From an optimization exercise on the open Yosys and OpenROAD flow, aimed at a short achievable clock period and few clock cycles; shortcuts taken in it are not production practice.
Function was checked by simulation only, so behaviour that the tests miss may differ from the original.
Not every run is shown, and edits may drop behaviour that the tests do not exercise.

<file path="flow/config.mk">
export PLATFORM = sky130hd
export DESIGN_NAME = cpu
export DESIGN_NICKNAME = cpu
export VERILOG_FILES = /design/flow/design.v
export SDC_FILE = /design/flow/constraint.sdc
export NUM_CORES = 8
export LEC_CHECK = 0
export ABC_CLOCK_PERIOD_IN_PS = 10000
export CAP_MARGIN = 20
export CORE_MARGIN = 2
export CORE_UTILIZATION = 40
export SETUP_SLACK_MARGIN = 3.0
export SLEW_MARGIN = 20
</file>
<file path="flow/constraint.sdc">
create_clock -name core_clock -period 14.0 [get_ports {clk}]
set_input_delay 2.8000 -clock core_clock [delete_from_list [all_inputs] [get_ports {clk}]]
set_output_delay 2.8000 -clock core_clock [all_outputs]
set_load 0.01 [all_outputs]
</file>
<file path="flow/design.v">
module gnrl_dfflrs #(
    parameter DW = 32 
) (
    input lden,
    input [DW-1:0] dnxt,
    output [DW-1:0] qout,
    input clk,
    input rst_n
);
reg [DW-1: 0] qout_r;
always @(posedge clk or negedge rst_n) begin
    if (rst_n == 1'b0) begin
        qout_r <= {DW{1'b1}};
    end
    else if (lden == 1'b1) begin
        qout_r  <= dnxt;
    end
end
assign qout = qout_r;
endmodule
module gnrl_dfflr #(
    parameter DW = 32 
) (
    input lden,
    input [DW-1:0] dnxt,
    output [DW-1:0] qout,
    input clk,
    input rst_n
);
reg [DW-1: 0] qout_r;
always @(posedge clk or negedge rst_n) begin
    if (rst_n == 1'b0) begin
        qout_r <= {DW{1'b0}};
    end
    else if (lden == 1'b1) begin
        qout_r  <= dnxt;
    end
end
assign qout = qout_r;
endmodule
module gnrl_dffl #(
    parameter DW = 32 
) (
    input lden,
    input [DW-1:0] dnxt,
    output [DW-1:0] qout,
    input clk
);
reg [DW-1: 0] qout_r;
always @(posedge clk) begin
    if (lden == 1'b1) begin
        qout_r  <= dnxt;
    end
end
assign qout = qout_r;
endmodule
module gnrl_dffrs #(
    parameter DW = 32 
) (
    input [DW-1:0] dnxt,
    output [DW-1:0] qout,
    input clk,
    input rst_n
);
reg [DW-1: 0] qout_r;
always @(posedge clk or negedge rst_n) begin
    if (rst_n == 1'b0) begin
        qout_r <= {DW{1'b1}};
    end
    else begin
        qout_r  <= dnxt;
    end
end
assign qout = qout_r;
endmodule
module gnrl_dffr #(
    parameter DW = 32 
) (
    input [DW-1:0] dnxt,
    output [DW-1:0] qout,
    input clk,
    input rst_n
);
reg [DW-1: 0] qout_r;
always @(posedge clk or negedge rst_n) begin
    if (rst_n == 1'b0) begin
        qout_r <= {DW{1'b0}};
    end
    else begin
        qout_r  <= dnxt;
    end
end
assign qout = qout_r;
endmodule
module gnrl_pipe_stage #(
    parameter DP = 1,
    parameter DW = 32
)(
    input           i_vld, 
    output          i_rdy, 
    input  [DW-1:0] i_dat,
    output          o_vld, 
    input           o_rdy, 
    output [DW-1:0] o_dat,
    input           clk,
    input           rst_n
);
    wire vld_set;
    wire vld_clr;
    wire vld_ena;
    wire vld_r;
    wire vld_nxt;
    assign vld_set = i_vld & i_rdy;
    assign vld_clr = o_vld & o_rdy;
    assign vld_ena = vld_set | vld_clr;
    assign vld_nxt = vld_set | (~ vld_clr);
    gnrl_dfflr #(1) vld_dfflr(vld_ena, vld_nxt, vld_r, clk, rst_n);
    gnrl_dfflr #(DW) dat_dfflr(vld_set, i_dat, o_dat, clk, rst_n);
    assign o_vld = vld_r;
    assign i_rdy = (~vld_r) | vld_clr;
endmodule
module exu_decode (
    input[32-1: 0] i_instr,
    input[32-1:0] i_pc,
    input i_prdt_taken,
    output dec_rs1en,
    output dec_rs2en,
    output dec_rdwen,
    output [5-1:0] dec_rs1idx,
    output [5-1:0] dec_rs2idx,
    output [5-1:0] dec_rdidx,
    output [0+2 - 1+1+1+1+1+1+1+1+1+1+1+1+1+1+1+1-1:0] dec_info,
    output [32-1:0] dec_imm,
    output [32-1:0] dec_pc,
    output dec_illegal,
    output dec_bjp,
    output dec_jal,
    output dec_jalr,
    output dec_bxx,
    output [5-1:0] dec_jalr_rs1idx,
    output [32-1:0] dec_bjp_imm
);
wire opcode_1_0_00 = i_instr[1:0] == 2'b00;
wire opcode_1_0_11 = i_instr[1:0] == 2'b11;
wire opcode_4_2_000 = i_instr[4:2] == 3'b000;
wire opcode_4_2_001 = i_instr[4:2] == 3'b001;
wire opcode_4_2_011 = i_instr[4:2] == 3'b011;
wire opcode_4_2_100 = i_instr[4:2] == 3'b100;
wire opcode_4_2_101 = i_instr[4:2] == 3'b101;
wire opcode_4_2_111 = i_instr[4:2] == 3'b111;
wire opcode_6_5_00 = i_instr[6:5] == 2'b00;
wire opcode_6_5_01 = i_instr[6:5] == 2'b01;
wire opcode_6_5_11 = i_instr[6:5] == 2'b11;
wire func3_000 = i_instr[14:12] == 3'b000;
wire func3_001 = i_instr[14:12] == 3'b001;
wire func3_010 = i_instr[14:12] == 3'b010;
wire func3_011 = i_instr[14:12] == 3'b011;
wire func3_100 = i_instr[14:12] == 3'b100;
wire func3_101 = i_instr[14:12] == 3'b101;
wire func3_110 = i_instr[14:12] == 3'b110;
wire func3_111 = i_instr[14:12] == 3'b111;
wire func7_0000000 = i_instr[31:25] == 7'b000_0000;
wire func7_0000001 = i_instr[31:25] == 7'b000_0001;
wire func7_0100000 = i_instr[31:25] == 7'b010_0000;
wire func7_1111111 = i_instr[31:25] == 7'b111_1111;
wire rv32_lui = opcode_4_2_101 & opcode_6_5_01;
wire rv32_auipc = opcode_4_2_101 & opcode_6_5_00;
wire rv32_jal = opcode_4_2_011 & opcode_6_5_11;
wire rv32_jalr = opcode_4_2_001 & opcode_6_5_11;
wire rv32_branch = opcode_4_2_000 & opcode_6_5_11;
wire rv32_load = opcode_4_2_000 & opcode_6_5_00 & opcode_1_0_11;
wire rv32_store = opcode_4_2_000 & opcode_6_5_01;
wire rv32_op_imm = opcode_4_2_100 & opcode_6_5_00;
wire rv32_op = opcode_4_2_100 & opcode_6_5_01; 
wire need_rs1 = ~(rv32_lui | rv32_auipc | rv32_jal) ;
wire need_rs2 = rv32_branch | rv32_store | rv32_op;
wire need_rd = ~(rv32_branch | rv32_store);
wire[5-1:0] rs1_idx = i_instr[19:15];
wire[5-1:0] rs2_idx = i_instr[24:20];
wire[5-1:0] rd_idx = i_instr[11:7];
wire rs1_x0 = rs1_idx == {5{1'b0}};
wire rd_x0 = rd_idx == {5{1'b0}};
wire rs1_x31 = rs1_idx == {5{1'b1}};
wire rs2_x31 = rs1_idx == {5{1'b1}};
wire rd_x31 = rd_idx == {5{1'b1}};
wire rv32_beq = rv32_branch & func3_000;
wire rv32_bne = rv32_branch & func3_001;
wire rv32_blt = rv32_branch & func3_100;
wire rv32_bge = rv32_branch & func3_101;
wire rv32_bltu = rv32_branch & func3_110;
wire rv32_bgeu = rv32_branch & func3_111;
wire bjp_op = rv32_branch | rv32_jal | rv32_jalr;
wire [0+2 - 1+1+1+1+1+1+1+1+1+1+1-1:0] bjp_info_bus;
assign bjp_info_bus[0+2 - 1:0] = 2'd1;  
assign bjp_info_bus[0+2 - 1+1] = rv32_jal | rv32_jalr;
assign bjp_info_bus[0+2 - 1+1+1] = i_prdt_taken;
assign bjp_info_bus[0+2 - 1+1+1+1] = rv32_beq;
assign bjp_info_bus[0+2 - 1+1+1+1+1] = rv32_bne;
assign bjp_info_bus[0+2 - 1+1+1+1+1+1] = rv32_blt;
assign bjp_info_bus[0+2 - 1+1+1+1+1+1+1] = rv32_bge;
assign bjp_info_bus[0+2 - 1+1+1+1+1+1+1+1] = rv32_bltu;
assign bjp_info_bus[0+2 - 1+1+1+1+1+1+1+1+1] = rv32_bgeu;
assign bjp_info_bus[0+2 - 1+1+1+1+1+1+1+1+1+1] = rv32_branch;
wire rv32_addi = rv32_op_imm & func3_000;
wire rv32_slti = rv32_op_imm & func3_010;
wire rv32_sltiu = rv32_op_imm & func3_011;
wire rv32_xori = rv32_op_imm & func3_100;
wire rv32_ori = rv32_op_imm & func3_110;
wire rv32_andi = rv32_op_imm & func3_111;
wire rv32_slli = rv32_op_imm & func3_001 & func7_0000000;
wire rv32_srli = rv32_op_imm & func3_101 & func7_0000000;
wire rv32_srai = rv32_op_imm & func3_101 &func7_0100000;
wire rv32_op_imm_sxxi  = rv32_slli | rv32_srli | rv32_srai;
wire rv32_nop = rv32_addi & rs1_x0 & rd_x0 & (~(|i_instr[31:20])); 
wire rv32_add = rv32_op & func3_000 & func7_0000000;
wire rv32_sub = rv32_op & func3_000 & func7_0100000;
wire rv32_sll = rv32_op & func3_001 & func7_0000000;
wire rv32_slt = rv32_op & func3_010 & func7_0000000;
wire rv32_sltu = rv32_op & func3_011 & func7_0000000;
wire rv32_xor = rv32_op & func3_100 & func7_0000000;
wire rv32_srl = rv32_op & func3_101 & func7_0000000;
wire rv32_sra = rv32_op & func3_101 & func7_0100000;
wire rv32_or = rv32_op & func3_110 & func7_0000000;
wire rv32_and = rv32_op & func3_111 & func7_0000000;
wire rv32_mul = rv32_op & func3_000 & func7_0000001;
wire rv32_mulh = rv32_op & func3_001 & func7_0000001;
wire rv32_mulhsu = rv32_op & func3_010 & func7_0000001;
wire rv32_mulhu = rv32_op & func3_011 & func7_0000001;
wire rv32_div = rv32_op & func3_100 & func7_0000001;
wire rv32_divu = rv32_op & func3_101 & func7_0000001;
wire rv32_rem = rv32_op & func3_110 & func7_0000001;
wire rv32_remu = rv32_op & func3_111 & func7_0000001;
wire alu_op =  
                (rv32_lui
                | rv32_auipc
                | rv32_op_imm
                | (rv32_op & ~func7_0000001)  
                );
wire need_imm;
wire [0+2 - 1+1+1+1+1+1+1+1+1+1+1+1+1+1+1+1-1:0] alu_info_bus;
assign alu_info_bus[0+2 - 1:0] = 2'd0;
assign alu_info_bus[0+2 - 1+1] = rv32_add | rv32_addi | rv32_auipc;
assign alu_info_bus[0+2 - 1+1+1] = rv32_sub; 
assign alu_info_bus[0+2 - 1+1+1+1] = rv32_slt | rv32_slti;
assign alu_info_bus[0+2 - 1+1+1+1+1] = rv32_sltu | rv32_sltiu;
assign alu_info_bus[0+2 - 1+1+1+1+1+1] = rv32_xor | rv32_xori;
assign alu_info_bus[0+2 - 1+1+1+1+1+1+1] = rv32_or | rv32_ori;
assign alu_info_bus[0+2 - 1+1+1+1+1+1+1+1] = rv32_and | rv32_andi;
assign alu_info_bus[0+2 - 1+1+1+1+1+1+1+1+1] = rv32_sll | rv32_slli;
assign alu_info_bus[0+2 - 1+1+1+1+1+1+1+1+1+1] = rv32_srl | rv32_srli;
assign alu_info_bus[0+2 - 1+1+1+1+1+1+1+1+1+1+1] = rv32_sra | rv32_srai;
assign alu_info_bus[0+2 - 1+1+1+1+1+1+1+1+1+1+1+1] = rv32_lui;
assign alu_info_bus[0+2 - 1+1+1+1+1+1+1+1+1+1+1+1+1] = need_imm;
assign alu_info_bus[0+2 - 1+1+1+1+1+1+1+1+1+1+1+1+1+1] =rv32_auipc;
assign alu_info_bus[0+2 - 1+1+1+1+1+1+1+1+1+1+1+1+1+1+1] = rv32_nop;
wire muldiv_op = rv32_op & func7_0000001;
wire [0+2 - 1+1+1+1+1+1+1+1+1+1-1:0] muldiv_info_bus;
assign muldiv_info_bus[0+2 - 1:0] = 2'd2;
assign muldiv_info_bus[0+2 - 1+1] = rv32_mul;
assign muldiv_info_bus[0+2 - 1+1+1] = rv32_mulh;
assign muldiv_info_bus[0+2 - 1+1+1+1] = rv32_mulhsu;
assign muldiv_info_bus[0+2 - 1+1+1+1+1] = rv32_mulhu;
assign muldiv_info_bus[0+2 - 1+1+1+1+1+1] = rv32_div;
assign muldiv_info_bus[0+2 - 1+1+1+1+1+1+1] = rv32_divu;
assign muldiv_info_bus[0+2 - 1+1+1+1+1+1+1+1] = rv32_rem;
assign muldiv_info_bus[0+2 - 1+1+1+1+1+1+1+1+1] = rv32_remu;
wire rv32_lb = rv32_load & func3_000;
wire rv32_lh = rv32_load & func3_001;
wire rv32_lw = rv32_load & func3_010;
wire rv32_lbu = rv32_load & func3_100;
wire rv32_lhu = rv32_load & func3_101;
wire rv32_sb = rv32_store & func3_000;
wire rv32_sh = rv32_store & func3_001;
wire rv32_sw = rv32_store & func3_010;
wire ls_op = rv32_load | rv32_store;
wire [1:0] lsu_info_size = i_instr[13:12];
wire lsu_info_usign = i_instr[14];
wire [0+2 - 1+1+1+2+1+1+1-1:0] agu_info_bus;
assign agu_info_bus[0+2 - 1:0] = 2'd3;
assign agu_info_bus[0+2 - 1+1] = rv32_load;
assign agu_info_bus[0+2 - 1+1+1] = rv32_store;
assign agu_info_bus[0+2 - 1+1+1+2:0+2 - 1+1+1+1] = lsu_info_size; 
assign agu_info_bus[0+2 - 1+1+1+2+1] = lsu_info_usign;
assign agu_info_bus[0+2 - 1+1+1+2+1+1] = need_imm;
wire rv32_imm_sel_i = rv32_jalr | rv32_op_imm | rv32_load;
wire rv32_imm_sel_s = rv32_store;
wire rv32_imm_sel_b = rv32_branch;
wire rv32_imm_sel_u = rv32_lui | rv32_auipc;
wire rv32_imm_sel_j = rv32_jal;
assign need_imm = ~rv32_op;
wire[32-1:0] rv32_i_imm =  {{20{i_instr[31]}},i_instr[31:20]};
wire[32-1:0] rv32_s_imm = {{20{i_instr[31]}},i_instr[31], i_instr[30:25],i_instr[11:8], i_instr[7]};
wire[32-1:0] rv32_b_imm = {{20{i_instr[31]}},
                                                 i_instr[7], 
                                                 i_instr[30:25], 
                                                 i_instr[11:8], 
                                                 1'b0};
wire[32-1:0] rv32_u_imm ={i_instr[31:12],
                                                12'b0};
wire[32-1:0] rv32_j_imm = {{11{i_instr[31]}},
                                                i_instr[31],
                                                i_instr[19:12],
                                                i_instr[20],
                                                i_instr[30:25],
                                                i_instr[24:21],
                                                1'b0};
wire all_zeros_illegal = opcode_1_0_00 
                                    & opcode_4_2_000 
                                    & opcode_6_5_00
                                    & rd_x0
                                    & func3_000
                                    & i_instr[15] == 1'b0;
wire all_ones_illegal = opcode_1_0_11
                                    & opcode_4_2_111
                                    & opcode_6_5_11
                                    & rd_x31
                                    & func3_111
                                    & rs1_x31
                                    & rs2_x31
                                    & func7_1111111;
wire rv32_legal_ops = alu_op | muldiv_op | ls_op | bjp_op;
assign dec_rs1idx = rs1_idx;
assign dec_rs2idx = rs2_idx;
assign dec_rs1en = need_rs1;
assign dec_rs2en = need_rs2;
assign dec_rdidx = rd_idx;
assign dec_rdwen = need_rd & (~dec_illegal);
assign dec_jalr_rs1idx = rs1_idx;
assign dec_pc = i_pc;
assign dec_imm = ({32{rv32_imm_sel_i}} & rv32_i_imm)
                            | ({32{rv32_imm_sel_s}} & rv32_s_imm)
                            | ({32{rv32_imm_sel_b}} & rv32_b_imm)
                            | ({32{rv32_imm_sel_u}} & rv32_u_imm)
                            | ({32{rv32_imm_sel_j}} & rv32_j_imm);
assign dec_illegal = all_ones_illegal
                                | all_zeros_illegal
                                | ~rv32_legal_ops;
assign dec_jal = rv32_jal;
assign dec_jalr = rv32_jalr;
assign dec_bjp = bjp_op;
assign dec_bjp_imm =({32{rv32_jalr}} & rv32_i_imm)
                            | ({32{rv32_branch}} & rv32_b_imm)
                            | ({32{rv32_jal}} & rv32_j_imm);
assign dec_bxx = rv32_branch;
assign dec_info = {{0+2 - 1+1+1+1+1+1+1+1+1+1+1+1+1+1+1+1{bjp_op}}&
                            {{0+2 - 1+1+1+1+1+1+1+1+1+1+1+1+1+1+1+1-0+2 - 1+1+1+1+1+1+1+1+1+1+1{1'b0}},bjp_info_bus}}
                            | ({0+2 - 1+1+1+1+1+1+1+1+1+1+1+1+1+1+1+1{alu_op}} & 
                            {{0+2 - 1+1+1+1+1+1+1+1+1+1+1+1+1+1+1+1-0+2 - 1+1+1+1+1+1+1+1+1+1+1+1+1+1+1+1{1'b0}},
                            alu_info_bus})
                            | ({0+2 - 1+1+1+1+1+1+1+1+1+1+1+1+1+1+1+1{muldiv_op}} & 
                            {{0+2 - 1+1+1+1+1+1+1+1+1+1+1+1+1+1+1+1-0+2 - 1+1+1+1+1+1+1+1+1+1{1'b0}},
                            muldiv_info_bus})
                            |({0+2 - 1+1+1+1+1+1+1+1+1+1+1+1+1+1+1+1{ls_op}} & 
                            {{0+2 - 1+1+1+1+1+1+1+1+1+1+1+1+1+1+1+1-0+2 - 1+1+1+2+1+1+1{1'b0}},
                            agu_info_bus});
endmodule
module ifu_minidec(
  input  [32-1:0] instr,
  output dec_rs1en,
  output dec_rs2en,
  output [5-1:0] dec_rs1idx,
  output [5-1:0] dec_rs2idx,
  output dec_bjp,  
  output dec_jal,
  output dec_jalr,
  output dec_bxx,  
  output [5-1:0] dec_jalr_rs1idx,
  output [32-1:0] dec_bjp_imm 
  );
  exu_decode u_exu_decode(
  .i_instr(instr),
  .i_pc(32'b0),
  .i_prdt_taken(1'b0), 
  .dec_illegal(),
  .dec_rs1en(dec_rs1en),
  .dec_rs2en(dec_rs2en),
  .dec_rdwen(),
  .dec_rs1idx(dec_rs1idx),
  .dec_rs2idx(dec_rs2idx),
  .dec_rdidx(),
  .dec_info(),  
  .dec_imm(),
  .dec_pc(),
  .dec_bjp (dec_bjp ),
  .dec_jal (dec_jal ),
  .dec_jalr(dec_jalr),
  .dec_bxx (dec_bxx ),
  .dec_jalr_rs1idx(dec_jalr_rs1idx),
  .dec_bjp_imm    (dec_bjp_imm    )  
  );
endmodule
module ifu_bpu(
  input  [32-1:0] pc,
  input  dec_jal,  
  input  dec_jalr,
  input  dec_bxx,   
  input  [32-1:0] dec_bjp_imm,  
  input  [5-1:0] dec_jalr_rs1idx,
  input  oitf_empty,  
  input  ir_rs1en,
  input  jalr_rs1idx_match_irrdidx,
  output bpu_wait,  
  output prdt_taken,   
  output [32-1:0] prdt_pc_add_op1,  
  output [32-1:0] prdt_pc_add_op2,
  input  dec_i_valid,
  input  ir_nop_instr,
  input  [32-1:0] rf2bpu_x1,
  input  [32-1:0] rf2bpu_rs1,
  input  clk,
  input  rst_n
);
  assign prdt_taken   = (dec_jal | dec_jalr | (dec_bxx & dec_bjp_imm[32-1]));  
  wire dec_jalr_rs1x0 = (dec_jalr_rs1idx == 5'd0);     
  wire dec_jalr_rs1x1 = (dec_jalr_rs1idx == 5'd1);     
  wire dec_jalr_rs1xn = (~dec_jalr_rs1x0) & (~dec_jalr_rs1x1);    
  wire jalr_rs1x1_dep = dec_i_valid & dec_jalr & dec_jalr_rs1x1 & ((~oitf_empty) | (jalr_rs1idx_match_irrdidx));
  wire jalr_rs1xn_dep = dec_i_valid & dec_jalr & dec_jalr_rs1xn & ((~oitf_empty) | (~ir_nop_instr));
  assign bpu_wait = jalr_rs1x1_dep | jalr_rs1xn_dep;
  assign prdt_pc_add_op1 = (dec_bxx | dec_jal) ? pc[32-1:0]                        
                         : (dec_jalr & dec_jalr_rs1x0) ? 32'b0                     
                         : (dec_jalr & dec_jalr_rs1x1) ? rf2bpu_x1[32-1:0]         
                         : rf2bpu_rs1[32-1:0];                                     
  assign prdt_pc_add_op2 = dec_bjp_imm[32-1:0];  
endmodule
module ifu_ifetch(
   input  [32-1:0] pc_rtvec,               
   output ifu_req_valid, 
   input  ifu_req_ready,
   output [32-1:0] ifu_req_pc,
   input  ifu_rsp_valid, 
   output ifu_rsp_ready, 
   input  [32-1:0] ifu_rsp_instr, 
   output [32-1:0] ifu_o_ir,            
   output [32-1:0] ifu_o_pc,
   output [5-1:0] ifu_o_rs1idx,
   output [5-1:0] ifu_o_rs2idx,
   output ifu_o_prdt_taken,                      
   output ifu_o_valid,                           
   input  ifu_o_ready,
   output  pipe_flush_ack,                       
   input   pipe_flush_req,                       
   input   [32-1:0] pipe_flush_add_op1,  
   input   [32-1:0] pipe_flush_add_op2,
   input  oitf_empty,
   input  [32-1:0] rf2ifu_x1,
   input  [32-1:0] rf2ifu_rs1,
   input  dec2ifu_rs1en,
   input  dec2ifu_rden,
   input  [5-1:0] dec2ifu_rdidx,
   input  clk,
   input  rst_n
);
   wire [32-1:0] pc_r;
   wire prdt_taken;
   wire ir_nop_instr_r;
   wire minidec_bjp;
   wire minidec_jal;
   wire minidec_jalr;
   wire minidec_bxx;
   wire [32-1:0] minidec_bjp_imm;
   wire [5-1:0] minidec_jalr_rs1idx;
   wire minidec_rs1en;  
   wire minidec_rs2en;
   wire [5-1:0] minidec_rs1idx;
   wire [5-1:0] minidec_rs2idx;
   ifu_minidec u_ifu_minidec (
      .instr       (ifu_rsp_instr         ),
      .dec_rs1en   (minidec_rs1en      ),
      .dec_rs2en   (minidec_rs2en      ),
      .dec_rs1idx  (minidec_rs1idx     ),
      .dec_rs2idx  (minidec_rs2idx     ),
      .dec_bjp     (minidec_bjp        ),
      .dec_jal     (minidec_jal        ),
      .dec_jalr    (minidec_jalr       ),
      .dec_bxx     (minidec_bxx        ),
      .dec_jalr_rs1idx (minidec_jalr_rs1idx),
      .dec_bjp_imm (minidec_bjp_imm)
   );
   wire bpu_wait;
   wire [32-1:0] prdt_pc_add_op1;  
   wire [32-1:0] prdt_pc_add_op2;
   wire jalr_rs1idx_match_irrdidx = dec2ifu_rden & (minidec_jalr_rs1idx == dec2ifu_rdidx);
   ifu_bpu u_ifu_bpu(
      .pc                           (pc_r),
      .dec_jal                      (minidec_jal  ),
      .dec_jalr                     (minidec_jalr ),
      .dec_bxx                      (minidec_bxx  ),
      .dec_bjp_imm                  (minidec_bjp_imm  ),
      .dec_jalr_rs1idx              (minidec_jalr_rs1idx  ),
      .dec_i_valid                  (ifu_rsp_valid),
      .oitf_empty                   (oitf_empty),
      .ir_rs1en                     (dec2ifu_rs1en  ),
      .jalr_rs1idx_match_irrdidx    (jalr_rs1idx_match_irrdidx),
      .bpu_wait                     (bpu_wait       ),  
      .prdt_taken                   (prdt_taken     ),  
      .prdt_pc_add_op1              (prdt_pc_add_op1),  
      .prdt_pc_add_op2              (prdt_pc_add_op2),
      .ir_nop_instr                 (ir_nop_instr_r),
      .rf2bpu_x1                    (rf2ifu_x1    ),
      .rf2bpu_rs1                   (rf2ifu_rs1   ),
      .clk                          (clk  ) ,
      .rst_n                        (rst_n )                 
   );
   wire reset_flag_r;
   wire ifu_o_hsked = (ifu_o_valid & ifu_o_ready);              
   assign ifu_req_valid = ~reset_flag_r;
   wire ifu_req_hsked  = (ifu_req_valid & ifu_req_ready);
   wire ifu_rsp_hsked  = (ifu_rsp_valid & ifu_rsp_ready);
   assign pipe_flush_ack = 1'b1;                                
  gnrl_dffrs #(1) reset_flag_dffrs (1'b0, reset_flag_r, clk, rst_n);
  wire reset_req_r;
  wire reset_req_set = (~reset_req_r) & reset_flag_r;
  wire reset_req_clr = reset_req_r & ifu_req_hsked;
  wire reset_req_ena = reset_req_set | reset_req_clr;
  wire reset_req_nxt = reset_req_set | (~reset_req_clr);
  gnrl_dfflr #(1) reset_req_dfflr (reset_req_ena, reset_req_nxt, reset_req_r, clk, rst_n);
  wire ifu_reset_req = reset_req_r;
   wire pc_hold_req = (~ifu_o_hsked) | bpu_wait;                                 
   wire [32-1:0] ifu_ir_r;
   wire instr_nop_req = (bpu_wait & ifu_o_hsked) | pipe_flush_req;
   wire [32-1:0] ifu_ir_nxt = instr_nop_req ? 32'b0000000_00000_00000_000_00000_001_0011:ifu_rsp_instr; 
   wire [32-1:0] ifu_pc_nxt = pc_r;
   wire [32-1:0] ifu_pc_r;
   wire [5-1:0] ir_rs1idx_r;
   wire [5-1:0] ir_rs2idx_r;
   wire ifu_prdt_taken_r;
   wire ifu_exu_ena = ifu_o_hsked;
   gnrl_dfflr #(32) ifu_pc_dfflr (ifu_exu_ena, ifu_pc_nxt,  ifu_pc_r, clk, rst_n);
   gnrl_dfflr #(5) ifu_rs1idx_dfflr (ifu_exu_ena, minidec_rs1idx,  ir_rs1idx_r, clk, rst_n);
   gnrl_dfflr #(5) ifu_rs2idx_dfflr (ifu_exu_ena, minidec_rs2idx,  ir_rs2idx_r, clk, rst_n);
   gnrl_dfflr #(1) ifu_prdt_taken_dfflr (ifu_exu_ena, prdt_taken, ifu_prdt_taken_r, clk, rst_n);
   gnrl_dfflr #(32) ifu_ir_dfflr (ifu_exu_ena, ifu_ir_nxt, ifu_ir_r, clk, rst_n);
   assign ifu_o_ir  = ifu_ir_r;            
   assign ifu_o_pc  = ifu_pc_r;            
   wire ir_nop_instr_set = bpu_wait & ifu_o_hsked & (~pipe_flush_req);
   wire ir_nop_instr_clr = ir_nop_instr_r;
   wire ir_nop_instr_ena = ir_nop_instr_set | ir_nop_instr_clr;
   wire ir_nop_instr_nxt = ir_nop_instr_set | (~ir_nop_instr_clr);
   gnrl_dfflr #(1) ir_nop_instr_dfflr (ir_nop_instr_ena, ir_nop_instr_nxt, ir_nop_instr_r, clk, rst_n);
   assign ifu_o_rs1idx = ir_rs1idx_r;
   assign ifu_o_rs2idx = ir_rs2idx_r;
   assign ifu_o_prdt_taken = ifu_prdt_taken_r;
   assign ifu_o_valid  = ~reset_flag_r;
   wire bjp_req = minidec_bjp & prdt_taken;
   wire [32-1:0] pc_add_op1 = 
                                 reset_req_r ? pc_rtvec:
                                 pipe_flush_req  ? pipe_flush_add_op1 :
                                 pc_hold_req   ? pc_r :
                                 bjp_req ? prdt_pc_add_op1    :
                                                   pc_r;
   wire [32-1:0] pc_add_op2 =  
                                 reset_req_r ? 32'b0:
                                 pipe_flush_req  ? pipe_flush_add_op2 :
                                 pc_hold_req   ? 32'b0 :
                                 bjp_req ? prdt_pc_add_op2    :
                                  32'd4 ;
   wire [32-1:0] pc_nxt_pre = pc_add_op1 + pc_add_op2;
   wire [32-1:0] pc_nxt = {pc_nxt_pre[32-1:2],2'b00};
   gnrl_dfflr #(32) pc_dfflr (1'b1, pc_nxt, pc_r, clk, rst_n);
   assign ifu_rsp_ready = 1'b1;
   assign ifu_req_pc = pc_nxt;
   endmodule
module ifu_ifu2itcm(
  input  ifu_req_valid,  
  output ifu_req_ready,  
  input  [32-1:0] ifu_req_pc,  
  output ifu_rsp_valid,  
  input  ifu_rsp_ready,  
  output [32-1:0] ifu_rsp_instr,  
  output ifu2itcm_cmd_valid,  
  input  ifu2itcm_cmd_ready,  
  output [16-1:0]   ifu2itcm_cmd_addr,  
  input  ifu2itcm_rsp_valid,  
  output ifu2itcm_rsp_ready,  
  input  [32-1:0] ifu2itcm_rsp_rdata
);
  assign ifu2itcm_cmd_valid = ifu_req_valid;
  assign ifu_req_ready = ifu2itcm_cmd_ready;
  assign ifu2itcm_cmd_addr = ifu_req_pc[16-1:0]; 
  assign ifu_rsp_valid = ifu2itcm_rsp_valid;
  assign ifu2itcm_rsp_ready = ifu_rsp_ready;
  assign ifu_rsp_instr = ifu2itcm_rsp_rdata;
endmodule
module ifu (
   input [32-1:0] pc_rtvec,
  output [32-1:0] ifu_o_ir, 
  output [32-1:0] ifu_o_pc,    
  output [5-1:0] ifu_o_rs1idx,
  output [5-1:0] ifu_o_rs2idx,
  output ifu_o_prdt_taken,                
  output ifu_o_valid,  
  input  ifu_o_ready,
  output  pipe_flush_ack,
  input   pipe_flush_req,
  input   [32-1:0] pipe_flush_add_op1,  
  input   [32-1:0] pipe_flush_add_op2,
  output ifu2itcm_cmd_valid,  
  input  ifu2itcm_cmd_ready,  
  output [16-1:0]   ifu2itcm_cmd_addr,  
  input  ifu2itcm_rsp_valid,  
  output ifu2itcm_rsp_ready,  
  input  [32-1:0] ifu2itcm_rsp_rdata, 
  input  oitf_empty,
  input  [32-1:0] rf2ifu_x1,
  input  [32-1:0] rf2ifu_rs1,
  input  dec2ifu_rden,
  input  dec2ifu_rs1en,
  input  [5-1:0] dec2ifu_rdidx,
  input  clk,
  input  rst_n
);
  wire ifu_req_valid; 
  wire ifu_req_ready; 
  wire [32-1:0]   ifu_req_pc; 
  wire ifu_rsp_valid; 
  wire ifu_rsp_ready; 
  wire [32-1:0] ifu_rsp_instr; 
  ifu_ifetch u_ifu_ifetch(
    .pc_rtvec      (pc_rtvec),  
    .ifu_req_valid (ifu_req_valid),
    .ifu_req_ready (ifu_req_ready),
    .ifu_req_pc    (ifu_req_pc   ),
    .ifu_rsp_valid (ifu_rsp_valid),
    .ifu_rsp_ready (ifu_rsp_ready),
    .ifu_rsp_instr (ifu_rsp_instr),
    .ifu_o_ir      (ifu_o_ir     ),
    .ifu_o_pc      (ifu_o_pc     ),
    .ifu_o_rs1idx  (ifu_o_rs1idx),
    .ifu_o_rs2idx  (ifu_o_rs2idx),
    .ifu_o_prdt_taken(ifu_o_prdt_taken),
    .ifu_o_valid   (ifu_o_valid  ),
    .ifu_o_ready   (ifu_o_ready  ),
    .pipe_flush_ack (pipe_flush_ack),
    .pipe_flush_req     (pipe_flush_req),
    .pipe_flush_add_op1 (pipe_flush_add_op1),     
    .pipe_flush_add_op2 (pipe_flush_add_op2), 
    .oitf_empty    (oitf_empty   ),
    .rf2ifu_x1     (rf2ifu_x1    ),
    .rf2ifu_rs1    (rf2ifu_rs1   ),
    .dec2ifu_rden  (dec2ifu_rden ),
    .dec2ifu_rs1en (dec2ifu_rs1en),
    .dec2ifu_rdidx (dec2ifu_rdidx),
    .clk           (clk),
    .rst_n         (rst_n) 
  );
  ifu_ifu2itcm u_ifu_ifu2itcm (
    .ifu_req_valid (ifu_req_valid),
    .ifu_req_ready (ifu_req_ready),
    .ifu_req_pc    (ifu_req_pc),
    .ifu_rsp_valid (ifu_rsp_valid),
    .ifu_rsp_ready (ifu_rsp_ready),
    .ifu_rsp_instr (ifu_rsp_instr),
    .ifu2itcm_cmd_valid(ifu2itcm_cmd_valid),
    .ifu2itcm_cmd_ready(ifu2itcm_cmd_ready),
    .ifu2itcm_cmd_addr(ifu2itcm_cmd_addr),
    .ifu2itcm_rsp_valid(ifu2itcm_rsp_valid),
    .ifu2itcm_rsp_ready(ifu2itcm_rsp_ready),
    .ifu2itcm_rsp_rdata(ifu2itcm_rsp_rdata)
  );
endmodule
module exu_regfile (
    input [5-1:0] read_src1_idx,
    input [5-1:0] read_src2_idx,
    output [32-1:0] read_src1_data,
    output [32-1:0] read_src2_data,
    input [5-1:0] wbck_dest_idx,
    input [32-1:0] wbck_dest_data,
    input wbck_dest_ena,
    output [32-1:0] x1_data,
    input clk,
    input rst_n
);
wire [32-1:0] rf_r[32-1:0];
wire [32-1:0] rf_wen;
genvar i;
generate
    for(i=0; i<32; i=i+1) begin:regfile
        if(i==0) begin:x0
            assign rf_wen[i] = 1'b0;
            assign rf_r[i] = 32'b0;          
        end        
        else begin:not_x0
            assign rf_wen[i] = wbck_dest_ena & (wbck_dest_idx == i);
            gnrl_dfflr #(32) rf_dfflr(rf_wen[i], wbck_dest_data, rf_r[i], clk, rst_n);
        end
    end
endgenerate
assign read_src1_data = rf_r[read_src1_idx];
assign read_src2_data = rf_r[read_src2_idx];
assign x1_data = rf_r[1]; 
endmodule
module exu_disp (
    input oitf_empty,
    input disp_i_valid,          
    output disp_i_ready,      
    input disp_i_rs1en,
    input disp_i_rs2en,
    input disp_i_rdwen,
    input [5-1:0] disp_i_rs1idx,
    input [5-1:0] disp_i_rs2idx,
    input [5-1:0] disp_i_rdidx,
    input [32-1:0] disp_i_rs1,
    input [32-1:0] disp_i_rs2,
    input [0+2 - 1+1+1+1+1+1+1+1+1+1+1+1+1+1+1+1-1:0] disp_i_info,
    input [32-1:0] disp_i_imm,
    input [32-1:0] disp_i_pc,
    input disp_ilegl,
    output disp_o_alu_valid,
    input disp_o_alu_ready,
    input disp_o_alu_longpipe,  
    output [32-1:0] disp_o_alu_rs1,
    output [32-1:0] disp_o_alu_rs2,
    output disp_o_alu_rdwen,
    output [5-1:0] disp_o_alu_rdidx,
    output [0+2 - 1+1+1+1+1+1+1+1+1+1+1+1+1+1+1+1-1:0] disp_o_alu_info,
    output [32-1:0] disp_o_alu_imm,
    output [32-1:0] disp_o_alu_pc,
    output [1-1:0] disp_o_alu_itag,  
    output disp_o_alu_ilegl,
    input oitfrd_match_disprs1,  
    input oitfrd_match_disprs2,  
    input oitfrd_match_disprd,   
    input [1-1:0] disp_oitf_ptr, 
    output disp_oitf_ena,
    input disp_oitf_ready,
    output  disp_oitf_rs1en,
    output disp_oitf_rs2en,
    output disp_oitf_rdwen,
    output [5-1:0] disp_oitf_rs1idx,
    output [5-1:0] disp_oitf_rs2idx,
    output [5-1:0] disp_oitf_rdidx
);
wire raw_dep = oitfrd_match_disprs1 | oitfrd_match_disprs2;
wire waw_dep = oitfrd_match_disprd;
wire dep = raw_dep | waw_dep;
wire disp_condition = (~dep)
                                    & (disp_o_alu_longpipe ? disp_oitf_ready: 1'b1);
wire disp_i_valid_pos = disp_condition & disp_i_valid;
assign disp_i_ready = disp_condition & disp_o_alu_ready;
assign disp_o_alu_valid = disp_i_valid_pos;
assign disp_o_alu_rs1 = disp_i_rs1;
assign disp_o_alu_rs2 = disp_i_rs2;
assign disp_o_alu_rdwen = disp_i_rdwen;
assign disp_o_alu_rdidx = disp_i_rdidx;
assign disp_o_alu_info = disp_i_info;
assign disp_oitf_ena = disp_o_alu_valid & disp_o_alu_ready & disp_o_alu_longpipe;
assign disp_o_alu_imm = disp_i_imm;
assign disp_o_alu_pc = disp_i_pc;
assign disp_o_alu_itag = disp_oitf_ptr; 
assign disp_o_alu_ilegl = disp_ilegl;
assign disp_oitf_rs1en = disp_i_rs1en;
assign disp_oitf_rs2en = disp_i_rs2en;
assign disp_oitf_rdwen = disp_i_rdwen;
assign disp_oitf_rs1idx = disp_i_rs1idx;
assign disp_oitf_rs2idx = disp_i_rs2idx;
assign disp_oitf_rdidx = disp_i_rdidx;
endmodule
module exu_alu_dpath(
  input  alu_req_alu,
  input  alu_req_alu_add ,
  input  alu_req_alu_sub ,
  input  alu_req_alu_xor ,
  input  alu_req_alu_sll ,
  input  alu_req_alu_srl ,
  input  alu_req_alu_sra ,
  input  alu_req_alu_or  ,
  input  alu_req_alu_and ,
  input  alu_req_alu_slt ,
  input  alu_req_alu_sltu,
  input  alu_req_alu_lui ,
  input  [32-1:0] alu_req_alu_op1,
  input  [32-1:0] alu_req_alu_op2,
  output [32-1:0] alu_req_alu_res,
  input  bjp_req_alu,
  input  [32-1:0] bjp_req_alu_op1,
  input  [32-1:0] bjp_req_alu_op2,
  input  bjp_req_alu_cmp_eq ,
  input  bjp_req_alu_cmp_ne ,
  input  bjp_req_alu_cmp_lt ,
  input  bjp_req_alu_cmp_ge ,
  input  bjp_req_alu_cmp_ltu,
  input  bjp_req_alu_cmp_geu,
  input  bjp_req_alu_add,
  output bjp_req_alu_cmp_res,
  output [32-1:0] bjp_req_alu_add_res,
  input  agu_req_alu,
  input  [32-1:0] agu_req_alu_op1,
  input  [32-1:0] agu_req_alu_op2,
  input  agu_req_alu_swap,
  input  agu_req_alu_add ,
  input  agu_req_alu_and ,
  input  agu_req_alu_or  ,
  input  agu_req_alu_xor ,
  input  agu_req_alu_max ,
  input  agu_req_alu_min ,
  input  agu_req_alu_maxu,
  input  agu_req_alu_minu,
  output [32-1:0] agu_req_alu_res,
  input  agu_sbf_0_ena,
  input  [32-1:0] agu_sbf_0_nxt,
  output [32-1:0] agu_sbf_0_r,
  input  agu_sbf_1_ena,
  input  [32-1:0] agu_sbf_1_nxt,
  output [32-1:0] agu_sbf_1_r,
  input  muldiv_req_alu,
  input  [32+1-1:0] muldiv_req_alu_op1,
  input  [32+1-1:0] muldiv_req_alu_op2,
  input                         muldiv_req_alu_add,
  input                         muldiv_req_alu_sub,
  output [32+1-1:0] muldiv_req_alu_res,
  input           muldiv_sbf_0_ena,
  input  [33-1:0] muldiv_sbf_0_nxt,
  output [33-1:0] muldiv_sbf_0_r,
  input           muldiv_sbf_1_ena,
  input  [33-1:0] muldiv_sbf_1_nxt,
  output [33-1:0] muldiv_sbf_1_r,
  input  clk,
  input  rst_n
  );
  wire [32-1:0] mux_op1;
  wire [32-1:0] mux_op2;
  wire [32-1:0] misc_op1 = mux_op1[32-1:0];
  wire [32-1:0] misc_op2 = mux_op2[32-1:0];
  wire [32-1:0] shifter_op1 = alu_req_alu_op1[32-1:0];
  wire [32-1:0] shifter_op2 = alu_req_alu_op2[32-1:0];
  wire op_max;  
  wire op_min; 
  wire op_maxu;
  wire op_minu;
  wire op_add;
  wire op_sub;
  wire op_addsub = op_add | op_sub; 
  wire op_or;
  wire op_xor;
  wire op_and;
  wire op_sll;
  wire op_srl;
  wire op_sra;
  wire op_slt;
  wire op_sltu;
  wire op_mvop2;
  wire op_cmp_eq ;
  wire op_cmp_ne ;
  wire op_cmp_lt ;
  wire op_cmp_gt ;
  wire op_cmp_ltu;
  wire op_cmp_gtu;
  wire cmp_res;
  wire sbf_0_ena;
  wire [33-1:0] sbf_0_nxt;
  wire [33-1:0] sbf_0_r;
  wire sbf_1_ena;
  wire [33-1:0] sbf_1_nxt;
  wire [33-1:0] sbf_1_r;
  wire [32-1:0] shifter_in1;
  wire [4:0] shifter_in2;
  wire [32-1:0] shifter_res;
  wire op_shift = op_sra | op_sll | op_srl; 
  assign shifter_in1 = {32{op_shift}} &
           ((op_sra | op_srl) ? 
                 {
                    shifter_op1[00],shifter_op1[01],shifter_op1[02],shifter_op1[03],
                    shifter_op1[04],shifter_op1[05],shifter_op1[06],shifter_op1[07],
                    shifter_op1[08],shifter_op1[09],shifter_op1[10],shifter_op1[11],
                    shifter_op1[12],shifter_op1[13],shifter_op1[14],shifter_op1[15],
                    shifter_op1[16],shifter_op1[17],shifter_op1[18],shifter_op1[19],
                    shifter_op1[20],shifter_op1[21],shifter_op1[22],shifter_op1[23],
                    shifter_op1[24],shifter_op1[25],shifter_op1[26],shifter_op1[27],
                    shifter_op1[28],shifter_op1[29],shifter_op1[30],shifter_op1[31]
                 } : shifter_op1
           );
  assign shifter_in2 = {5{op_shift}} & shifter_op2[4:0];
  assign shifter_res = (shifter_in1 << shifter_in2);
  wire [32-1:0] sll_res = shifter_res;
  wire [32-1:0] srl_res =  
                 {
                    shifter_res[00],shifter_res[01],shifter_res[02],shifter_res[03],
                    shifter_res[04],shifter_res[05],shifter_res[06],shifter_res[07],
                    shifter_res[08],shifter_res[09],shifter_res[10],shifter_res[11],
                    shifter_res[12],shifter_res[13],shifter_res[14],shifter_res[15],
                    shifter_res[16],shifter_res[17],shifter_res[18],shifter_res[19],
                    shifter_res[20],shifter_res[21],shifter_res[22],shifter_res[23],
                    shifter_res[24],shifter_res[25],shifter_res[26],shifter_res[27],
                    shifter_res[28],shifter_res[29],shifter_res[30],shifter_res[31]
                 };
  wire [32-1:0] eff_mask = (~(32'b0)) >> shifter_in2;
  wire [32-1:0] sra_res = (srl_res & eff_mask) | ({32{shifter_op1[31]}} & (~eff_mask));
  wire op_unsigned = op_sltu | op_cmp_ltu | op_cmp_gtu | op_maxu | op_minu;
  wire [32+1-1:0] misc_adder_op1 =
      {{32+1-32{(~op_unsigned) & misc_op1[32-1]}},misc_op1};
  wire [32+1-1:0] misc_adder_op2 =
      {{32+1-32{(~op_unsigned) & misc_op2[32-1]}},misc_op2};
  wire [32+1-1:0] adder_op1 =  misc_adder_op1;
  wire [32+1-1:0] adder_op2 =  misc_adder_op2;
  wire adder_cin;
  wire [32+1-1:0] adder_in1;
  wire [32+1-1:0] adder_in2;
  wire [32+1-1:0] adder_res;
  wire adder_add;
  wire adder_sub;
  assign adder_add = op_add; 
  assign adder_sub = (
                      (op_sub) 
                    | (op_cmp_lt | op_cmp_gt  | 
                      op_cmp_ltu | op_cmp_gtu |
                      op_max     | op_maxu    |
                      op_min     | op_minu    |
                      op_slt     | op_sltu 
                    ));
  wire adder_addsub = adder_add | adder_sub; 
  assign adder_in1 = {32+1{adder_addsub}} & (adder_op1);
  assign adder_in2 = {32+1{adder_addsub}} & (adder_sub ? (~adder_op2) : adder_op2);
  assign adder_cin = adder_addsub & adder_sub;
  assign adder_res = adder_in1 + adder_in2 + adder_cin;
  wire [32-1:0] xorer_in1;
  wire [32-1:0] xorer_in2;
  wire xorer_op = op_xor | (op_cmp_eq | op_cmp_ne); 
  assign xorer_in1 = {32{xorer_op}} & misc_op1;
  assign xorer_in2 = {32{xorer_op}} & misc_op2;
  wire [32-1:0] xorer_res = xorer_in1 ^ xorer_in2;
  wire [32-1:0] orer_res  = misc_op1 | misc_op2; 
  wire [32-1:0] ander_res = misc_op1 & misc_op2; 
  wire neq  = (|xorer_res); 
  wire cmp_res_ne  = (op_cmp_ne & neq);
  wire cmp_res_eq  = op_cmp_eq  & (~neq);
  wire cmp_res_lt  = op_cmp_lt  & adder_res[32];
  wire cmp_res_ltu = op_cmp_ltu & adder_res[32];
  wire op1_gt_op2  = (~adder_res[32]);
  wire cmp_res_gt  = op_cmp_gt  & op1_gt_op2;
  wire cmp_res_gtu = op_cmp_gtu & op1_gt_op2;
  assign cmp_res = cmp_res_eq 
                 | cmp_res_ne 
                 | cmp_res_lt 
                 | cmp_res_gt  
                 | cmp_res_ltu 
                 | cmp_res_gtu; 
  wire [32-1:0] mvop2_res = misc_op2;
  wire op_slttu = (op_slt | op_sltu);
  wire slttu_cmp_lt = op_slttu & adder_res[32];
  wire [32-1:0] slttu_res = slttu_cmp_lt ? 32'b1 : 32'b0;
  wire maxmin_sel_op1 =  ((op_max | op_maxu) &   op1_gt_op2) 
                      |  ((op_min | op_minu) & (~op1_gt_op2));
  wire [32-1:0] maxmin_res  = maxmin_sel_op1 ? misc_op1 : misc_op2;  
  wire [32-1:0] alu_dpath_res = 
                                   ({32{op_or       }} & orer_res )
                                 | ({32{op_and      }} & ander_res)
                                 | ({32{op_xor      }} & xorer_res)
                                 | ({32{op_addsub   }} & adder_res[32-1:0])
                                 | ({32{op_srl      }} & srl_res)
                                 | ({32{op_sll      }} & sll_res)
                                 | ({32{op_sra      }} & sra_res)
                                 | ({32{op_mvop2    }} & mvop2_res)
                                 | ({32{op_slttu    }} & slttu_res)
                                 | ({32{op_max | op_maxu | op_min | op_minu}} & maxmin_res)
                                  ;
  gnrl_dffl #(33) sbf_0_dffl (sbf_0_ena, sbf_0_nxt, sbf_0_r, clk);
  gnrl_dffl #(33) sbf_1_dffl (sbf_1_ena, sbf_1_nxt, sbf_1_r, clk);
  localparam DPATH_MUX_WIDTH = ((32*2) + 21);
  assign  {
             mux_op1
            ,mux_op2
            ,op_max  
            ,op_min  
            ,op_maxu 
            ,op_minu 
            ,op_add
            ,op_sub
            ,op_or
            ,op_xor
            ,op_and
            ,op_sll
            ,op_srl
            ,op_sra
            ,op_slt
            ,op_sltu
            ,op_mvop2
            ,op_cmp_eq 
            ,op_cmp_ne 
            ,op_cmp_lt 
            ,op_cmp_gt 
            ,op_cmp_ltu
            ,op_cmp_gtu
            }
            = 
        ({DPATH_MUX_WIDTH{alu_req_alu}} & {
             alu_req_alu_op1
            ,alu_req_alu_op2
            ,1'b0
            ,1'b0
            ,1'b0
            ,1'b0
            ,alu_req_alu_add
            ,alu_req_alu_sub
            ,alu_req_alu_or
            ,alu_req_alu_xor
            ,alu_req_alu_and
            ,alu_req_alu_sll
            ,alu_req_alu_srl
            ,alu_req_alu_sra
            ,alu_req_alu_slt
            ,alu_req_alu_sltu
            ,alu_req_alu_lui 
            ,1'b0
            ,1'b0
            ,1'b0
            ,1'b0
            ,1'b0
            ,1'b0
        })
      | ({DPATH_MUX_WIDTH{bjp_req_alu}} & {
             bjp_req_alu_op1
            ,bjp_req_alu_op2
            ,1'b0
            ,1'b0
            ,1'b0
            ,1'b0
            ,bjp_req_alu_add
            ,1'b0
            ,1'b0
            ,1'b0
            ,1'b0
            ,1'b0
            ,1'b0
            ,1'b0
            ,1'b0
            ,1'b0
            ,1'b0
            ,bjp_req_alu_cmp_eq 
            ,bjp_req_alu_cmp_ne 
            ,bjp_req_alu_cmp_lt 
            ,bjp_req_alu_cmp_ge 
            ,bjp_req_alu_cmp_ltu
            ,bjp_req_alu_cmp_geu
        })
      | ({DPATH_MUX_WIDTH{agu_req_alu}} & {
             agu_req_alu_op1
            ,agu_req_alu_op2
            ,agu_req_alu_max  
            ,agu_req_alu_min  
            ,agu_req_alu_maxu 
            ,agu_req_alu_minu 
            ,agu_req_alu_add
            ,1'b0
            ,agu_req_alu_or
            ,agu_req_alu_xor
            ,agu_req_alu_and
            ,1'b0
            ,1'b0
            ,1'b0
            ,1'b0
            ,1'b0
            ,agu_req_alu_swap 
            ,1'b0
            ,1'b0
            ,1'b0
            ,1'b0
            ,1'b0
            ,1'b0
        })
        ;
  assign alu_req_alu_res     = alu_dpath_res[32-1:0];
  assign agu_req_alu_res     = alu_dpath_res[32-1:0];
  assign bjp_req_alu_add_res = alu_dpath_res[32-1:0];
  assign bjp_req_alu_cmp_res = cmp_res;
  assign muldiv_req_alu_res  = adder_res;
  assign sbf_0_ena = muldiv_req_alu ? muldiv_sbf_0_ena : agu_sbf_0_ena;
  assign sbf_1_ena = muldiv_req_alu ? muldiv_sbf_1_ena : agu_sbf_1_ena;
  assign sbf_0_nxt = muldiv_req_alu ? muldiv_sbf_0_nxt : {1'b0,agu_sbf_0_nxt};
  assign sbf_1_nxt = muldiv_req_alu ? muldiv_sbf_1_nxt : {1'b0,agu_sbf_1_nxt};
  assign agu_sbf_0_r = sbf_0_r[32-1:0];
  assign agu_sbf_1_r = sbf_1_r[32-1:0];
  assign muldiv_sbf_0_r = sbf_0_r;
  assign muldiv_sbf_1_r = sbf_1_r;
endmodule                                      
module exu_alu_rglr(
  input  alu_i_valid,  
  output alu_i_ready,  
  input  [32-1:0] alu_i_rs1,
  input  [32-1:0] alu_i_rs2,
  input  [32-1:0] alu_i_imm,
  input  [32-1:0] alu_i_pc,
  input  [0+2 - 1+1+1+1+1+1+1+1+1+1+1+1+1+1+1+1-1:0] alu_i_info,  
  output alu_o_valid,                          
  input  alu_o_ready,                          
  output [32-1:0] alu_o_wbck_wdat,
  output alu_req_alu_add ,
  output alu_req_alu_sub ,
  output alu_req_alu_xor ,
  output alu_req_alu_sll ,
  output alu_req_alu_srl ,
  output alu_req_alu_sra ,
  output alu_req_alu_or  ,
  output alu_req_alu_and ,
  output alu_req_alu_slt ,
  output alu_req_alu_sltu,
  output alu_req_alu_lui ,
  output [32-1:0] alu_req_alu_op1,
  output [32-1:0] alu_req_alu_op2,
  input  [32-1:0] alu_req_alu_res,
  input  clk,
  input  rst_n
  );
  wire op2imm  = alu_i_info [0+2 - 1+1+1+1+1+1+1+1+1+1+1+1+1];                   
  wire op1pc   = alu_i_info [0+2 - 1+1+1+1+1+1+1+1+1+1+1+1+1+1 ];                   
  assign alu_req_alu_op1  = op1pc  ? alu_i_pc  : alu_i_rs1;
  assign alu_req_alu_op2  = op2imm ? alu_i_imm : alu_i_rs2;  
  wire nop    = alu_i_info [0+2 - 1+1+1+1+1+1+1+1+1+1+1+1+1+1+1 ] ;                      
  assign alu_req_alu_add  = alu_i_info [0+2 - 1+1 ] & (~nop);  
  assign alu_req_alu_sub  = alu_i_info [0+2 - 1+1+1 ];           
  assign alu_req_alu_slt  = alu_i_info [0+2 - 1+1+1+1 ];           
  assign alu_req_alu_sltu = alu_i_info [0+2 - 1+1+1+1+1];           
  assign alu_req_alu_xor  = alu_i_info [0+2 - 1+1+1+1+1+1 ];           
  assign alu_req_alu_or   = alu_i_info [0+2 - 1+1+1+1+1+1+1  ];           
  assign alu_req_alu_and  = alu_i_info [0+2 - 1+1+1+1+1+1+1+1 ];           
  assign alu_req_alu_sll  = alu_i_info [0+2 - 1+1+1+1+1+1+1+1+1 ];           
  assign alu_req_alu_srl  = alu_i_info [0+2 - 1+1+1+1+1+1+1+1+1+1 ];           
  assign alu_req_alu_sra  = alu_i_info [0+2 - 1+1+1+1+1+1+1+1+1+1+1 ];           
  assign alu_req_alu_lui  = alu_i_info [0+2 - 1+1+1+1+1+1+1+1+1+1+1+1 ];           
  assign alu_o_valid = alu_i_valid;
  assign alu_i_ready = alu_o_ready;
  assign alu_o_wbck_wdat = alu_req_alu_res;
endmodule
module exu_alu_bjp(
  input  bjp_i_valid,        
  output bjp_i_ready,        
  input  [32-1:0] bjp_i_rs1,
  input  [32-1:0] bjp_i_rs2,
  input  [32-1:0] bjp_i_imm,
  input  [32-1:0] bjp_i_pc,
  input  [0+2 - 1+1+1+1+1+1+1+1+1+1+1-1:0] bjp_i_info,  
  output bjp_o_valid,        
  input  bjp_o_ready,        
  output [32-1:0] bjp_o_wbck_wdat,
  output bjp_o_wbck_err,
  output bjp_o_cmt_bjp,
  output bjp_o_cmt_prdt,     
  output bjp_o_cmt_rslv,     
  output [32-1:0] bjp_req_alu_op1,
  output [32-1:0] bjp_req_alu_op2,
  output bjp_req_alu_cmp_eq ,   
  output bjp_req_alu_cmp_ne ,  
  output bjp_req_alu_cmp_lt ,   
  output bjp_req_alu_cmp_ge ,    
  output bjp_req_alu_cmp_ltu,
  output bjp_req_alu_cmp_geu,
  output bjp_req_alu_add,
  input  bjp_req_alu_cmp_res,
  input  [32-1:0] bjp_req_alu_add_res,
  input  clk,
  input  rst_n
  );
  wire bxx   = bjp_i_info [0+2 - 1+1+1+1+1+1+1+1+1+1 ];    
  wire jump  = bjp_i_info [0+2 - 1+1 ];   
  wire wbck_link = jump;
  wire bjp_i_bprdt = bjp_i_info [0+2 - 1+1+1];
  assign bjp_req_alu_op1 = wbck_link ? bjp_i_pc : bjp_i_rs1;
  assign bjp_req_alu_op2 = wbck_link ? 32'd4 : bjp_i_rs2;
  assign bjp_o_cmt_bjp = bxx | jump;
  assign bjp_req_alu_cmp_eq  = bjp_i_info [0+2 - 1+1+1+1  ];   
  assign bjp_req_alu_cmp_ne  = bjp_i_info [0+2 - 1+1+1+1+1  ];   
  assign bjp_req_alu_cmp_lt  = bjp_i_info [0+2 - 1+1+1+1+1+1  ];   
  assign bjp_req_alu_cmp_ge  = bjp_i_info [0+2 - 1+1+1+1+1+1+1  ];   
  assign bjp_req_alu_cmp_ltu = bjp_i_info [0+2 - 1+1+1+1+1+1+1+1 ];   
  assign bjp_req_alu_cmp_geu = bjp_i_info [0+2 - 1+1+1+1+1+1+1+1+1 ];   
  assign bjp_req_alu_add  = wbck_link;
  assign bjp_o_valid     = bjp_i_valid;
  assign bjp_i_ready     = bjp_o_ready;
  assign bjp_o_cmt_prdt  = bjp_i_bprdt;
  assign bjp_o_cmt_rslv  = jump ? 1'b1 : bjp_req_alu_cmp_res;
  assign bjp_o_wbck_wdat  = bjp_req_alu_add_res;
  assign bjp_o_wbck_err   = 1'b0;
endmodule
module exu_alu_lsuagu(
  input  agu_i_valid,                                 
  output agu_i_ready,                                 
  input  [32-1:0] agu_i_rs1,
  input  [32-1:0] agu_i_rs2,
  input  [32-1:0] agu_i_imm,
  input  [0+2 - 1+1+1+2+1+1+1-1:0] agu_i_info,        
  input  [1-1:0] agu_i_itag,
  output agu_i_longpipe,
  output agu_o_valid,                                
  input  agu_o_ready,                                
  output [32-1:0] agu_o_wbck_wdat,
  output agu_cmd_usign,
  output [1:0] agu_cmd_size,
  output                  agu_cmd_valid,             
  input                   agu_cmd_ready,             
  output [16-1:0] agu_cmd_addr,              
  output                  agu_cmd_read,              
  output [32-1:0]      agu_cmd_wdata,
  output [32/8-1:0] agu_cmd_wmask,
  output [1-1:0]agu_cmd_itag,
  input                        agu_rsp_valid,        
  output                       agu_rsp_ready,        
  output [32-1:0] agu_req_alu_op1,
  output [32-1:0] agu_req_alu_op2,
  output agu_req_alu_swap,
  output agu_req_alu_add ,
  output agu_req_alu_and ,
  output agu_req_alu_or  ,
  output agu_req_alu_xor ,
  output agu_req_alu_max ,
  output agu_req_alu_min ,
  output agu_req_alu_maxu,
  output agu_req_alu_minu,
  input  [32-1:0] agu_req_alu_res,
  output agu_sbf_0_ena,
  output [32-1:0] agu_sbf_0_nxt,
  input  [32-1:0] agu_sbf_0_r,
  output agu_sbf_1_ena,
  output [32-1:0] agu_sbf_1_nxt,
  input  [32-1:0] agu_sbf_1_r,
  input  clk,
  input  rst_n
  );
  wire       sta_is_idle;                            
wire       agu_i_load    = agu_i_info [0+2 - 1+1   ];
wire       agu_i_store   = agu_i_info [0+2 - 1+1+1  ];
  wire [1:0] agu_i_size    = agu_i_info [0+2 - 1+1+1+2:0+2 - 1+1+1+1   ];
  wire       agu_i_usign   = agu_i_info [0+2 - 1+1+1+2+1  ];
  wire agu_i_size_b  = (agu_i_size == 2'b00);
  wire agu_i_size_hw = (agu_i_size == 2'b01);
  wire agu_i_size_w  = (agu_i_size == 2'b10);
  wire state_last_exit_ena;
  localparam STATE_WIDTH = 1;
  wire state_ena;
  wire [STATE_WIDTH-1:0] state_nxt;
  wire [STATE_WIDTH-1:0] state_r;
  localparam STATE_IDLE = 1'd0;
  assign sta_is_idle    = (state_r == STATE_IDLE);
  assign state_ena = 1'b0;
  assign state_nxt =({STATE_WIDTH{1'b0}});
  gnrl_dfflr #(STATE_WIDTH) state_dfflr (state_ena, state_nxt, state_r, clk, rst_n);
  wire  sta_is_last = 1'b0; 
  assign state_last_exit_ena = 1'b0;
  wire leftover_ena;
  wire [32-1:0] leftover_nxt;
  wire [32-1:0] leftover_r;
  wire leftover_err_nxt;
  wire leftover_err_r;
  wire [32-1:0] leftover_1_r;
  wire leftover_1_ena;
  wire [32-1:0] leftover_1_nxt;
  assign agu_sbf_0_ena = 1'b0;
  assign agu_sbf_0_nxt = {32{1'b0}};
  assign agu_sbf_1_ena = 1'b0;
  assign agu_sbf_1_nxt = {32{1'b0}};
  assign agu_req_alu_add  = 1'b0 | sta_is_idle;
  assign agu_req_alu_op1 =  sta_is_idle ? agu_i_rs1: 32'd0 ;
  wire [32-1:0] agu_addr_gen_op2 = agu_i_imm;
  assign agu_req_alu_op2 =  sta_is_idle   ? agu_addr_gen_op2 : 32'd0 ;
  assign agu_req_alu_swap = 1'b0;
  assign agu_req_alu_and  = 1'b0;
  assign agu_req_alu_or   = 1'b0;
  assign agu_req_alu_xor  = 1'b0;
  assign agu_req_alu_max  = 1'b0;
  assign agu_req_alu_min  = 1'b0;
  assign agu_req_alu_maxu = 1'b0;
  assign agu_req_alu_minu = 1'b0;
  assign agu_i_ready =( 1'b0) ? state_last_exit_ena : (agu_cmd_ready & agu_o_ready) ;
  assign agu_i_longpipe = agu_i_load | agu_i_store;
  assign agu_o_valid =   agu_i_valid & agu_cmd_ready;
  assign agu_o_wbck_wdat = {32{1'b0 }};
  assign agu_rsp_ready = 1'b1;
  assign agu_cmd_valid = agu_i_valid & agu_o_ready ;
  assign agu_cmd_addr = agu_req_alu_res[16-1:0];
  assign agu_cmd_read = agu_i_load;
  wire [32-1:0] algnst_wdata   = 
                                    ({32{agu_i_size_b }} & {4{agu_i_rs2[ 7:0]}})
                                  | ({32{agu_i_size_hw}} & {2{agu_i_rs2[15:0]}})
                                  | ({32{agu_i_size_w }} & {1{agu_i_rs2[31:0]}});
  assign agu_cmd_wmask =             ({32/8{agu_i_size_b }} & (4'b0001 << agu_cmd_addr[1:0]))
          | ({32/8{agu_i_size_hw}} & (4'b0011 << {agu_cmd_addr[1],1'b0}))
          | ({32/8{agu_i_size_w }} & (4'b1111));
  assign agu_cmd_wdata = algnst_wdata;
  assign agu_cmd_itag     = agu_i_itag;
  assign agu_cmd_usign    = agu_i_usign;
  assign agu_cmd_size     = agu_i_size;
endmodule       
module exu_alu(
  input  i_valid, 
  output i_ready, 
  output i_longpipe,                                 
  input  [1-1:0] i_itag,
  input  [32-1:0] i_rs1,
  input  [32-1:0] i_rs2,
  input  [32-1:0] i_imm,
  input  [0+2 - 1+1+1+1+1+1+1+1+1+1+1+1+1+1+1+1-1:0]  i_info,  
  input  [32-1:0] i_pc,
  input  i_pc_vld,
  input  [5-1:0] i_rdidx,
  input  i_rdwen,
  input  i_ilegl,
  output cmt_o_valid,                                
  input  cmt_o_ready,                                
  output cmt_o_pc_vld,  
  output [32-1:0] cmt_o_pc,  
  output [32-1:0]    cmt_o_imm,                  
  output cmt_o_bjp,
  output cmt_o_ifu_misalgn,
  output cmt_o_ifu_ilegl,
  output cmt_o_bjp_prdt,                             
  output cmt_o_bjp_rslv,                             
  output wbck_o_valid,                               
  input  wbck_o_ready,                               
  output [32-1:0] wbck_o_wdat,
  output [5-1:0] wbck_o_rdidx,
  input  mdv_nob2b,
  output                         agu_cmd_valid,      
  input                          agu_cmd_ready,     
  output [16-1:0]        agu_cmd_addr,            
  output                         agu_cmd_read,       
  output [32-1:0]             agu_cmd_wdata, 
  output [32/8-1:0] agu_cmd_wmask,
  output [1:0]                   agu_cmd_size,
  output                          agu_cmd_usign,
  output [1 -1:0]       agu_cmd_itag,
  input                          agu_rsp_valid,      
  output                         agu_rsp_ready,      
  input  [32-1:0]             agu_rsp_rdata,
  input  clk,
  input  rst_n
  );
  wire ifu_excp_op = i_ilegl;
  wire alu_op = (~ifu_excp_op) & (i_info[0+2 - 1:0] == 2'd0); 
  wire agu_op = (~ifu_excp_op) & (i_info[0+2 - 1:0] == 2'd3); 
  wire bjp_op = (~ifu_excp_op) & (i_info[0+2 - 1:0] == 2'd1); 
  wire mdv_op = (~ifu_excp_op) & (i_info[0+2 - 1:0] == 2'd2); 
  wire mdv_i_valid = i_valid & mdv_op;
  wire agu_i_valid = i_valid & agu_op;
  wire alu_i_valid = i_valid & alu_op;
  wire bjp_i_valid = i_valid & bjp_op;
  wire ifu_excp_i_valid = i_valid & ifu_excp_op;
  wire mdv_i_ready;
  wire agu_i_ready;
  wire alu_i_ready;
  wire bjp_i_ready;
  wire ifu_excp_i_ready;
  assign i_ready =   (agu_i_ready & agu_op)
                   | (mdv_i_ready & mdv_op)
                   | (alu_i_ready & alu_op)
                   | (ifu_excp_i_ready & ifu_excp_op)
                   | (bjp_i_ready & bjp_op)
                     ;
  wire agu_i_longpipe;
  assign i_longpipe = (agu_i_longpipe & agu_op)    
                   ;
  wire bjp_o_valid; 
  wire bjp_o_ready; 
  wire [32-1:0] bjp_o_wbck_wdat;
  wire bjp_o_wbck_err;
  wire bjp_o_cmt_bjp;
  wire bjp_o_cmt_prdt;
  wire bjp_o_cmt_rslv;
  wire [32-1:0] bjp_req_alu_op1;
  wire [32-1:0] bjp_req_alu_op2;
  wire bjp_req_alu_cmp_eq ;
  wire bjp_req_alu_cmp_ne ;
  wire bjp_req_alu_cmp_lt ;
  wire bjp_req_alu_cmp_ge ;
  wire bjp_req_alu_cmp_ltu;
  wire bjp_req_alu_cmp_geu;
  wire bjp_req_alu_add;
  wire bjp_req_alu_cmp_res;
  wire [32-1:0] bjp_req_alu_add_res;
  wire  [32-1:0]           bjp_i_rs1  = {32         {bjp_op}} & i_rs1;
  wire  [32-1:0]           bjp_i_rs2  = {32         {bjp_op}} & i_rs2;
  wire  [32-1:0]           bjp_i_imm  = {32         {bjp_op}} & i_imm;
  wire  [0+2 - 1+1+1+1+1+1+1+1+1+1+1+1+1+1+1+1-1:0]  bjp_i_info = {0+2 - 1+1+1+1+1+1+1+1+1+1+1+1+1+1+1+1{bjp_op}} & i_info;  
  wire  [32-1:0]        bjp_i_pc   = {32      {bjp_op}} & i_pc;  
  exu_alu_bjp u_exu_alu_bjp(
      .bjp_i_valid         (bjp_i_valid         ),
      .bjp_i_ready         (bjp_i_ready         ),
      .bjp_i_rs1           (bjp_i_rs1           ),
      .bjp_i_rs2           (bjp_i_rs2           ),
      .bjp_i_info          (bjp_i_info[0+2 - 1+1+1+1+1+1+1+1+1+1+1-1:0]),
      .bjp_i_imm           (bjp_i_imm           ),
      .bjp_i_pc            (bjp_i_pc            ),
      .bjp_o_valid         (bjp_o_valid      ),
      .bjp_o_ready         (bjp_o_ready      ),
      .bjp_o_wbck_wdat     (bjp_o_wbck_wdat  ),
      .bjp_o_wbck_err      (bjp_o_wbck_err   ),
      .bjp_o_cmt_bjp       (bjp_o_cmt_bjp    ),
      .bjp_o_cmt_prdt      (bjp_o_cmt_prdt   ),
      .bjp_o_cmt_rslv      (bjp_o_cmt_rslv   ),
      .bjp_req_alu_op1     (bjp_req_alu_op1       ),
      .bjp_req_alu_op2     (bjp_req_alu_op2       ),
      .bjp_req_alu_cmp_eq  (bjp_req_alu_cmp_eq    ),
      .bjp_req_alu_cmp_ne  (bjp_req_alu_cmp_ne    ),
      .bjp_req_alu_cmp_lt  (bjp_req_alu_cmp_lt    ),
      .bjp_req_alu_cmp_ge  (bjp_req_alu_cmp_ge    ),
      .bjp_req_alu_cmp_ltu (bjp_req_alu_cmp_ltu   ),
      .bjp_req_alu_cmp_geu (bjp_req_alu_cmp_geu   ),
      .bjp_req_alu_add     (bjp_req_alu_add       ),
      .bjp_req_alu_cmp_res (bjp_req_alu_cmp_res   ),
      .bjp_req_alu_add_res (bjp_req_alu_add_res   ),
      .clk                 (clk),
      .rst_n               (rst_n)
  );
  wire agu_o_valid; 
  wire agu_o_ready; 
  wire [32-1:0] agu_o_wbck_wdat;
  wire agu_o_wbck_err;   
  wire [32-1:0] agu_req_alu_op1;
  wire [32-1:0] agu_req_alu_op2;
  wire agu_req_alu_swap;
  wire agu_req_alu_add ;
  wire agu_req_alu_and ;
  wire agu_req_alu_or  ;
  wire agu_req_alu_xor ;
  wire agu_req_alu_max ;
  wire agu_req_alu_min ;
  wire agu_req_alu_maxu;
  wire agu_req_alu_minu;
  wire [32-1:0] agu_req_alu_res;
  wire agu_sbf_0_ena;
  wire [32-1:0] agu_sbf_0_nxt;
  wire [32-1:0] agu_sbf_0_r;
  wire agu_sbf_1_ena;
  wire [32-1:0] agu_sbf_1_nxt;
  wire [32-1:0] agu_sbf_1_r;
  wire  [32-1:0]           agu_i_rs1  = {32         {agu_op}} & i_rs1;
  wire  [32-1:0]           agu_i_rs2  = {32         {agu_op}} & i_rs2;
  wire  [32-1:0]           agu_i_imm  = {32         {agu_op}} & i_imm;
  wire  [0+2 - 1+1+1+1+1+1+1+1+1+1+1+1+1+1+1+1-1:0]  agu_i_info = {0+2 - 1+1+1+1+1+1+1+1+1+1+1+1+1+1+1+1{agu_op}} & i_info;  
  wire  [1-1:0]     agu_i_itag = {1   {agu_op}} & i_itag;  
  exu_alu_lsuagu u_exu_alu_lsuagu(
      .agu_i_valid         (agu_i_valid     ),
      .agu_i_ready         (agu_i_ready     ),
      .agu_i_rs1           (agu_i_rs1       ),
      .agu_i_rs2           (agu_i_rs2       ),
      .agu_i_imm           (agu_i_imm       ),
      .agu_i_info          (agu_i_info[0+2 - 1+1+1+2+1+1+1-1:0]),
      .agu_i_longpipe      (agu_i_longpipe  ),
      .agu_i_itag          (agu_i_itag      ),
      .agu_o_valid         (agu_o_valid         ),
      .agu_o_ready         (agu_o_ready         ),
      .agu_o_wbck_wdat     (agu_o_wbck_wdat     ),
      .agu_cmd_valid   (agu_cmd_valid   ),
      .agu_cmd_ready   (agu_cmd_ready   ),
      .agu_cmd_addr    (agu_cmd_addr    ),
      .agu_cmd_read    (agu_cmd_read    ),
      .agu_cmd_wdata   (agu_cmd_wdata   ),
      .agu_cmd_wmask (agu_cmd_wmask),
      .agu_cmd_size    (agu_cmd_size    ),
      .agu_cmd_usign   (agu_cmd_usign   ),
      .agu_cmd_itag    (agu_cmd_itag    ),
      .agu_rsp_valid   (agu_rsp_valid   ),
      .agu_rsp_ready   (agu_rsp_ready   ),
      .agu_req_alu_op1     (agu_req_alu_op1     ),
      .agu_req_alu_op2     (agu_req_alu_op2     ),
      .agu_req_alu_swap    (agu_req_alu_swap    ),
      .agu_req_alu_add     (agu_req_alu_add     ),
      .agu_req_alu_and     (agu_req_alu_and     ),
      .agu_req_alu_or      (agu_req_alu_or      ),
      .agu_req_alu_xor     (agu_req_alu_xor     ),
      .agu_req_alu_max     (agu_req_alu_max     ),
      .agu_req_alu_min     (agu_req_alu_min     ),
      .agu_req_alu_maxu    (agu_req_alu_maxu    ),
      .agu_req_alu_minu    (agu_req_alu_minu    ),
      .agu_req_alu_res     (agu_req_alu_res     ),
      .agu_sbf_0_ena       (agu_sbf_0_ena       ),
      .agu_sbf_0_nxt       (agu_sbf_0_nxt       ),
      .agu_sbf_0_r         (agu_sbf_0_r         ),
      .agu_sbf_1_ena       (agu_sbf_1_ena       ),
      .agu_sbf_1_nxt       (agu_sbf_1_nxt       ),
      .agu_sbf_1_r         (agu_sbf_1_r         ),
      .clk                 (clk),
      .rst_n               (rst_n)
  );
  wire alu_o_valid; 
  wire alu_o_ready; 
  wire [32-1:0] alu_o_wbck_wdat;
  wire alu_o_wbck_err;   
  wire alu_req_alu_add ;
  wire alu_req_alu_sub ;
  wire alu_req_alu_xor ;
  wire alu_req_alu_sll ;
  wire alu_req_alu_srl ;
  wire alu_req_alu_sra ;
  wire alu_req_alu_or  ;
  wire alu_req_alu_and ;
  wire alu_req_alu_slt ;
  wire alu_req_alu_sltu;
  wire alu_req_alu_lui ;
  wire [32-1:0] alu_req_alu_op1;
  wire [32-1:0] alu_req_alu_op2;
  wire [32-1:0] alu_req_alu_res;
  wire  [32-1:0]           alu_i_rs1  = {32         {alu_op}} & i_rs1;
  wire  [32-1:0]           alu_i_rs2  = {32         {alu_op}} & i_rs2;
  wire  [32-1:0]           alu_i_imm  = {32         {alu_op}} & i_imm;
  wire  [0+2 - 1+1+1+1+1+1+1+1+1+1+1+1+1+1+1+1-1:0]  alu_i_info = {0+2 - 1+1+1+1+1+1+1+1+1+1+1+1+1+1+1+1{alu_op}} & i_info;  
  wire  [32-1:0]        alu_i_pc   = {32      {alu_op}} & i_pc;  
  exu_alu_rglr u_exu_alu_rglr(
      .alu_i_valid         (alu_i_valid     ),
      .alu_i_ready         (alu_i_ready     ),
      .alu_i_rs1           (alu_i_rs1           ),
      .alu_i_rs2           (alu_i_rs2           ),
      .alu_i_info          (alu_i_info[0+2 - 1+1+1+1+1+1+1+1+1+1+1+1+1+1+1+1-1:0]),
      .alu_i_imm           (alu_i_imm           ),
      .alu_i_pc            (alu_i_pc            ),
      .alu_o_valid         (alu_o_valid         ),
      .alu_o_ready         (alu_o_ready         ),
      .alu_o_wbck_wdat     (alu_o_wbck_wdat     ),
      .alu_req_alu_add     (alu_req_alu_add       ),
      .alu_req_alu_sub     (alu_req_alu_sub       ),
      .alu_req_alu_xor     (alu_req_alu_xor       ),
      .alu_req_alu_sll     (alu_req_alu_sll       ),
      .alu_req_alu_srl     (alu_req_alu_srl       ),
      .alu_req_alu_sra     (alu_req_alu_sra       ),
      .alu_req_alu_or      (alu_req_alu_or        ),
      .alu_req_alu_and     (alu_req_alu_and       ),
      .alu_req_alu_slt     (alu_req_alu_slt       ),
      .alu_req_alu_sltu    (alu_req_alu_sltu      ),
      .alu_req_alu_lui     (alu_req_alu_lui       ),
      .alu_req_alu_op1     (alu_req_alu_op1       ),
      .alu_req_alu_op2     (alu_req_alu_op2       ),
      .alu_req_alu_res     (alu_req_alu_res       ),
      .clk                 (clk           ),
      .rst_n               (rst_n         ) 
  );
  wire [32-1:0]           mdv_i_rs1  = {32         {mdv_op}} & i_rs1;
  wire [32-1:0]           mdv_i_rs2  = {32         {mdv_op}} & i_rs2;
  wire [32-1:0]           mdv_i_imm  = {32         {mdv_op}} & i_imm;
  wire [0+2 - 1+1+1+1+1+1+1+1+1+1+1+1+1+1+1+1-1:0]  mdv_i_info = {0+2 - 1+1+1+1+1+1+1+1+1+1+1+1+1+1+1+1{mdv_op}} & i_info;  
  wire  [1-1:0]    mdv_i_itag = {1   {mdv_op}} & i_itag;  
  wire mdv_o_valid; 
  wire mdv_o_ready;
  wire [32-1:0] mdv_o_wbck_wdat;
  wire mdv_o_wbck_err;
  wire [32+1-1:0] muldiv_req_alu_op1;
  wire [32+1-1:0] muldiv_req_alu_op2;
  wire                             muldiv_req_alu_add ;
  wire                             muldiv_req_alu_sub ;
  wire [32+1-1:0] muldiv_req_alu_res;
  wire          muldiv_sbf_0_ena;
  wire [33-1:0] muldiv_sbf_0_nxt;
  wire [33-1:0] muldiv_sbf_0_r;
  wire          muldiv_sbf_1_ena;
  wire [33-1:0] muldiv_sbf_1_nxt;
  wire [33-1:0] muldiv_sbf_1_r;
  assign mdv_i_ready        = mdv_o_ready;
  assign mdv_o_valid        = mdv_i_valid;
  assign mdv_o_wbck_wdat    = 32'b0;
  assign mdv_o_wbck_err     = 1'b0;
  assign muldiv_req_alu_op1 = {32+1{1'b0}};
  assign muldiv_req_alu_op2 = {32+1{1'b0}};
  assign muldiv_req_alu_add = 1'b0;
  assign muldiv_req_alu_sub = 1'b0;
  assign muldiv_sbf_0_ena   = 1'b0;
  assign muldiv_sbf_0_nxt   = 33'b0;
  assign muldiv_sbf_1_ena   = 1'b0;
  assign muldiv_sbf_1_nxt   = 33'b0;
  wire alu_req_alu = alu_op & i_rdwen; 
  wire muldiv_req_alu = mdv_op; 
  wire bjp_req_alu = bjp_op; 
  wire agu_req_alu = agu_op; 
  exu_alu_dpath u_exu_alu_dpath(
      .alu_req_alu         (alu_req_alu           ),    
      .alu_req_alu_add     (alu_req_alu_add       ),
      .alu_req_alu_sub     (alu_req_alu_sub       ),
      .alu_req_alu_xor     (alu_req_alu_xor       ),
      .alu_req_alu_sll     (alu_req_alu_sll       ),
      .alu_req_alu_srl     (alu_req_alu_srl       ),
      .alu_req_alu_sra     (alu_req_alu_sra       ),
      .alu_req_alu_or      (alu_req_alu_or        ),
      .alu_req_alu_and     (alu_req_alu_and       ),
      .alu_req_alu_slt     (alu_req_alu_slt       ),
      .alu_req_alu_sltu    (alu_req_alu_sltu      ),
      .alu_req_alu_lui     (alu_req_alu_lui       ),
      .alu_req_alu_op1     (alu_req_alu_op1       ),
      .alu_req_alu_op2     (alu_req_alu_op2       ),
      .alu_req_alu_res     (alu_req_alu_res       ),
      .bjp_req_alu         (bjp_req_alu           ),
      .bjp_req_alu_op1     (bjp_req_alu_op1       ),
      .bjp_req_alu_op2     (bjp_req_alu_op2       ),
      .bjp_req_alu_cmp_eq  (bjp_req_alu_cmp_eq    ),
      .bjp_req_alu_cmp_ne  (bjp_req_alu_cmp_ne    ),
      .bjp_req_alu_cmp_lt  (bjp_req_alu_cmp_lt    ),
      .bjp_req_alu_cmp_ge  (bjp_req_alu_cmp_ge    ),
      .bjp_req_alu_cmp_ltu (bjp_req_alu_cmp_ltu   ),
      .bjp_req_alu_cmp_geu (bjp_req_alu_cmp_geu   ),
      .bjp_req_alu_add     (bjp_req_alu_add       ),
      .bjp_req_alu_cmp_res (bjp_req_alu_cmp_res   ),
      .bjp_req_alu_add_res (bjp_req_alu_add_res   ),
      .agu_req_alu         (agu_req_alu           ),
      .agu_req_alu_op1     (agu_req_alu_op1       ),
      .agu_req_alu_op2     (agu_req_alu_op2       ),
      .agu_req_alu_swap    (agu_req_alu_swap      ),
      .agu_req_alu_add     (agu_req_alu_add       ),
      .agu_req_alu_and     (agu_req_alu_and       ),
      .agu_req_alu_or      (agu_req_alu_or        ),
      .agu_req_alu_xor     (agu_req_alu_xor       ),
      .agu_req_alu_max     (agu_req_alu_max       ),
      .agu_req_alu_min     (agu_req_alu_min       ),
      .agu_req_alu_maxu    (agu_req_alu_maxu      ),
      .agu_req_alu_minu    (agu_req_alu_minu      ),
      .agu_req_alu_res     (agu_req_alu_res       ),
      .agu_sbf_0_ena       (agu_sbf_0_ena         ),
      .agu_sbf_0_nxt       (agu_sbf_0_nxt         ),
      .agu_sbf_0_r         (agu_sbf_0_r           ),
      .agu_sbf_1_ena       (agu_sbf_1_ena         ),
      .agu_sbf_1_nxt       (agu_sbf_1_nxt         ),
      .agu_sbf_1_r         (agu_sbf_1_r           ),      
      .muldiv_req_alu      (muldiv_req_alu    ),
      .muldiv_req_alu_op1  (muldiv_req_alu_op1),
      .muldiv_req_alu_op2  (muldiv_req_alu_op2),
      .muldiv_req_alu_add  (muldiv_req_alu_add),
      .muldiv_req_alu_sub  (muldiv_req_alu_sub),
      .muldiv_req_alu_res  (muldiv_req_alu_res),
      .muldiv_sbf_0_ena    (muldiv_sbf_0_ena  ),
      .muldiv_sbf_0_nxt    (muldiv_sbf_0_nxt  ),
      .muldiv_sbf_0_r      (muldiv_sbf_0_r    ),
      .muldiv_sbf_1_ena    (muldiv_sbf_1_ena  ),
      .muldiv_sbf_1_nxt    (muldiv_sbf_1_nxt  ),
      .muldiv_sbf_1_r      (muldiv_sbf_1_r    ),
      .clk                 (clk           ),
      .rst_n               (rst_n         ) 
    );
  wire ifu_excp_o_valid;
  wire ifu_excp_o_ready;
  wire [32-1:0] ifu_excp_o_wbck_wdat;
  wire ifu_excp_o_wbck_err;
  assign ifu_excp_i_ready = ifu_excp_o_ready;
  assign ifu_excp_o_valid = ifu_excp_i_valid;
  assign ifu_excp_o_wbck_wdat = 32'b0;
  assign ifu_excp_o_wbck_err  = 1'b1; 
  wire o_valid;
  wire o_ready;
  wire o_sel_ifu_excp = ifu_excp_op;
  wire o_sel_alu = alu_op;
  wire o_sel_bjp = bjp_op;
  wire o_sel_agu = agu_op;
  wire o_sel_mdv = mdv_op;
  assign o_valid =     (o_sel_alu      & alu_o_valid     )
                     | (o_sel_bjp      & bjp_o_valid     )
                     | (o_sel_agu      & agu_o_valid     )
                     | (o_sel_ifu_excp & ifu_excp_o_valid)
                     | (o_sel_mdv      & mdv_o_valid     )
                     ;
  assign ifu_excp_o_ready = o_sel_ifu_excp & o_ready;
  assign alu_o_ready      = o_sel_alu & o_ready;
  assign agu_o_ready      = o_sel_agu & o_ready;
  assign mdv_o_ready      = o_sel_mdv & o_ready;
  assign bjp_o_ready      = o_sel_bjp & o_ready;
  assign wbck_o_wdat = 
                    ({32{o_sel_alu}} & alu_o_wbck_wdat)
                  | ({32{o_sel_bjp}} & bjp_o_wbck_wdat)
                  | ({32{o_sel_agu}} & agu_o_wbck_wdat)
                  | ({32{o_sel_mdv}} & mdv_o_wbck_wdat)
                  | ({32{o_sel_ifu_excp}} & ifu_excp_o_wbck_wdat)
                  ;
  assign wbck_o_rdidx = i_rdidx; 
  wire wbck_o_rdwen = i_rdwen;                  
  wire o_need_wbck = wbck_o_rdwen & (~i_longpipe);
  wire o_need_cmt  = 1'b1;
  assign o_ready = 
           (o_need_cmt  ? cmt_o_ready  : 1'b1)  
         & (o_need_wbck ? wbck_o_ready : 1'b1); 
  assign wbck_o_valid = o_need_wbck & o_valid & (o_need_cmt  ? cmt_o_ready  : 1'b1);
  assign cmt_o_valid  = o_need_cmt  & o_valid & (o_need_wbck ? wbck_o_ready : 1'b1);
  assign cmt_o_pc   = i_pc;  
  assign cmt_o_imm  = i_imm;
  assign cmt_o_pc_vld      = i_pc_vld;
  assign cmt_o_bjp         = o_sel_bjp & bjp_o_cmt_bjp;
  assign cmt_o_bjp_prdt    = o_sel_bjp & bjp_o_cmt_prdt;
  assign cmt_o_bjp_rslv    = o_sel_bjp & bjp_o_cmt_rslv;
  assign cmt_o_ifu_ilegl   = i_ilegl;
  assign cmt_o_ifu_misalgn = 1'b0;
endmodule                                      
module exu_branchslv (
    input cmt_i_valid,
    output cmt_i_ready,
    input cmt_i_bjp,
    input cmt_i_bjp_prdt,  
    input cmt_i_bjp_rslv, 
    input [32-1:0] cmt_i_pc,
    input [32-1:0] cmt_i_imm,
    input brchmis_flush_ack, 
    output brchmis_flush_req,
    output [32-1:0] brchmis_flush_add_op1,
    output [32-1:0] brchmis_flush_add_op2
);
wire brchmis_need_flush = cmt_i_bjp
                                            & (cmt_i_bjp_prdt ^ cmt_i_bjp_rslv);  
assign brchmis_flush_req = cmt_i_valid & brchmis_need_flush;
assign cmt_i_ready = (~cmt_i_bjp) | 
                                   (brchmis_need_flush? brchmis_flush_ack:1'b1);
assign brchmis_flush_add_op1    = cmt_i_pc;
assign brchmis_flush_add_op2 = cmt_i_bjp_prdt? 32'd4:cmt_i_imm[32-1:0];
endmodule 
module exu_commit (
    output nonflush_cmt_ena,
    input alu_cmt_i_valid,
    output alu_cmt_i_ready,
    input [32-1:0] alu_cmt_i_imm,
    input alu_cmt_i_bjp,
    input alu_cmt_i_bjp_prdt, 
    input alu_cmt_i_bjp_rslv, 
    input [32-1:0] alu_cmt_i_pc,
    input alu_cmt_i_ilegl,
    output flush_pulse,
    input pipe_flush_ack,
    output pipe_flush_req,
    output [32-1:0] pipe_flush_add_op1,
    output [32-1:0] pipe_flush_add_op2
);
    wire alu_brchmis_flush_ack = pipe_flush_ack;
    wire [32-1:0] alu_brchmis_add_op1;
    wire [32-1:0] alu_brchmis_add_op2;
    assign pipe_flush_add_op1 = alu_brchmis_add_op1;
    assign pipe_flush_add_op2 = alu_brchmis_add_op2;
    exu_branchslv u_exu_branchslv (
        .cmt_i_valid(alu_cmt_i_valid),
        .cmt_i_ready(alu_cmt_i_ready),
        .cmt_i_bjp(alu_cmt_i_bjp),
        .cmt_i_bjp_prdt(alu_cmt_i_bjp_prdt),
        .cmt_i_bjp_rslv(alu_cmt_i_bjp_rslv),
        .cmt_i_pc(alu_cmt_i_pc),
        .cmt_i_imm(alu_cmt_i_imm),
        .brchmis_flush_ack(alu_brchmis_flush_ack),
        .brchmis_flush_req(pipe_flush_req),
        .brchmis_flush_add_op1(alu_brchmis_add_op1),
        .brchmis_flush_add_op2(alu_brchmis_add_op2)
    );
    assign flush_pulse = pipe_flush_ack & pipe_flush_req;  
    wire cmt_ena = alu_cmt_i_valid & alu_cmt_i_ready;
    assign nonflush_cmt_ena = (~pipe_flush_req) & cmt_ena;
endmodule
module exu_oitf (
    output disp_ready,
    input disp_ena,  
    input ret_ena,       
    output [1-1:0] dis_ptr,
    output [1-1:0] ret_ptr,
    output [5-1:0] ret_rdidx,
    output ret_rdwen,
    input disp_i_rs1en,
    input disp_i_rs2en,
    input disp_i_rdwen,
    input [5-1:0] disp_i_rs1idx,
    input [5-1:0] disp_i_rs2idx,
    input [5-1:0] disp_i_rdidx,
    output oitfrd_match_disprs1,
    output oitfrd_match_disprs2,
    output oitfrd_match_disprd,
    output oitf_empty,
    input clk,
    input rst_n
);
    wire [1-1:0] vld_set;
    wire [1-1:0] vld_clr;
    wire [1-1:0] vld_ena;
    wire [1-1:0] vld_nxt;
    wire [1-1:0] vld_r;
    wire [1-1:0] rdwen_r;
    wire [5-1:0] rdidx_r[1-1:0];
    wire alc_ptr_ena = disp_ena;
    wire ret_ptr_ena = ret_ena;
    wire oitf_full;  
    wire [1-1:0] alc_ptr_r;
    wire [1-1:0] ret_ptr_r;
    generate
        if(1 > 1) begin: depth_gt1
            wire alc_ptr_flg_r;
            wire alc_ptr_flg_nxt = ~alc_ptr_flg_r;
            wire alc_ptr_flg_ena = (alc_ptr_r == ($unsigned(1-1))) & alc_ptr_ena;
            wire [1-1:0] alc_ptr_nxt = alc_ptr_flg_ena ? 1'b0: (alc_ptr_r + 1'b1);
            wire ret_ptr_flg_r;
            wire ret_ptr_flg_nxt = ~ret_ptr_flg_r;
            wire ret_ptr_flg_ena = (ret_ptr_r == ($unsigned(1-1))) & ret_ptr_ena;
            wire [1-1:0] ret_ptr_nxt = ret_ptr_flg_ena? 1'b0:(ret_ptr_r + 1'b1);
            gnrl_dfflr #(1) alc_ptr_flg_dfflr(alc_ptr_flg_ena, alc_ptr_flg_nxt, alc_ptr_flg_r, clk, rst_n);
            gnrl_dfflr #(1) alc_ptr_dfflr(alc_ptr_ena, alc_ptr_nxt, alc_ptr_r, clk, rst_n);
            gnrl_dfflr #(1) ret_ptr_flg_dfflr(ret_ptr_flg_ena, ret_ptr_flg_nxt, ret_ptr_flg_r, clk, rst_n);
            gnrl_dfflr #(1) ret_ptr_dfflr(ret_ptr_ena, ret_ptr_nxt, ret_ptr_r, clk, rst_n);
            assign oitf_empty = (alc_ptr_r == ret_ptr_r) & (ret_ptr_flg_r == alc_ptr_flg_r);
            assign oitf_full = (alc_ptr_r == ret_ptr_r) & (~(ret_ptr_flg_r == alc_ptr_flg_r));
        end
        else begin: depth_eq1
            assign alc_ptr_r = 1'b0;
            assign ret_ptr_r = 1'b0;
            assign oitf_empty = ~vld_r[0];
            assign oitf_full = vld_r[0];
        end
    endgenerate
    assign dis_ptr = alc_ptr_r;
    assign ret_ptr = ret_ptr_r;
    assign disp_ready = ~oitf_full;
    wire [1-1:0] rd_match_rs1idx;
    wire [1-1:0] rd_match_rs2idx;
    wire [1-1:0] rd_match_rdidx;
    genvar i;
    generate
        for(i=0; i<1;i=i+1) begin:oitf_entries
            assign vld_set[i] = alc_ptr_ena & (alc_ptr_r == i);
            assign vld_clr[i] = ret_ptr_ena & (ret_ptr_r == i);
            assign vld_ena[i] = vld_set[i] | vld_clr[i];
            assign vld_nxt[i] = vld_set[i] | (~vld_clr[i]);
            gnrl_dfflr #(1) vld_dfflr(vld_ena[i], vld_nxt[i], vld_r[i], clk, rst_n);
            gnrl_dfflr #(5) rdidx_dffl(vld_set[i], disp_i_rdidx, rdidx_r[i],clk, rst_n);
            gnrl_dfflr #(1) rdwen_dffl(vld_set[i], disp_i_rdwen, rdwen_r[i], clk, rst_n);
            assign rd_match_rs1idx[i] = vld_r[i] & rdwen_r[i] & disp_i_rs1en & (rdidx_r[i] == disp_i_rs1idx);
            assign rd_match_rs2idx[i] = vld_r[i] & rdwen_r[i] & disp_i_rs2en & (rdidx_r[i] == disp_i_rs2idx);
            assign rd_match_rdidx[i] = vld_r[i] & rdwen_r[i] & disp_i_rdwen & (rdidx_r[i] == disp_i_rdidx);
        end
    endgenerate
    assign oitfrd_match_disprs1 = |rd_match_rs1idx;
    assign oitfrd_match_disprs2 = |rd_match_rs2idx;
    assign oitfrd_match_disprd = |rd_match_rdidx;
    assign ret_rdidx = rdidx_r[ret_ptr];
    assign ret_rdwen = rdwen_r[ret_ptr];
endmodule
module exu_longpwbck (
    input lsu_wbck_i_valid,
    output lsu_wbck_i_ready,
    input [32-1:0] lsu_wbck_i_data,
    input [1-1:0] lsu_wbck_i_itag,
    output longp_wbck_o_valid,
    input longp_wbck_o_ready,
    output [32-1:0] longp_wbck_o_data,
    output [5-1:0] longp_wbck_o_rdidx,
    input oitf_empty,
    input [1-1:0] oitf_ret_ptr,
    input oitf_ret_rdwen,
    output oitf_ret_ena,
    input [5-1:0] oitf_ret_rdidx
);
wire wbck_ready4lsu = (lsu_wbck_i_itag == oitf_ret_ptr) & (~oitf_empty);
wire need_wbck = oitf_ret_rdwen;
wire wbck_i_ready = need_wbck? longp_wbck_o_ready:1'b1;
assign lsu_wbck_i_ready = wbck_ready4lsu & wbck_i_ready;
wire wbck_i_valid = lsu_wbck_i_valid;
assign longp_wbck_o_valid = need_wbck & wbck_i_valid;
assign longp_wbck_o_data = lsu_wbck_i_data;
assign longp_wbck_o_rdidx = oitf_ret_rdidx;
assign oitf_ret_ena = wbck_i_valid & wbck_i_ready;
endmodule
module exu_wbck (
    input alu_wbck_i_valid, 
    output alu_wbck_i_ready,
    input [32-1:0] alu_wbck_i_data,
    input [5-1:0] alu_wbck_i_rdidx,
    input longp_wbck_i_valid,
    output longp_wbck_i_ready,
    input [32-1:0] longp_wbck_i_data,
    input [5-1:0] longp_wbck_i_rdidx,
    output rf_wbck_o_ena,
    output [32-1:0] rf_wbck_o_data,
    output [5-1:0] rf_wbck_o_rdidx
);
    wire wbck_ready4alu = (~longp_wbck_i_valid);
    wire wbck_sel_alu = alu_wbck_i_valid & wbck_ready4alu; 
    wire wbck_ready4longp = 1'b1;
    wire wbck_sel_longp = longp_wbck_i_valid & wbck_ready4longp;
    wire wbck_i_ready;
    wire wbck_i_valid;
    wire [32-1:0] wbck_i_data;
    wire [5-1:0] wbck_i_rdidx;
    assign alu_wbck_i_ready = wbck_i_ready & wbck_ready4alu;
    assign longp_wbck_i_ready = wbck_i_ready & wbck_ready4longp;
    assign wbck_i_valid = wbck_sel_alu? alu_wbck_i_valid : longp_wbck_i_valid;
    assign wbck_i_data = wbck_sel_alu? alu_wbck_i_data : longp_wbck_i_data;
    assign wbck_i_rdidx = wbck_sel_alu? alu_wbck_i_rdidx : longp_wbck_i_rdidx;
    wire rf_wbck_o_ready;
    assign rf_wbck_o_ready = 1'b1;  
    assign wbck_i_ready = rf_wbck_o_ready;
    wire rf_wbck_o_valid = wbck_i_valid;
    assign rf_wbck_o_ena = rf_wbck_o_valid & rf_wbck_o_ready;
    assign rf_wbck_o_rdidx = wbck_i_rdidx;
    assign rf_wbck_o_data = wbck_i_data;
endmodule
module exu (
    input i_valid,
    output i_ready,
    input [32-1:0] i_ir,
    input [32-1:0] i_pc,
    input i_prdt_taken, 
    input [5-1:0] i_rs1idx,  
    input [5-1:0] i_rs2idx,  
    input pipe_flush_ack,
    output pipe_flush_req,
    output [32-1:0] pipe_flush_add_op1,
    output [32-1:0] pipe_flush_add_op2,
    input lsu_wbck_i_valid,
    output lsu_wbck_i_ready,
    input [32-1:0] lsu_wbck_i_data,
    input [1-1:0] lsu_wbck_i_itag,
    output oitf_empty,
    output [32-1:0] rf2ifu_x1,
    output [32-1:0] rf2ifu_rs1,
    output dec2ifu_rden,
    output dec2ifu_rs1en,
    output [5-1:0] dec2ifu_rdidx,
    output agu_cmd_valid,
    input agu_cmd_ready,
    output [16-1:0] agu_cmd_addr,
    output agu_cmd_read,
    output [1-1:0] agu_cmd_itag,
    output [1:0] agu_cmd_size,
    output agu_cmd_usign,
    output [32-1:0] agu_cmd_wdata,
    output [32/8-1:0] agu_cmd_wmask,
    input agu_rsp_valid,
    output agu_rsp_ready,
    input [32-1:0] agu_rsp_rdata,
    input clk,
    input rst_n
);
wire [32-1:0] rf_read_src1_data;
wire [32-1:0] rf_read_src2_data;
wire [5-1:0] rf_wbck_o_rdidx;
wire rf_wbck_o_ena;
wire [32-1:0] rf_wbck_o_data;
wire [32-1:0] rf_x1_data;
assign rf2ifu_rs1 = rf_read_src1_data;
exu_regfile u_exu_regfile (
    .read_src1_idx(i_rs1idx),  
    .read_src2_idx(i_rs2idx),  
    .read_src1_data(rf_read_src1_data), 
    .read_src2_data(rf_read_src2_data), 
    .wbck_dest_idx(rf_wbck_o_rdidx), 
    .wbck_dest_data(rf_wbck_o_data), 
    .wbck_dest_ena(rf_wbck_o_ena), 
    .x1_data(rf2ifu_x1),
    .clk(clk),
    .rst_n(rst_n)
);  
wire [0+2 - 1+1+1+1+1+1+1+1+1+1+1+1+1+1+1+1-1:0] dec_info;
wire [32-1:0] dec_imm;
wire dec_rdwen;
wire [32-1:0] dec_pc;
wire dec_illegal;
wire [5-1:0] dec_rs1idx;
wire [5-1:0] dec_rs2idx;
wire [5-1:0] dec_rdidx;
wire dec_rs1en;
wire dec_rs2en;
assign dec2ifu_rden = dec_rdwen;
assign dec2ifu_rs1en = dec_rs1en;
assign dec2ifu_rdidx = dec_rdidx;
exu_decode u_exu_decode (
    .i_instr(i_ir), 
    .i_pc(i_pc), 
    .i_prdt_taken(i_prdt_taken), 
    .dec_rs1en(dec_rs1en), 
    .dec_rs2en(dec_rs2en), 
    .dec_rdwen(dec_rdwen), 
    .dec_rs1idx(),
    .dec_rs2idx(),
    .dec_rdidx(dec_rdidx), 
    .dec_info(dec_info), 
    .dec_imm(dec_imm), 
    .dec_pc(dec_pc), 
    .dec_illegal(dec_illegal), 
    .dec_bjp(),
    .dec_jal(),
    .dec_jalr(),
    .dec_bxx(),
    .dec_jalr_rs1idx(),
    .dec_bjp_imm()
);
wire disp_oitf_ena;
wire disp_oitf_rs1en;
wire disp_oitf_rs2en;
wire disp_oitf_rdwen;
wire [5-1:0] disp_oitf_rs1idx;
wire [5-1:0] disp_oitf_rs2idx;
wire [5-1:0] disp_oitf_rdidx;
wire disp_o_alu_valid;
wire [32-1:0] disp_o_alu_rs1;
wire [32-1:0] disp_o_alu_rs2;
wire disp_o_alu_rdwen;
wire [5-1:0] disp_o_alu_rdidx;
wire [0+2 - 1+1+1+1+1+1+1+1+1+1+1+1+1+1+1+1-1:0] disp_o_alu_info;
wire [32-1:0] disp_o_alu_imm;
wire [32-1:0] disp_o_alu_pc;
wire [1-1:0] disp_o_alu_itag;
wire disp_o_alu_ilegl;
wire oitfrd_match_disprs1;
wire oitfrd_match_disprs2;
wire oitfrd_match_disprd;
wire disp_oitf_ready;
wire [1-1:0] disp_oitf_ptr;
wire disp_o_alu_ready;
wire disp_o_alu_longpipe;
exu_disp u_exu_disp (
    .oitf_empty(oitf_empty), 
    .disp_i_valid(i_valid), 
    .disp_i_ready(i_ready), 
    .disp_i_rs1idx(i_rs1idx), 
    .disp_i_rs2idx(i_rs2idx), 
    .disp_i_rs1en(dec_rs1en), 
    .disp_i_rs2en(dec_rs2en), 
    .disp_i_rdwen(dec_rdwen), 
    .disp_i_rdidx(dec_rdidx),  
    .disp_i_rs1(rf_read_src1_data), 
    .disp_i_rs2(rf_read_src2_data), 
    .disp_i_info(dec_info), 
    .disp_i_imm(dec_imm), 
    .disp_i_pc(dec_pc), 
    .disp_ilegl(dec_illegal), 
    .disp_o_alu_valid(disp_o_alu_valid), 
    .disp_o_alu_ready(disp_o_alu_ready), 
    .disp_o_alu_longpipe(disp_o_alu_longpipe), 
    .disp_o_alu_rs1(disp_o_alu_rs1), 
    .disp_o_alu_rs2(disp_o_alu_rs2), 
    .disp_o_alu_rdwen(disp_o_alu_rdwen), 
    .disp_o_alu_rdidx(disp_o_alu_rdidx), 
    .disp_o_alu_info(disp_o_alu_info), 
    .disp_o_alu_imm(disp_o_alu_imm), 
    .disp_o_alu_pc(disp_o_alu_pc), 
    .disp_o_alu_itag(disp_o_alu_itag), 
    .disp_o_alu_ilegl(disp_o_alu_ilegl), 
    .oitfrd_match_disprs1(oitfrd_match_disprs1), 
    .oitfrd_match_disprs2(oitfrd_match_disprs2), 
    .oitfrd_match_disprd(oitfrd_match_disprd), 
    .disp_oitf_ptr(disp_oitf_ptr), 
    .disp_oitf_ena(disp_oitf_ena), 
    .disp_oitf_ready(disp_oitf_ready), 
    .disp_oitf_rs1en(disp_oitf_rs1en), 
    .disp_oitf_rs2en(disp_oitf_rs2en), 
    .disp_oitf_rdwen(disp_oitf_rdwen), 
    .disp_oitf_rs1idx(disp_oitf_rs1idx), 
    .disp_oitf_rs2idx(disp_oitf_rs2idx), 
    .disp_oitf_rdidx(disp_oitf_rdidx) 
);
wire alu_cmt_i_valid;
wire [32-1:0] alu_cmt_i_imm;
wire alu_cmt_i_bjp;
wire alu_cmt_i_ilegl;
wire alu_cmt_i_bjp_prdt;
wire alu_cmt_i_bjp_rslv;
wire alu_wbck_i_valid;
wire [32-1:0] alu_wbck_i_data;
wire [5-1:0] alu_wbck_i_rdidx;
wire alu_cmt_i_ready;
wire alu_wbck_i_ready;
wire [32-1:0] alu_cmt_i_pc;
exu_alu u_exu_alu (
    .i_valid(disp_o_alu_valid), 
    .i_ready(disp_o_alu_ready), 
    .i_longpipe(disp_o_alu_longpipe), 
    .i_itag(disp_o_alu_itag), 
    .i_rs1(disp_o_alu_rs1), 
    .i_rs2(disp_o_alu_rs2), 
    .i_imm(disp_o_alu_imm), 
    .i_info(disp_o_alu_info), 
    .i_pc(disp_o_alu_pc), 
    .i_pc_vld(), 
    .i_rdidx(disp_o_alu_rdidx), 
    .i_rdwen(disp_o_alu_rdwen), 
    .i_ilegl(disp_o_alu_ilegl), 
    .cmt_o_valid(alu_cmt_i_valid), 
    .cmt_o_ready(alu_cmt_i_ready), 
    .cmt_o_pc(alu_cmt_i_pc), 
    .cmt_o_imm(alu_cmt_i_imm), 
    .cmt_o_bjp(alu_cmt_i_bjp), 
    .cmt_o_ifu_ilegl(alu_cmt_i_ilegl), 
    .cmt_o_bjp_prdt(alu_cmt_i_bjp_prdt), 
    .cmt_o_bjp_rslv(alu_cmt_i_bjp_rslv), 
    .wbck_o_valid(alu_wbck_i_valid), 
    .wbck_o_ready(alu_wbck_i_ready), 
    .wbck_o_wdat(alu_wbck_i_data), 
    .wbck_o_rdidx(alu_wbck_i_rdidx), 
    .mdv_nob2b(),
    .agu_cmd_valid(agu_cmd_valid), 
    .agu_cmd_ready(agu_cmd_ready), 
    .agu_cmd_addr(agu_cmd_addr), 
    .agu_cmd_read(agu_cmd_read), 
    .agu_cmd_wdata(agu_cmd_wdata), 
    .agu_cmd_wmask(agu_cmd_wmask), 
    .agu_cmd_size(agu_cmd_size),
    .agu_cmd_usign(agu_cmd_usign),
    .agu_cmd_itag(agu_cmd_itag), 
    .agu_rsp_valid(agu_rsp_valid), 
    .agu_rsp_ready(agu_rsp_ready), 
    .agu_rsp_rdata(agu_rsp_rdata), 
    .clk(clk),
    .rst_n(rst_n)
);
exu_commit u_exu_commit (
    .nonflush_cmt_ena(),
    .alu_cmt_i_valid(alu_cmt_i_valid), 
    .alu_cmt_i_ready(alu_cmt_i_ready), 
    .alu_cmt_i_imm(alu_cmt_i_imm), 
    .alu_cmt_i_bjp(alu_cmt_i_bjp), 
    .alu_cmt_i_bjp_prdt(alu_cmt_i_bjp_prdt), 
    .alu_cmt_i_bjp_rslv(alu_cmt_i_bjp_rslv), 
    .alu_cmt_i_pc(alu_cmt_i_pc), 
    .alu_cmt_i_ilegl(alu_cmt_i_ilegl), 
    .pipe_flush_ack(pipe_flush_ack), 
    .pipe_flush_req(pipe_flush_req), 
    .pipe_flush_add_op1(pipe_flush_add_op1), 
    .pipe_flush_add_op2(pipe_flush_add_op2) 
);
wire [1-1:0] oitf_ret_ptr;
wire oitf_ret_ena;
wire [5-1:0] oitf_ret_rdidx;
wire oitf_ret_rdwen;
exu_oitf u_exu_oitf (
    .disp_ready(disp_oitf_ready), 
    .disp_ena(disp_oitf_ena), 
    .dis_ptr(disp_oitf_ptr), 
    .ret_ena(oitf_ret_ena), 
    .ret_ptr(oitf_ret_ptr), 
    .ret_rdidx(oitf_ret_rdidx), 
    .ret_rdwen(oitf_ret_rdwen), 
    .disp_i_rs1en(disp_oitf_rs1en), 
    .disp_i_rs2en(disp_oitf_rs2en), 
    .disp_i_rdwen(disp_oitf_rdwen), 
    .disp_i_rs1idx(disp_oitf_rs1idx), 
    .disp_i_rs2idx(disp_oitf_rs2idx), 
    .disp_i_rdidx(disp_oitf_rdidx), 
    .oitfrd_match_disprs1(oitfrd_match_disprs1), 
    .oitfrd_match_disprs2(oitfrd_match_disprs2), 
    .oitfrd_match_disprd(oitfrd_match_disprd), 
    .oitf_empty(oitf_empty),  
    .clk(clk),
    .rst_n(rst_n)
);
wire longp_wbck_o_valid;
wire [32-1:0] longp_wbck_o_data;
wire [5-1:0] longp_wbck_o_rdidx;
wire longp_wbck_o_ready;
exu_longpwbck u_exu_longpwbck (
    .lsu_wbck_i_valid(lsu_wbck_i_valid), 
    .lsu_wbck_i_ready(lsu_wbck_i_ready), 
    .lsu_wbck_i_data(lsu_wbck_i_data), 
    .lsu_wbck_i_itag(lsu_wbck_i_itag), 
    .longp_wbck_o_valid(longp_wbck_o_valid), 
    .longp_wbck_o_ready(longp_wbck_o_ready), 
    .longp_wbck_o_data(longp_wbck_o_data), 
    .longp_wbck_o_rdidx(longp_wbck_o_rdidx), 
    .oitf_empty(oitf_empty), 
    .oitf_ret_ptr(oitf_ret_ptr), 
    .oitf_ret_rdwen(oitf_ret_rdwen), 
    .oitf_ret_ena(oitf_ret_ena), 
    .oitf_ret_rdidx(oitf_ret_rdidx) 
);
exu_wbck u_exu_wbck (
    .alu_wbck_i_valid(alu_wbck_i_valid), 
    .alu_wbck_i_ready(alu_wbck_i_ready), 
    .alu_wbck_i_data(alu_wbck_i_data), 
    .alu_wbck_i_rdidx(alu_wbck_i_rdidx), 
    .longp_wbck_i_valid(longp_wbck_o_valid), 
    .longp_wbck_i_ready(longp_wbck_o_ready), 
    .longp_wbck_i_data(longp_wbck_o_data), 
    .longp_wbck_i_rdidx(longp_wbck_o_rdidx), 
    .rf_wbck_o_ena(rf_wbck_o_ena), 
    .rf_wbck_o_data(rf_wbck_o_data), 
    .rf_wbck_o_rdidx(rf_wbck_o_rdidx) 
);
endmodule
module lsu_ctrl (
    output lsu_o_valid,
    input lsu_o_ready,
    output [32-1:0] lsu_o_wbck_data,
    output [1-1:0] lsu_o_wbck_itag,
    input agu_cmd_valid,
    output agu_cmd_ready,
    input agu_cmd_read,
    input [16-1:0] agu_cmd_addr,
    input [32-1:0] agu_cmd_wdata,
    input [32/8-1:0] agu_cmd_wmask,
    input [1-1:0] agu_cmd_itag,
    input agu_cmd_usign,       
    input [1:0] agu_cmd_size,  
    output agu_rsp_valid,
    input agu_rsp_ready,
    output dtcm_cmd_valid,
    input dtcm_cmd_ready,
    output dtcm_cmd_read,
    output [16-1:0] dtcm_cmd_addr,
    output [32-1:0] dtcm_cmd_wdata,
    output [32/8-1:0] dtcm_cmd_wmask,
    input dtcm_rsp_valid,
    output dtcm_rsp_ready,
    input [32-1:0] dtcm_rsp_rdata,
    input clk,
    input rst_n
);
   wire wbck_hsked = dtcm_rsp_ready & dtcm_rsp_valid;
    assign lsu_o_valid = wbck_hsked;
    wire fifo_i_ready;
    assign agu_cmd_ready = fifo_i_ready;  
    assign agu_rsp_valid = wbck_hsked;
    assign dtcm_cmd_valid = agu_cmd_valid;
    assign dtcm_cmd_read = agu_cmd_read;
    assign dtcm_cmd_addr = agu_cmd_addr;
    assign dtcm_cmd_wdata = agu_cmd_wdata;
    assign dtcm_cmd_wmask = agu_cmd_wmask;
    assign dtcm_rsp_ready = 1'b1;  
    wire [1:0] agu_cmd_addr_align_shift = agu_cmd_addr[1:0];
    wire [1+6-1:0] agu_cmd_fifo_data = 
                                                {agu_cmd_itag, 
                                                agu_cmd_read, 
                                                agu_cmd_usign, 
                                                agu_cmd_size,
                                                agu_cmd_addr_align_shift};
    wire fifo_i_valid = agu_cmd_valid;
    wire fifo_o_valid;
    wire fifo_o_ready = 1'b1;
    wire [1+6-1:0] agu_cmd_fifo_data_o;
    assign lsu_o_wbck_itag= {1{wbck_hsked}} & agu_cmd_fifo_data_o;
    wire [1-1:0] agu_cmd_itag_o;
    wire agu_cmd_read_o;
    wire [1:0] agu_cmd_size_o;
    wire agu_cmd_usign_o;
    wire [1:0] agu_cmd_cmd_align_shift_o;
    assign {agu_cmd_itag_o,
            agu_cmd_read_o,
            agu_cmd_usign_o,
            agu_cmd_size_o,
            agu_cmd_cmd_align_shift_o} = agu_cmd_fifo_data_o;
    wire [2-1:0]     pre_agu_rsp_size;
    wire rsp_lb   = (agu_cmd_size_o == 2'b00) & (agu_cmd_usign_o  == 1'b0);
    wire rsp_lh   = (agu_cmd_size_o == 2'b01) & (agu_cmd_usign_o  == 1'b0);
    wire rsp_lw   = (agu_cmd_size_o == 2'b10);
    wire rsp_lbu  = (agu_cmd_size_o == 2'b00) & (agu_cmd_usign_o  == 1'b1);
    wire rsp_lhu  = (agu_cmd_size_o == 2'b01) & (agu_cmd_usign_o  == 1'b1);
    wire [16-1:0]   pre_agu_rsp_addr;
    assign   pre_agu_rsp_addr = dtcm_cmd_addr;
    wire [32-1:0] pre_agu_rsp_rdata;
    assign pre_agu_rsp_rdata = dtcm_rsp_rdata;
    wire [32-1:0] rdata_algn= 
      (pre_agu_rsp_rdata >> {agu_cmd_cmd_align_shift_o,3'b0});
    assign lsu_o_wbck_data   =  {(({32{rsp_lb }} & {{24{rdata_algn[7]}}, rdata_algn[ 7:0]})
                                | ({32{rsp_lh }} & {{16{rdata_algn[15]}}, rdata_algn[15:0]}) 
                                | ({32{rsp_lw }} & rdata_algn[31:0])) 
                                |({32{rsp_lbu }} & {{24'b0}, rdata_algn[ 7:0]})
                                | ({32{rsp_lhu }} & {{16'b0}, rdata_algn[15:0]})};
    gnrl_pipe_stage #(
        .DW(1+6),
        .DP(1)
    ) u_lsu_pipe_stage (
        .i_vld(fifo_i_valid),
        .i_rdy(fifo_i_ready),
        .i_dat(agu_cmd_fifo_data),
        .o_vld(fifo_o_valid),  
        .o_rdy(fifo_o_ready),
        .o_dat(agu_cmd_fifo_data_o),
        .clk(clk),
        .rst_n(rst_n)
    );
endmodule
module lsu (
    output lsu_o_valid,
    input lsu_o_ready,
    output [32-1:0] lsu_o_wbck_data,
    output [1-1:0] lsu_o_wbck_itag,
    input agu_cmd_valid,
    output agu_cmd_ready,
    input agu_cmd_read,
    input [16-1:0] agu_cmd_addr,
    input [32-1:0] agu_cmd_wdata,
    input [32/8-1:0] agu_cmd_wmask,
    input [1-1:0] agu_cmd_itag,
    input agu_cmd_usign,
    input [1:0] agu_cmd_size,
    output agu_rsp_valid,
    input agu_rsp_ready,
    output dtcm_cmd_valid,
    input dtcm_cmd_ready,
    output dtcm_cmd_read,
    output [16-1:0] dtcm_cmd_addr,
    output [32-1:0] dtcm_cmd_wdata,
    output [32/8-1:0] dtcm_cmd_wmask,
    input dtcm_rsp_valid,
    output dtcm_rsp_ready,
    input [32-1:0] dtcm_rsp_rdata,
    input clk,
    input rst_n
);
lsu_ctrl u_lsu_ctrl (
    .lsu_o_valid(lsu_o_valid),
    .lsu_o_ready(lsu_o_ready),
    .lsu_o_wbck_data(lsu_o_wbck_data),
    .lsu_o_wbck_itag(lsu_o_wbck_itag),
    .agu_cmd_valid(agu_cmd_valid),
    .agu_cmd_ready(agu_cmd_ready),
    .agu_cmd_read(agu_cmd_read),
    .agu_cmd_addr(agu_cmd_addr),
    .agu_cmd_wdata(agu_cmd_wdata),
    .agu_cmd_wmask(agu_cmd_wmask),
    .agu_cmd_itag(agu_cmd_itag),
     .agu_cmd_usign(agu_cmd_usign),
    .agu_cmd_size(agu_cmd_size),
    .agu_rsp_valid(agu_rsp_valid),
    .agu_rsp_ready(agu_rsp_ready),
    .dtcm_cmd_valid(dtcm_cmd_valid),
    .dtcm_cmd_ready(dtcm_cmd_ready),
    .dtcm_cmd_read(dtcm_cmd_read),
    .dtcm_cmd_addr(dtcm_cmd_addr),
    .dtcm_cmd_wdata(dtcm_cmd_wdata),
    .dtcm_cmd_wmask(dtcm_cmd_wmask),
    .dtcm_rsp_valid(dtcm_rsp_valid),
    .dtcm_rsp_ready(dtcm_rsp_ready),
    .dtcm_rsp_rdata(dtcm_rsp_rdata),
    .clk(clk),
    .rst_n(rst_n)
);
endmodule
module core (
    input [32-1:0] pc_rtvec,     
    output ifu2itcm_cmd_valid,    
    input ifu2itcm_cmd_ready,
    output [16-1:0] ifu2itcm_cmd_addr,
    input ifu2itcm_rsp_valid,
    output ifu2itcm_rsp_ready,
    input [32-1:0] ifu2itcm_rsp_rdata,
    output lsu2dtcm_cmd_valid,
    input lsu2dtcm_cmd_ready,
    output lsu2dtcm_cmd_read,
    output [16-1:0] lsu2dtcm_cmd_addr,
    output [32-1:0] lsu2dtcm_cmd_wdata,
    output [32/8-1:0] lsu2dtcm_cmd_wmask,
    input lsu2dtcm_rsp_valid,
    output lsu2dtcm_rsp_ready,
    input [32-1:0] lsu2dtcm_rsp_rdata,
    input clk,
    input rst_n
);
wire ifu_exu_valid;
wire [32-1:0] ifu_o_ir;
wire [32-1:0] ifu_o_pc;
wire [5-1:0]ifu_o_rs1idx;
wire [5-1:0]ifu_o_rs2idx;
wire ifu_o_prdt_taken;
wire ifu_exu_ready;
wire oitf_empty;
wire pipe_flush_ack;
wire pipe_flush_req;
wire [32-1:0] pipe_flush_add_op1;
wire [32-1:0] pipe_flush_add_op2;
wire [32-1:0] rf2ifu_x1;
wire [32-1:0] rf2ifu_rs1;
wire dec2ifu_rden;
wire dec2ifu_rs1en;
wire [5-1:0] dec2ifu_rdidx;
ifu u_ifu (
    .pc_rtvec(pc_rtvec),                         
    .ifu_o_ir(ifu_o_ir),                         
    .ifu_o_pc(ifu_o_pc),                         
    .ifu_o_rs1idx(ifu_o_rs1idx),                 
    .ifu_o_rs2idx(ifu_o_rs2idx),                 
    .ifu_o_prdt_taken(ifu_o_prdt_taken),         
    .ifu_o_valid(ifu_exu_valid),                 
    .ifu_o_ready(ifu_exu_ready),                 
    .pipe_flush_ack(pipe_flush_ack),             
    .pipe_flush_req(pipe_flush_req),             
    .pipe_flush_add_op1(pipe_flush_add_op1),     
    .pipe_flush_add_op2(pipe_flush_add_op2),     
    .ifu2itcm_cmd_valid(ifu2itcm_cmd_valid),     
    .ifu2itcm_cmd_ready(ifu2itcm_cmd_ready),     
    .ifu2itcm_cmd_addr(ifu2itcm_cmd_addr),       
    .ifu2itcm_rsp_valid(ifu2itcm_rsp_valid),     
    .ifu2itcm_rsp_ready(ifu2itcm_rsp_ready),     
    .ifu2itcm_rsp_rdata(ifu2itcm_rsp_rdata),     
    .oitf_empty(oitf_empty),                     
    .rf2ifu_x1(rf2ifu_x1),                       
    .rf2ifu_rs1(rf2ifu_rs1),                     
    .dec2ifu_rden(dec2ifu_rden),                 
    .dec2ifu_rs1en(dec2ifu_rs1en),               
    .dec2ifu_rdidx(dec2ifu_rdidx),               
    .clk(clk),
    .rst_n(rst_n)
);
wire agu_cmd_ready;
wire agu_cmd_usign;
wire agu_cmd_valid;
wire agu_cmd_read;
wire agu_rsp_valid;
wire agu_rsp_ready;
wire [1:0] agu_cmd_size;
wire [16-1:0] agu_cmd_addr;
wire [1-1:0] agu_cmd_itag;
wire [32-1:0] agu_cmd_wdata;
wire [32/8-1:0] agu_cmd_wmask;
wire lsu_o_valid;
wire lsu_o_ready;
wire [32-1:0] lsu_o_wbck_data;
wire [1-1:0] lsu_o_wbck_itag;
exu u_exu (
    .i_valid(ifu_exu_valid),                     
    .i_ready(ifu_exu_ready),                     
    .i_ir(ifu_o_ir),                             
    .i_pc(ifu_o_pc),                             
    .i_prdt_taken(ifu_o_prdt_taken),             
    .i_rs1idx(ifu_o_rs1idx),                     
    .i_rs2idx(ifu_o_rs2idx),                     
    .pipe_flush_ack(pipe_flush_ack),             
    .pipe_flush_req(pipe_flush_req),             
    .pipe_flush_add_op1(pipe_flush_add_op1),     
    .pipe_flush_add_op2(pipe_flush_add_op2),     
    .lsu_wbck_i_valid(lsu_o_valid),              
    .lsu_wbck_i_ready(lsu_o_ready),              
    .lsu_wbck_i_data(lsu_o_wbck_data),           
    .lsu_wbck_i_itag(lsu_o_wbck_itag),           
    .oitf_empty(oitf_empty),                     
    .rf2ifu_x1(rf2ifu_x1),                       
    .rf2ifu_rs1(rf2ifu_rs1),                     
    .dec2ifu_rden(dec2ifu_rden),                 
    .dec2ifu_rs1en(dec2ifu_rs1en),               
    .dec2ifu_rdidx(dec2ifu_rdidx),               
    .agu_cmd_valid(agu_cmd_valid),               
    .agu_cmd_ready(agu_cmd_ready),               
    .agu_cmd_addr(agu_cmd_addr),                 
    .agu_cmd_read(agu_cmd_read),                 
    .agu_cmd_itag(agu_cmd_itag),                 
     .agu_cmd_usign(agu_cmd_usign),              
    .agu_cmd_size(agu_cmd_size),                 
    .agu_cmd_wdata(agu_cmd_wdata),               
    .agu_cmd_wmask(agu_cmd_wmask),               
    .agu_rsp_valid(agu_rsp_valid),               
    .agu_rsp_ready(agu_rsp_ready),               
    .clk(clk),
    .rst_n(rst_n)
);
lsu u_lsu (
    .lsu_o_valid(lsu_o_valid),                   
    .lsu_o_ready(lsu_o_ready),                   
    .lsu_o_wbck_data(lsu_o_wbck_data),           
    .lsu_o_wbck_itag(lsu_o_wbck_itag),           
    .agu_cmd_valid(agu_cmd_valid),               
    .agu_cmd_ready(agu_cmd_ready),               
    .agu_cmd_read(agu_cmd_read),                 
    .agu_cmd_addr(agu_cmd_addr),                 
    .agu_cmd_wdata(agu_cmd_wdata),               
    .agu_cmd_wmask(agu_cmd_wmask),               
    .agu_cmd_itag(agu_cmd_itag),                 
    .agu_cmd_usign(agu_cmd_usign),               
    .agu_cmd_size(agu_cmd_size),                 
    .agu_rsp_valid(agu_rsp_valid),               
    .agu_rsp_ready(agu_rsp_ready),               
    .dtcm_cmd_valid(lsu2dtcm_cmd_valid),         
    .dtcm_cmd_ready(lsu2dtcm_cmd_ready),         
    .dtcm_cmd_read(lsu2dtcm_cmd_read),           
    .dtcm_cmd_addr(lsu2dtcm_cmd_addr),           
    .dtcm_cmd_wdata(lsu2dtcm_cmd_wdata),         
    .dtcm_cmd_wmask(lsu2dtcm_cmd_wmask),         
    .dtcm_rsp_valid(lsu2dtcm_rsp_valid),         
    .dtcm_rsp_ready(lsu2dtcm_rsp_ready),         
    .dtcm_rsp_rdata(lsu2dtcm_rsp_rdata),         
    .clk(clk),
    .rst_n(rst_n)
);
endmodule
module itcm_ctrl (
    input ifu2itcm_cmd_valid,
    output ifu2itcm_cmd_ready,
    input [16-1:0] ifu2itcm_cmd_addr,
    output ifu2itcm_rsp_valid,
    input ifu2itcm_rsp_ready,
    output [32-1:0] ifu2itcm_rsp_rdata,
    output [16-2-1:0] itcm_ram_addr,
    input [32-1:0] itcm_ram_dout,
    input clk,
    input rst_n
);
    assign ifu2itcm_cmd_ready = 1; 
    wire ifu2itcm_rsp_hdskd = ifu2itcm_rsp_valid & ifu2itcm_rsp_ready;
    assign ifu2itcm_rsp_rdata = {32{ifu2itcm_rsp_hdskd}} & itcm_ram_dout;
    assign itcm_ram_addr = ifu2itcm_cmd_addr[16-1:2];
    wire ifu2itcm_rsp_valid_set = ifu2itcm_cmd_valid;
    wire ifu2itcm_rsp_valid_clr = ifu2itcm_rsp_valid;
    wire ifu2itcm_rsp_valid_nxt = ifu2itcm_rsp_valid_set | (~ifu2itcm_rsp_valid_clr);
    wire ifu2itcm_rsp_valid_ena = ifu2itcm_rsp_valid_set | ifu2itcm_rsp_valid_clr;
    gnrl_dfflr #(1) ifu2itcm_rsp_valid_dfflr(ifu2itcm_rsp_valid_ena, ifu2itcm_rsp_valid_nxt, ifu2itcm_rsp_valid, clk, rst_n);
endmodule
module dtcm_ctrl (
    input lsu2dtcm_cmd_valid,
    output lsu2dtcm_cmd_ready,
    input lsu2dtcm_cmd_read,
    input [16-1:0] lsu2dtcm_cmd_addr,
    input [4-1:0] lsu2dtcm_cmd_wmask,
    input [32-1:0] lsu2dtcm_cmd_wdata,
    output lsu2dtcm_rsp_valid,
    input lsu2dtcm_rsp_ready,
    output [32-1:0] lsu2dtcm_rsp_rdata,
    output dtcm_ram_we,
    output [16-2-1:0] dtcm_ram_addr,
    output [4-1:0] dtcm_ram_wem,
    output [32-1:0] dtcm_ram_din,
    input [32-1:0] dtcm_ram_dout,
    input clk,
    input rst_n
);
    wire lsu2dtcm_rsp_valid_r;
    assign lsu2dtcm_cmd_ready = 1; 
    assign lsu2dtcm_rsp_valid = lsu2dtcm_rsp_valid_r;
    assign lsu2dtcm_rsp_rdata = dtcm_ram_dout;
    assign dtcm_ram_we = ~lsu2dtcm_cmd_read & lsu2dtcm_cmd_valid;
    assign dtcm_ram_addr = lsu2dtcm_cmd_addr[16-1:2];
    assign dtcm_ram_wem = lsu2dtcm_cmd_wmask;
    assign dtcm_ram_din = lsu2dtcm_cmd_wdata;
    wire lsu2dtcm_rsp_valid_set = lsu2dtcm_cmd_valid;
    wire lsu2dtcm_rsp_valid_clr = lsu2dtcm_rsp_valid_r;
    wire lsu2dtcm_rsp_valid_nxt = lsu2dtcm_rsp_valid_set | (~lsu2dtcm_rsp_valid_clr);
    wire lsu2dtcm_rsp_valid_ena = lsu2dtcm_rsp_valid_set | lsu2dtcm_rsp_valid_clr;
    gnrl_dfflr #(1) lsu2dtcm_rsp_valid_dfflr(lsu2dtcm_rsp_valid_ena, lsu2dtcm_rsp_valid_nxt, lsu2dtcm_rsp_valid_r, clk, rst_n);
endmodule
module cpu (
    input [32-1:0] pc_rtvec,
    output [16-2-1:0] itcm_ram_addr,
    input [32-1:0] itcm_ram_dout,
    output dtcm_ram_we,
    output [16-2-1:0] dtcm_ram_addr,
    output [32-1:0] dtcm_ram_din,
    output [4-1:0] dtcm_ram_wem,
    input [32-1:0] dtcm_ram_dout,
    input clk, 
    input rst_n 
);
wire ifu2itcm_cmd_valid;
wire ifu2itcm_cmd_ready;
wire [16-1:0] ifu2itcm_cmd_addr;
wire ifu2itcm_rsp_valid;
wire ifu2itcm_rsp_ready;
wire [32-1:0] ifu2itcm_rsp_rdata;
wire lsu2dtcm_cmd_valid;
wire lsu2dtcm_cmd_ready;
wire lsu2dtcm_cmd_read;
wire [16-1:0] lsu2dtcm_cmd_addr;
wire [32-1:0] lsu2dtcm_cmd_wdata;
wire [4-1:0] lsu2dtcm_cmd_wmask;
wire lsu2dtcm_rsp_valid;
wire lsu2dtcm_rsp_ready;
wire [32-1:0] lsu2dtcm_rsp_rdata;
core u_core (
    .pc_rtvec(pc_rtvec),
    .ifu2itcm_cmd_valid(ifu2itcm_cmd_valid),
    .ifu2itcm_cmd_ready(ifu2itcm_cmd_ready),
    .ifu2itcm_cmd_addr(ifu2itcm_cmd_addr),
    .ifu2itcm_rsp_valid(ifu2itcm_rsp_valid),
    .ifu2itcm_rsp_ready(ifu2itcm_rsp_ready),
    .ifu2itcm_rsp_rdata(ifu2itcm_rsp_rdata),
    .lsu2dtcm_cmd_valid(lsu2dtcm_cmd_valid),
    .lsu2dtcm_cmd_ready(lsu2dtcm_cmd_ready),
    .lsu2dtcm_cmd_read(lsu2dtcm_cmd_read),
    .lsu2dtcm_cmd_addr(lsu2dtcm_cmd_addr),
    .lsu2dtcm_cmd_wdata(lsu2dtcm_cmd_wdata),
    .lsu2dtcm_cmd_wmask(lsu2dtcm_cmd_wmask),
    .lsu2dtcm_rsp_valid(lsu2dtcm_rsp_valid),
    .lsu2dtcm_rsp_ready(lsu2dtcm_rsp_ready),
    .lsu2dtcm_rsp_rdata(lsu2dtcm_rsp_rdata),
    .clk(clk),
    .rst_n(rst_n)
);
itcm_ctrl u_itcm_ctrl (
    .ifu2itcm_cmd_valid(ifu2itcm_cmd_valid),
    .ifu2itcm_cmd_ready(ifu2itcm_cmd_ready),
    .ifu2itcm_cmd_addr(ifu2itcm_cmd_addr),
    .ifu2itcm_rsp_valid(ifu2itcm_rsp_valid),
    .ifu2itcm_rsp_ready(ifu2itcm_rsp_ready),
    .ifu2itcm_rsp_rdata(ifu2itcm_rsp_rdata),
    .itcm_ram_addr(itcm_ram_addr),
    .itcm_ram_dout(itcm_ram_dout),
    .clk(clk),
    .rst_n(rst_n)
);
dtcm_ctrl u_dtcm_ctrl (
    .lsu2dtcm_cmd_valid(lsu2dtcm_cmd_valid),
    .lsu2dtcm_cmd_ready(lsu2dtcm_cmd_ready),
    .lsu2dtcm_cmd_read(lsu2dtcm_cmd_read),
    .lsu2dtcm_cmd_addr(lsu2dtcm_cmd_addr),
    .lsu2dtcm_cmd_wmask(lsu2dtcm_cmd_wmask),
    .lsu2dtcm_cmd_wdata(lsu2dtcm_cmd_wdata),
    .lsu2dtcm_rsp_valid(lsu2dtcm_rsp_valid),
    .lsu2dtcm_rsp_ready(lsu2dtcm_rsp_ready),
    .lsu2dtcm_rsp_rdata(lsu2dtcm_rsp_rdata),
    .dtcm_ram_we(dtcm_ram_we),
    .dtcm_ram_addr(dtcm_ram_addr),
    .dtcm_ram_wem(dtcm_ram_wem),
    .dtcm_ram_din(dtcm_ram_din),
    .dtcm_ram_dout(dtcm_ram_dout),
    .clk(clk),
    .rst_n(rst_n)
);
endmodule
</file>
<file path="flow/run.sh">
#!/bin/bash
# synth_recipe.tcl (not shown) runs the flow's synth.tcl, then flattens the netlist and writes it again
# the make line also repeats each setting of config.mk as NAME=value (left out here)
make -C /OpenROAD-flow-scripts/flow DESIGN_CONFIG=/design/flow/config.mk WORK_HOME=/design/flow/orfs CLKGATE_MAP_FILE= SYNTH_SCRIPT=/design/flow/synth_recipe.tcl finish
</file>
Figure 1. Critical path on the layout (run 1).
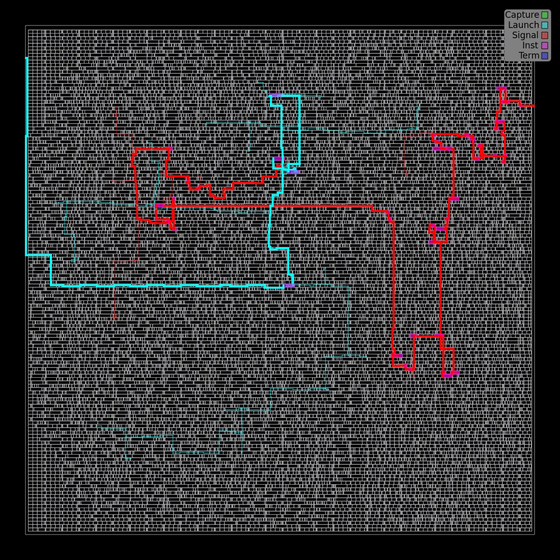
Setup WS post-layout: 1110 ps
Final Core Density: 51.2%
final std cells w/o fill: 10900
final-layout setup total negative slack: 0 ps
minimum period implied by the final worst setup slack: 12890 ps

Figure 2. Met1 routing (run 1).
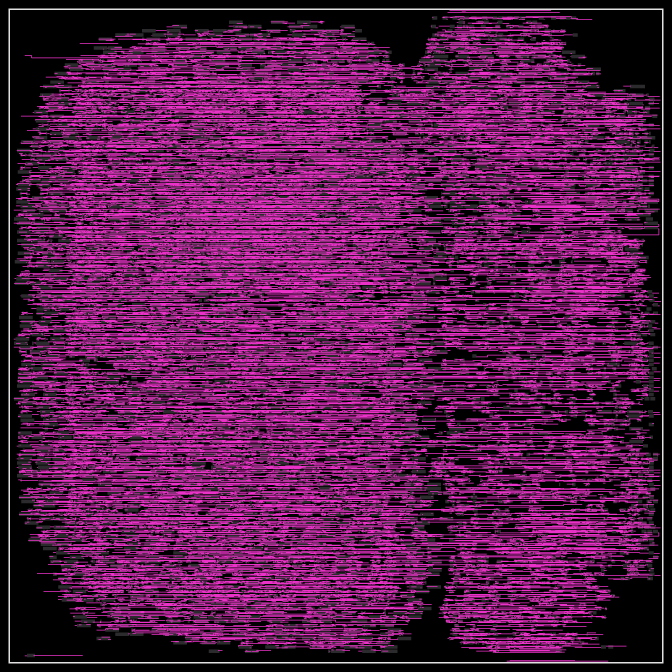
main direction	horizontal
share of all routed wire	34%

Figure 3. M3 wires (run 1).
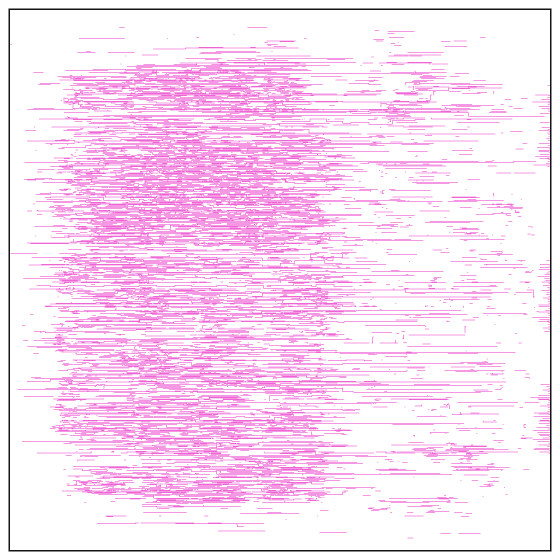
main direction	horizontal
share of all routed wire	15%
longest straight run	297 um
wire length on this layer	65.7 mm
nets with wire on the layer	1783

==> metrics.md, run 1 <==
| Metric | Value |
|---|---|
| Residual DRC count | 0 |
| Resize count post-CTS | 478 |
| Initial antenna violation count | 55 |
| Max-cap violations | 0 |
| Register share of the cell area | 32.5% |
| Req. time, crit path | 11200 ps |
| Port-buffer cells | 161 |
| Kind of start point of the critical path | register |
| End point of the critical path | itcm_ram_addr[12] |
| Die X | 414 um |
| Maximum level of the CTS H-tree | 4 |
| Cell depth of the worst hold path | 1 |
| Register-to-Register Setup Slack | 3320 ps |
| Starting density of the core | 40.3% |
| Run status | no timing/DRC/antenna violations |
| Slew Limit Fails | 0 |
| Number of flip-flops under the largest register name | 992 |
| Multi-input logic area | 0.0390 mm^2 |
| Post-placement worst setup slack | 532 ps |
| Inserted Clock Buffers | 130 |
| Worst-case headroom to the max-slew limit | 11.5% |
| Number of placement rows | 150 |
| Number of enable-type register cells in the synthesized netlist | 0 |
| Post-route clock skew | 61.0 ps |
| Cell with the largest stage delay on the worst path | nor4_4 |
| Post-route cell area | 0.0857 mm^2 |
| Most used cells in the layout excluding fill and tap cells | nand2_1 (1371), o21ai_0 (1133), dfrtp_1 (1098) |
| Critical Path Sink Type | primary output |
| Share of synthesized registers carrying an async set or reset | 100% |
| Final nets | 8745 |
| Sink Count | 1112 |
| Layout clock buffer count | 188 |
| Layout sequential cell count | 1112 |
| Multi-input combinational cell count | 6106 |
| DRT Wirelength | 438000 um |
| Number of design-rule violations left by the first detailed-router iteration | 14800 |
| Number of buffers between clock root and the deepest sink | 3 |
| Cell count after synthesis | 8036 |
| Synthesis-to-finish area growth | 27.2% |
| Slowest Stage Delay on Critical Path | 760 ps |
| Buffer and inverter count on the worst path | 11 |
| Share of post-route cells with drive strength above 1 | 21.2% |
| Setup repair after global routing missed its margin | yes |
| Number of distinct library cell variants in the gate-level netlist after synthesis | 116 |
Testbench counts for the RTL of run 1, summed over its fixed seeds: cycles 723,629.
[run 1: cells in the mapped netlist, drive strengths merged (22+ instances only)]
library cell and n:
nand3b 42, nand2b 26, and2 57, a21oi 279, or3b 22, inv 46
a22o 51, nand2 1414, xnor2 59, nor4 53, a21o 45, nand3 154
and3 661, dfrtp 1111, buf 174, a221oi 119, a32o 30, mux2 83
ha 62, nand4 126, a2111oi 217, xor2 46, o22ai 52, a31oi 22
nor2 307, a22oi 402, mux2i 116, clkbuf 605, o21ai 1238, nor3 54
a211oi 29
[run 1: kinds of logic after synthesis]
family | Yosys count | share of synthesized area (%)
compound gates | 2683 | 25.5
buf+inv | 828 | 5.25
xor+xnor | 105 | 1.38
other cells | 1 | 0.00557
mux | 201 | 3.18
fa+ha+maj | 64 | 1.21
flops | 1112 | 41.3
simple gates | 3042 | 22.2
[run 1: routing by layer]
metal | routed length (um) | track usage, % | vias up
met1 | 149000 | 55.8 | 37400
li1 | - | - | 30700
met4 | 50000 | 42.6 | 44
met2 | 172000 | 67.5 | 7425
met3 | 65700 | 25.2 | 2715
met5 | 1640 | 6.36 | -
--- run 2 (changed files replaced; the others as in run 1) ---
==> flow/design.v <==
module cpu (
    input  [31:0] pc_rtvec,
    output [13:0] itcm_ram_addr,
    input  [31:0] itcm_ram_dout,
    output        dtcm_ram_we,
    output [13:0] dtcm_ram_addr,
    output [31:0] dtcm_ram_din,
    output [3:0]  dtcm_ram_wem,
    input  [31:0] dtcm_ram_dout,
    input         clk,
    input         rst_n
);
reg         boot;                
reg  [31:0] fpc;                 
reg         fv;                  
reg         f2v;
reg  [31:0] f2pc;
reg         f2pt;                
reg  [31:2] f2tgt;               
reg         q0v, q1v, q2v;
reg  [31:0] q0i, q1i, q2i;
reg  [31:0] q0pc, q1pc, q2pc;
reg         q0pt, q1pt, q2pt;
reg  [31:2] q0tgt, q1tgt, q2tgt;
reg         e_v;
reg  [4:0]  e_rd;
reg         e_wen;
reg         e_ld, e_st, e_br, e_jal, e_jalr, e_pre_sel, e_imm_sel;
reg         e_sub, e_sra;
reg  [2:0]  e_f3;
reg  [31:0] e_a, e_b, e_imm, e_pre;
reg         e_am, e_aw, e_bm, e_bw;      
reg  [31:0] e_tgt, e_link;
reg         e_pt;
reg  [31:2] e_ptgt;
reg  [15:0] e_addr;
reg         e_we;
reg  [3:0]  e_wem;
reg  [31:0] e_pc;
reg         m_wen;
reg  [4:0]  m_rd;
reg  [31:0] m_res;
reg         m_ld;
reg  [1:0]  m_off;
reg  [2:0]  m_f3;
reg         w_wen;
reg  [4:0]  w_rd;
reg  [31:0] w_val;
reg  [31:0] rf [1:31];
reg         bt_v   [0:15];
reg  [31:6] bt_tag [0:15];
reg  [31:2] bt_tgt [0:15];
reg  [1:0]  bt_ctr [0:15];
reg         bt_jmp [0:15];
reg         u_v;
reg  [31:2] u_pc;
reg  [31:2] u_tgt;
reg         u_tk;
reg         u_jmp;
wire [3:0]  fidx  = fpc[5:2];
wire        bhit  = bt_v[fidx] && (bt_tag[fidx] == fpc[31:6]);
wire        btk   = bhit && (bt_jmp[fidx] || bt_ctr[fidx][1]);
wire [31:2] fseq  = fpc[31:2] + 30'd1;
wire [31:2] fpred = btk ? bt_tgt[fidx] : fseq;
assign itcm_ram_addr = fpc[15:2];
wire [31:0] ir  = q0i;
wire [4:0]  opc = ir[6:2];
wire [4:0]  rd  = ir[11:7];
wire [2:0]  f3  = ir[14:12];
wire [4:0]  rs1 = ir[19:15];
wire [4:0]  rs2 = ir[24:20];
wire d_lui   = (opc == 5'b01101);
wire d_auipc = (opc == 5'b00101);
wire d_jal   = (opc == 5'b11011);
wire d_jalr  = (opc == 5'b11001);
wire d_br    = (opc == 5'b11000);
wire d_ld    = (opc == 5'b00000);
wire d_st    = (opc == 5'b01000);
wire d_opi   = (opc == 5'b00100);
wire d_op    = (opc == 5'b01100);
wire [31:0] imm_i = {{20{ir[31]}}, ir[31:20]};
wire [31:0] imm_s = {{20{ir[31]}}, ir[31:25], ir[11:7]};
wire [31:0] imm_b = {{19{ir[31]}}, ir[31], ir[7], ir[30:25], ir[11:8], 1'b0};
wire [31:0] imm_u = {ir[31:12], 12'b0};
wire [31:0] imm_j = {{11{ir[31]}}, ir[31], ir[19:12], ir[20], ir[30:21], 1'b0};
wire d_use1 = d_jalr | d_br | d_ld | d_st | d_opi | d_op;
wire d_use2 = d_br | d_st | d_op;
wire d_wen  = (d_lui | d_auipc | d_jal | d_jalr | d_ld | d_opi | d_op) & (rd != 5'd0);
wire [31:0] rf1 = (rs1 == 5'd0) ? 32'd0 : rf[rs1];
wire [31:0] rf2 = (rs2 == 5'd0) ? 32'd0 : rf[rs2];
wire m_hit1 = m_wen & (m_rd == rs1);
wire m_hit2 = m_wen & (m_rd == rs2);
wire w_hit1 = w_wen & (w_rd == rs1);
wire w_hit2 = w_wen & (w_rd == rs2);
wire e_hit1 = e_v & e_wen & (e_rd == rs1);
wire e_hit2 = e_v & e_wen & (e_rd == rs2);
wire [31:0] d_a = m_hit1 ? m_res : w_hit1 ? w_val : rf1;
wire [31:0] d_b = m_hit2 ? m_res : w_hit2 ? w_val : rf2;
wire lu_stall  = e_v & e_ld & ((d_use1 & e_hit1) | (d_use2 & e_hit2));
wire agu_stall = (d_ld | d_st) & (e_hit1 | (m_hit1 & m_ld));
wire d_stall   = lu_stall | agu_stall;
wire [31:0] d_off  = d_jal ? imm_j : d_br ? imm_b : imm_u;
wire [31:0] d_tgt  = q0pc + d_off;
wire [31:0] d_link = q0pc + 32'd4;
wire tgt_ok   = (q0tgt == d_tgt[31:2]);
wire d_fix_j  = d_jal & ~(q0pt & tgt_ok);
wire d_fix_b  = d_br & q0pt & ~tgt_ok;
wire d_fix_n  = q0pt & ~(d_jal | d_br | d_jalr);
wire d_fix    = d_fix_j | d_fix_b | d_fix_n;
wire [31:0] d_fix_pc = d_fix_n ? d_link : d_tgt;
wire d_pt     = d_fix_n ? 1'b0 : (d_fix_j | d_fix_b) ? 1'b1 : q0pt;
wire [15:0] d_addr = d_a[15:0] + (d_st ? imm_s[15:0] : imm_i[15:0]);
reg  [3:0]  d_wem;
always @(*) begin
    case (f3[1:0])
        2'b00:   d_wem = 4'b0001 << d_addr[1:0];
        2'b01:   d_wem = d_addr[1] ? 4'b1100 : 4'b0011;
        default: d_wem = 4'b1111;
    endcase
end
wire [31:0] x_a  = e_am ? m_res : e_aw ? w_val : e_a;
wire [31:0] x_b  = e_bm ? m_res : e_bw ? w_val : e_b;
wire [31:0] x_o2 = e_imm_sel ? e_imm : x_b;
wire [31:0] x_sum = x_a + (e_sub ? ~x_o2 : x_o2) + {31'd0, e_sub};
wire        x_eq  = (x_a == x_o2);
wire        x_ltu = (x_a < x_o2);
wire        x_lt  = (x_a[31] ^ x_o2[31]) ? x_a[31] : x_ltu;
wire [4:0]  x_sh  = x_o2[4:0];
wire [31:0] x_sll = x_a << x_sh;
wire [31:0] x_srl = x_a >> x_sh;
wire [31:0] x_sra = x_srl | ~({32{x_a[31]}} >> x_sh) & {32{x_a[31]}};
reg  [31:0] x_alu;
always @(*) begin
    case (e_f3)
        3'b000: x_alu = x_sum;
        3'b001: x_alu = x_sll;
        3'b010: x_alu = {31'd0, x_lt};
        3'b011: x_alu = {31'd0, x_ltu};
        3'b100: x_alu = x_a ^ x_o2;
        3'b101: x_alu = e_sra ? x_sra : x_srl;
        3'b110: x_alu = x_a | x_o2;
        default: x_alu = x_a & x_o2;
    endcase
end
wire [31:0] x_res = e_pre_sel ? e_pre : x_alu;
reg x_tk;
always @(*) begin
    case (e_f3)
        3'b000: x_tk = x_eq;
        3'b001: x_tk = ~x_eq;
        3'b100: x_tk = x_lt;
        3'b101: x_tk = ~x_lt;
        3'b110: x_tk = x_ltu;
        default: x_tk = ~x_ltu;
    endcase
end
wire x_br_mis = e_br & (x_tk ^ e_pt);
wire x_jr_mis = e_jalr & ~(e_pt & (e_ptgt == x_sum[31:2]));
wire x_flush  = e_v & (x_br_mis | x_jr_mis);
wire [31:0] x_fix_pc = e_jalr ? x_sum : x_tk ? e_tgt : e_link;
wire [31:0] x_sd = (e_f3[1:0] == 2'b00) ? {4{x_b[7:0]}} :
                   (e_f3[1:0] == 2'b01) ? {2{x_b[15:0]}} : x_b;
assign dtcm_ram_we   = e_we;
assign dtcm_ram_addr = e_addr[15:2];
assign dtcm_ram_wem  = e_wem;
assign dtcm_ram_din  = x_sd;
wire [31:0] ld_w  = dtcm_ram_dout;
wire [15:0] ld_h  = m_off[1] ? ld_w[31:16] : ld_w[15:0];
wire [7:0]  ld_b  = m_off[0] ? ld_h[15:8] : ld_h[7:0];
reg  [31:0] ld_val;
always @(*) begin
    case (m_f3)
        3'b000:  ld_val = {{24{ld_b[7]}}, ld_b};
        3'b001:  ld_val = {{16{ld_h[15]}}, ld_h};
        3'b100:  ld_val = {24'd0, ld_b};
        3'b101:  ld_val = {16'd0, ld_h};
        default: ld_val = ld_w;
    endcase
end
wire d_go    = q0v & ~d_stall & ~x_flush;    
wire d_redir = d_go & d_fix;
wire redir   = x_flush | d_redir;
wire [31:0] redir_pc = x_flush ? x_fix_pc : d_fix_pc;
wire consume = d_go;
wire [1:0] occ_now = {1'b0, q0v} + {1'b0, q1v} + {1'b0, q2v};
wire [2:0] occ_nxt = {1'b0, occ_now} - {2'b0, consume} + {2'b0, f2v};
wire fetch_ok = (occ_nxt + {2'b0, fv}) <= 3'd2;
always @(posedge clk or negedge rst_n) begin
    if (!rst_n) begin
        boot <= 1'b1;
        fv   <= 1'b0;
        f2v  <= 1'b0;
        q0v  <= 1'b0;
        q1v  <= 1'b0;
        q2v  <= 1'b0;
    end else begin
        boot <= 1'b0;
        if (boot) begin
            fv  <= 1'b1;
            f2v <= 1'b0;
        end else if (redir) begin
            fv  <= 1'b1;
            f2v <= 1'b0;
        end else begin
            fv  <= fetch_ok;
            f2v <= fv;
        end
        if (redir | boot) begin
            q0v <= 1'b0;
            q1v <= 1'b0;
            q2v <= 1'b0;
        end else if (consume) begin
            q0v <= q1v | f2v;
            q1v <= q2v | (q1v & f2v);
            q2v <= q2v & f2v;
        end else begin
            q0v <= q0v | f2v;
            q1v <= q1v | (q0v & f2v);
            q2v <= q2v | (q1v & f2v);
        end
    end
end
always @(posedge clk) begin
    if (boot)
        fpc <= pc_rtvec;
    else if (redir)
        fpc <= redir_pc;
    else if (fv)
        fpc <= {fpred, 2'b00};
    f2pc  <= fpc;
    f2pt  <= btk;
    f2tgt <= bt_tgt[fidx];
    if (consume) begin
        if (q1v) begin q0i <= q1i; q0pc <= q1pc; q0pt <= q1pt; q0tgt <= q1tgt; end
        else     begin q0i <= itcm_ram_dout; q0pc <= f2pc; q0pt <= f2pt; q0tgt <= f2tgt; end
        if (q2v) begin q1i <= q2i; q1pc <= q2pc; q1pt <= q2pt; q1tgt <= q2tgt; end
        else     begin q1i <= itcm_ram_dout; q1pc <= f2pc; q1pt <= f2pt; q1tgt <= f2tgt; end
        q2i <= itcm_ram_dout; q2pc <= f2pc; q2pt <= f2pt; q2tgt <= f2tgt;
    end else begin
        if (!q0v) begin q0i <= itcm_ram_dout; q0pc <= f2pc; q0pt <= f2pt; q0tgt <= f2tgt; end
        if (!q1v) begin q1i <= itcm_ram_dout; q1pc <= f2pc; q1pt <= f2pt; q1tgt <= f2tgt; end
        if (!q2v) begin q2i <= itcm_ram_dout; q2pc <= f2pc; q2pt <= f2pt; q2tgt <= f2tgt; end
    end
end
always @(posedge clk or negedge rst_n) begin
    if (!rst_n) begin
        e_v  <= 1'b0;
        e_we <= 1'b0;
    end else begin
        e_v  <= d_go;
        e_we <= d_go & d_st;
    end
end
always @(posedge clk) begin
    if (d_go) begin
        e_rd      <= rd;
        e_wen     <= d_wen;
        e_ld      <= d_ld;
        e_st      <= d_st;
        e_br      <= d_br;
        e_jal     <= d_jal;
        e_jalr    <= d_jalr;
        e_pre_sel <= d_lui | d_auipc | d_jal | d_jalr;
        e_imm_sel <= ~(d_op | d_br);
        e_sub     <= d_op & ir[30] & (f3 == 3'b000);
        e_sra     <= ir[30];
        e_f3      <= f3;
        e_a       <= d_a;
        e_b       <= d_b;
        e_imm     <= imm_i;
        e_pre     <= d_lui ? imm_u : d_auipc ? d_tgt : d_link;
        e_am      <= e_hit1;
        e_aw      <= m_hit1;
        e_bm      <= e_hit2;
        e_bw      <= m_hit2;
        e_tgt     <= d_tgt;
        e_link    <= d_link;
        e_pt      <= d_pt;
        e_ptgt    <= q0tgt;
        e_addr    <= d_addr;
        e_wem     <= d_wem;
        e_pc      <= q0pc;
    end
end
always @(posedge clk or negedge rst_n) begin
    if (!rst_n) begin
        m_wen <= 1'b0;
        w_wen <= 1'b0;
        u_v   <= 1'b0;
    end else begin
        m_wen <= e_v & e_wen;
        w_wen <= m_wen;
        u_v   <= e_v & (e_br | e_jal | e_jalr);
    end
end
always @(posedge clk) begin
    m_rd  <= e_rd;
    m_res <= x_res;
    m_ld  <= e_ld;
    m_off <= e_addr[1:0];
    m_f3  <= e_f3;
    w_rd  <= m_rd;
    w_val <= m_ld ? ld_val : m_res;
    if (w_wen) rf[w_rd] <= w_val;
    u_pc  <= e_pc[31:2];
    u_tgt <= e_jalr ? x_sum[31:2] : e_tgt[31:2];
    u_tk  <= e_jal | e_jalr | x_tk;
    u_jmp <= e_jal | e_jalr;
end
wire [3:0] uidx = u_pc[5:2];
wire       uhit = bt_v[uidx] && (bt_tag[uidx] == u_pc[31:6]);
integer k;
always @(posedge clk or negedge rst_n) begin
    if (!rst_n) begin
        for (k = 0; k < 16; k = k + 1) bt_v[k] <= 1'b0;
    end else if (u_v & (u_tk | uhit)) begin
        bt_v[uidx] <= 1'b1;
    end
end
always @(posedge clk) begin
    if (u_v) begin
        if (u_jmp) begin
            bt_tag[uidx] <= u_pc[31:6];
            bt_tgt[uidx] <= u_tgt;
            bt_jmp[uidx] <= 1'b1;
            bt_ctr[uidx] <= 2'b11;
        end else if (uhit) begin
            if (u_tk) begin
                bt_tgt[uidx] <= u_tgt;
                if (bt_ctr[uidx] != 2'b11) bt_ctr[uidx] <= bt_ctr[uidx] + 2'd1;
            end else begin
                if (bt_ctr[uidx] != 2'b00) bt_ctr[uidx] <= bt_ctr[uidx] - 2'd1;
            end
            bt_jmp[uidx] <= 1'b0;
        end else if (u_tk) begin
            bt_tag[uidx] <= u_pc[31:6];
            bt_tgt[uidx] <= u_tgt;
            bt_jmp[uidx] <= 1'b0;
            bt_ctr[uidx] <= 2'b10;
        end
    end
end
endmodule
==> flow/config.mk <==
export PLATFORM = sky130hd
export DESIGN_NAME = cpu
export DESIGN_NICKNAME = cpu
export VERILOG_FILES = /design/flow/design.v
export SDC_FILE = /design/flow/constraint.sdc
export NUM_CORES = 8
export LEC_CHECK = 0
export ABC_CLOCK_PERIOD_IN_PS = 4000
export CAP_MARGIN = 20
export CORE_MARGIN = 2
export CORE_UTILIZATION = 40
export SETUP_SLACK_MARGIN = 5.0
export SLEW_MARGIN = 20
Figure 4. Sequential cells coloured by netlist name (run 2).
Bar = 200 um. Other sequential cells in the stronger grey, the rest of the logic in the fainter grey.
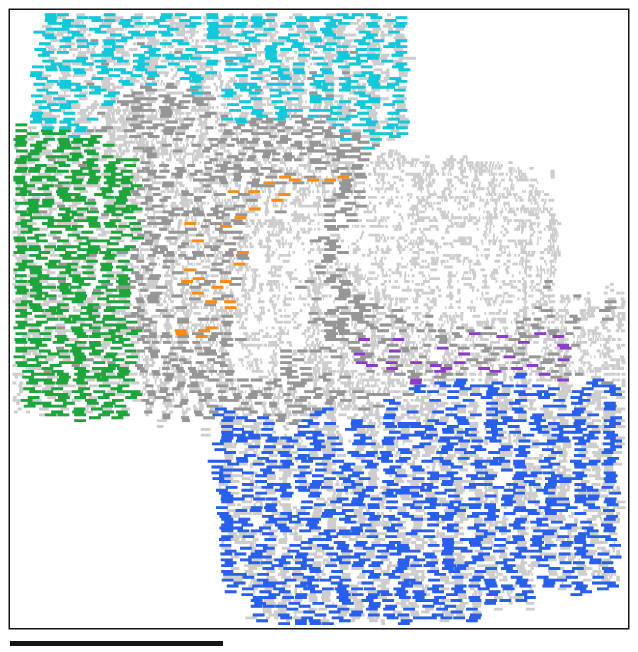
name in the netlist	colour	placed flops
bt_tgt	green	480
bt_tag	cyan	416
rf	blue	992
e_tgt	orange	31
e_b	purple	32

==> run 2 against run 1 <==
Synthesized cell count rose by 13%. Count of clock-buffer cells in the layout is 210 higher. Sequential cell count up 1653. Non-clock buffer count shrank 795. Global-route usage down 24 points. Routed wire length up 0.83%. Register-to-register slack better by 1900 ps. Still clean. Critical path depth down 22. Area after synthesis up 97%. Hold slack got worse by 150 ps. Cell area rose by 74%. Critical endpoint is now q1tgt[3]$_DFF_P_.
==> metrics.md, run 2 <==
| Metric | Value |
|---|---|
| Length of routed met3 wiring | 43400 um |
| Global routing usage on met2 | 38.5% |
| Req. time, crit path | 14740 ps |
| Most instantiated cells after synthesis | edfxtp_1 (2333), mux4_2 (921), nand2_1 (653), nor2_1 (507), a21oi_1 (480) |
| Die X | 580 um |
| Initial antenna violation count | 29 |
| Met2 Wirelength | 197000 um |
| Routed length on met1 | 184000 um |
| Post-route clock skew | 98.2 ps |
| Starting density of the core | 40.2% |
| Run status | no timing/DRC/antenna violations |
| Worst-case headroom to the max-slew limit | 16.8% |
| Top layer used by detailed routing | met4 |
| Synthesis-to-finish area growth | 12.7% |
| Slew Limit Fails | 0 |
| Number of distinct library cell variants in the gate-level netlist after synthesis | 104 |
| Final Core Density | 45.3% |
| Cell depth of the worst hold path | 0 |
| Number of enable-type register cells in the synthesized netlist | 2333 |
| Final std cells w/o fill | 13700 |
| Post-placement worst setup slack | 4090 ps |
| Sink Count | 2765 |
| End point of the critical path | q1tgt[3]$_DFF_P_ |
| Number of buffers between clock root and the deepest sink | 4 |
| Resize count post-CTS | 9 |
| Post-route cell area | 0.149 mm^2 |
| Kind of start point of the critical path | register |
| Busiest metal layer after global routing | met2 |
| Inserted Clock Buffers | 301 |
| Global Route met1 Usage | 36.9% |
| Share of synthesized registers carrying an async set or reset | 0.976% |
| Cell count after synthesis | 9098 |
| Max-cap violations | 0 |
| Number of design-rule violations left by the first detailed-router iteration | 11500 |
| Cell with the largest stage delay on the worst path | and2_4 |
| Setup WS post-layout | 5250 ps |
| Final-layout setup total negative slack | 0 ps |
| Final nets | 9400 |
| Minimum period implied by the final worst setup slack | 8750 ps |
| Number of flip-flops under the largest register name | 992 |
| Most used cells in the layout excluding fill and tap cells | edfxtp_1 (2333), mux4_2 (921), nand2_1 (651) |
| Maximum level of the CTS H-tree | 5 |
| Buffer and inverter count on the worst path | 4 |
| Slowest Stage Delay on Critical Path | 930 ps |
Testbench counts for the RTL of run 2, summed over its fixed seeds: cycles 732,752.
Figure 5. M3 wires (run 2).
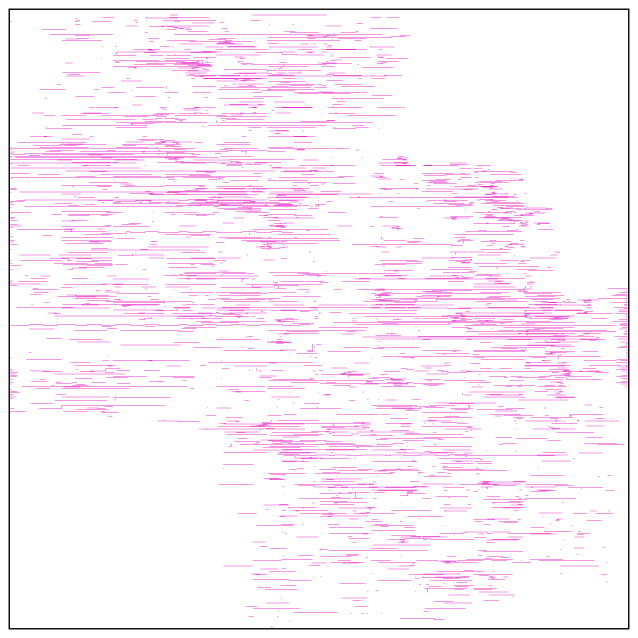
M3 GR Usage: 4.99%
routed via count: 85200
DRT Wirelength: 442000 um

run 2: changes by cell type in the layout (fill, tap and decap cells not counted), moves of 173 or more:
cell	delta
buf_4	-592
mux2i_1	+242
nor2_1	+210
dfxtp_1	+370
nand2_1	-720
mux4_2	+919
and3_1	-617
inv_1	+244
a22oi_1	-356
dfrtp_1	-1072
a21oi_1	+218
edfxtp_1	+2333
clkbuf_16	+173
o21ai_0	-726
run 2: kinds of logic after synthesis:
| group | after synthesis | share of synthesized area [%] |
|---|---|---|
| xor+xnor | 304 | 2.12 |
| other cells | 1 | 0.00283 |
| compound gates | 1864 | 8.90 |
| fa+ha+maj | 186 | 1.79 |
| mux | 1394 | 19.3 |
| simple gates | 1609 | 5.37 |
| buf+inv | 975 | 3.01 |
| flops | 2765 | 59.5 |
run 2: layout make-up:
cell class                 count  area (um^2)  area share, %
antenna                       11         27.5         0.0184
clock buffer                 398         8210           5.50
clock inverter               151         1560           1.05
inverter                     299         1130          0.755
multi-input combinational   5359        50500           33.8
sequential                  2765        78900           52.8
tap                         4366         5460           3.66
timing repair buffer         389         3510           2.35
timing repair inverter         1         5.00        0.00335
--- run 3 (changed files replaced; the others as in run 2) ---
removed: flow/run.sh
==> flow/design.v <==
module cpu (
    input  [31:0] pc_rtvec,
    output [13:0] itcm_ram_addr,
    input  [31:0] itcm_ram_dout,
    output        dtcm_ram_we,
    output [13:0] dtcm_ram_addr,
    output [31:0] dtcm_ram_din,
    output [3:0]  dtcm_ram_wem,
    input  [31:0] dtcm_ram_dout,
    input         clk,
    input         rst_n
);
function [31:0] add32;
    input [31:0] x, y;
    input        ci;
    reg   [31:0] g, p, t;
    integer i, d;
    begin
        g = x & y;
        p = x ^ y;
        t = p;
        g[0] = g[0] | (p[0] & ci);
        for (d = 1; d < 32; d = d * 2) begin
            for (i = 31; i >= d; i = i - 1) begin
                g[i] = g[i] | (t[i] & g[i-d]);
                t[i] = t[i] & t[i-d];
            end
        end
        add32 = p ^ {g[30:0], ci};
    end
endfunction
function [15:0] add16;
    input [15:0] x, y;
    reg   [15:0] g, p, t;
    integer i, d;
    begin
        g = x & y;
        p = x ^ y;
        t = p;
        for (d = 1; d < 16; d = d * 2) begin
            for (i = 15; i >= d; i = i - 1) begin
                g[i] = g[i] | (t[i] & g[i-d]);
                t[i] = t[i] & t[i-d];
            end
        end
        add16 = p ^ {g[14:0], 1'b0};
    end
endfunction
function [29:0] inc30;
    input [29:0] x;
    reg   [29:0] t;
    integer i, d;
    begin
        t = x;
        for (d = 1; d < 30; d = d * 2) begin
            for (i = 29; i >= d; i = i - 1) begin
                t[i] = t[i] & t[i-d];
            end
        end
        inc30 = x ^ {t[28:0], 1'b1};
    end
endfunction
function [2:0] cmp32;
    input [31:0] x, y;
    reg   [30:0] l, e;
    reg          lu, ls, e31;
    integer i, d;
    begin
        l = ~x[30:0] & y[30:0];
        e = ~(x[30:0] ^ y[30:0]);
        for (d = 1; d < 31; d = d * 2) begin
            for (i = 30; i >= d; i = i - 1) begin
                l[i] = l[i] | (e[i] & l[i-d]);
                e[i] = e[i] & e[i-d];
            end
        end
        e31 = ~(x[31] ^ y[31]);
        lu  = (~x[31] & y[31]) | (e31 & l[30]);
        ls  = (x[31] & ~y[31]) | (e31 & l[30]);
        cmp32 = {e31 & e[30], lu, ls};
    end
endfunction
reg         boot;                
reg  [31:0] fpc;                 
reg         fv;                  
reg  [13:0] fa;                  
reg         f2v;
reg  [31:0] f2pc;
reg         f2pt;                
reg  [31:2] f2tgt;               
reg         q0v, q1v, q2v;
reg  [31:0] q0i, q1i, q2i;
reg  [31:0] q0pc, q1pc, q2pc;
reg         q0pt, q1pt, q2pt;
reg  [31:2] q0tgt, q1tgt, q2tgt;
reg  [31:1] q0s1, q0s2;          
reg         r_fix;
reg  [31:0] r_fixpc;
reg         e_v;
reg  [4:0]  e_rd;
reg         e_wen;
reg         e_ld, e_st, e_br, e_jal, e_jalr, e_pre_sel, e_imm_sel;
reg         e_sub, e_sra;
reg  [2:0]  e_f3;
reg  [31:0] e_a, e_b, e_imm, e_pre;
reg         e_am, e_bm;          
reg  [31:0] e_tgt, e_link;
reg         e_pt;
reg  [31:2] e_ptgt;
reg  [15:0] e_addr;
reg  [3:0]  e_wem;
reg  [31:2] e_pc;
reg  [5:0]  e_s;                 
reg  [6:0]  e_f;                 
reg  [31:0] e_fixpc;
reg         dc_we;
reg  [13:0] dc_addr;
reg  [3:0]  dc_wem;
reg  [31:0] dc_din;
reg         m_wen;
reg  [4:0]  m_rd;
reg  [31:0] m_res;
reg         m_ld;
reg  [1:0]  m_off;
reg  [2:0]  m_f3;
reg         m_jv;                
reg         m_pt;
reg  [31:2] m_ptgt;
reg         m_bv;                
reg  [31:2] m_bpc;
reg  [31:2] m_btgt;
reg         m_btk;
reg         m_bjmp;
reg         w_wen;
reg  [4:0]  w_rd;
reg  [31:0] w_val;
reg  [31:0] rf [1:31];
reg         bt_v   [0:15];
reg  [31:6] bt_tag [0:15];
reg  [31:2] bt_tgt [0:15];
reg  [1:0]  bt_ctr [0:15];
reg         bt_jmp [0:15];
wire [3:0]  fidx  = fpc[5:2];
wire        bhit  = bt_v[fidx] && (bt_tag[fidx] == fpc[31:6]);
wire        btk   = bhit && (bt_jmp[fidx] || bt_ctr[fidx][1]);
wire [31:2] fseq  = inc30(fpc[31:2]);
wire [31:2] fpred = btk ? bt_tgt[fidx] : fseq;
assign itcm_ram_addr = fa;
wire [31:0] ld_w  = dtcm_ram_dout;
wire [15:0] ld_h  = m_off[1] ? ld_w[31:16] : ld_w[15:0];
wire [7:0]  ld_b  = m_off[0] ? ld_h[15:8] : ld_h[7:0];
reg  [31:0] ld_val;
always @(*) begin
    case (m_f3)
        3'b000:  ld_val = {{24{ld_b[7]}}, ld_b};
        3'b001:  ld_val = {{16{ld_h[15]}}, ld_h};
        3'b100:  ld_val = {24'd0, ld_b};
        3'b101:  ld_val = {16'd0, ld_h};
        default: ld_val = ld_w;
    endcase
end
wire [31:0] m_val = m_ld ? ld_val : m_res;
wire m_jflush = m_jv & ~(m_pt & (m_ptgt == m_btgt));
wire [31:0] ir  = q0i;
wire [4:0]  opc = ir[6:2];
wire [4:0]  rd  = ir[11:7];
wire [2:0]  f3  = ir[14:12];
wire [4:0]  rs1 = ir[19:15];
wire [4:0]  rs2 = ir[24:20];
wire d_lui   = (opc == 5'b01101);
wire d_auipc = (opc == 5'b00101);
wire d_jal   = (opc == 5'b11011);
wire d_jalr  = (opc == 5'b11001);
wire d_br    = (opc == 5'b11000);
wire d_ld    = (opc == 5'b00000);
wire d_st    = (opc == 5'b01000);
wire d_opi   = (opc == 5'b00100);
wire d_op    = (opc == 5'b01100);
wire [31:0] imm_i = {{20{ir[31]}}, ir[31:20]};
wire [31:0] imm_s = {{20{ir[31]}}, ir[31:25], ir[11:7]};
wire [31:0] imm_b = {{19{ir[31]}}, ir[31], ir[7], ir[30:25], ir[11:8], 1'b0};
wire [31:0] imm_u = {ir[31:12], 12'b0};
wire [31:0] imm_j = {{11{ir[31]}}, ir[31], ir[19:12], ir[20], ir[30:21], 1'b0};
wire d_use1 = d_jalr | d_br | d_ld | d_st | d_opi | d_op;
wire d_use2 = d_br | d_st | d_op;
wire d_wen  = (d_lui | d_auipc | d_jal | d_jalr | d_ld | d_opi | d_op) & (rd != 5'd0);
reg  [31:0] rf1, rf2;
integer r;
always @(*) begin
    rf1 = 32'd0;
    rf2 = 32'd0;
    for (r = 1; r < 32; r = r + 1) begin
        rf1 = rf1 | ({32{q0s1[r]}} & rf[r]);
        rf2 = rf2 | ({32{q0s2[r]}} & rf[r]);
    end
end
wire e_hit1 = e_v & e_wen & (e_rd == rs1);
wire e_hit2 = e_v & e_wen & (e_rd == rs2);
wire m_hit1 = m_wen & (m_rd == rs1);
wire m_hit2 = m_wen & (m_rd == rs2);
wire w_hit1 = w_wen & (w_rd == rs1);
wire w_hit2 = w_wen & (w_rd == rs2);
wire [31:0] d_rw1 = w_hit1 ? w_val : rf1;
wire [31:0] d_rw2 = w_hit2 ? w_val : rf2;
wire [31:0] d_a   = m_hit1 ? m_val : d_rw1;            
wire [31:0] d_b   = m_hit2 ? m_val : d_rw2;
wire [15:0] d_ab  = m_hit1 ? m_res[15:0] : d_rw1[15:0];  
wire lu_stall  = e_v & e_ld & ((d_use1 & e_hit1) | (d_use2 & e_hit2));
wire agu_stall = (d_ld | d_st) & (e_hit1 | (m_hit1 & m_ld));
wire ls_stall  = d_ld & e_v & e_st;          
wire jr_stall  = e_v & e_jalr;               
wire d_stall   = lu_stall | agu_stall | ls_stall | jr_stall;
wire [31:0] d_off  = d_jal ? imm_j : d_br ? imm_b : imm_u;
wire [31:0] d_tgt  = add32(q0pc, d_off, 1'b0);
wire [31:0] d_link = {inc30(q0pc[31:2]), q0pc[1:0]};
wire        d_fixj = d_jal & ~q0pt;          
wire [5:0]  d_bsel = {6{d_br}} & {f3 == 3'b111, f3 == 3'b110, f3 == 3'b101,
                                  f3 == 3'b100, f3 == 3'b001, f3 == 3'b000};
wire [15:0] d_addr = add16(d_ab, d_st ? imm_s[15:0] : imm_i[15:0]);
reg  [3:0]  d_wem;
always @(*) begin
    case (f3[1:0])
        2'b00:   d_wem = 4'b0001 << d_addr[1:0];
        2'b01:   d_wem = d_addr[1] ? 4'b1100 : 4'b0011;
        default: d_wem = 4'b1111;
    endcase
end
wire [31:0] x_a  = e_am ? m_res : e_a;
wire [31:0] x_b  = e_bm ? m_res : e_b;
wire [31:0] x_o2 = e_imm_sel ? e_imm : x_b;
wire [31:0] x_sum = add32(x_a, e_sub ? ~x_o2 : x_o2, e_sub);
wire [2:0]  x_c   = cmp32(x_a, x_o2);       
wire        x_ltu = x_c[1];
wire        x_lt  = x_c[0];
wire [2:0]  x_bc  = cmp32(x_a, x_b);        
wire        b_eq  = x_bc[2];
wire        b_ltu = x_bc[1];
wire        b_lt  = x_bc[0];
wire [4:0]  x_sh  = x_o2[4:0];
wire [31:0] x_sll = x_a << x_sh;
wire [31:0] x_srl = x_a >> x_sh;
wire [31:0] x_sra = x_srl | ~({32{x_a[31]}} >> x_sh) & {32{x_a[31]}};
reg  [31:0] x_alu;
always @(*) begin
    case (e_f3)
        3'b000: x_alu = x_sum;
        3'b001: x_alu = x_sll;
        3'b010: x_alu = {31'd0, x_lt};
        3'b011: x_alu = {31'd0, x_ltu};
        3'b100: x_alu = x_a ^ x_o2;
        3'b101: x_alu = e_sra ? x_sra : x_srl;
        3'b110: x_alu = x_a | x_o2;
        default: x_alu = x_a & x_o2;
    endcase
end
wire [31:0] x_res = e_pre_sel ? e_pre : x_alu;
wire x_tk = (e_s[0] & b_eq) | (e_s[1] & ~b_eq) | (e_s[2] & b_lt) |
            (e_s[3] & ~b_lt) | (e_s[4] & b_ltu) | (e_s[5] & ~b_ltu);
wire x_flush = (e_f[0] & b_eq) | (e_f[1] & ~b_eq) | (e_f[2] & b_lt) |
               (e_f[3] & ~b_lt) | (e_f[4] & b_ltu) | (e_f[5] & ~b_ltu) | e_f[6];
wire [31:0] x_sd = (e_f3[1:0] == 2'b00) ? {4{x_b[7:0]}} :
                   (e_f3[1:0] == 2'b01) ? {2{x_b[15:0]}} : x_b;
assign dtcm_ram_we   = dc_we;
assign dtcm_ram_addr = dc_addr;
assign dtcm_ram_wem  = dc_wem;
assign dtcm_ram_din  = dc_din;
wire flush   = x_flush | m_jflush | r_fix;       
wire d_go    = q0v & ~d_stall & ~flush;          
wire consume = q0v & ~d_stall;                   
wire d_ld_en = ~d_stall;                         
wire [1:0] occ_now = {1'b0, q0v} + {1'b0, q1v} + {1'b0, q2v};
wire [2:0] occ_in  = {1'b0, occ_now} + {2'b0, f2v} + {2'b0, fv};
wire ok0 = (occ_in <= 3'd2);
wire ok1 = (occ_in <= 3'd3);
wire fv_nxt = boot | flush | (consume ? ok1 : ok0);
wire [31:0] q_in_i  = (d_ld_en & q1v) ? q1i : itcm_ram_dout;
reg  [31:1] s1_nxt, s2_nxt;
always @(*) begin
    for (r = 1; r < 32; r = r + 1) begin
        s1_nxt[r] = (q_in_i[19:15] == r);
        s2_nxt[r] = (q_in_i[24:20] == r);
    end
end
always @(posedge clk or negedge rst_n) begin
    if (!rst_n) begin
        boot  <= 1'b1;
        fv    <= 1'b0;
        f2v   <= 1'b0;
        q0v   <= 1'b0;
        q1v   <= 1'b0;
        q2v   <= 1'b0;
        r_fix <= 1'b0;
    end else begin
        boot  <= 1'b0;
        r_fix <= d_go & d_fixj;
        if (boot | flush) begin
            fv  <= 1'b1;
            f2v <= 1'b0;
            q0v <= 1'b0;
            q1v <= 1'b0;
            q2v <= 1'b0;
        end else begin
            fv  <= fv_nxt;
            f2v <= fv;
            if (consume) begin
                q0v <= q1v | f2v;
                q1v <= q2v | (q1v & f2v);
                q2v <= q2v & f2v;
            end else begin
                q0v <= q0v | f2v;
                q1v <= q1v | (q0v & f2v);
                q2v <= q2v | (q1v & f2v);
            end
        end
    end
end
reg [31:0] fpc_upd;
always @(*) begin
    if (x_flush)
        fpc_upd = e_fixpc;
    else if (m_jflush)
        fpc_upd = {m_btgt, 2'b00};
    else if (boot)
        fpc_upd = pc_rtvec;
    else if (r_fix)
        fpc_upd = r_fixpc;
    else
        fpc_upd = {fpred, 2'b00};
end
wire fpc_en = x_flush | m_jflush | boot | r_fix | fv;
always @(posedge clk) begin
    if (fpc_en) fpc <= fpc_upd;
    fa  <= (fpc_en | ~fv_nxt) ? fpc_upd[15:2] : fpc[15:2];
    r_fixpc <= d_tgt;
    f2pc  <= fpc;
    f2pt  <= btk;
    f2tgt <= bt_tgt[fidx];
    if (d_ld_en) begin
        if (q1v) begin q0i <= q1i; q0pc <= q1pc; q0pt <= q1pt; q0tgt <= q1tgt; end
        else     begin q0i <= itcm_ram_dout; q0pc <= f2pc; q0pt <= f2pt; q0tgt <= f2tgt; end
        q0s1 <= s1_nxt;
        q0s2 <= s2_nxt;
        if (q2v) begin q1i <= q2i; q1pc <= q2pc; q1pt <= q2pt; q1tgt <= q2tgt; end
        else     begin q1i <= itcm_ram_dout; q1pc <= f2pc; q1pt <= f2pt; q1tgt <= f2tgt; end
        q2i <= itcm_ram_dout; q2pc <= f2pc; q2pt <= f2pt; q2tgt <= f2tgt;
    end else begin
        if (!q0v) begin
            q0i <= itcm_ram_dout; q0pc <= f2pc; q0pt <= f2pt; q0tgt <= f2tgt;
            q0s1 <= s1_nxt;
            q0s2 <= s2_nxt;
        end
        if (!q1v) begin q1i <= itcm_ram_dout; q1pc <= f2pc; q1pt <= f2pt; q1tgt <= f2tgt; end
        if (!q2v) begin q2i <= itcm_ram_dout; q2pc <= f2pc; q2pt <= f2pt; q2tgt <= f2tgt; end
    end
end
always @(posedge clk or negedge rst_n) begin
    if (!rst_n) begin
        e_v   <= 1'b0;
        dc_we <= 1'b0;
    end else begin
        e_v   <= d_go;
        dc_we <= e_v & e_st;
    end
end
always @(posedge clk) begin
    begin
        e_rd      <= rd;
        e_wen     <= d_wen;
        e_ld      <= d_ld;
        e_st      <= d_st;
        e_br      <= d_br;
        e_jal     <= d_jal;
        e_jalr    <= d_jalr;
        e_fixpc   <= q0pt ? d_link : d_tgt;
        e_pre_sel <= d_lui | d_auipc | d_jal | d_jalr;
        e_imm_sel <= ~(d_op | d_br);
        e_sub     <= d_op & ir[30] & (f3 == 3'b000);
        e_sra     <= ir[30];
        e_f3      <= f3;
        e_a       <= d_a;
        e_b       <= d_b;
        e_imm     <= imm_i;
        e_pre     <= d_lui ? imm_u : d_auipc ? d_tgt : d_link;
        e_am      <= e_hit1;
        e_bm      <= e_hit2;
        e_tgt     <= d_tgt;
        e_link    <= d_link;
        e_pt      <= q0pt | d_fixj;
        e_ptgt    <= d_fixj ? d_tgt[31:2] : q0tgt;
        e_addr    <= d_addr;
        e_wem     <= d_wem;
        e_pc      <= q0pc[31:2];
    end
    e_s <= d_bsel;
    e_f <= {d_go & q0pt & ~(d_jal | d_br | d_jalr),
            {6{d_go}} & (q0pt ? {d_bsel[4], d_bsel[5], d_bsel[2], d_bsel[3], d_bsel[0], d_bsel[1]} : d_bsel)};
    if (e_v & e_st)
        dc_addr <= e_addr[15:2];
    else
        dc_addr <= d_addr[15:2];
    dc_wem <= e_wem;
    dc_din <= x_sd;
end
always @(posedge clk or negedge rst_n) begin
    if (!rst_n) begin
        m_wen <= 1'b0;
        w_wen <= 1'b0;
        m_jv  <= 1'b0;
        m_bv  <= 1'b0;
    end else begin
        m_wen <= e_v & e_wen;
        w_wen <= m_wen;
        m_jv  <= e_v & e_jalr;
        m_bv  <= e_v & (e_br | e_jal | e_jalr);
    end
end
always @(posedge clk) begin
    m_rd   <= e_rd;
    m_res  <= x_res;
    m_ld   <= e_ld;
    m_off  <= e_addr[1:0];
    m_f3   <= e_f3;
    m_pt   <= e_pt;
    m_ptgt <= e_ptgt;
    m_bpc  <= e_pc;
    m_btgt <= e_jalr ? x_sum[31:2] : e_tgt[31:2];
    m_btk  <= e_jal | e_jalr | x_tk;
    m_bjmp <= e_jal | e_jalr;
    w_rd   <= m_rd;
    w_val  <= m_val;
    if (w_wen) rf[w_rd] <= w_val;
end
wire [3:0] uidx = m_bpc[5:2];
wire       uhit = bt_v[uidx] && (bt_tag[uidx] == m_bpc[31:6]);
wire [1:0] uctr = bt_ctr[uidx];
reg        u_v, u_wtgt, u_jmp;
reg  [3:0] u_idx;
reg  [31:6] u_tag;
reg  [31:2] u_tgt;
reg  [1:0] u_ctr;
always @(posedge clk or negedge rst_n) begin
    if (!rst_n)
        u_v <= 1'b0;
    else
        u_v <= m_bv & (m_btk | uhit);
end
always @(posedge clk) begin
    u_idx  <= uidx;
    u_tag  <= m_bpc[31:6];
    u_tgt  <= m_btgt;
    u_jmp  <= m_bjmp;
    u_wtgt <= m_btk;
    if (m_bjmp)
        u_ctr <= 2'b11;
    else if (!uhit)
        u_ctr <= 2'b10;
    else if (m_btk)
        u_ctr <= (uctr == 2'b11) ? 2'b11 : uctr + 2'd1;
    else
        u_ctr <= (uctr == 2'b00) ? 2'b00 : uctr - 2'd1;
end
integer k;
always @(posedge clk or negedge rst_n) begin
    if (!rst_n) begin
        for (k = 0; k < 16; k = k + 1) bt_v[k] <= 1'b0;
    end else if (u_v) begin
        bt_v[u_idx] <= 1'b1;
    end
end
always @(posedge clk) begin
    if (u_v) begin
        bt_ctr[u_idx] <= u_ctr;
        bt_jmp[u_idx] <= u_jmp;
        if (u_wtgt) begin
            bt_tag[u_idx] <= u_tag;
            bt_tgt[u_idx] <= u_tgt;
        end
    end
end
endmodule
==> flow/flow/run.sh <==
#!/bin/bash
set -euo pipefail
bash standard.sh SETUP_SLACK_MARGIN=9.5 finish > standard_flow.log 2>&1
==> flow/standard.sh <==
#!/bin/bash
# synth_recipe.tcl (not shown) runs the flow's synth.tcl, then flattens the netlist and writes it again
# the make line also repeats each setting of config.mk as NAME=value (left out here)
make -C /OpenROAD-flow-scripts/flow DESIGN_CONFIG=/design/flow/config.mk WORK_HOME=/design/flow/orfs CLKGATE_MAP_FILE= SYNTH_SCRIPT=/design/flow/synth_recipe.tcl "${@:-finish}"
Figure 6. Critical path on the layout (run 3).
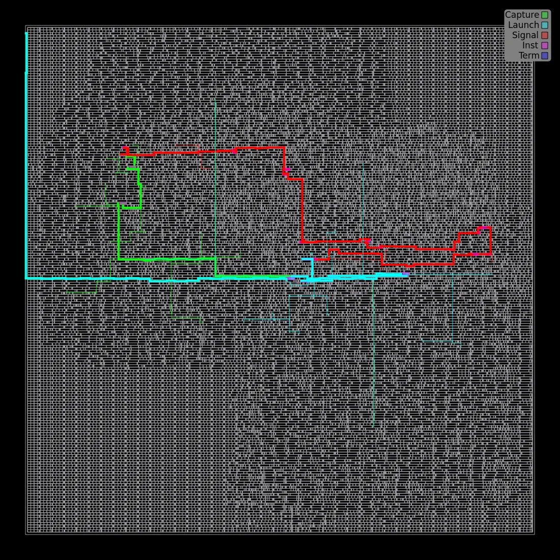
final std cells w/o fill: 14100
minimum period implied by the final worst setup slack: 4640 ps

==> run 3 against run 2 <==
Cell count is 2.6% higher. Via count is 9.1% higher. Fmax is 89% higher. Non-clock buffer count is 214 higher. Critical endpoint is now fa[13]$_DFF_P_.
==> metrics.md, run 3 <==
| Metric | Value |
|---|---|
| Post-route clock skew | 101 ps |
| HP Class | reg -> reg |
| DRT Wirelength | 507000 um |
| Final nets | 9812 |
| Fraction of area in non-clock buffers | 4.10% |
| Post-route clock period utilization | 33.1% |
| Biggest area consumer among cell classes | flip-flops and latches |
| Multi-input logic area | 0.0462 mm^2 |
| Post-Synth Adder-Cell Area | 2.17% |
| Multi-input combinational cell count | 5369 |
| Share of synthesized registers carrying an async set or reset | 1.00% |
| Buffer and inverter count on the worst path | 3 |
| End point of the critical path | fa[13]$_DFF_P_ |
| Register ranked first by flip-flop count | rf |
| Number of non-clock inverters | 216 |
| Layout sequential cell count | 2991 |
| Sink Count | 2991 |
| Initial antenna violation count | 51 |
| Compound-cell area share of the yosys netlist | 12.5% |
| Number of setup buffers added after CTS | 81 |
| Worst-case headroom to the max-slew limit | 12.3% |
| Starting density of the core | 40.1% |
| Setup WS post-layout | 9360 ps |
| Count leader, synth | edfxtp_1 |
| Mean instance size in the synthesized netlist | 14.0 um^2 |
| Gpl congestion | 0.985 |
| Worst r2r dst | fa[13]$_DFF_P_ |
| Max-cap violations | 0 |
| CTS root buffer | clkbuf_16 |
| Final-layout setup total negative slack | 0 ps |
| Slew Limit Fails | 0 |
| Setup repair after global routing missed its margin | yes |
| Number of distinct library cell variants in the gate-level netlist after synthesis | 90 |
| Number of design-rule violations left by the first detailed-router iteration | 17100 |
| Critical Path Sink Type | register |
| Residual DRC count | 0 |
| Cell with the largest stage delay on the worst path | or4_4 |
| Area of the core region | 0.320 mm^2 |
| Routed via count | 93000 |
| Layout clock buffer count | 424 |
| Slowest Stage Delay on Critical Path | 630 ps |
| Number of placement rows | 208 |
| Post-placement worst setup slack | 8000 ps |
| Share of the final layout cell area in multi-input gates | 30.7% |
| Share of the synthesized netlist area taken by xor and xnor gates | 1.89% |
| Number of buffers between clock root and the deepest sink | 4 |
| Clock Network Area Fraction | 6.85% |
| Most used cells in the layout excluding fill and tap cells | edfxtp_1 (2123), dfxtp_1 (786), nor2_1 (484) |
| Non-clock buffer instance count of the final layout | 603 |
| Number of flip-flops under the largest register name | 992 |
| Tapcell count | 4305 |
| Most instantiated cells after synthesis | edfxtp_1 (2123), dfxtp_1 (838), nor2_1 (522), clkbuf_1 (447), nand2_1 (416) |
| Cell family with the largest share of critical-path delay | simple AND/OR/NAND/NOR gates |
| Cell area after technology mapping | 0.128 mm^2 |
| Sequential element share of the synthesized area | 63.3% |
| 1st-pass router iterations | 12 |
| Multiplexer fraction of the synthesized cell area | 11.7% |
| Number of enable-type register cells in the synthesized netlist | 2123 |
| CP arrival | 5430 ps |
| Worst-skew pair later-pin latency | 960 ps |
| Cell chain of the critical path | buf_12 > buf_12 > mux2_4 > ha_4 > and4_1 > and3_4 > nand4_1 > or4_4 > a211oi_2 > o31a_1 > mux2_4 > nand3_4 > buf_12 > mux2_2 > o31a_1 > mux2_4 |
| Resize count post-CTS | 422 |
| Setup Crit Path Kind | reg -> reg |
| Cell count after synthesis | 9172 |
| Final Core Density | 46.9% |
| Req. time, crit path | 14790 ps |
| Combinational family with the most area after synthesis | compound AO/OA/AOI/OAI gates |
| Cell depth of the worst hold path | 0 |
| Reg area | 0.0814 mm^2 |
| Levels on crit path | 16 |
| Basic-gate share of the synthesized area counting and, or, nand and nor cells | 6.03% |
| Kind of start point of the critical path | register |
| Register-to-Register Setup Slack | 9360 ps |
| CTS tree | yes |
| Global-route wire length before repair | 690000 um |
| Post-route cell area | 0.150 mm^2 |
| Share of post-route cells with drive strength above 1 | 20.6% |
| Run status | no timing/DRC/antenna violations |
| Detail-routed via count per cell | 6.60 |
| Port-buffer cells | 160 |
| Die X | 571 um |
| Inserted Clock Buffers | 315 |
| Register share of the cell area | 54.1% |
| Synthesis-to-finish area growth | 17.1% |
| Number of placed instances, taps included | 13300 |
| Ant diodes | 29 |
| Maximum level of the CTS H-tree | 5 |
Testbench counts for the RTL of run 3, summed over its fixed seeds: cycles 737,113.
Figure 7. Wire density map (run 3).
Bar = 200 um. The die is cut into 29 by 29 equal tiles; white is low, dark blue is high, scaled to the fullest tile. Values are wire area over tile area, all layers added.
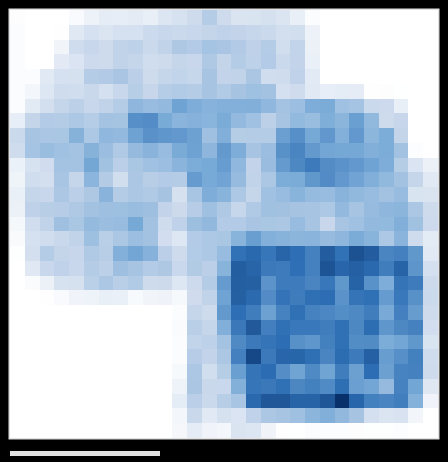
mean over tiles	0.28
fullest tile	0.91
nearly empty tiles	23%
tiles over half the peak	21%
emptiest ninth of the die	lower left

[run 3: worst register-to-register path: stages (launching register included)]
cell	delay (ps)
dfxtp_4	420
buf_12	170
buf_12	130
mux2_4	320
ha_4	260
and4_1	180
and3_4	210
nand4_1	250
or4_4	630
a211oi_2	160
o31a_1	290
mux2_4	380
nand3_4	120
buf_12	160
mux2_2	340
o31a_1	210
mux2_4	310
[run 3: routing by layer]
layer | vias up | GRT usage [%] | wire length, um
met1 | 46600 | 39.6 | 187000
met2 | 7604 | 43.6 | 214000
met5 | - | 0.132 | 175
met4 | 16 | 17.4 | 35800
met3 | 1787 | 8.99 | 70400
li1 | 37000 | - | -
[run 3: cells by family after synthesis]
group / count (synthesis)
AO/OA/AOI/OAI: 2235
AND/OR/NAND/NOR: 1655
XOR/XNOR: 277
adder cells (fa/ha/maj): 220
buffers and inverters: 815
other: 1
flip-flops: 2991
multiplexers: 978
## Run 4: files that changed since run 3, shown whole
==> flow/design.v <==
module cpu (
    input  [31:0] pc_rtvec,
    output [13:0] itcm_ram_addr,
    input  [31:0] itcm_ram_dout,
    output        dtcm_ram_we,
    output [13:0] dtcm_ram_addr,
    output [31:0] dtcm_ram_din,
    output [3:0]  dtcm_ram_wem,
    input  [31:0] dtcm_ram_dout,
    input         clk,
    input         rst_n
);
reg         boot;                
reg  [31:0] fpc;                 
reg         fv;                  
reg  [13:0] fa;                  
reg         f2v;
reg  [31:0] f2pc;
reg         f2pt;                
reg  [31:2] f2tgt;               
reg         q0v, q1v, q2v;
reg  [31:0] q0i, q1i, q2i;
reg  [31:0] q0pc, q1pc, q2pc;
reg         q0pt, q1pt, q2pt;
reg  [31:2] q0tgt, q1tgt, q2tgt;
reg  [31:1] q0s1, q0s2;          
reg         r_fix;
reg  [31:0] r_fixpc;
reg         e_v;
reg  [4:0]  e_rd;
reg         e_wen;
reg         e_ld, e_st, e_br, e_jal, e_jalr, e_pre_sel, e_imm_sel;
reg         e_sub, e_sra;
reg         e_add;               
reg  [2:0]  e_f3;
reg  [31:0] e_a, e_b, e_imm, e_pre;
reg         e_am, e_bm;          
reg  [31:0] e_tgt, e_link;
reg         e_pt;
reg  [31:2] e_ptgt;
reg  [15:0] e_addr;
reg  [3:0]  e_wem;
reg  [31:2] e_pc;
reg  [5:0]  e_s;                 
reg  [6:0]  e_f;                 
reg         e_sfb;               
reg         e_kill;              
reg         k_pend;              
reg  [31:0] e_fixpc;
reg         dc_we;
reg  [13:0] dc_addr;
reg  [3:0]  dc_wem;
reg  [31:0] dc_din;
reg         m_wen;
reg  [4:0]  m_rd;
reg  [31:0] m_res;
reg         m_ld;
reg  [1:0]  m_off;
reg  [2:0]  m_f3;
reg         m_jv;                
reg         m_pt;
reg  [31:2] m_ptgt;
reg         m_bv;                
reg  [31:2] m_bpc;
reg  [31:2] m_btgt;
reg  [31:2] m_jtgt;
reg         m_isjr;
reg         m_btk;
reg         m_bjmp;
reg         w_wen;
reg  [4:0]  w_rd;
reg  [31:0] w_val;
reg  [31:0] rf [1:31];
reg         bt_v   [0:15];
reg  [31:6] bt_tag [0:15];
reg  [31:2] bt_tgt [0:15];
reg  [1:0]  bt_ctr [0:15];
reg         bt_jmp [0:15];
wire [3:0]  fidx  = fpc[5:2];
wire        bhit  = bt_v[fidx] && (bt_tag[fidx] == fpc[31:6]);
wire        btk   = bhit && (bt_jmp[fidx] || bt_ctr[fidx][1]);
wire [31:2] fseq;
ks_inc30 u_fseq (.a(fpc[31:2]), .s(fseq));
wire [31:2] fpred = btk ? bt_tgt[fidx] : fseq;
assign itcm_ram_addr = fa;
wire [31:0] ld_w  = dtcm_ram_dout;
wire [15:0] ld_h  = m_off[1] ? ld_w[31:16] : ld_w[15:0];
wire [7:0]  ld_b  = m_off[0] ? ld_h[15:8] : ld_h[7:0];
reg  [31:0] ld_val;
always @(*) begin
    case (m_f3)
        3'b000:  ld_val = {{24{ld_b[7]}}, ld_b};
        3'b001:  ld_val = {{16{ld_h[15]}}, ld_h};
        3'b100:  ld_val = {24'd0, ld_b};
        3'b101:  ld_val = {16'd0, ld_h};
        default: ld_val = ld_w;
    endcase
end
wire [31:0] m_val = m_ld ? ld_val : m_res;
wire m_jflush = m_jv & ~(m_pt & (m_ptgt == m_jtgt));
wire [31:0] ir  = q0i;
wire [4:0]  opc = ir[6:2];
wire [4:0]  rd  = ir[11:7];
wire [2:0]  f3  = ir[14:12];
wire [4:0]  rs1 = ir[19:15];
wire [4:0]  rs2 = ir[24:20];
wire d_lui   = (opc == 5'b01101);
wire d_auipc = (opc == 5'b00101);
wire d_jal   = (opc == 5'b11011);
wire d_jalr  = (opc == 5'b11001);
wire d_br    = (opc == 5'b11000);
wire d_ld    = (opc == 5'b00000);
wire d_st    = (opc == 5'b01000);
wire d_opi   = (opc == 5'b00100);
wire d_op    = (opc == 5'b01100);
wire [31:0] imm_i = {{20{ir[31]}}, ir[31:20]};
wire [31:0] imm_s = {{20{ir[31]}}, ir[31:25], ir[11:7]};
wire [31:0] imm_b = {{19{ir[31]}}, ir[31], ir[7], ir[30:25], ir[11:8], 1'b0};
wire [31:0] imm_u = {ir[31:12], 12'b0};
wire [31:0] imm_j = {{11{ir[31]}}, ir[31], ir[19:12], ir[20], ir[30:21], 1'b0};
wire d_use1 = d_jalr | d_br | d_ld | d_st | d_opi | d_op;
wire d_use2 = d_br | d_st | d_op;
wire d_wen  = (d_lui | d_auipc | d_jal | d_jalr | d_ld | d_opi | d_op) & (rd != 5'd0);
reg  [31:0] rf1, rf2;
integer r;
always @(*) begin
    rf1 = 32'd0;
    rf2 = 32'd0;
    for (r = 1; r < 32; r = r + 1) begin
        rf1 = rf1 | ({32{q0s1[r]}} & rf[r]);
        rf2 = rf2 | ({32{q0s2[r]}} & rf[r]);
    end
end
wire e_live = e_v & ~e_kill;
wire e_hit1 = e_live & e_wen & (e_rd == rs1);
wire e_hit2 = e_live & e_wen & (e_rd == rs2);
wire m_hit1 = m_wen & (m_rd == rs1);
wire m_hit2 = m_wen & (m_rd == rs2);
wire w_hit1 = w_wen & (w_rd == rs1);
wire w_hit2 = w_wen & (w_rd == rs2);
wire [31:0] d_rw1 = w_hit1 ? w_val : rf1;
wire [31:0] d_rw2 = w_hit2 ? w_val : rf2;
wire [31:0] d_a   = m_hit1 ? m_val : d_rw1;            
wire [31:0] d_b   = m_hit2 ? m_val : d_rw2;
wire [15:0] d_ab  = m_hit1 ? m_res[15:0] : d_rw1[15:0];  
wire lu_stall  = e_v & e_ld & ((d_use1 & e_hit1) | (d_use2 & e_hit2));
wire agu_stall = (d_ld | d_st) & ((e_hit1 & ~e_add) | (m_hit1 & m_ld));
wire ls_stall  = d_ld & e_v & e_st;          
wire jr_stall  = e_v & e_jalr;               
wire d_stall   = lu_stall | agu_stall | ls_stall | jr_stall;
wire [31:0] d_off  = d_jal ? imm_j : d_br ? imm_b : imm_u;
wire [31:0] d_tgt;
ks_add32 u_dtgt (.a(q0pc), .b(d_off), .ci(1'b0), .s(d_tgt));
wire [31:2] d_link_h;
ks_inc30 u_dlink (.a(q0pc[31:2]), .s(d_link_h));
wire [31:0] d_link = {d_link_h, q0pc[1:0]};
wire        d_fixj = d_jal & ~q0pt;          
wire        d_sfb  = d_br & ~q0pt & (ir[31:25] == 7'd0) & (ir[11:7] == 5'b01000);
wire [5:0]  d_bsel = {6{d_br}} & {f3 == 3'b111, f3 == 3'b110, f3 == 3'b101,
                                  f3 == 3'b100, f3 == 3'b001, f3 == 3'b000};
wire [31:0] x_a  = e_am ? m_res : e_a;
wire [31:0] x_b  = e_bm ? m_res : e_b;
wire [31:0] x_o2 = e_imm_sel ? e_imm : x_b;
wire [15:0] d_imm   = d_st ? imm_s[15:0] : imm_i[15:0];
wire [15:0] d_addr0;
ks_add16 u_dadd0 (.a(d_ab), .b(d_imm), .s(d_addr0));
wire [15:0] f_a     = x_a[15:0];
wire [15:0] f_b     = x_o2[15:0];
wire [15:0] f_s     = f_a ^ f_b ^ d_imm;
wire [15:0] f_c     = (f_a & f_b) | (f_a & d_imm) | (f_b & d_imm);
wire [15:0] d_addr1;
ks_add16 u_dadd1 (.a(f_s), .b({f_c[14:0], 1'b0}), .s(d_addr1));
wire        d_fuse  = e_hit1 & e_add;
wire [15:0] d_addr  = d_fuse ? d_addr1 : d_addr0;
reg  [3:0]  d_wem;
always @(*) begin
    case (f3[1:0])
        2'b00:   d_wem = 4'b0001 << d_addr[1:0];
        2'b01:   d_wem = d_addr[1] ? 4'b1100 : 4'b0011;
        default: d_wem = 4'b1111;
    endcase
end
wire [31:0] x_sum;
ks_add32 u_xsum (.a(x_a), .b(e_sub ? ~x_o2 : x_o2), .ci(e_sub), .s(x_sum));
wire [2:0]  x_c;                          
cmp32m u_xc (.a(x_a), .b(x_o2), .c(x_c));
wire        x_ltu = x_c[1];
wire        x_lt  = x_c[0];
wire [2:0]  x_bc;                         
cmp32m u_xbc (.a(x_a), .b(x_b), .c(x_bc));
wire        b_eq  = x_bc[2];
wire        b_ltu = x_bc[1];
wire        b_lt  = x_bc[0];
wire [4:0]  x_sh  = x_o2[4:0];
wire [31:0] x_sll = x_a << x_sh;
wire [31:0] x_srl = x_a >> x_sh;
wire [31:0] x_sra = x_srl | ~({32{x_a[31]}} >> x_sh) & {32{x_a[31]}};
reg  [31:0] x_alu;
always @(*) begin
    case (e_f3)
        3'b000: x_alu = x_sum;
        3'b001: x_alu = x_sll;
        3'b010: x_alu = {31'd0, x_lt};
        3'b011: x_alu = {31'd0, x_ltu};
        3'b100: x_alu = x_a ^ x_o2;
        3'b101: x_alu = e_sra ? x_sra : x_srl;
        3'b110: x_alu = x_a | x_o2;
        default: x_alu = x_a & x_o2;
    endcase
end
wire [31:0] x_res = e_pre_sel ? e_pre : x_alu;
wire x_tk = (e_s[0] & b_eq) | (e_s[1] & ~b_eq) | (e_s[2] & b_lt) |
            (e_s[3] & ~b_lt) | (e_s[4] & b_ltu) | (e_s[5] & ~b_ltu);
wire x_flush = (e_f[0] & b_eq) | (e_f[1] & ~b_eq) | (e_f[2] & b_lt) |
               (e_f[3] & ~b_lt) | (e_f[4] & b_ltu) | (e_f[5] & ~b_ltu) | e_f[6];
wire [31:0] x_sd = (e_f3[1:0] == 2'b00) ? {4{x_b[7:0]}} :
                   (e_f3[1:0] == 2'b01) ? {2{x_b[15:0]}} : x_b;
assign dtcm_ram_we   = dc_we;
assign dtcm_ram_addr = dc_addr;
assign dtcm_ram_wem  = dc_wem;
assign dtcm_ram_din  = dc_din;
wire flush   = x_flush | m_jflush | r_fix;       
wire d_go    = q0v & ~d_stall & ~flush;          
wire consume = q0v & ~d_stall;                   
wire d_ld_en = ~d_stall;                         
wire [1:0] occ_now = {1'b0, q0v} + {1'b0, q1v} + {1'b0, q2v};
wire [2:0] occ_in  = {1'b0, occ_now} + {2'b0, f2v} + {2'b0, fv};
wire ok0 = (occ_in <= 3'd2);
wire ok1 = (occ_in <= 3'd3);
wire fv_nxt = boot | flush | (consume ? ok1 : ok0);
wire [31:0] q_in_i  = (d_ld_en & q1v) ? q1i : itcm_ram_dout;
reg  [31:1] s1_nxt, s2_nxt;
always @(*) begin
    for (r = 1; r < 32; r = r + 1) begin
        s1_nxt[r] = (q_in_i[19:15] == r);
        s2_nxt[r] = (q_in_i[24:20] == r);
    end
end
always @(posedge clk or negedge rst_n) begin
    if (!rst_n) begin
        boot  <= 1'b1;
        fv    <= 1'b0;
        f2v   <= 1'b0;
        q0v   <= 1'b0;
        q1v   <= 1'b0;
        q2v   <= 1'b0;
        r_fix <= 1'b0;
    end else begin
        boot  <= 1'b0;
        r_fix <= d_go & d_fixj & ~kill_now;
        if (boot | flush) begin
            fv  <= 1'b1;
            f2v <= 1'b0;
            q0v <= 1'b0;
            q1v <= 1'b0;
            q2v <= 1'b0;
        end else begin
            fv  <= fv_nxt;
            f2v <= fv;
            if (consume) begin
                q0v <= q1v | f2v;
                q1v <= q2v | (q1v & f2v);
                q2v <= q2v & f2v;
            end else begin
                q0v <= q0v | f2v;
                q1v <= q1v | (q0v & f2v);
                q2v <= q2v | (q1v & f2v);
            end
        end
    end
end
reg [31:0] fpc_upd;
always @(*) begin
    if (m_jflush)
        fpc_upd = {m_jtgt, 2'b00};
    else if (boot)
        fpc_upd = pc_rtvec;
    else if (r_fix)
        fpc_upd = r_fixpc;
    else
        fpc_upd = {fpred, 2'b00};
end
wire fpc_en  = m_jflush | boot | r_fix | fv;
wire fv_nxt0 = boot | m_jflush | r_fix | (consume ? ok1 : ok0);
always @(posedge clk) begin
    if (x_flush)
        fpc <= e_fixpc;
    else if (fpc_en)
        fpc <= fpc_upd;
    if (x_flush)
        fa <= e_fixpc[15:2];
    else
        fa <= (fpc_en | ~fv_nxt0) ? fpc_upd[15:2] : fpc[15:2];
    r_fixpc <= d_tgt;
    f2pc  <= fpc;
    f2pt  <= btk;
    f2tgt <= bt_tgt[fidx];
    if (d_ld_en) begin
        if (q1v) begin q0i <= q1i; q0pc <= q1pc; q0pt <= q1pt; q0tgt <= q1tgt; end
        else     begin q0i <= itcm_ram_dout; q0pc <= f2pc; q0pt <= f2pt; q0tgt <= f2tgt; end
        q0s1 <= s1_nxt;
        q0s2 <= s2_nxt;
        if (q2v) begin q1i <= q2i; q1pc <= q2pc; q1pt <= q2pt; q1tgt <= q2tgt; end
        else     begin q1i <= itcm_ram_dout; q1pc <= f2pc; q1pt <= f2pt; q1tgt <= f2tgt; end
        q2i <= itcm_ram_dout; q2pc <= f2pc; q2pt <= f2pt; q2tgt <= f2tgt;
    end else begin
        if (!q0v) begin
            q0i <= itcm_ram_dout; q0pc <= f2pc; q0pt <= f2pt; q0tgt <= f2tgt;
            q0s1 <= s1_nxt;
            q0s2 <= s2_nxt;
        end
        if (!q1v) begin q1i <= itcm_ram_dout; q1pc <= f2pc; q1pt <= f2pt; q1tgt <= f2tgt; end
        if (!q2v) begin q2i <= itcm_ram_dout; q2pc <= f2pc; q2pt <= f2pt; q2tgt <= f2tgt; end
    end
end
wire kill_now = k_pend | (e_v & e_sfb & x_tk);
always @(posedge clk or negedge rst_n) begin
    if (!rst_n) begin
        e_v    <= 1'b0;
        e_kill <= 1'b0;
        e_sfb  <= 1'b0;
        k_pend <= 1'b0;
    end else begin
        e_kill <= d_go & kill_now;
        e_sfb  <= d_go & d_sfb & ~kill_now;
        k_pend <= kill_now & ~d_go & ~flush;
        e_v   <= d_go;
    end
end
always @(posedge clk) begin
    begin
        e_rd      <= rd;
        e_wen     <= d_wen;
        e_ld      <= d_ld;
        e_st      <= d_st;
        e_br      <= d_br;
        e_jal     <= d_jal;
        e_jalr    <= d_jalr;
        e_fixpc   <= q0pt ? d_link : d_tgt;
        e_pre_sel <= d_lui | d_auipc | d_jal | d_jalr;
        e_imm_sel <= ~(d_op | d_br);
        e_sub     <= d_op & ir[30] & (f3 == 3'b000);
        e_add     <= ((d_op & ~ir[30]) | d_opi) & (f3 == 3'b000);
        e_sra     <= ir[30];
        e_f3      <= f3;
        e_a       <= d_a;
        e_b       <= d_b;
        e_imm     <= imm_i;
        e_pre     <= d_lui ? imm_u : d_auipc ? d_tgt : d_link;
        e_am      <= e_hit1;
        e_bm      <= e_hit2;
        e_tgt     <= d_tgt;
        e_link    <= d_link;
        e_pt      <= q0pt | d_fixj;
        e_ptgt    <= d_fixj ? d_tgt[31:2] : q0tgt;
        e_addr    <= d_addr;
        e_wem     <= d_wem;
        e_pc      <= q0pc[31:2];
    end
    e_s <= d_bsel;
    e_f <= {d_go & q0pt & (kill_now | ~(d_jal | d_br | d_jalr)),
            {6{d_go & ~kill_now & ~d_sfb}} &
            (q0pt ? {d_bsel[4], d_bsel[5], d_bsel[2], d_bsel[3], d_bsel[0], d_bsel[1]} : d_bsel)};
    if (e_v & e_st)
        dc_addr <= e_addr[15:2];
    else
        dc_addr <= d_addr[15:2];
    dc_wem <= e_wem;
    dc_we  <= e_live & e_st;     
    dc_din <= x_sd;
end
always @(posedge clk or negedge rst_n) begin
    if (!rst_n) begin
        m_wen <= 1'b0;
        w_wen <= 1'b0;
        m_jv  <= 1'b0;
        m_bv  <= 1'b0;
    end else begin
        m_wen <= e_live & e_wen;
        w_wen <= m_wen;
        m_jv  <= e_live & e_jalr;
        m_bv  <= e_live & (e_br | e_jal | e_jalr);
    end
end
always @(posedge clk) begin
    m_rd   <= e_rd;
    m_res  <= x_res;
    m_ld   <= e_ld;
    m_off  <= e_addr[1:0];
    m_f3   <= e_f3;
    m_pt   <= e_pt;
    m_ptgt <= e_ptgt;
    m_bpc  <= e_pc;
    m_btgt <= e_tgt[31:2];
    m_jtgt <= x_sum[31:2];
    m_isjr <= e_jalr;
    m_btk  <= e_jal | e_jalr | x_tk;
    m_bjmp <= e_jal | e_jalr;
    w_rd   <= m_rd;
    w_val  <= m_val;
    if (w_wen) rf[w_rd] <= w_val;
end
wire [3:0] uidx = m_bpc[5:2];
wire       uhit = bt_v[uidx] && (bt_tag[uidx] == m_bpc[31:6]);
wire [1:0] uctr = bt_ctr[uidx];
reg        u_v, u_wtgt, u_jmp;
reg  [3:0] u_idx;
reg  [31:6] u_tag;
reg  [31:2] u_tgt;
reg  [1:0] u_ctr;
always @(posedge clk or negedge rst_n) begin
    if (!rst_n)
        u_v <= 1'b0;
    else
        u_v <= m_bv & (m_btk | uhit);
end
always @(posedge clk) begin
    u_idx  <= uidx;
    u_tag  <= m_bpc[31:6];
    u_tgt  <= m_isjr ? m_jtgt : m_btgt;
    u_jmp  <= m_bjmp;
    u_wtgt <= m_btk;
    if (m_bjmp)
        u_ctr <= 2'b11;
    else if (!uhit)
        u_ctr <= 2'b10;
    else if (m_btk)
        u_ctr <= (uctr == 2'b11) ? 2'b11 : uctr + 2'd1;
    else
        u_ctr <= (uctr == 2'b00) ? 2'b00 : uctr - 2'd1;
end
integer k;
always @(posedge clk or negedge rst_n) begin
    if (!rst_n) begin
        for (k = 0; k < 16; k = k + 1) bt_v[k] <= 1'b0;
    end else if (u_v) begin
        bt_v[u_idx] <= 1'b1;
    end
end
always @(posedge clk) begin
    if (u_v) begin
        bt_ctr[u_idx] <= u_ctr;
        bt_jmp[u_idx] <= u_jmp;
        if (u_wtgt) begin
            bt_tag[u_idx] <= u_tag;
            bt_tgt[u_idx] <= u_tgt;
        end
    end
end
endmodule
module ks_add32 (input [31:0] a, input [31:0] b, input ci, output [31:0] s);
function [31:0] add32;
    input [31:0] x, y;
    input        ci;
    reg   [31:0] g, p, t;
    integer i, d;
    begin
        g = x & y;
        p = x ^ y;
        t = p;
        g[0] = g[0] | (p[0] & ci);
        for (d = 1; d < 32; d = d * 2) begin
            for (i = 31; i >= d; i = i - 1) begin
                g[i] = g[i] | (t[i] & g[i-d]);
                t[i] = t[i] & t[i-d];
            end
        end
        add32 = p ^ {g[30:0], ci};
    end
endfunction
function [15:0] add16;
    input [15:0] x, y;
    reg   [15:0] g, p, t;
    integer i, d;
    begin
        g = x & y;
        p = x ^ y;
        t = p;
        for (d = 1; d < 16; d = d * 2) begin
            for (i = 15; i >= d; i = i - 1) begin
                g[i] = g[i] | (t[i] & g[i-d]);
                t[i] = t[i] & t[i-d];
            end
        end
        add16 = p ^ {g[14:0], 1'b0};
    end
endfunction
function [29:0] inc30;
    input [29:0] x;
    reg   [29:0] t;
    integer i, d;
    begin
        t = x;
        for (d = 1; d < 30; d = d * 2) begin
            for (i = 29; i >= d; i = i - 1) begin
                t[i] = t[i] & t[i-d];
            end
        end
        inc30 = x ^ {t[28:0], 1'b1};
    end
endfunction
function [2:0] cmp32;
    input [31:0] x, y;
    reg   [30:0] l, e;
    reg          lu, ls, e31;
    integer i, d;
    begin
        l = ~x[30:0] & y[30:0];
        e = ~(x[30:0] ^ y[30:0]);
        for (d = 1; d < 31; d = d * 2) begin
            for (i = 30; i >= d; i = i - 1) begin
                l[i] = l[i] | (e[i] & l[i-d]);
                e[i] = e[i] & e[i-d];
            end
        end
        e31 = ~(x[31] ^ y[31]);
        lu  = (~x[31] & y[31]) | (e31 & l[30]);
        ls  = (x[31] & ~y[31]) | (e31 & l[30]);
        cmp32 = {e31 & e[30], lu, ls};
    end
endfunction
assign s = add32(a, b, ci);
endmodule
module ks_add16 (input [15:0] a, input [15:0] b, output [15:0] s);
function [31:0] add32;
    input [31:0] x, y;
    input        ci;
    reg   [31:0] g, p, t;
    integer i, d;
    begin
        g = x & y;
        p = x ^ y;
        t = p;
        g[0] = g[0] | (p[0] & ci);
        for (d = 1; d < 32; d = d * 2) begin
            for (i = 31; i >= d; i = i - 1) begin
                g[i] = g[i] | (t[i] & g[i-d]);
                t[i] = t[i] & t[i-d];
            end
        end
        add32 = p ^ {g[30:0], ci};
    end
endfunction
function [15:0] add16;
    input [15:0] x, y;
    reg   [15:0] g, p, t;
    integer i, d;
    begin
        g = x & y;
        p = x ^ y;
        t = p;
        for (d = 1; d < 16; d = d * 2) begin
            for (i = 15; i >= d; i = i - 1) begin
                g[i] = g[i] | (t[i] & g[i-d]);
                t[i] = t[i] & t[i-d];
            end
        end
        add16 = p ^ {g[14:0], 1'b0};
    end
endfunction
function [29:0] inc30;
    input [29:0] x;
    reg   [29:0] t;
    integer i, d;
    begin
        t = x;
        for (d = 1; d < 30; d = d * 2) begin
            for (i = 29; i >= d; i = i - 1) begin
                t[i] = t[i] & t[i-d];
            end
        end
        inc30 = x ^ {t[28:0], 1'b1};
    end
endfunction
function [2:0] cmp32;
    input [31:0] x, y;
    reg   [30:0] l, e;
    reg          lu, ls, e31;
    integer i, d;
    begin
        l = ~x[30:0] & y[30:0];
        e = ~(x[30:0] ^ y[30:0]);
        for (d = 1; d < 31; d = d * 2) begin
            for (i = 30; i >= d; i = i - 1) begin
                l[i] = l[i] | (e[i] & l[i-d]);
                e[i] = e[i] & e[i-d];
            end
        end
        e31 = ~(x[31] ^ y[31]);
        lu  = (~x[31] & y[31]) | (e31 & l[30]);
        ls  = (x[31] & ~y[31]) | (e31 & l[30]);
        cmp32 = {e31 & e[30], lu, ls};
    end
endfunction
assign s = add16(a, b);
endmodule
module ks_inc30 (input [29:0] a, output [29:0] s);
function [31:0] add32;
    input [31:0] x, y;
    input        ci;
    reg   [31:0] g, p, t;
    integer i, d;
    begin
        g = x & y;
        p = x ^ y;
        t = p;
        g[0] = g[0] | (p[0] & ci);
        for (d = 1; d < 32; d = d * 2) begin
            for (i = 31; i >= d; i = i - 1) begin
                g[i] = g[i] | (t[i] & g[i-d]);
                t[i] = t[i] & t[i-d];
            end
        end
        add32 = p ^ {g[30:0], ci};
    end
endfunction
function [15:0] add16;
    input [15:0] x, y;
    reg   [15:0] g, p, t;
    integer i, d;
    begin
        g = x & y;
        p = x ^ y;
        t = p;
        for (d = 1; d < 16; d = d * 2) begin
            for (i = 15; i >= d; i = i - 1) begin
                g[i] = g[i] | (t[i] & g[i-d]);
                t[i] = t[i] & t[i-d];
            end
        end
        add16 = p ^ {g[14:0], 1'b0};
    end
endfunction
function [29:0] inc30;
    input [29:0] x;
    reg   [29:0] t;
    integer i, d;
    begin
        t = x;
        for (d = 1; d < 30; d = d * 2) begin
            for (i = 29; i >= d; i = i - 1) begin
                t[i] = t[i] & t[i-d];
            end
        end
        inc30 = x ^ {t[28:0], 1'b1};
    end
endfunction
function [2:0] cmp32;
    input [31:0] x, y;
    reg   [30:0] l, e;
    reg          lu, ls, e31;
    integer i, d;
    begin
        l = ~x[30:0] & y[30:0];
        e = ~(x[30:0] ^ y[30:0]);
        for (d = 1; d < 31; d = d * 2) begin
            for (i = 30; i >= d; i = i - 1) begin
                l[i] = l[i] | (e[i] & l[i-d]);
                e[i] = e[i] & e[i-d];
            end
        end
        e31 = ~(x[31] ^ y[31]);
        lu  = (~x[31] & y[31]) | (e31 & l[30]);
        ls  = (x[31] & ~y[31]) | (e31 & l[30]);
        cmp32 = {e31 & e[30], lu, ls};
    end
endfunction
assign s = inc30(a);
endmodule
module cmp32m (input [31:0] a, input [31:0] b, output [2:0] c);
function [31:0] add32;
    input [31:0] x, y;
    input        ci;
    reg   [31:0] g, p, t;
    integer i, d;
    begin
        g = x & y;
        p = x ^ y;
        t = p;
        g[0] = g[0] | (p[0] & ci);
        for (d = 1; d < 32; d = d * 2) begin
            for (i = 31; i >= d; i = i - 1) begin
                g[i] = g[i] | (t[i] & g[i-d]);
                t[i] = t[i] & t[i-d];
            end
        end
        add32 = p ^ {g[30:0], ci};
    end
endfunction
function [15:0] add16;
    input [15:0] x, y;
    reg   [15:0] g, p, t;
    integer i, d;
    begin
        g = x & y;
        p = x ^ y;
        t = p;
        for (d = 1; d < 16; d = d * 2) begin
            for (i = 15; i >= d; i = i - 1) begin
                g[i] = g[i] | (t[i] & g[i-d]);
                t[i] = t[i] & t[i-d];
            end
        end
        add16 = p ^ {g[14:0], 1'b0};
    end
endfunction
function [29:0] inc30;
    input [29:0] x;
    reg   [29:0] t;
    integer i, d;
    begin
        t = x;
        for (d = 1; d < 30; d = d * 2) begin
            for (i = 29; i >= d; i = i - 1) begin
                t[i] = t[i] & t[i-d];
            end
        end
        inc30 = x ^ {t[28:0], 1'b1};
    end
endfunction
function [2:0] cmp32;
    input [31:0] x, y;
    reg   [30:0] l, e;
    reg          lu, ls, e31;
    integer i, d;
    begin
        l = ~x[30:0] & y[30:0];
        e = ~(x[30:0] ^ y[30:0]);
        for (d = 1; d < 31; d = d * 2) begin
            for (i = 30; i >= d; i = i - 1) begin
                l[i] = l[i] | (e[i] & l[i-d]);
                e[i] = e[i] & e[i-d];
            end
        end
        e31 = ~(x[31] ^ y[31]);
        lu  = (~x[31] & y[31]) | (e31 & l[30]);
        ls  = (x[31] & ~y[31]) | (e31 & l[30]);
        cmp32 = {e31 & e[30], lu, ls};
    end
endfunction
assign c = cmp32(a, b);
endmodule
==> flow/flow/run.sh <==
#!/bin/bash
set -euo pipefail
bash standard.sh SETUP_SLACK_MARGIN=10.5 finish > standard_flow.log 2>&1
==> flow/config.mk <==
export PLATFORM = sky130hd
export DESIGN_NAME = cpu
export DESIGN_NICKNAME = cpu
export VERILOG_FILES = /design/flow/design.v
export SDC_FILE = /design/flow/constraint.sdc
export NUM_CORES = 8
export LEC_CHECK = 0
export ABC_CLOCK_PERIOD_IN_PS = 4000
export CAP_MARGIN = 20
export CORE_MARGIN = 2
export CORE_UTILIZATION = 40
export SETUP_SLACK_MARGIN = 5.0
export SLEW_MARGIN = 20
export SYNTH_HIERARCHICAL = 1
Figure 8. Met1 routing (run 4).
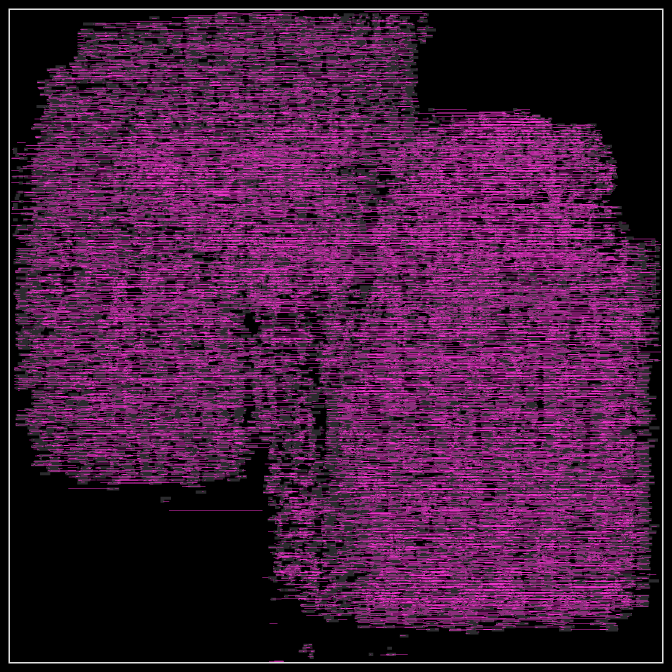
routed via count: 101000
Global Route met1 Usage: 42.1%

==> run 4 against run 3 <==
Register-to-register slack better by 320 ps. Worst setup slack better by 320 ps. Clock skew is 20 ps lower. Still clean on timing, DRC and antenna. Fmax is 7.3% higher. Synthesized cell count is 3.8% higher.
==> metrics.md, run 4 <==
| Metric | Value |
|---|---|
| Register ranked first by flip-flop count | rf |
| Final-layout worst hold slack | 281 ps |
| CP Max Fanout | 8 |
| Number of setup buffers added after CTS | 445 |
| Number of warnings reported in the yosys synthesis log | 12 |
| Number of flip-flops under the largest register name | 992 |
| Global router's overall resource usage | 32.3% |
| Slowest Stage Delay on Critical Path | 450 ps |
| Most used cells in the layout excluding fill and tap cells | edfxtp_1 (2123), dfxtp_1 (789), buf_4 (542) |
| Final setup violation count | 0 |
| Mean instance size in the synthesized netlist | 13.9 um^2 |
| Sink Count | 3027 |
| Startpoint of the worst register-to-register path | e_am$_DFF_P_ |
| Starting density of the core | 40.1% |
| Buffer and inverter count on the worst path | 6 |
| CTS tree | yes |
| Setup Crit Path Kind | reg -> reg |
| Half-perimeter wire length after detailed placement | 311000 um |
| Cell depth of the worst hold path | 0 |
| Length of routed met3 wiring | 80300 um |
| Detail-routed via count per cell | 6.73 |
| Top layer used by detailed routing | met5 |
| Cell count after synthesis | 9519 |
| Worst-skew pair later-pin latency | 960 ps |
| Inserted Clock Buffers | 321 |
| Setup repair after global routing missed its margin | yes |
| Final nets | 10600 |
| Synthesis-to-finish area growth | 24.7% |
| Count of cells along the worst register-to-register path | 18 |
| Fin. Hold Viols | 0 |
| M3 GR Usage | 11.0% |
| Tightest Pin Transition | 1290 ps |
| DRT Wirelength | 562000 um |
| Met2 Wirelength | 236000 um |
| Leftover overflow at the end of global routing | 0 |
| Top Registers | rf: 992 flops, bt_tgt: 480 flops, bt_tag: 416 flops |
| Ports | 163 |
| Maximum level of the CTS H-tree | 5 |
| Residual DRC count | 0 |
| Routed length on met1 | 204000 um |
| Post-route clock skew | 81.6 ps |
| Initial antenna violation count | 44 |
| 1st-pass router iterations | 13 |
| Gpl congestion | 0.979 |
| Port-buffer cells | 160 |
| CTS root buffer | clkbuf_16 |
| HP Class | reg -> reg |
| Final-layout setup total negative slack | 0 ps |
| CP arrival | 5110 ps |
| Busiest metal layer after global routing | met2 |
| Cell family with the largest share of critical-path delay | compound AO/OA/AOI/OAI gates |
| Critical hold path startpoint | e_pc[17]$_DFF_P_ |
| Fill cell instance count of the final layout | 27500 |
| Endpoint of the worst hold-timing path | m_bpc[17]$_DFF_P_ |
| Die area | 0.336 mm^2 |
| Worst-case headroom to the max-slew limit | 13.3% |
| Number of design-rule violations left by the first detailed-router iteration | 18800 |
| Number of buffers between clock root and the deepest sink | 4 |
| Die X | 580 um |
| Req. time, crit path | 14780 ps |
| Run status | no timing/DRC/antenna violations |
| Number of buffers added to fix hold violations after cts | 0 |
| Number of global-route vias before repair | 96500 |
| Cell area after technology mapping | 0.132 mm^2 |
| Worst r2r dst | fa[5]$_DFF_P_ |
| Reg area | 0.0822 mm^2 |
| Cell with the largest stage delay on the worst path | dfxtp_4 |
| Resize count post-CTS | 1623 |
| Share of post-route cells with drive strength above 1 | 31.1% |
| Average detailed-routed wire length per instance | 37.6 um |
| Clock-pin slew on the worst setup and hold paths | 70 ps |
| Critical Path Sink Type | register |
| Max Clk Rate | 231 MHz |
| Post-route clock period utilization | 30.9% |
| Register-to-Register Setup Slack | 9680 ps |
| Maximum number of pins on one net before global-route repair | 150 |
| Most common cell after layout, fill and taps aside | edfxtp_1 |
| Global routing usage on met2 | 46.8% |
| Cell chain of the critical path | buf_16 > mux2i_4 > clkinvlp_4 > inv_2 > ha_4 > and2_4 > a221o_1 > a221oi_2 > a21o_1 > nand3b_1 > buf_6 > mux2i_2 > and4b_2 > buf_12 > buf_12 > o21ai_2 > o21bai_4 > o211ai_1 |
| Kind of start point of the critical path | register |
| Worst setup path startpoint | e_am$_DFF_P_ |
| Number of nets with antenna violations after routing | 0 |
| Most used cell along the critical path | buf_12 |
| Die height | 580 um |
| Slew Limit Fails | 0 |
| Max-cap violations | 0 |
| Global-route wire length before repair | 761000 um |
| Area of the core region | 0.330 mm^2 |
| Number of placed instances, taps included | 13700 |
| Multi-input logic area | 0.0542 mm^2 |
| Number of placement rows | 211 |
Testbench counts for the RTL of run 4, summed over its fixed seeds: cycles 716,221.
Figure 9. Critical path on the layout (run 4).
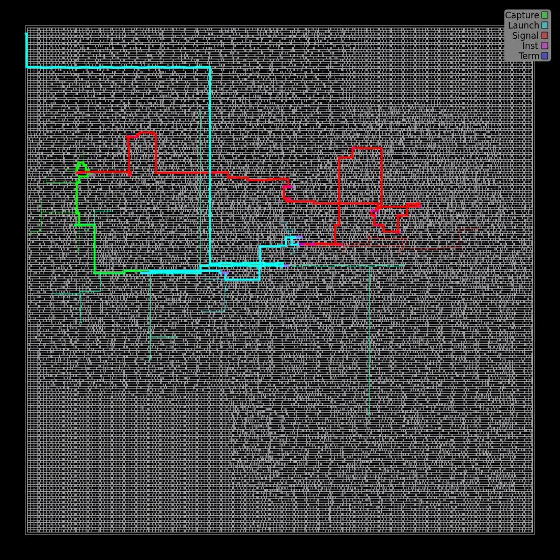
Setup WS post-layout: 9680 ps
final std cells w/o fill: 15000
Final Core Density: 50.1%
minimum period implied by the final worst setup slack: 4320 ps

-- run 4: metrics by stage --
stage          setup WS [ps]  area [um^2]
2_1_floorplan           9690       134000
3_3_place_gp            8120       140000
3_5_place_dp            7980       140000
4_1_cts                 9700       162000
5_1_grt                 9640       165000
6_report                9680       165000
-- run 4: cell type report --
class / count / area share [%]
sequential: 3027 / 49.7
multi-input combinational: 5663 / 32.8
timing repair buffer: 1031 / 6.99
clock buffer: 450 / 5.63
tap: 4366 / 3.31
clock inverter: 143 / 0.844
inverter: 245 / 0.627
antenna: 26 / 0.0394
-- run 4: worst max-delay path by stage --
stage | depth (start not counted) | slack [ps] | endpoint
3_3_place_gp | 15 | 8120 | m_res[25]$_DFF_P_
3_5_place_dp | 15 | 7980 | m_res[25]$_DFF_P_
2_1_floorplan | 8 | 9690 | e_a[14]$_DFF_P_
4_1_cts | 1 | 9700 | dtcm_ram_addr[7]
6_report | 18 | 9680 | fa[5]$_DFF_P_
5_1_grt | 20 | 9640 | m_res[27]$_DFF_P_
## Run 5: what changed since run 4
--- a/flow/design.v
+++ b/flow/design.v
@@ -15,4 +15,6 @@
 reg         fv;                  
 reg  [13:0] fa;                  
+reg         xf_q;
+reg  [31:0] xf_pc;
 reg         f2v;
 reg  [31:0] f2pc;
@@ -79,8 +81,10 @@
 wire [3:0]  fidx  = fpc[5:2];
 wire        bhit  = bt_v[fidx] && (bt_tag[fidx] == fpc[31:6]);
-wire        btk   = bhit && (bt_jmp[fidx] || bt_ctr[fidx][1]);
+wire        btk   = bhit && (bt_jmp[fidx] || bt_ctr[fidx][1]) && !xf_q;
 wire [31:2] fseq;
 ks_inc30 u_fseq (.a(fpc[31:2]), .s(fseq));
 wire [31:2] fpred = btk ? bt_tgt[fidx] : fseq;
+wire [31:2] xf_seq;
+ks_inc30 u_xfseq (.a(xf_pc[31:2]), .s(xf_seq));
 assign itcm_ram_addr = fa;
 wire [31:0] ld_w  = dtcm_ram_dout;
@@ -272,5 +276,7 @@
 reg [31:0] fpc_upd;
 always @(*) begin
-    if (m_jflush)
+    if (xf_q)
+        fpc_upd = {xf_seq, 2'b00};
+    else if (m_jflush)
         fpc_upd = {m_jtgt, 2'b00};
     else if (boot)
@@ -281,10 +287,10 @@
         fpc_upd = {fpred, 2'b00};
 end
-wire fpc_en  = m_jflush | boot | r_fix | fv;
+wire fpc_en  = xf_q | m_jflush | boot | r_fix | fv;
 wire fv_nxt0 = boot | m_jflush | r_fix | (consume ? ok1 : ok0);
 always @(posedge clk) begin
-    if (x_flush)
-        fpc <= e_fixpc;
-    else if (fpc_en)
+    xf_q  <= x_flush;
+    xf_pc <= e_fixpc;
+    if (fpc_en)
         fpc <= fpc_upd;
     if (x_flush)
@@ -293,5 +299,5 @@
         fa <= (fpc_en | ~fv_nxt0) ? fpc_upd[15:2] : fpc[15:2];
     r_fixpc <= d_tgt;
-    f2pc  <= fpc;
+    f2pc  <= xf_q ? xf_pc : fpc;
     f2pt  <= btk;
     f2tgt <= bt_tgt[fidx];
==> flow/flow/run.sh (replaced) <==
#!/bin/bash
set -euo pipefail
bash standard.sh SETUP_SLACK_MARGIN=11.5 finish > standard_flow.log 2>&1
Figure 10. Wire density map (run 5).
Bar = 200 um. The die is cut into 29 by 29 equal tiles; white is low, dark blue is high, scaled to the fullest tile. Values are wire area over tile area, all layers added.
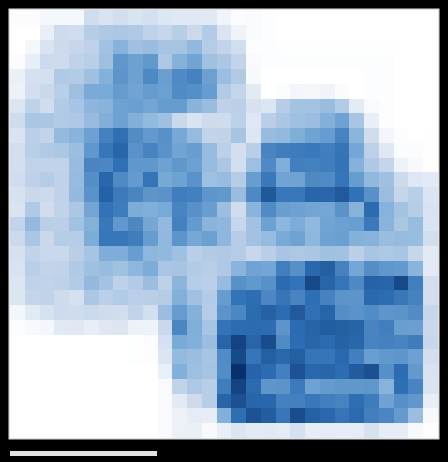
nearly empty tiles	19%
emptiest ninth of the die	lower left
fullest tile	0.95
tiles over half the peak	34%
densest ninth of the die	lower right

==> run 5 against run 4 <==
Cell area grew 8.6%. Global-route usage grew 2.5 points. Still clean. Largest cell class unchanged. Sequential cell count grew 33. Critical path depth shrank 17. Non-clock buffer count grew 478. Cell count grew 6.0%.
==> metrics.md, run 5 <==
| Metric | Value |
|---|---|
| Port-buffer cells | 160 |
| Final std cells w/o fill | 15800 |
| Cell area after placement | 0.143 mm^2 |
| Residual DRC count | 0 |
| Average detailed-routed wire length per instance | 39.3 um |
| Setup Crit Path Kind | reg -> out |
| Number of global-route vias before repair | 102000 |
| CTS root buffer | clkbuf_16 |
| Number of nets with antenna violations after routing | 0 |
| Run status | no timing/DRC/antenna violations |
| Register-to-Register Setup Slack | 9680 ps |
| Most common cell after layout, fill and taps aside | edfxtp_1 |
| Die height | 583 um |
| Global router's overall resource usage | 34.9% |
| Cell area after technology mapping | 0.134 mm^2 |
| Max-cap violations | 0 |
| Worst-skew pair later-pin latency | 990 ps |
| Setup repair after global routing missed its margin | yes |
| Sink Count | 3060 |
| Maximum level of the CTS H-tree | 5 |
| Mean instance size in the synthesized netlist | 13.6 um^2 |
| Ports | 163 |
| Final Core Density | 53.8% |
| Post-placement worst setup slack | 8000 ps |
| Final-layout worst hold slack | 321 ps |
| Cell count after synthesis | 9867 |
| Half-perimeter wire length after detailed placement | 336000 um |
| Share of post-route cells with drive strength above 1 | 37.0% |
| Top Registers | rf: 992 flops, bt_tgt: 480 flops, bt_tag: 416 flops |
| Final-layout setup total negative slack | 0 ps |
| Top layer used by detailed routing | met5 |
| Fin. Hold Viols | 0 |
| Most used cells in the layout excluding fill and tap cells | edfxtp_1 (2123), dfxtp_1 (781), buf_4 (652) |
| Number of buffers added to fix hold violations after cts | 0 |
| Final setup violation count | 0 |
| Starting density of the core | 40.2% |
| Cell chain of the critical path | buf_6 |
| Post-route clock period utilization | 30.9% |
| Setup WS post-layout | 9670 ps |
| Post-route cell area | 0.179 mm^2 |
| Endpoint of the worst hold-timing path | m_ptgt[12]$_DFF_P_ |
| CP arrival | 1530 ps |
| Detail-routed via count per cell | 6.88 |
| Cell depth of the worst hold path | 0 |
| Clock-pin slew on the worst setup and hold paths | 60 ps |
| Area of the core region | 0.334 mm^2 |
| Buffer and inverter count on the worst path | 1 |
| Inserted Clock Buffers | 329 |
| Number of buffers between clock root and the deepest sink | 4 |
| Global-route wire length before repair | 830000 um |
| Leftover overflow at the end of global routing | 0 |
| Register ranked first by flip-flop count | rf |
| Critical hold path startpoint | e_ptgt[12]$_DFF_P_ |
| Resize count post-CTS | 2399 |
| Gpl congestion | 0.980 |
| 1st-pass router iterations | 14 |
| Max Clk Rate | 231 MHz |
| CP Max Fanout | 1 |
| HP Class | reg -> reg |
| Slew Limit Fails | 0 |
| Startpoint of the worst register-to-register path | e_bm$_DFF_P_ |
| Cell with the largest stage delay on the worst path | dfxtp_4 |
Testbench counts for the RTL of run 5, summed over its fixed seeds: cycles 716,398.
Figure 11. M3 wires (run 5).
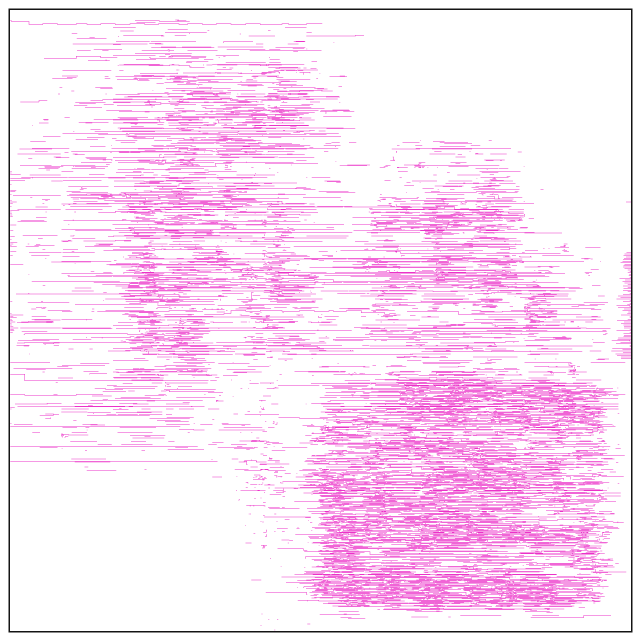
DRT Wirelength: 623000 um
routed via count: 109000

## run 5: per-layer routing
layer,vias to the layer above,track usage [%]
met5,-,0.326
met4,41,19.9
met3,2703,14.2
li1,41600,-
met2,10400,48.9
met1,54200,45.4
## run 5: how the worst max path moves through the flow
stage	start	endpoint	slack, ps
4_1_cts	fa[8]$_DFF_P_	itcm_ram_addr[8]	9650
3_3_place_gp	e_am$_DFF_P_	fa[0]$_DFF_P_	8050
6_report	fa[8]$_DFF_P_	itcm_ram_addr[8]	9670
5_1_grt	e_bm$_DFF_P_	m_res[30]$_DFF_P_	9660
3_5_place_dp	e_am$_DFF_P_	fa[7]$_DFF_P_	8000
2_1_floorplan	dtcm_ram_dout[31]	e_b[10]$_DFF_P_	9690
## run 5: layout make-up
type | instances | area, um^2
Fill cell | 26400 | 154000
Sequential cell | 3060 | 82900
Multi-Input combinational cell | 5966 | 59100
Timing Repair Buffer | 1509 | 19500
Clock buffer | 436 | 9140
Tap cell | 4387 | 5490
Clock inverter | 171 | 1870
Inverter | 285 | 1270
Antenna cell | 32 | 80.1
Timing Repair inverter | 3 | 32.5
## Run 6: what changed since run 5
--- a/flow/design.v
+++ b/flow/design.v
@@ -37,4 +37,7 @@
 reg  [2:0]  e_f3;
 reg  [31:0] e_a, e_b, e_imm, e_pre;
+reg  [31:0] e_o2, e_o2s;             
+reg         e_o2m;                   
+reg         e_sadd;                  
 reg         e_am, e_bm;          
 reg  [31:0] e_tgt, e_link;
@@ -165,5 +168,6 @@
 wire [31:0] x_a  = e_am ? m_res : e_a;
 wire [31:0] x_b  = e_bm ? m_res : e_b;
-wire [31:0] x_o2 = e_imm_sel ? e_imm : x_b;
+wire [31:0] x_o2  = e_o2m ? m_res : e_o2;
+wire [31:0] x_o2s = e_o2m ? (m_res ^ {32{e_sub}}) : e_o2s;
 wire [15:0] d_imm   = d_st ? imm_s[15:0] : imm_i[15:0];
 wire [15:0] d_addr0;
@@ -186,14 +190,9 @@
 end
 wire [31:0] x_sum;
-ks_add32 u_xsum (.a(x_a), .b(e_sub ? ~x_o2 : x_o2), .ci(e_sub), .s(x_sum));
+ks_add32 u_xsum (.a(x_a), .b(x_o2s), .ci(e_sub), .s(x_sum));
 wire [2:0]  x_c;                          
 cmp32m u_xc (.a(x_a), .b(x_o2), .c(x_c));
 wire        x_ltu = x_c[1];
 wire        x_lt  = x_c[0];
-wire [2:0]  x_bc;                         
-cmp32m u_xbc (.a(x_a), .b(x_b), .c(x_bc));
-wire        b_eq  = x_bc[2];
-wire        b_ltu = x_bc[1];
-wire        b_lt  = x_bc[0];
 wire [4:0]  x_sh  = x_o2[4:0];
 wire [31:0] x_sll = x_a << x_sh;
@@ -203,5 +202,5 @@
 always @(*) begin
     case (e_f3)
-        3'b000: x_alu = x_sum;
+        3'b000: x_alu = x_sum;    
         3'b001: x_alu = x_sll;
         3'b010: x_alu = {31'd0, x_lt};
@@ -213,9 +212,12 @@
     endcase
 end
-wire [31:0] x_res = e_pre_sel ? e_pre : x_alu;
-wire x_tk = (e_s[0] & b_eq) | (e_s[1] & ~b_eq) | (e_s[2] & b_lt) |
-            (e_s[3] & ~b_lt) | (e_s[4] & b_ltu) | (e_s[5] & ~b_ltu);
-wire x_flush = (e_f[0] & b_eq) | (e_f[1] & ~b_eq) | (e_f[2] & b_lt) |
-               (e_f[3] & ~b_lt) | (e_f[4] & b_ltu) | (e_f[5] & ~b_ltu) | e_f[6];
+wire [31:0] x_oth = e_pre_sel ? e_pre : x_alu;
+wire [31:0] x_res;
+alusum u_xres (.a(x_a), .b(x_o2s), .ci(e_sub), .sadd(e_sadd), .oth(x_oth), .y(x_res));
+wire x_tk, x_flush, x_flush_f, x_tk_f;
+brunit u_br_ctl (.ea(e_a), .eb(e_b), .mres(m_res), .am(e_am), .bm(e_bm),
+                 .s(e_s), .f(e_f), .tk(x_tk), .fl(x_flush));
+brunit u_br_fa  (.ea(e_a), .eb(e_b), .mres(m_res), .am(e_am), .bm(e_bm),
+                 .s(e_s), .f(e_f), .tk(x_tk_f), .fl(x_flush_f));
 wire [31:0] x_sd = (e_f3[1:0] == 2'b00) ? {4{x_b[7:0]}} :
                    (e_f3[1:0] == 2'b01) ? {2{x_b[15:0]}} : x_b;
@@ -290,9 +292,9 @@
 wire fv_nxt0 = boot | m_jflush | r_fix | (consume ? ok1 : ok0);
 always @(posedge clk) begin
-    xf_q  <= x_flush;
+    xf_q  <= x_flush_f;
     xf_pc <= e_fixpc;
     if (fpc_en)
         fpc <= fpc_upd;
-    if (x_flush)
+    if (x_flush_f)
         fa <= e_fixpc[15:2];
     else
@@ -320,5 +322,5 @@
     end
 end
-wire kill_now = k_pend | (e_v & e_sfb & x_tk);
+wire kill_now = k_pend | (e_v & e_sfb & x_tk_f);
 always @(posedge clk or negedge rst_n) begin
     if (!rst_n) begin
@@ -353,4 +355,8 @@
         e_b       <= d_b;
         e_imm     <= imm_i;
+        e_o2      <= ~(d_op | d_br) ? imm_i : d_b;
+        e_o2s     <= ~(d_op | d_br) ? imm_i : ((d_op & ir[30] & (f3 == 3'b000)) ? ~d_b : d_b);
+        e_o2m     <= e_hit2 & (d_op | d_br);
+        e_sadd    <= ~(d_lui | d_auipc | d_jal | d_jalr) & (f3 == 3'b000);
         e_pre     <= d_lui ? imm_u : d_auipc ? d_tgt : d_link;
         e_am      <= e_hit1;
@@ -747,2 +753,18 @@
 assign c = cmp32(a, b);
 endmodule
+module brunit (input [31:0] ea, input [31:0] eb, input [31:0] mres, input am, input bm,
+               input [5:0] s, input [6:0] f, output tk, output fl);
+wire [31:0] a = am ? mres : ea;
+wire [31:0] b = bm ? mres : eb;
+wire [2:0]  c;
+cmp32m u_c (.a(a), .b(b), .c(c));
+wire eq = c[2], ltu = c[1], lt = c[0];
+assign tk = (s[0] & eq) | (s[1] & ~eq) | (s[2] & lt) | (s[3] & ~lt) | (s[4] & ltu) | (s[5] & ~ltu);
+assign fl = (f[0] & eq) | (f[1] & ~eq) | (f[2] & lt) | (f[3] & ~lt) | (f[4] & ltu) | (f[5] & ~ltu) | f[6];
+endmodule
+module alusum (input [31:0] a, input [31:0] b, input ci, input sadd, input [31:0] oth,
+               output [31:0] y);
+wire [31:0] sum;
+ks_add32 u_a (.a(a), .b(b), .ci(ci), .s(sum));
+assign y = sadd ? sum : oth;
+endmodule
Figure 12. Critical path on the layout (run 6).
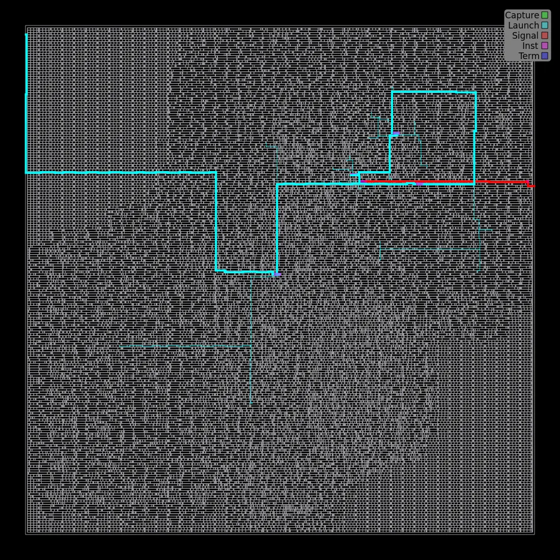
final std cells w/o fill: 16800
minimum period implied by the final worst setup slack: 4320 ps
Final Core Density: 53.3%

==> run 6 against run 5 <==
Critical endpoint is now itcm_ram_addr[13]. Core utilization shrank 0.49 points. Still clean on timing, DRC and antenna. Via count is 1.7% higher. Routed wire length up 1.4%. Critical path type unchanged. Cell area is 4.6% higher.
==> metrics.md, run 6 <==
| Metric | Value |
|---|---|
| Req. time, crit path | 11200 ps |
| Ports | 163 |
| Resize count post-CTS | 2388 |
| Most common cell after layout, fill and taps aside | edfxtp_1 |
| Number of buffers added to fix hold violations after cts | 0 |
| Die height | 599 um |
| Post-placement worst setup slack | 7450 ps |
| Die area | 0.358 mm^2 |
| Multi-input combinational cell count | 6467 |
| Top Registers | rf: 992 flops, bt_tgt: 480 flops, bt_tag: 416 flops |
| Cell depth of the worst hold path | 0 |
| Max Clk Rate | 232 MHz |
| Cell count after synthesis | 10500 |
| Number of flip-flops under the largest register name | 992 |
| Slowest Stage Delay on Critical Path | 430 ps |
| Run status | no timing/DRC/antenna violations |
| Post-route clock skew | 74.8 ps |
| Setup Crit Path Kind | reg -> out |
| Number of placement rows | 218 |
| Half-perimeter wire length after detailed placement | 346000 um |
| Most used cells in the layout excluding fill and tap cells | edfxtp_1 (2123), dfxtp_1 (815), buf_4 (617) |
| Share of the final layout cell area in multi-input gates | 34.5% |
| CTS tree | yes |
| Fin. Hold Viols | 0 |
| Gpl congestion | 0.953 |
| Layout sequential cell count | 3114 |
| Tightest Pin Transition | 1340 ps |
| Routed via count | 111000 |
| Mean instance size in the synthesized netlist | 13.5 um^2 |
| HP Class | reg -> reg |
| Final-layout setup total negative slack | 0 ps |
| Final-layout worst hold slack | 276 ps |
| Maximum number of pins on one net before global-route repair | 67 |
| Ant diodes | 20 |
| Register-to-Register Setup Slack | 9720 ps |
| Number of warnings reported in the yosys synthesis log | 12 |
| Register share of the cell area | 44.8% |
| Endpoint of the worst hold-timing path | m_ptgt[13]$_DFF_P_ |
| Critical hold path startpoint | e_ptgt[13]$_DFF_P_ |
| Critical Path Sink Type | primary output |
| Clock-pin slew on the worst setup and hold paths | 70 ps |
| Cell with the largest stage delay on the worst path | dfxtp_4 |
| Post-route clock period utilization | 30.8% |
| Setup WS post-layout | 9680 ps |
| Setup repair after global routing missed its margin | yes |
| Residual DRC count | 0 |
| Tapcell count | 4730 |
| Port-buffer cells | 160 |
| DRT Wirelength | 632000 um |
| Kind of start point of the critical path | register |
| Maximum level of the CTS H-tree | 5 |
| Number of setup buffers added after CTS | 764 |
| Count of cells along the worst register-to-register path | 23 |
| Starting density of the core | 40.1% |
| Area of the core region | 0.352 mm^2 |
| Initial antenna violation count | 53 |
| Number of nets with antenna violations after routing | 0 |
| CTS root buffer | clkbuf_16 |
| Reg area | 0.0841 mm^2 |
Testbench counts for the RTL of run 6, summed over its fixed seeds: cycles 716,398.
Figure 13. M3 wires (run 6).
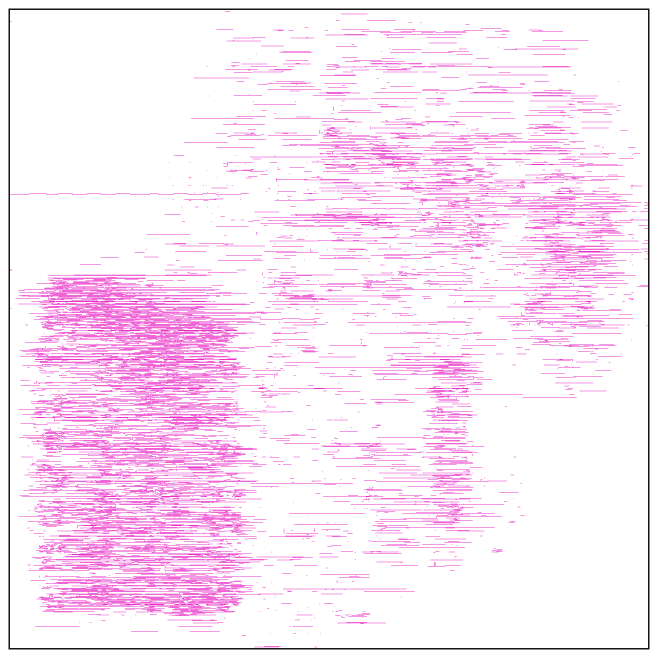
nets with wire on the layer	1992
share of all routed wire	12%
wire length on this layer	78.6 mm
main direction	horizontal

[run 6: worst max-delay path by stage]
stage                       from                 to  cells after the start
2_1_floorplan  dtcm_ram_dout[31]  e_o2s[10]$_DFF_P_                      9
3_3_place_gp        e_am$_DFF_P_     e_f[5]$_DFF_P_                     17
3_5_place_dp        e_am$_DFF_P_     e_f[5]$_DFF_P_                     17
4_1_cts           fa[13]$_DFF_P_  itcm_ram_addr[13]                      1
5_1_grt             e_am$_DFF_P_     e_f[5]$_DFF_P_                     23
6_report          fa[13]$_DFF_P_  itcm_ram_addr[13]                      1
[run 6: layer usage]
metal | share of wire, % | GRT usage [%] | up-vias
met5 | 0.027 | 0 | -
met4 | 9.3 | 23.9 | 16
met3 | 12 | 9.94 | 2795
met2 | 43 | 50.9 | 8899
met1 | 35 | 41.3 | 55200
li1 | - | - | 43900
[run 6: per-stage QoR]
step / util (%) / instance area (um^2) / cells
floorplan: - / 144000 / 10500
global placement: 42.7 / 150000 / 15000
detailed placement: 42.7 / 151000 / 15000
CTS: 51.6 / 182000 / 16500
global route: 53.3 / 188000 / 16800
finish: 53.3 / 188000 / 16800
## Run 7: what changed since run 6
--- a/flow/design.v
+++ b/flow/design.v
@@ -37,7 +37,4 @@
 reg  [2:0]  e_f3;
 reg  [31:0] e_a, e_b, e_imm, e_pre;
-reg  [31:0] e_o2, e_o2s;             
-reg         e_o2m;                   
-reg         e_sadd;                  
 reg         e_am, e_bm;          
 reg  [31:0] e_tgt, e_link;
@@ -50,4 +47,9 @@
 reg  [6:0]  e_f;                 
 reg         e_sfb;               
+reg         e_lbv, e_lb1, e_lb2;   
+reg  [5:0]  e_lbf;
+reg         m_lbv, m_lb1, m_lb2;
+reg  [5:0]  m_lbf, m_lbs;
+reg  [31:0] m_la, m_lb, m_lfix;
 reg         e_kill;              
 reg         k_pend;              
@@ -151,5 +153,6 @@
 wire [31:0] d_b   = m_hit2 ? m_val : d_rw2;
 wire [15:0] d_ab  = m_hit1 ? m_res[15:0] : d_rw1[15:0];  
-wire lu_stall  = e_v & e_ld & ((d_use1 & e_hit1) | (d_use2 & e_hit2));
+wire d_lbr     = d_br & e_ld & (e_hit1 | e_hit2);
+wire lu_stall  = e_v & e_ld & ((d_use1 & e_hit1) | (d_use2 & e_hit2)) & ~d_br;
 wire agu_stall = (d_ld | d_st) & ((e_hit1 & ~e_add) | (m_hit1 & m_ld));
 wire ls_stall  = d_ld & e_v & e_st;          
@@ -163,11 +166,10 @@
 wire [31:0] d_link = {d_link_h, q0pc[1:0]};
 wire        d_fixj = d_jal & ~q0pt;          
-wire        d_sfb  = d_br & ~q0pt & (ir[31:25] == 7'd0) & (ir[11:7] == 5'b01000);
+wire        d_sfb  = d_br & ~q0pt & (ir[31:25] == 7'd0) & (ir[11:7] == 5'b01000) & ~d_lbr;
 wire [5:0]  d_bsel = {6{d_br}} & {f3 == 3'b111, f3 == 3'b110, f3 == 3'b101,
                                   f3 == 3'b100, f3 == 3'b001, f3 == 3'b000};
 wire [31:0] x_a  = e_am ? m_res : e_a;
 wire [31:0] x_b  = e_bm ? m_res : e_b;
-wire [31:0] x_o2  = e_o2m ? m_res : e_o2;
-wire [31:0] x_o2s = e_o2m ? (m_res ^ {32{e_sub}}) : e_o2s;
+wire [31:0] x_o2 = e_imm_sel ? e_imm : x_b;
 wire [15:0] d_imm   = d_st ? imm_s[15:0] : imm_i[15:0];
 wire [15:0] d_addr0;
@@ -190,5 +192,5 @@
 end
 wire [31:0] x_sum;
-ks_add32 u_xsum (.a(x_a), .b(x_o2s), .ci(e_sub), .s(x_sum));
+ks_add32 u_xsum (.a(x_a), .b(e_sub ? ~x_o2 : x_o2), .ci(e_sub), .s(x_sum));
 wire [2:0]  x_c;                          
 cmp32m u_xc (.a(x_a), .b(x_o2), .c(x_c));
@@ -202,5 +204,5 @@
 always @(*) begin
     case (e_f3)
-        3'b000: x_alu = x_sum;    
+        3'b000: x_alu = x_sum;
         3'b001: x_alu = x_sll;
         3'b010: x_alu = {31'd0, x_lt};
@@ -212,7 +214,5 @@
     endcase
 end
-wire [31:0] x_oth = e_pre_sel ? e_pre : x_alu;
-wire [31:0] x_res;
-alusum u_xres (.a(x_a), .b(x_o2s), .ci(e_sub), .sadd(e_sadd), .oth(x_oth), .y(x_res));
+wire [31:0] x_res = e_pre_sel ? e_pre : x_alu;
 wire x_tk, x_flush, x_flush_f, x_tk_f;
 brunit u_br_ctl (.ea(e_a), .eb(e_b), .mres(m_res), .am(e_am), .bm(e_bm),
@@ -226,5 +226,11 @@
 assign dtcm_ram_wem  = dc_wem;
 assign dtcm_ram_din  = dc_din;
-wire flush   = x_flush | m_jflush | r_fix;       
+wire m_ltk, m_lflush, m_ltk_f, m_lflush_f;
+lbunit u_lb_ctl (.w(w_val), .a(m_la), .b(m_lb), .s1(m_lb1), .s2(m_lb2), .v(m_lbv),
+                 .s(m_lbs), .f(m_lbf), .tk(m_ltk), .fl(m_lflush));
+lbunit u_lb_fa  (.w(w_val), .a(m_la), .b(m_lb), .s1(m_lb1), .s2(m_lb2), .v(m_lbv),
+                 .s(m_lbs), .f(m_lbf), .tk(m_ltk_f), .fl(m_lflush_f));
+wire e_eff = e_live & ~m_lflush;     
+wire flush   = x_flush | m_lflush | m_jflush | r_fix;    
 wire d_go    = q0v & ~d_stall & ~flush;          
 wire consume = q0v & ~d_stall;                   
@@ -292,9 +298,11 @@
 wire fv_nxt0 = boot | m_jflush | r_fix | (consume ? ok1 : ok0);
 always @(posedge clk) begin
-    xf_q  <= x_flush_f;
-    xf_pc <= e_fixpc;
+    xf_q  <= x_flush_f | m_lflush_f;
+    xf_pc <= m_lflush_f ? m_lfix : e_fixpc;
     if (fpc_en)
         fpc <= fpc_upd;
-    if (x_flush_f)
+    if (m_lflush_f)
+        fa <= m_lfix[15:2];
+    else if (x_flush_f)
         fa <= e_fixpc[15:2];
     else
@@ -322,5 +330,5 @@
     end
 end
-wire kill_now = k_pend | (e_v & e_sfb & x_tk_f);
+wire kill_now = k_pend | (e_v & e_sfb & x_tk);
 always @(posedge clk or negedge rst_n) begin
     if (!rst_n) begin
@@ -355,8 +363,4 @@
         e_b       <= d_b;
         e_imm     <= imm_i;
-        e_o2      <= ~(d_op | d_br) ? imm_i : d_b;
-        e_o2s     <= ~(d_op | d_br) ? imm_i : ((d_op & ir[30] & (f3 == 3'b000)) ? ~d_b : d_b);
-        e_o2m     <= e_hit2 & (d_op | d_br);
-        e_sadd    <= ~(d_lui | d_auipc | d_jal | d_jalr) & (f3 == 3'b000);
         e_pre     <= d_lui ? imm_u : d_auipc ? d_tgt : d_link;
         e_am      <= e_hit1;
@@ -371,6 +375,10 @@
     end
     e_s <= d_bsel;
+    e_lbv <= d_go & ~kill_now & d_lbr;
+    e_lb1 <= e_hit1;
+    e_lb2 <= e_hit2;
+    e_lbf <= q0pt ? {d_bsel[4], d_bsel[5], d_bsel[2], d_bsel[3], d_bsel[0], d_bsel[1]} : d_bsel;
     e_f <= {d_go & q0pt & (kill_now | ~(d_jal | d_br | d_jalr)),
-            {6{d_go & ~kill_now & ~d_sfb}} &
+            {6{d_go & ~kill_now & ~d_sfb & ~d_lbr}} &
             (q0pt ? {d_bsel[4], d_bsel[5], d_bsel[2], d_bsel[3], d_bsel[0], d_bsel[1]} : d_bsel)};
     if (e_v & e_st)
@@ -379,5 +387,5 @@
         dc_addr <= d_addr[15:2];
     dc_wem <= e_wem;
-    dc_we  <= e_live & e_st;     
+    dc_we  <= e_eff & e_st;     
     dc_din <= x_sd;
 end
@@ -388,9 +396,11 @@
         m_jv  <= 1'b0;
         m_bv  <= 1'b0;
+        m_lbv <= 1'b0;
     end else begin
-        m_wen <= e_live & e_wen;
+        m_wen <= e_eff & e_wen;
         w_wen <= m_wen;
-        m_jv  <= e_live & e_jalr;
-        m_bv  <= e_live & (e_br | e_jal | e_jalr);
+        m_jv  <= e_eff & e_jalr;
+        m_bv  <= e_eff & (e_br | e_jal | e_jalr);
+        m_lbv <= e_eff & e_lbv;
     end
 end
@@ -408,4 +418,11 @@
     m_isjr <= e_jalr;
     m_btk  <= e_jal | e_jalr | x_tk;
+    m_la   <= x_a;
+    m_lb   <= x_b;
+    m_lb1  <= e_lb1;
+    m_lb2  <= e_lb2;
+    m_lbf  <= e_lbf;
+    m_lbs  <= e_s;
+    m_lfix <= e_fixpc;
     m_bjmp <= e_jal | e_jalr;
     w_rd   <= m_rd;
@@ -413,4 +430,5 @@
     if (w_wen) rf[w_rd] <= w_val;
 end
+wire       m_btkx = m_lbv ? m_ltk : m_btk;
 wire [3:0] uidx = m_bpc[5:2];
 wire       uhit = bt_v[uidx] && (bt_tag[uidx] == m_bpc[31:6]);
@@ -425,5 +443,5 @@
         u_v <= 1'b0;
     else
-        u_v <= m_bv & (m_btk | uhit);
+        u_v <= m_bv & (m_btkx | uhit);
 end
 always @(posedge clk) begin
@@ -432,10 +450,10 @@
     u_tgt  <= m_isjr ? m_jtgt : m_btgt;
     u_jmp  <= m_bjmp;
-    u_wtgt <= m_btk;
+    u_wtgt <= m_btkx;
     if (m_bjmp)
         u_ctr <= 2'b11;
     else if (!uhit)
         u_ctr <= 2'b10;
-    else if (m_btk)
+    else if (m_btkx)
         u_ctr <= (uctr == 2'b11) ? 2'b11 : uctr + 2'd1;
     else
@@ -763,8 +781,12 @@
 assign fl = (f[0] & eq) | (f[1] & ~eq) | (f[2] & lt) | (f[3] & ~lt) | (f[4] & ltu) | (f[5] & ~ltu) | f[6];
 endmodule
-module alusum (input [31:0] a, input [31:0] b, input ci, input sadd, input [31:0] oth,
-               output [31:0] y);
-wire [31:0] sum;
-ks_add32 u_a (.a(a), .b(b), .ci(ci), .s(sum));
-assign y = sadd ? sum : oth;
+module lbunit (input [31:0] w, input [31:0] a, input [31:0] b, input s1, input s2, input v,
+               input [5:0] s, input [5:0] f, output tk, output fl);
+wire [31:0] x = s1 ? w : a;
+wire [31:0] y = s2 ? w : b;
+wire [2:0]  c;
+cmp32m u_c (.a(x), .b(y), .c(c));
+wire eq = c[2], ltu = c[1], lt = c[0];
+assign tk = (s[0] & eq) | (s[1] & ~eq) | (s[2] & lt) | (s[3] & ~lt) | (s[4] & ltu) | (s[5] & ~ltu);
+assign fl = v & ((f[0] & eq) | (f[1] & ~eq) | (f[2] & lt) | (f[3] & ~lt) | (f[4] & ltu) | (f[5] & ~ltu));
 endmodule
Figure 14. Wire density map (run 7).
Bar = 200 um. The die is cut into 30 by 30 equal tiles; white is low, dark blue is high, scaled to the fullest tile. Values are wire area over tile area, all layers added.
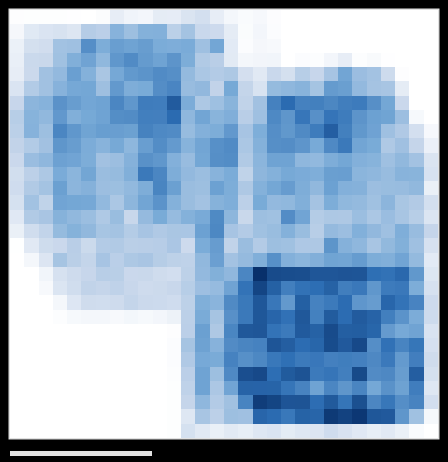
emptiest ninth of the die	lower left
tiles over half the peak	32%
nearly empty tiles	19%
mean over tiles	0.32
fullest tile	0.87
densest ninth of the die	lower right

==> run 7 against run 6 <==
Hold slack worse by 26 ps. Die area is 1.3% higher. Cell area increased by 0.37%. Non-clock buffer count shrank 33. Sequential share of layout area increased by 0.44 points. Sequential cell count is 56 higher. Routed wire length grew 1.7%. Via count is 0.50% higher. Synthesized cell count is 0.58% lower. Count of clock-buffer cells in the layout increased by 13. Largest cell class unchanged.
==> metrics.md, run 7 <==
| Metric | Value |
|---|---|
| Cell with the largest stage delay on the worst path | a2111o_1 |
| Starting density of the core | 40.2% |
| Cell area after technology mapping | 0.143 mm^2 |
| Residual DRC count | 0 |
| Tapcell count | 4751 |
| Req. time, crit path | 14730 ps |
| Reg area | 0.0852 mm^2 |
| Multi-input combinational cell count | 6284 |
| Slowest Stage Delay on Critical Path | 450 ps |
| Maximum number of pins on one net before global-route repair | 75 |
| Layout clock buffer count | 459 |
| Run status | no timing/DRC/antenna violations |
| Leftover overflow at the end of global routing | 0 |
| Cell area after placement | 0.153 mm^2 |
| Final nets | 12100 |
| Global-route wire length before repair | 864000 um |
| Met2 Wirelength | 274000 um |
| Worst-case headroom to the max-slew limit | 9.43% |
| Post-route clock skew | 112 ps |
| CP Max Fanout | 5 |
| CTS tree | yes |
| Buffer and inverter count on the worst path | 2 |
| CTS root buffer | clkbuf_16 |
| Average detailed-routed wire length per instance | 38.3 um |
| Area of the core region | 0.356 mm^2 |
| Final std cells w/o fill | 16800 |
| Clock Network Area Fraction | 6.11% |
| Post-route cell area | 0.188 mm^2 |
| Register-to-Register Setup Slack | 9350 ps |
| Top layer used by detailed routing | met5 |
| Register share of the cell area | 45.2% |
| Maximum level of the CTS H-tree | 5 |
| 1st-pass router iterations | 12 |
| Final setup violation count | 0 |
| Max-cap violations | 0 |
| Final-layout setup total negative slack | 0 ps |
| Sink Count | 3170 |
| Worst-skew pair later-pin latency | 1000 ps |
| Global routing usage on met2 | 50.6% |
| Number of buffers added to fix hold violations after cts | 0 |
| Number of placed instances, taps included | 15000 |
| M3 GR Usage | 10.1% |
| Minimum period implied by the final worst setup slack | 4650 ps |
| CP arrival | 5380 ps |
| Non-clock buffer instance count of the final layout | 1525 |
| Number of nets with antenna violations after routing | 0 |
| Number of buffers between clock root and the deepest sink | 4 |
Testbench counts for the RTL of run 7, summed over its fixed seeds: cycles 706,679.
Figure 15. Met1 routing (run 7).
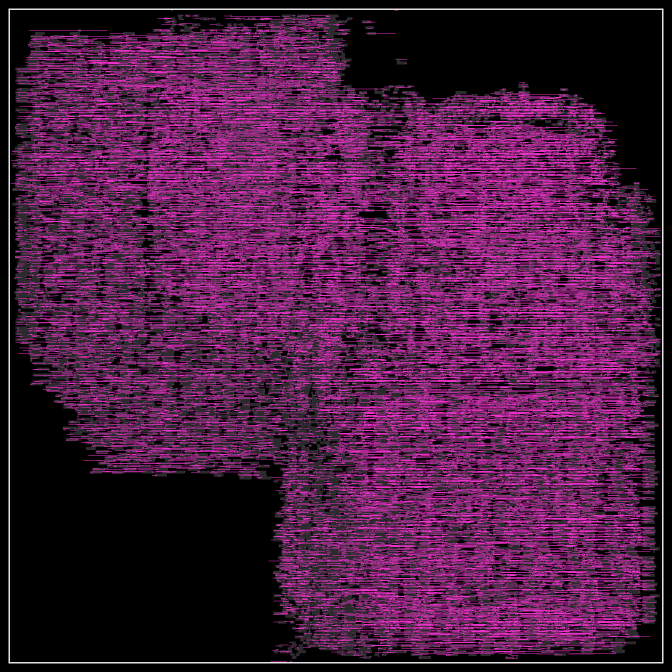
routed via count: 111000
DRT Wirelength: 643000 um
Global Route met1 Usage: 43.1%

==> run 7: worst paths after layout <==
check / start / endpoint / cells after the start
setup / recovery: e_lb2$_DFF_P_ / m_res[26]$_DFF_P_ / 17
hold / removal: e_ptgt[20]$_DFF_P_ / m_ptgt[20]$_DFF_P_ / 0
setup reg to reg: e_lb2$_DFF_P_ / m_res[26]$_DFF_P_ / 17
hold reg to reg: e_ptgt[20]$_DFF_P_ / m_ptgt[20]$_DFF_P_ / 0
max in group asynchronous: rst_n / w_wen$_DFF_PN0_ / 1
min in group asynchronous: rst_n / m_jv$_DFF_PN0_ / 1
==> run 7: repair_timing <==
item,in CTS,in global routing
endpoints found under the hold margin,0,0
gates resized for setup,2386,571
cloned,152,17
pin swaps,544,333
buffers inserted,779,197
endpoints found under the setup margin,2443,1763

==> gallery <==
Met1 routing.
image #1
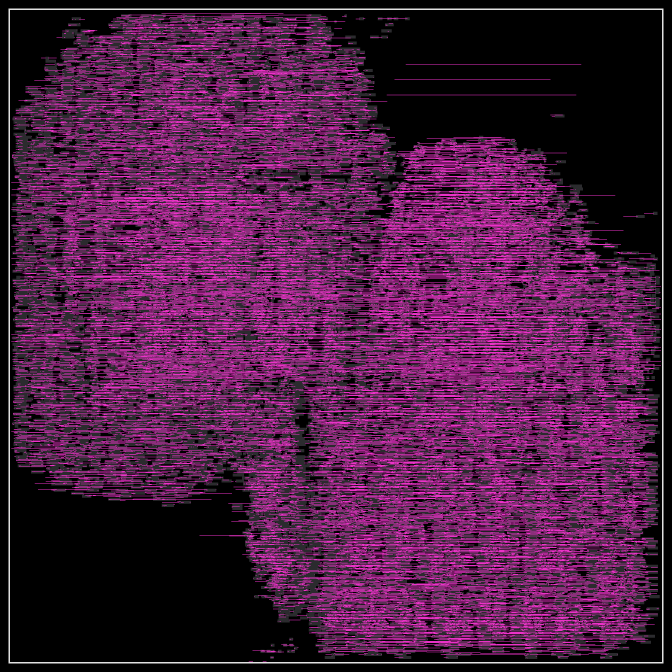
image #2
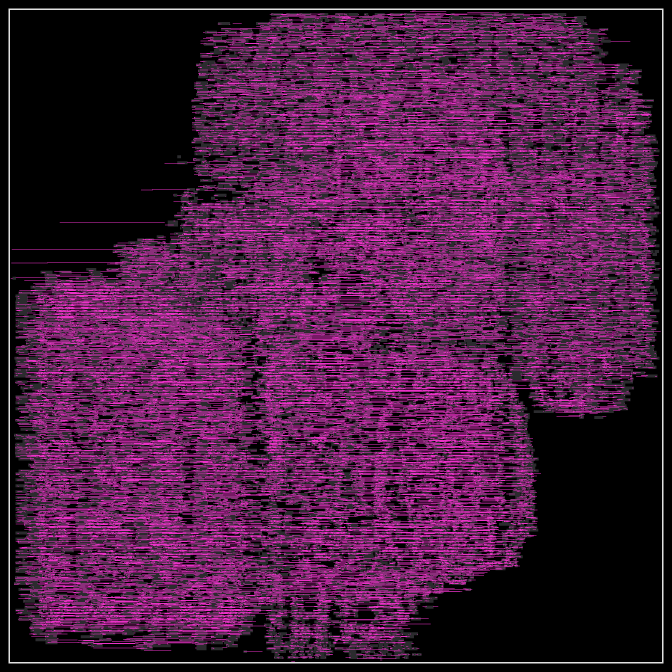
image #3
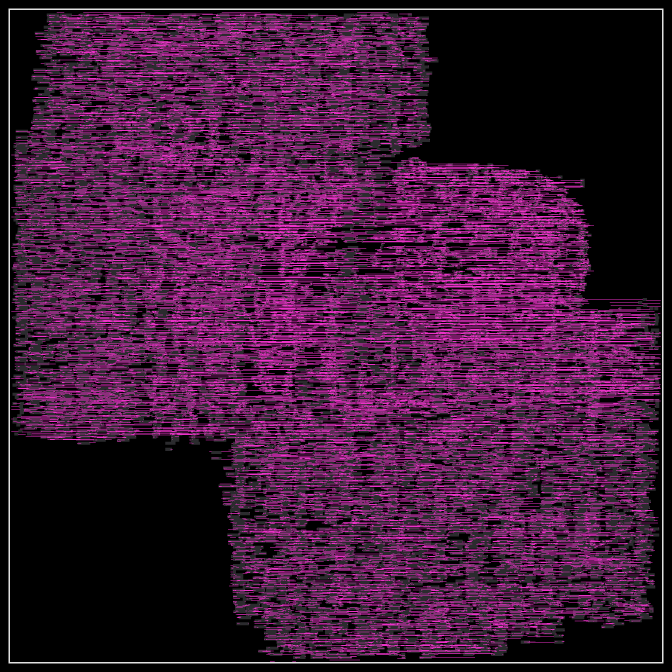
image #4
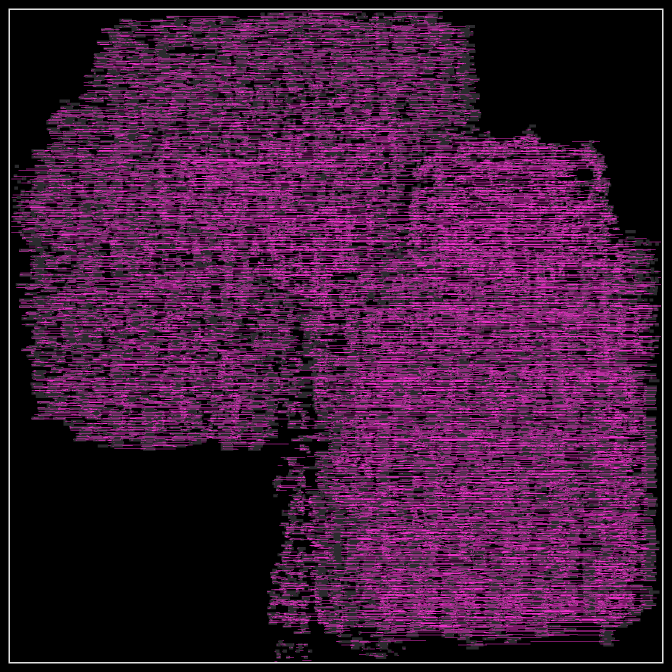
- run 3 = image #4
- run 2 = image #3
- run 6 = image #2
- run 5 = image #1

Key to image #3:
longest straight run	112 um
main direction	horizontal
wire length on this layer	184 mm
nets with wire on the layer	8997
share of all routed wire	42%

-- port drivers added, routing unchanged --
Ports are ideal in the flow. The routed layouts listed here were re-timed in OpenROAD.
Step 1: set_driving_cell puts a clkbuf_16 on clk and a buf_2 on each other input, an assumption about the parent block.
Step 2, shift: input delay + t, output delay - t, t = (earliest + latest rising clock arrival at the registers) / 2. This alone moves slack from input paths to output paths.
Three values: no drivers, after step 1, after step 2; two values: the first two.
run | t, ns | setup slack, ns | worst slew at a driven data input, ns
run 1 | 0.915 | 1.115 / 1.026 / 1.698 | 0.07
run 2 | 1.006 | 5.251 / 5.251 / 5.251 | 0.17
run 3 | 1.011 | 9.360 / 9.360 / 8.644 | 0.18
run 4 | 1.037 | 9.676 / 9.567 / 9.177 | 0.20
run 5 | 1.063 | 9.674 / 9.553 / 9.032 | 0.25
run 6 | 1.043 | 9.682 / 9.576 / 8.812 | 0.33
run 7 | 1.042 | 9.355 / 9.355 / 9.240 | 0.22
After both steps every run listed still meets setup and hold. The setup slack of run 6, which loses most, moves by -0.106 ns with the drivers and by -0.870 ns with both steps.
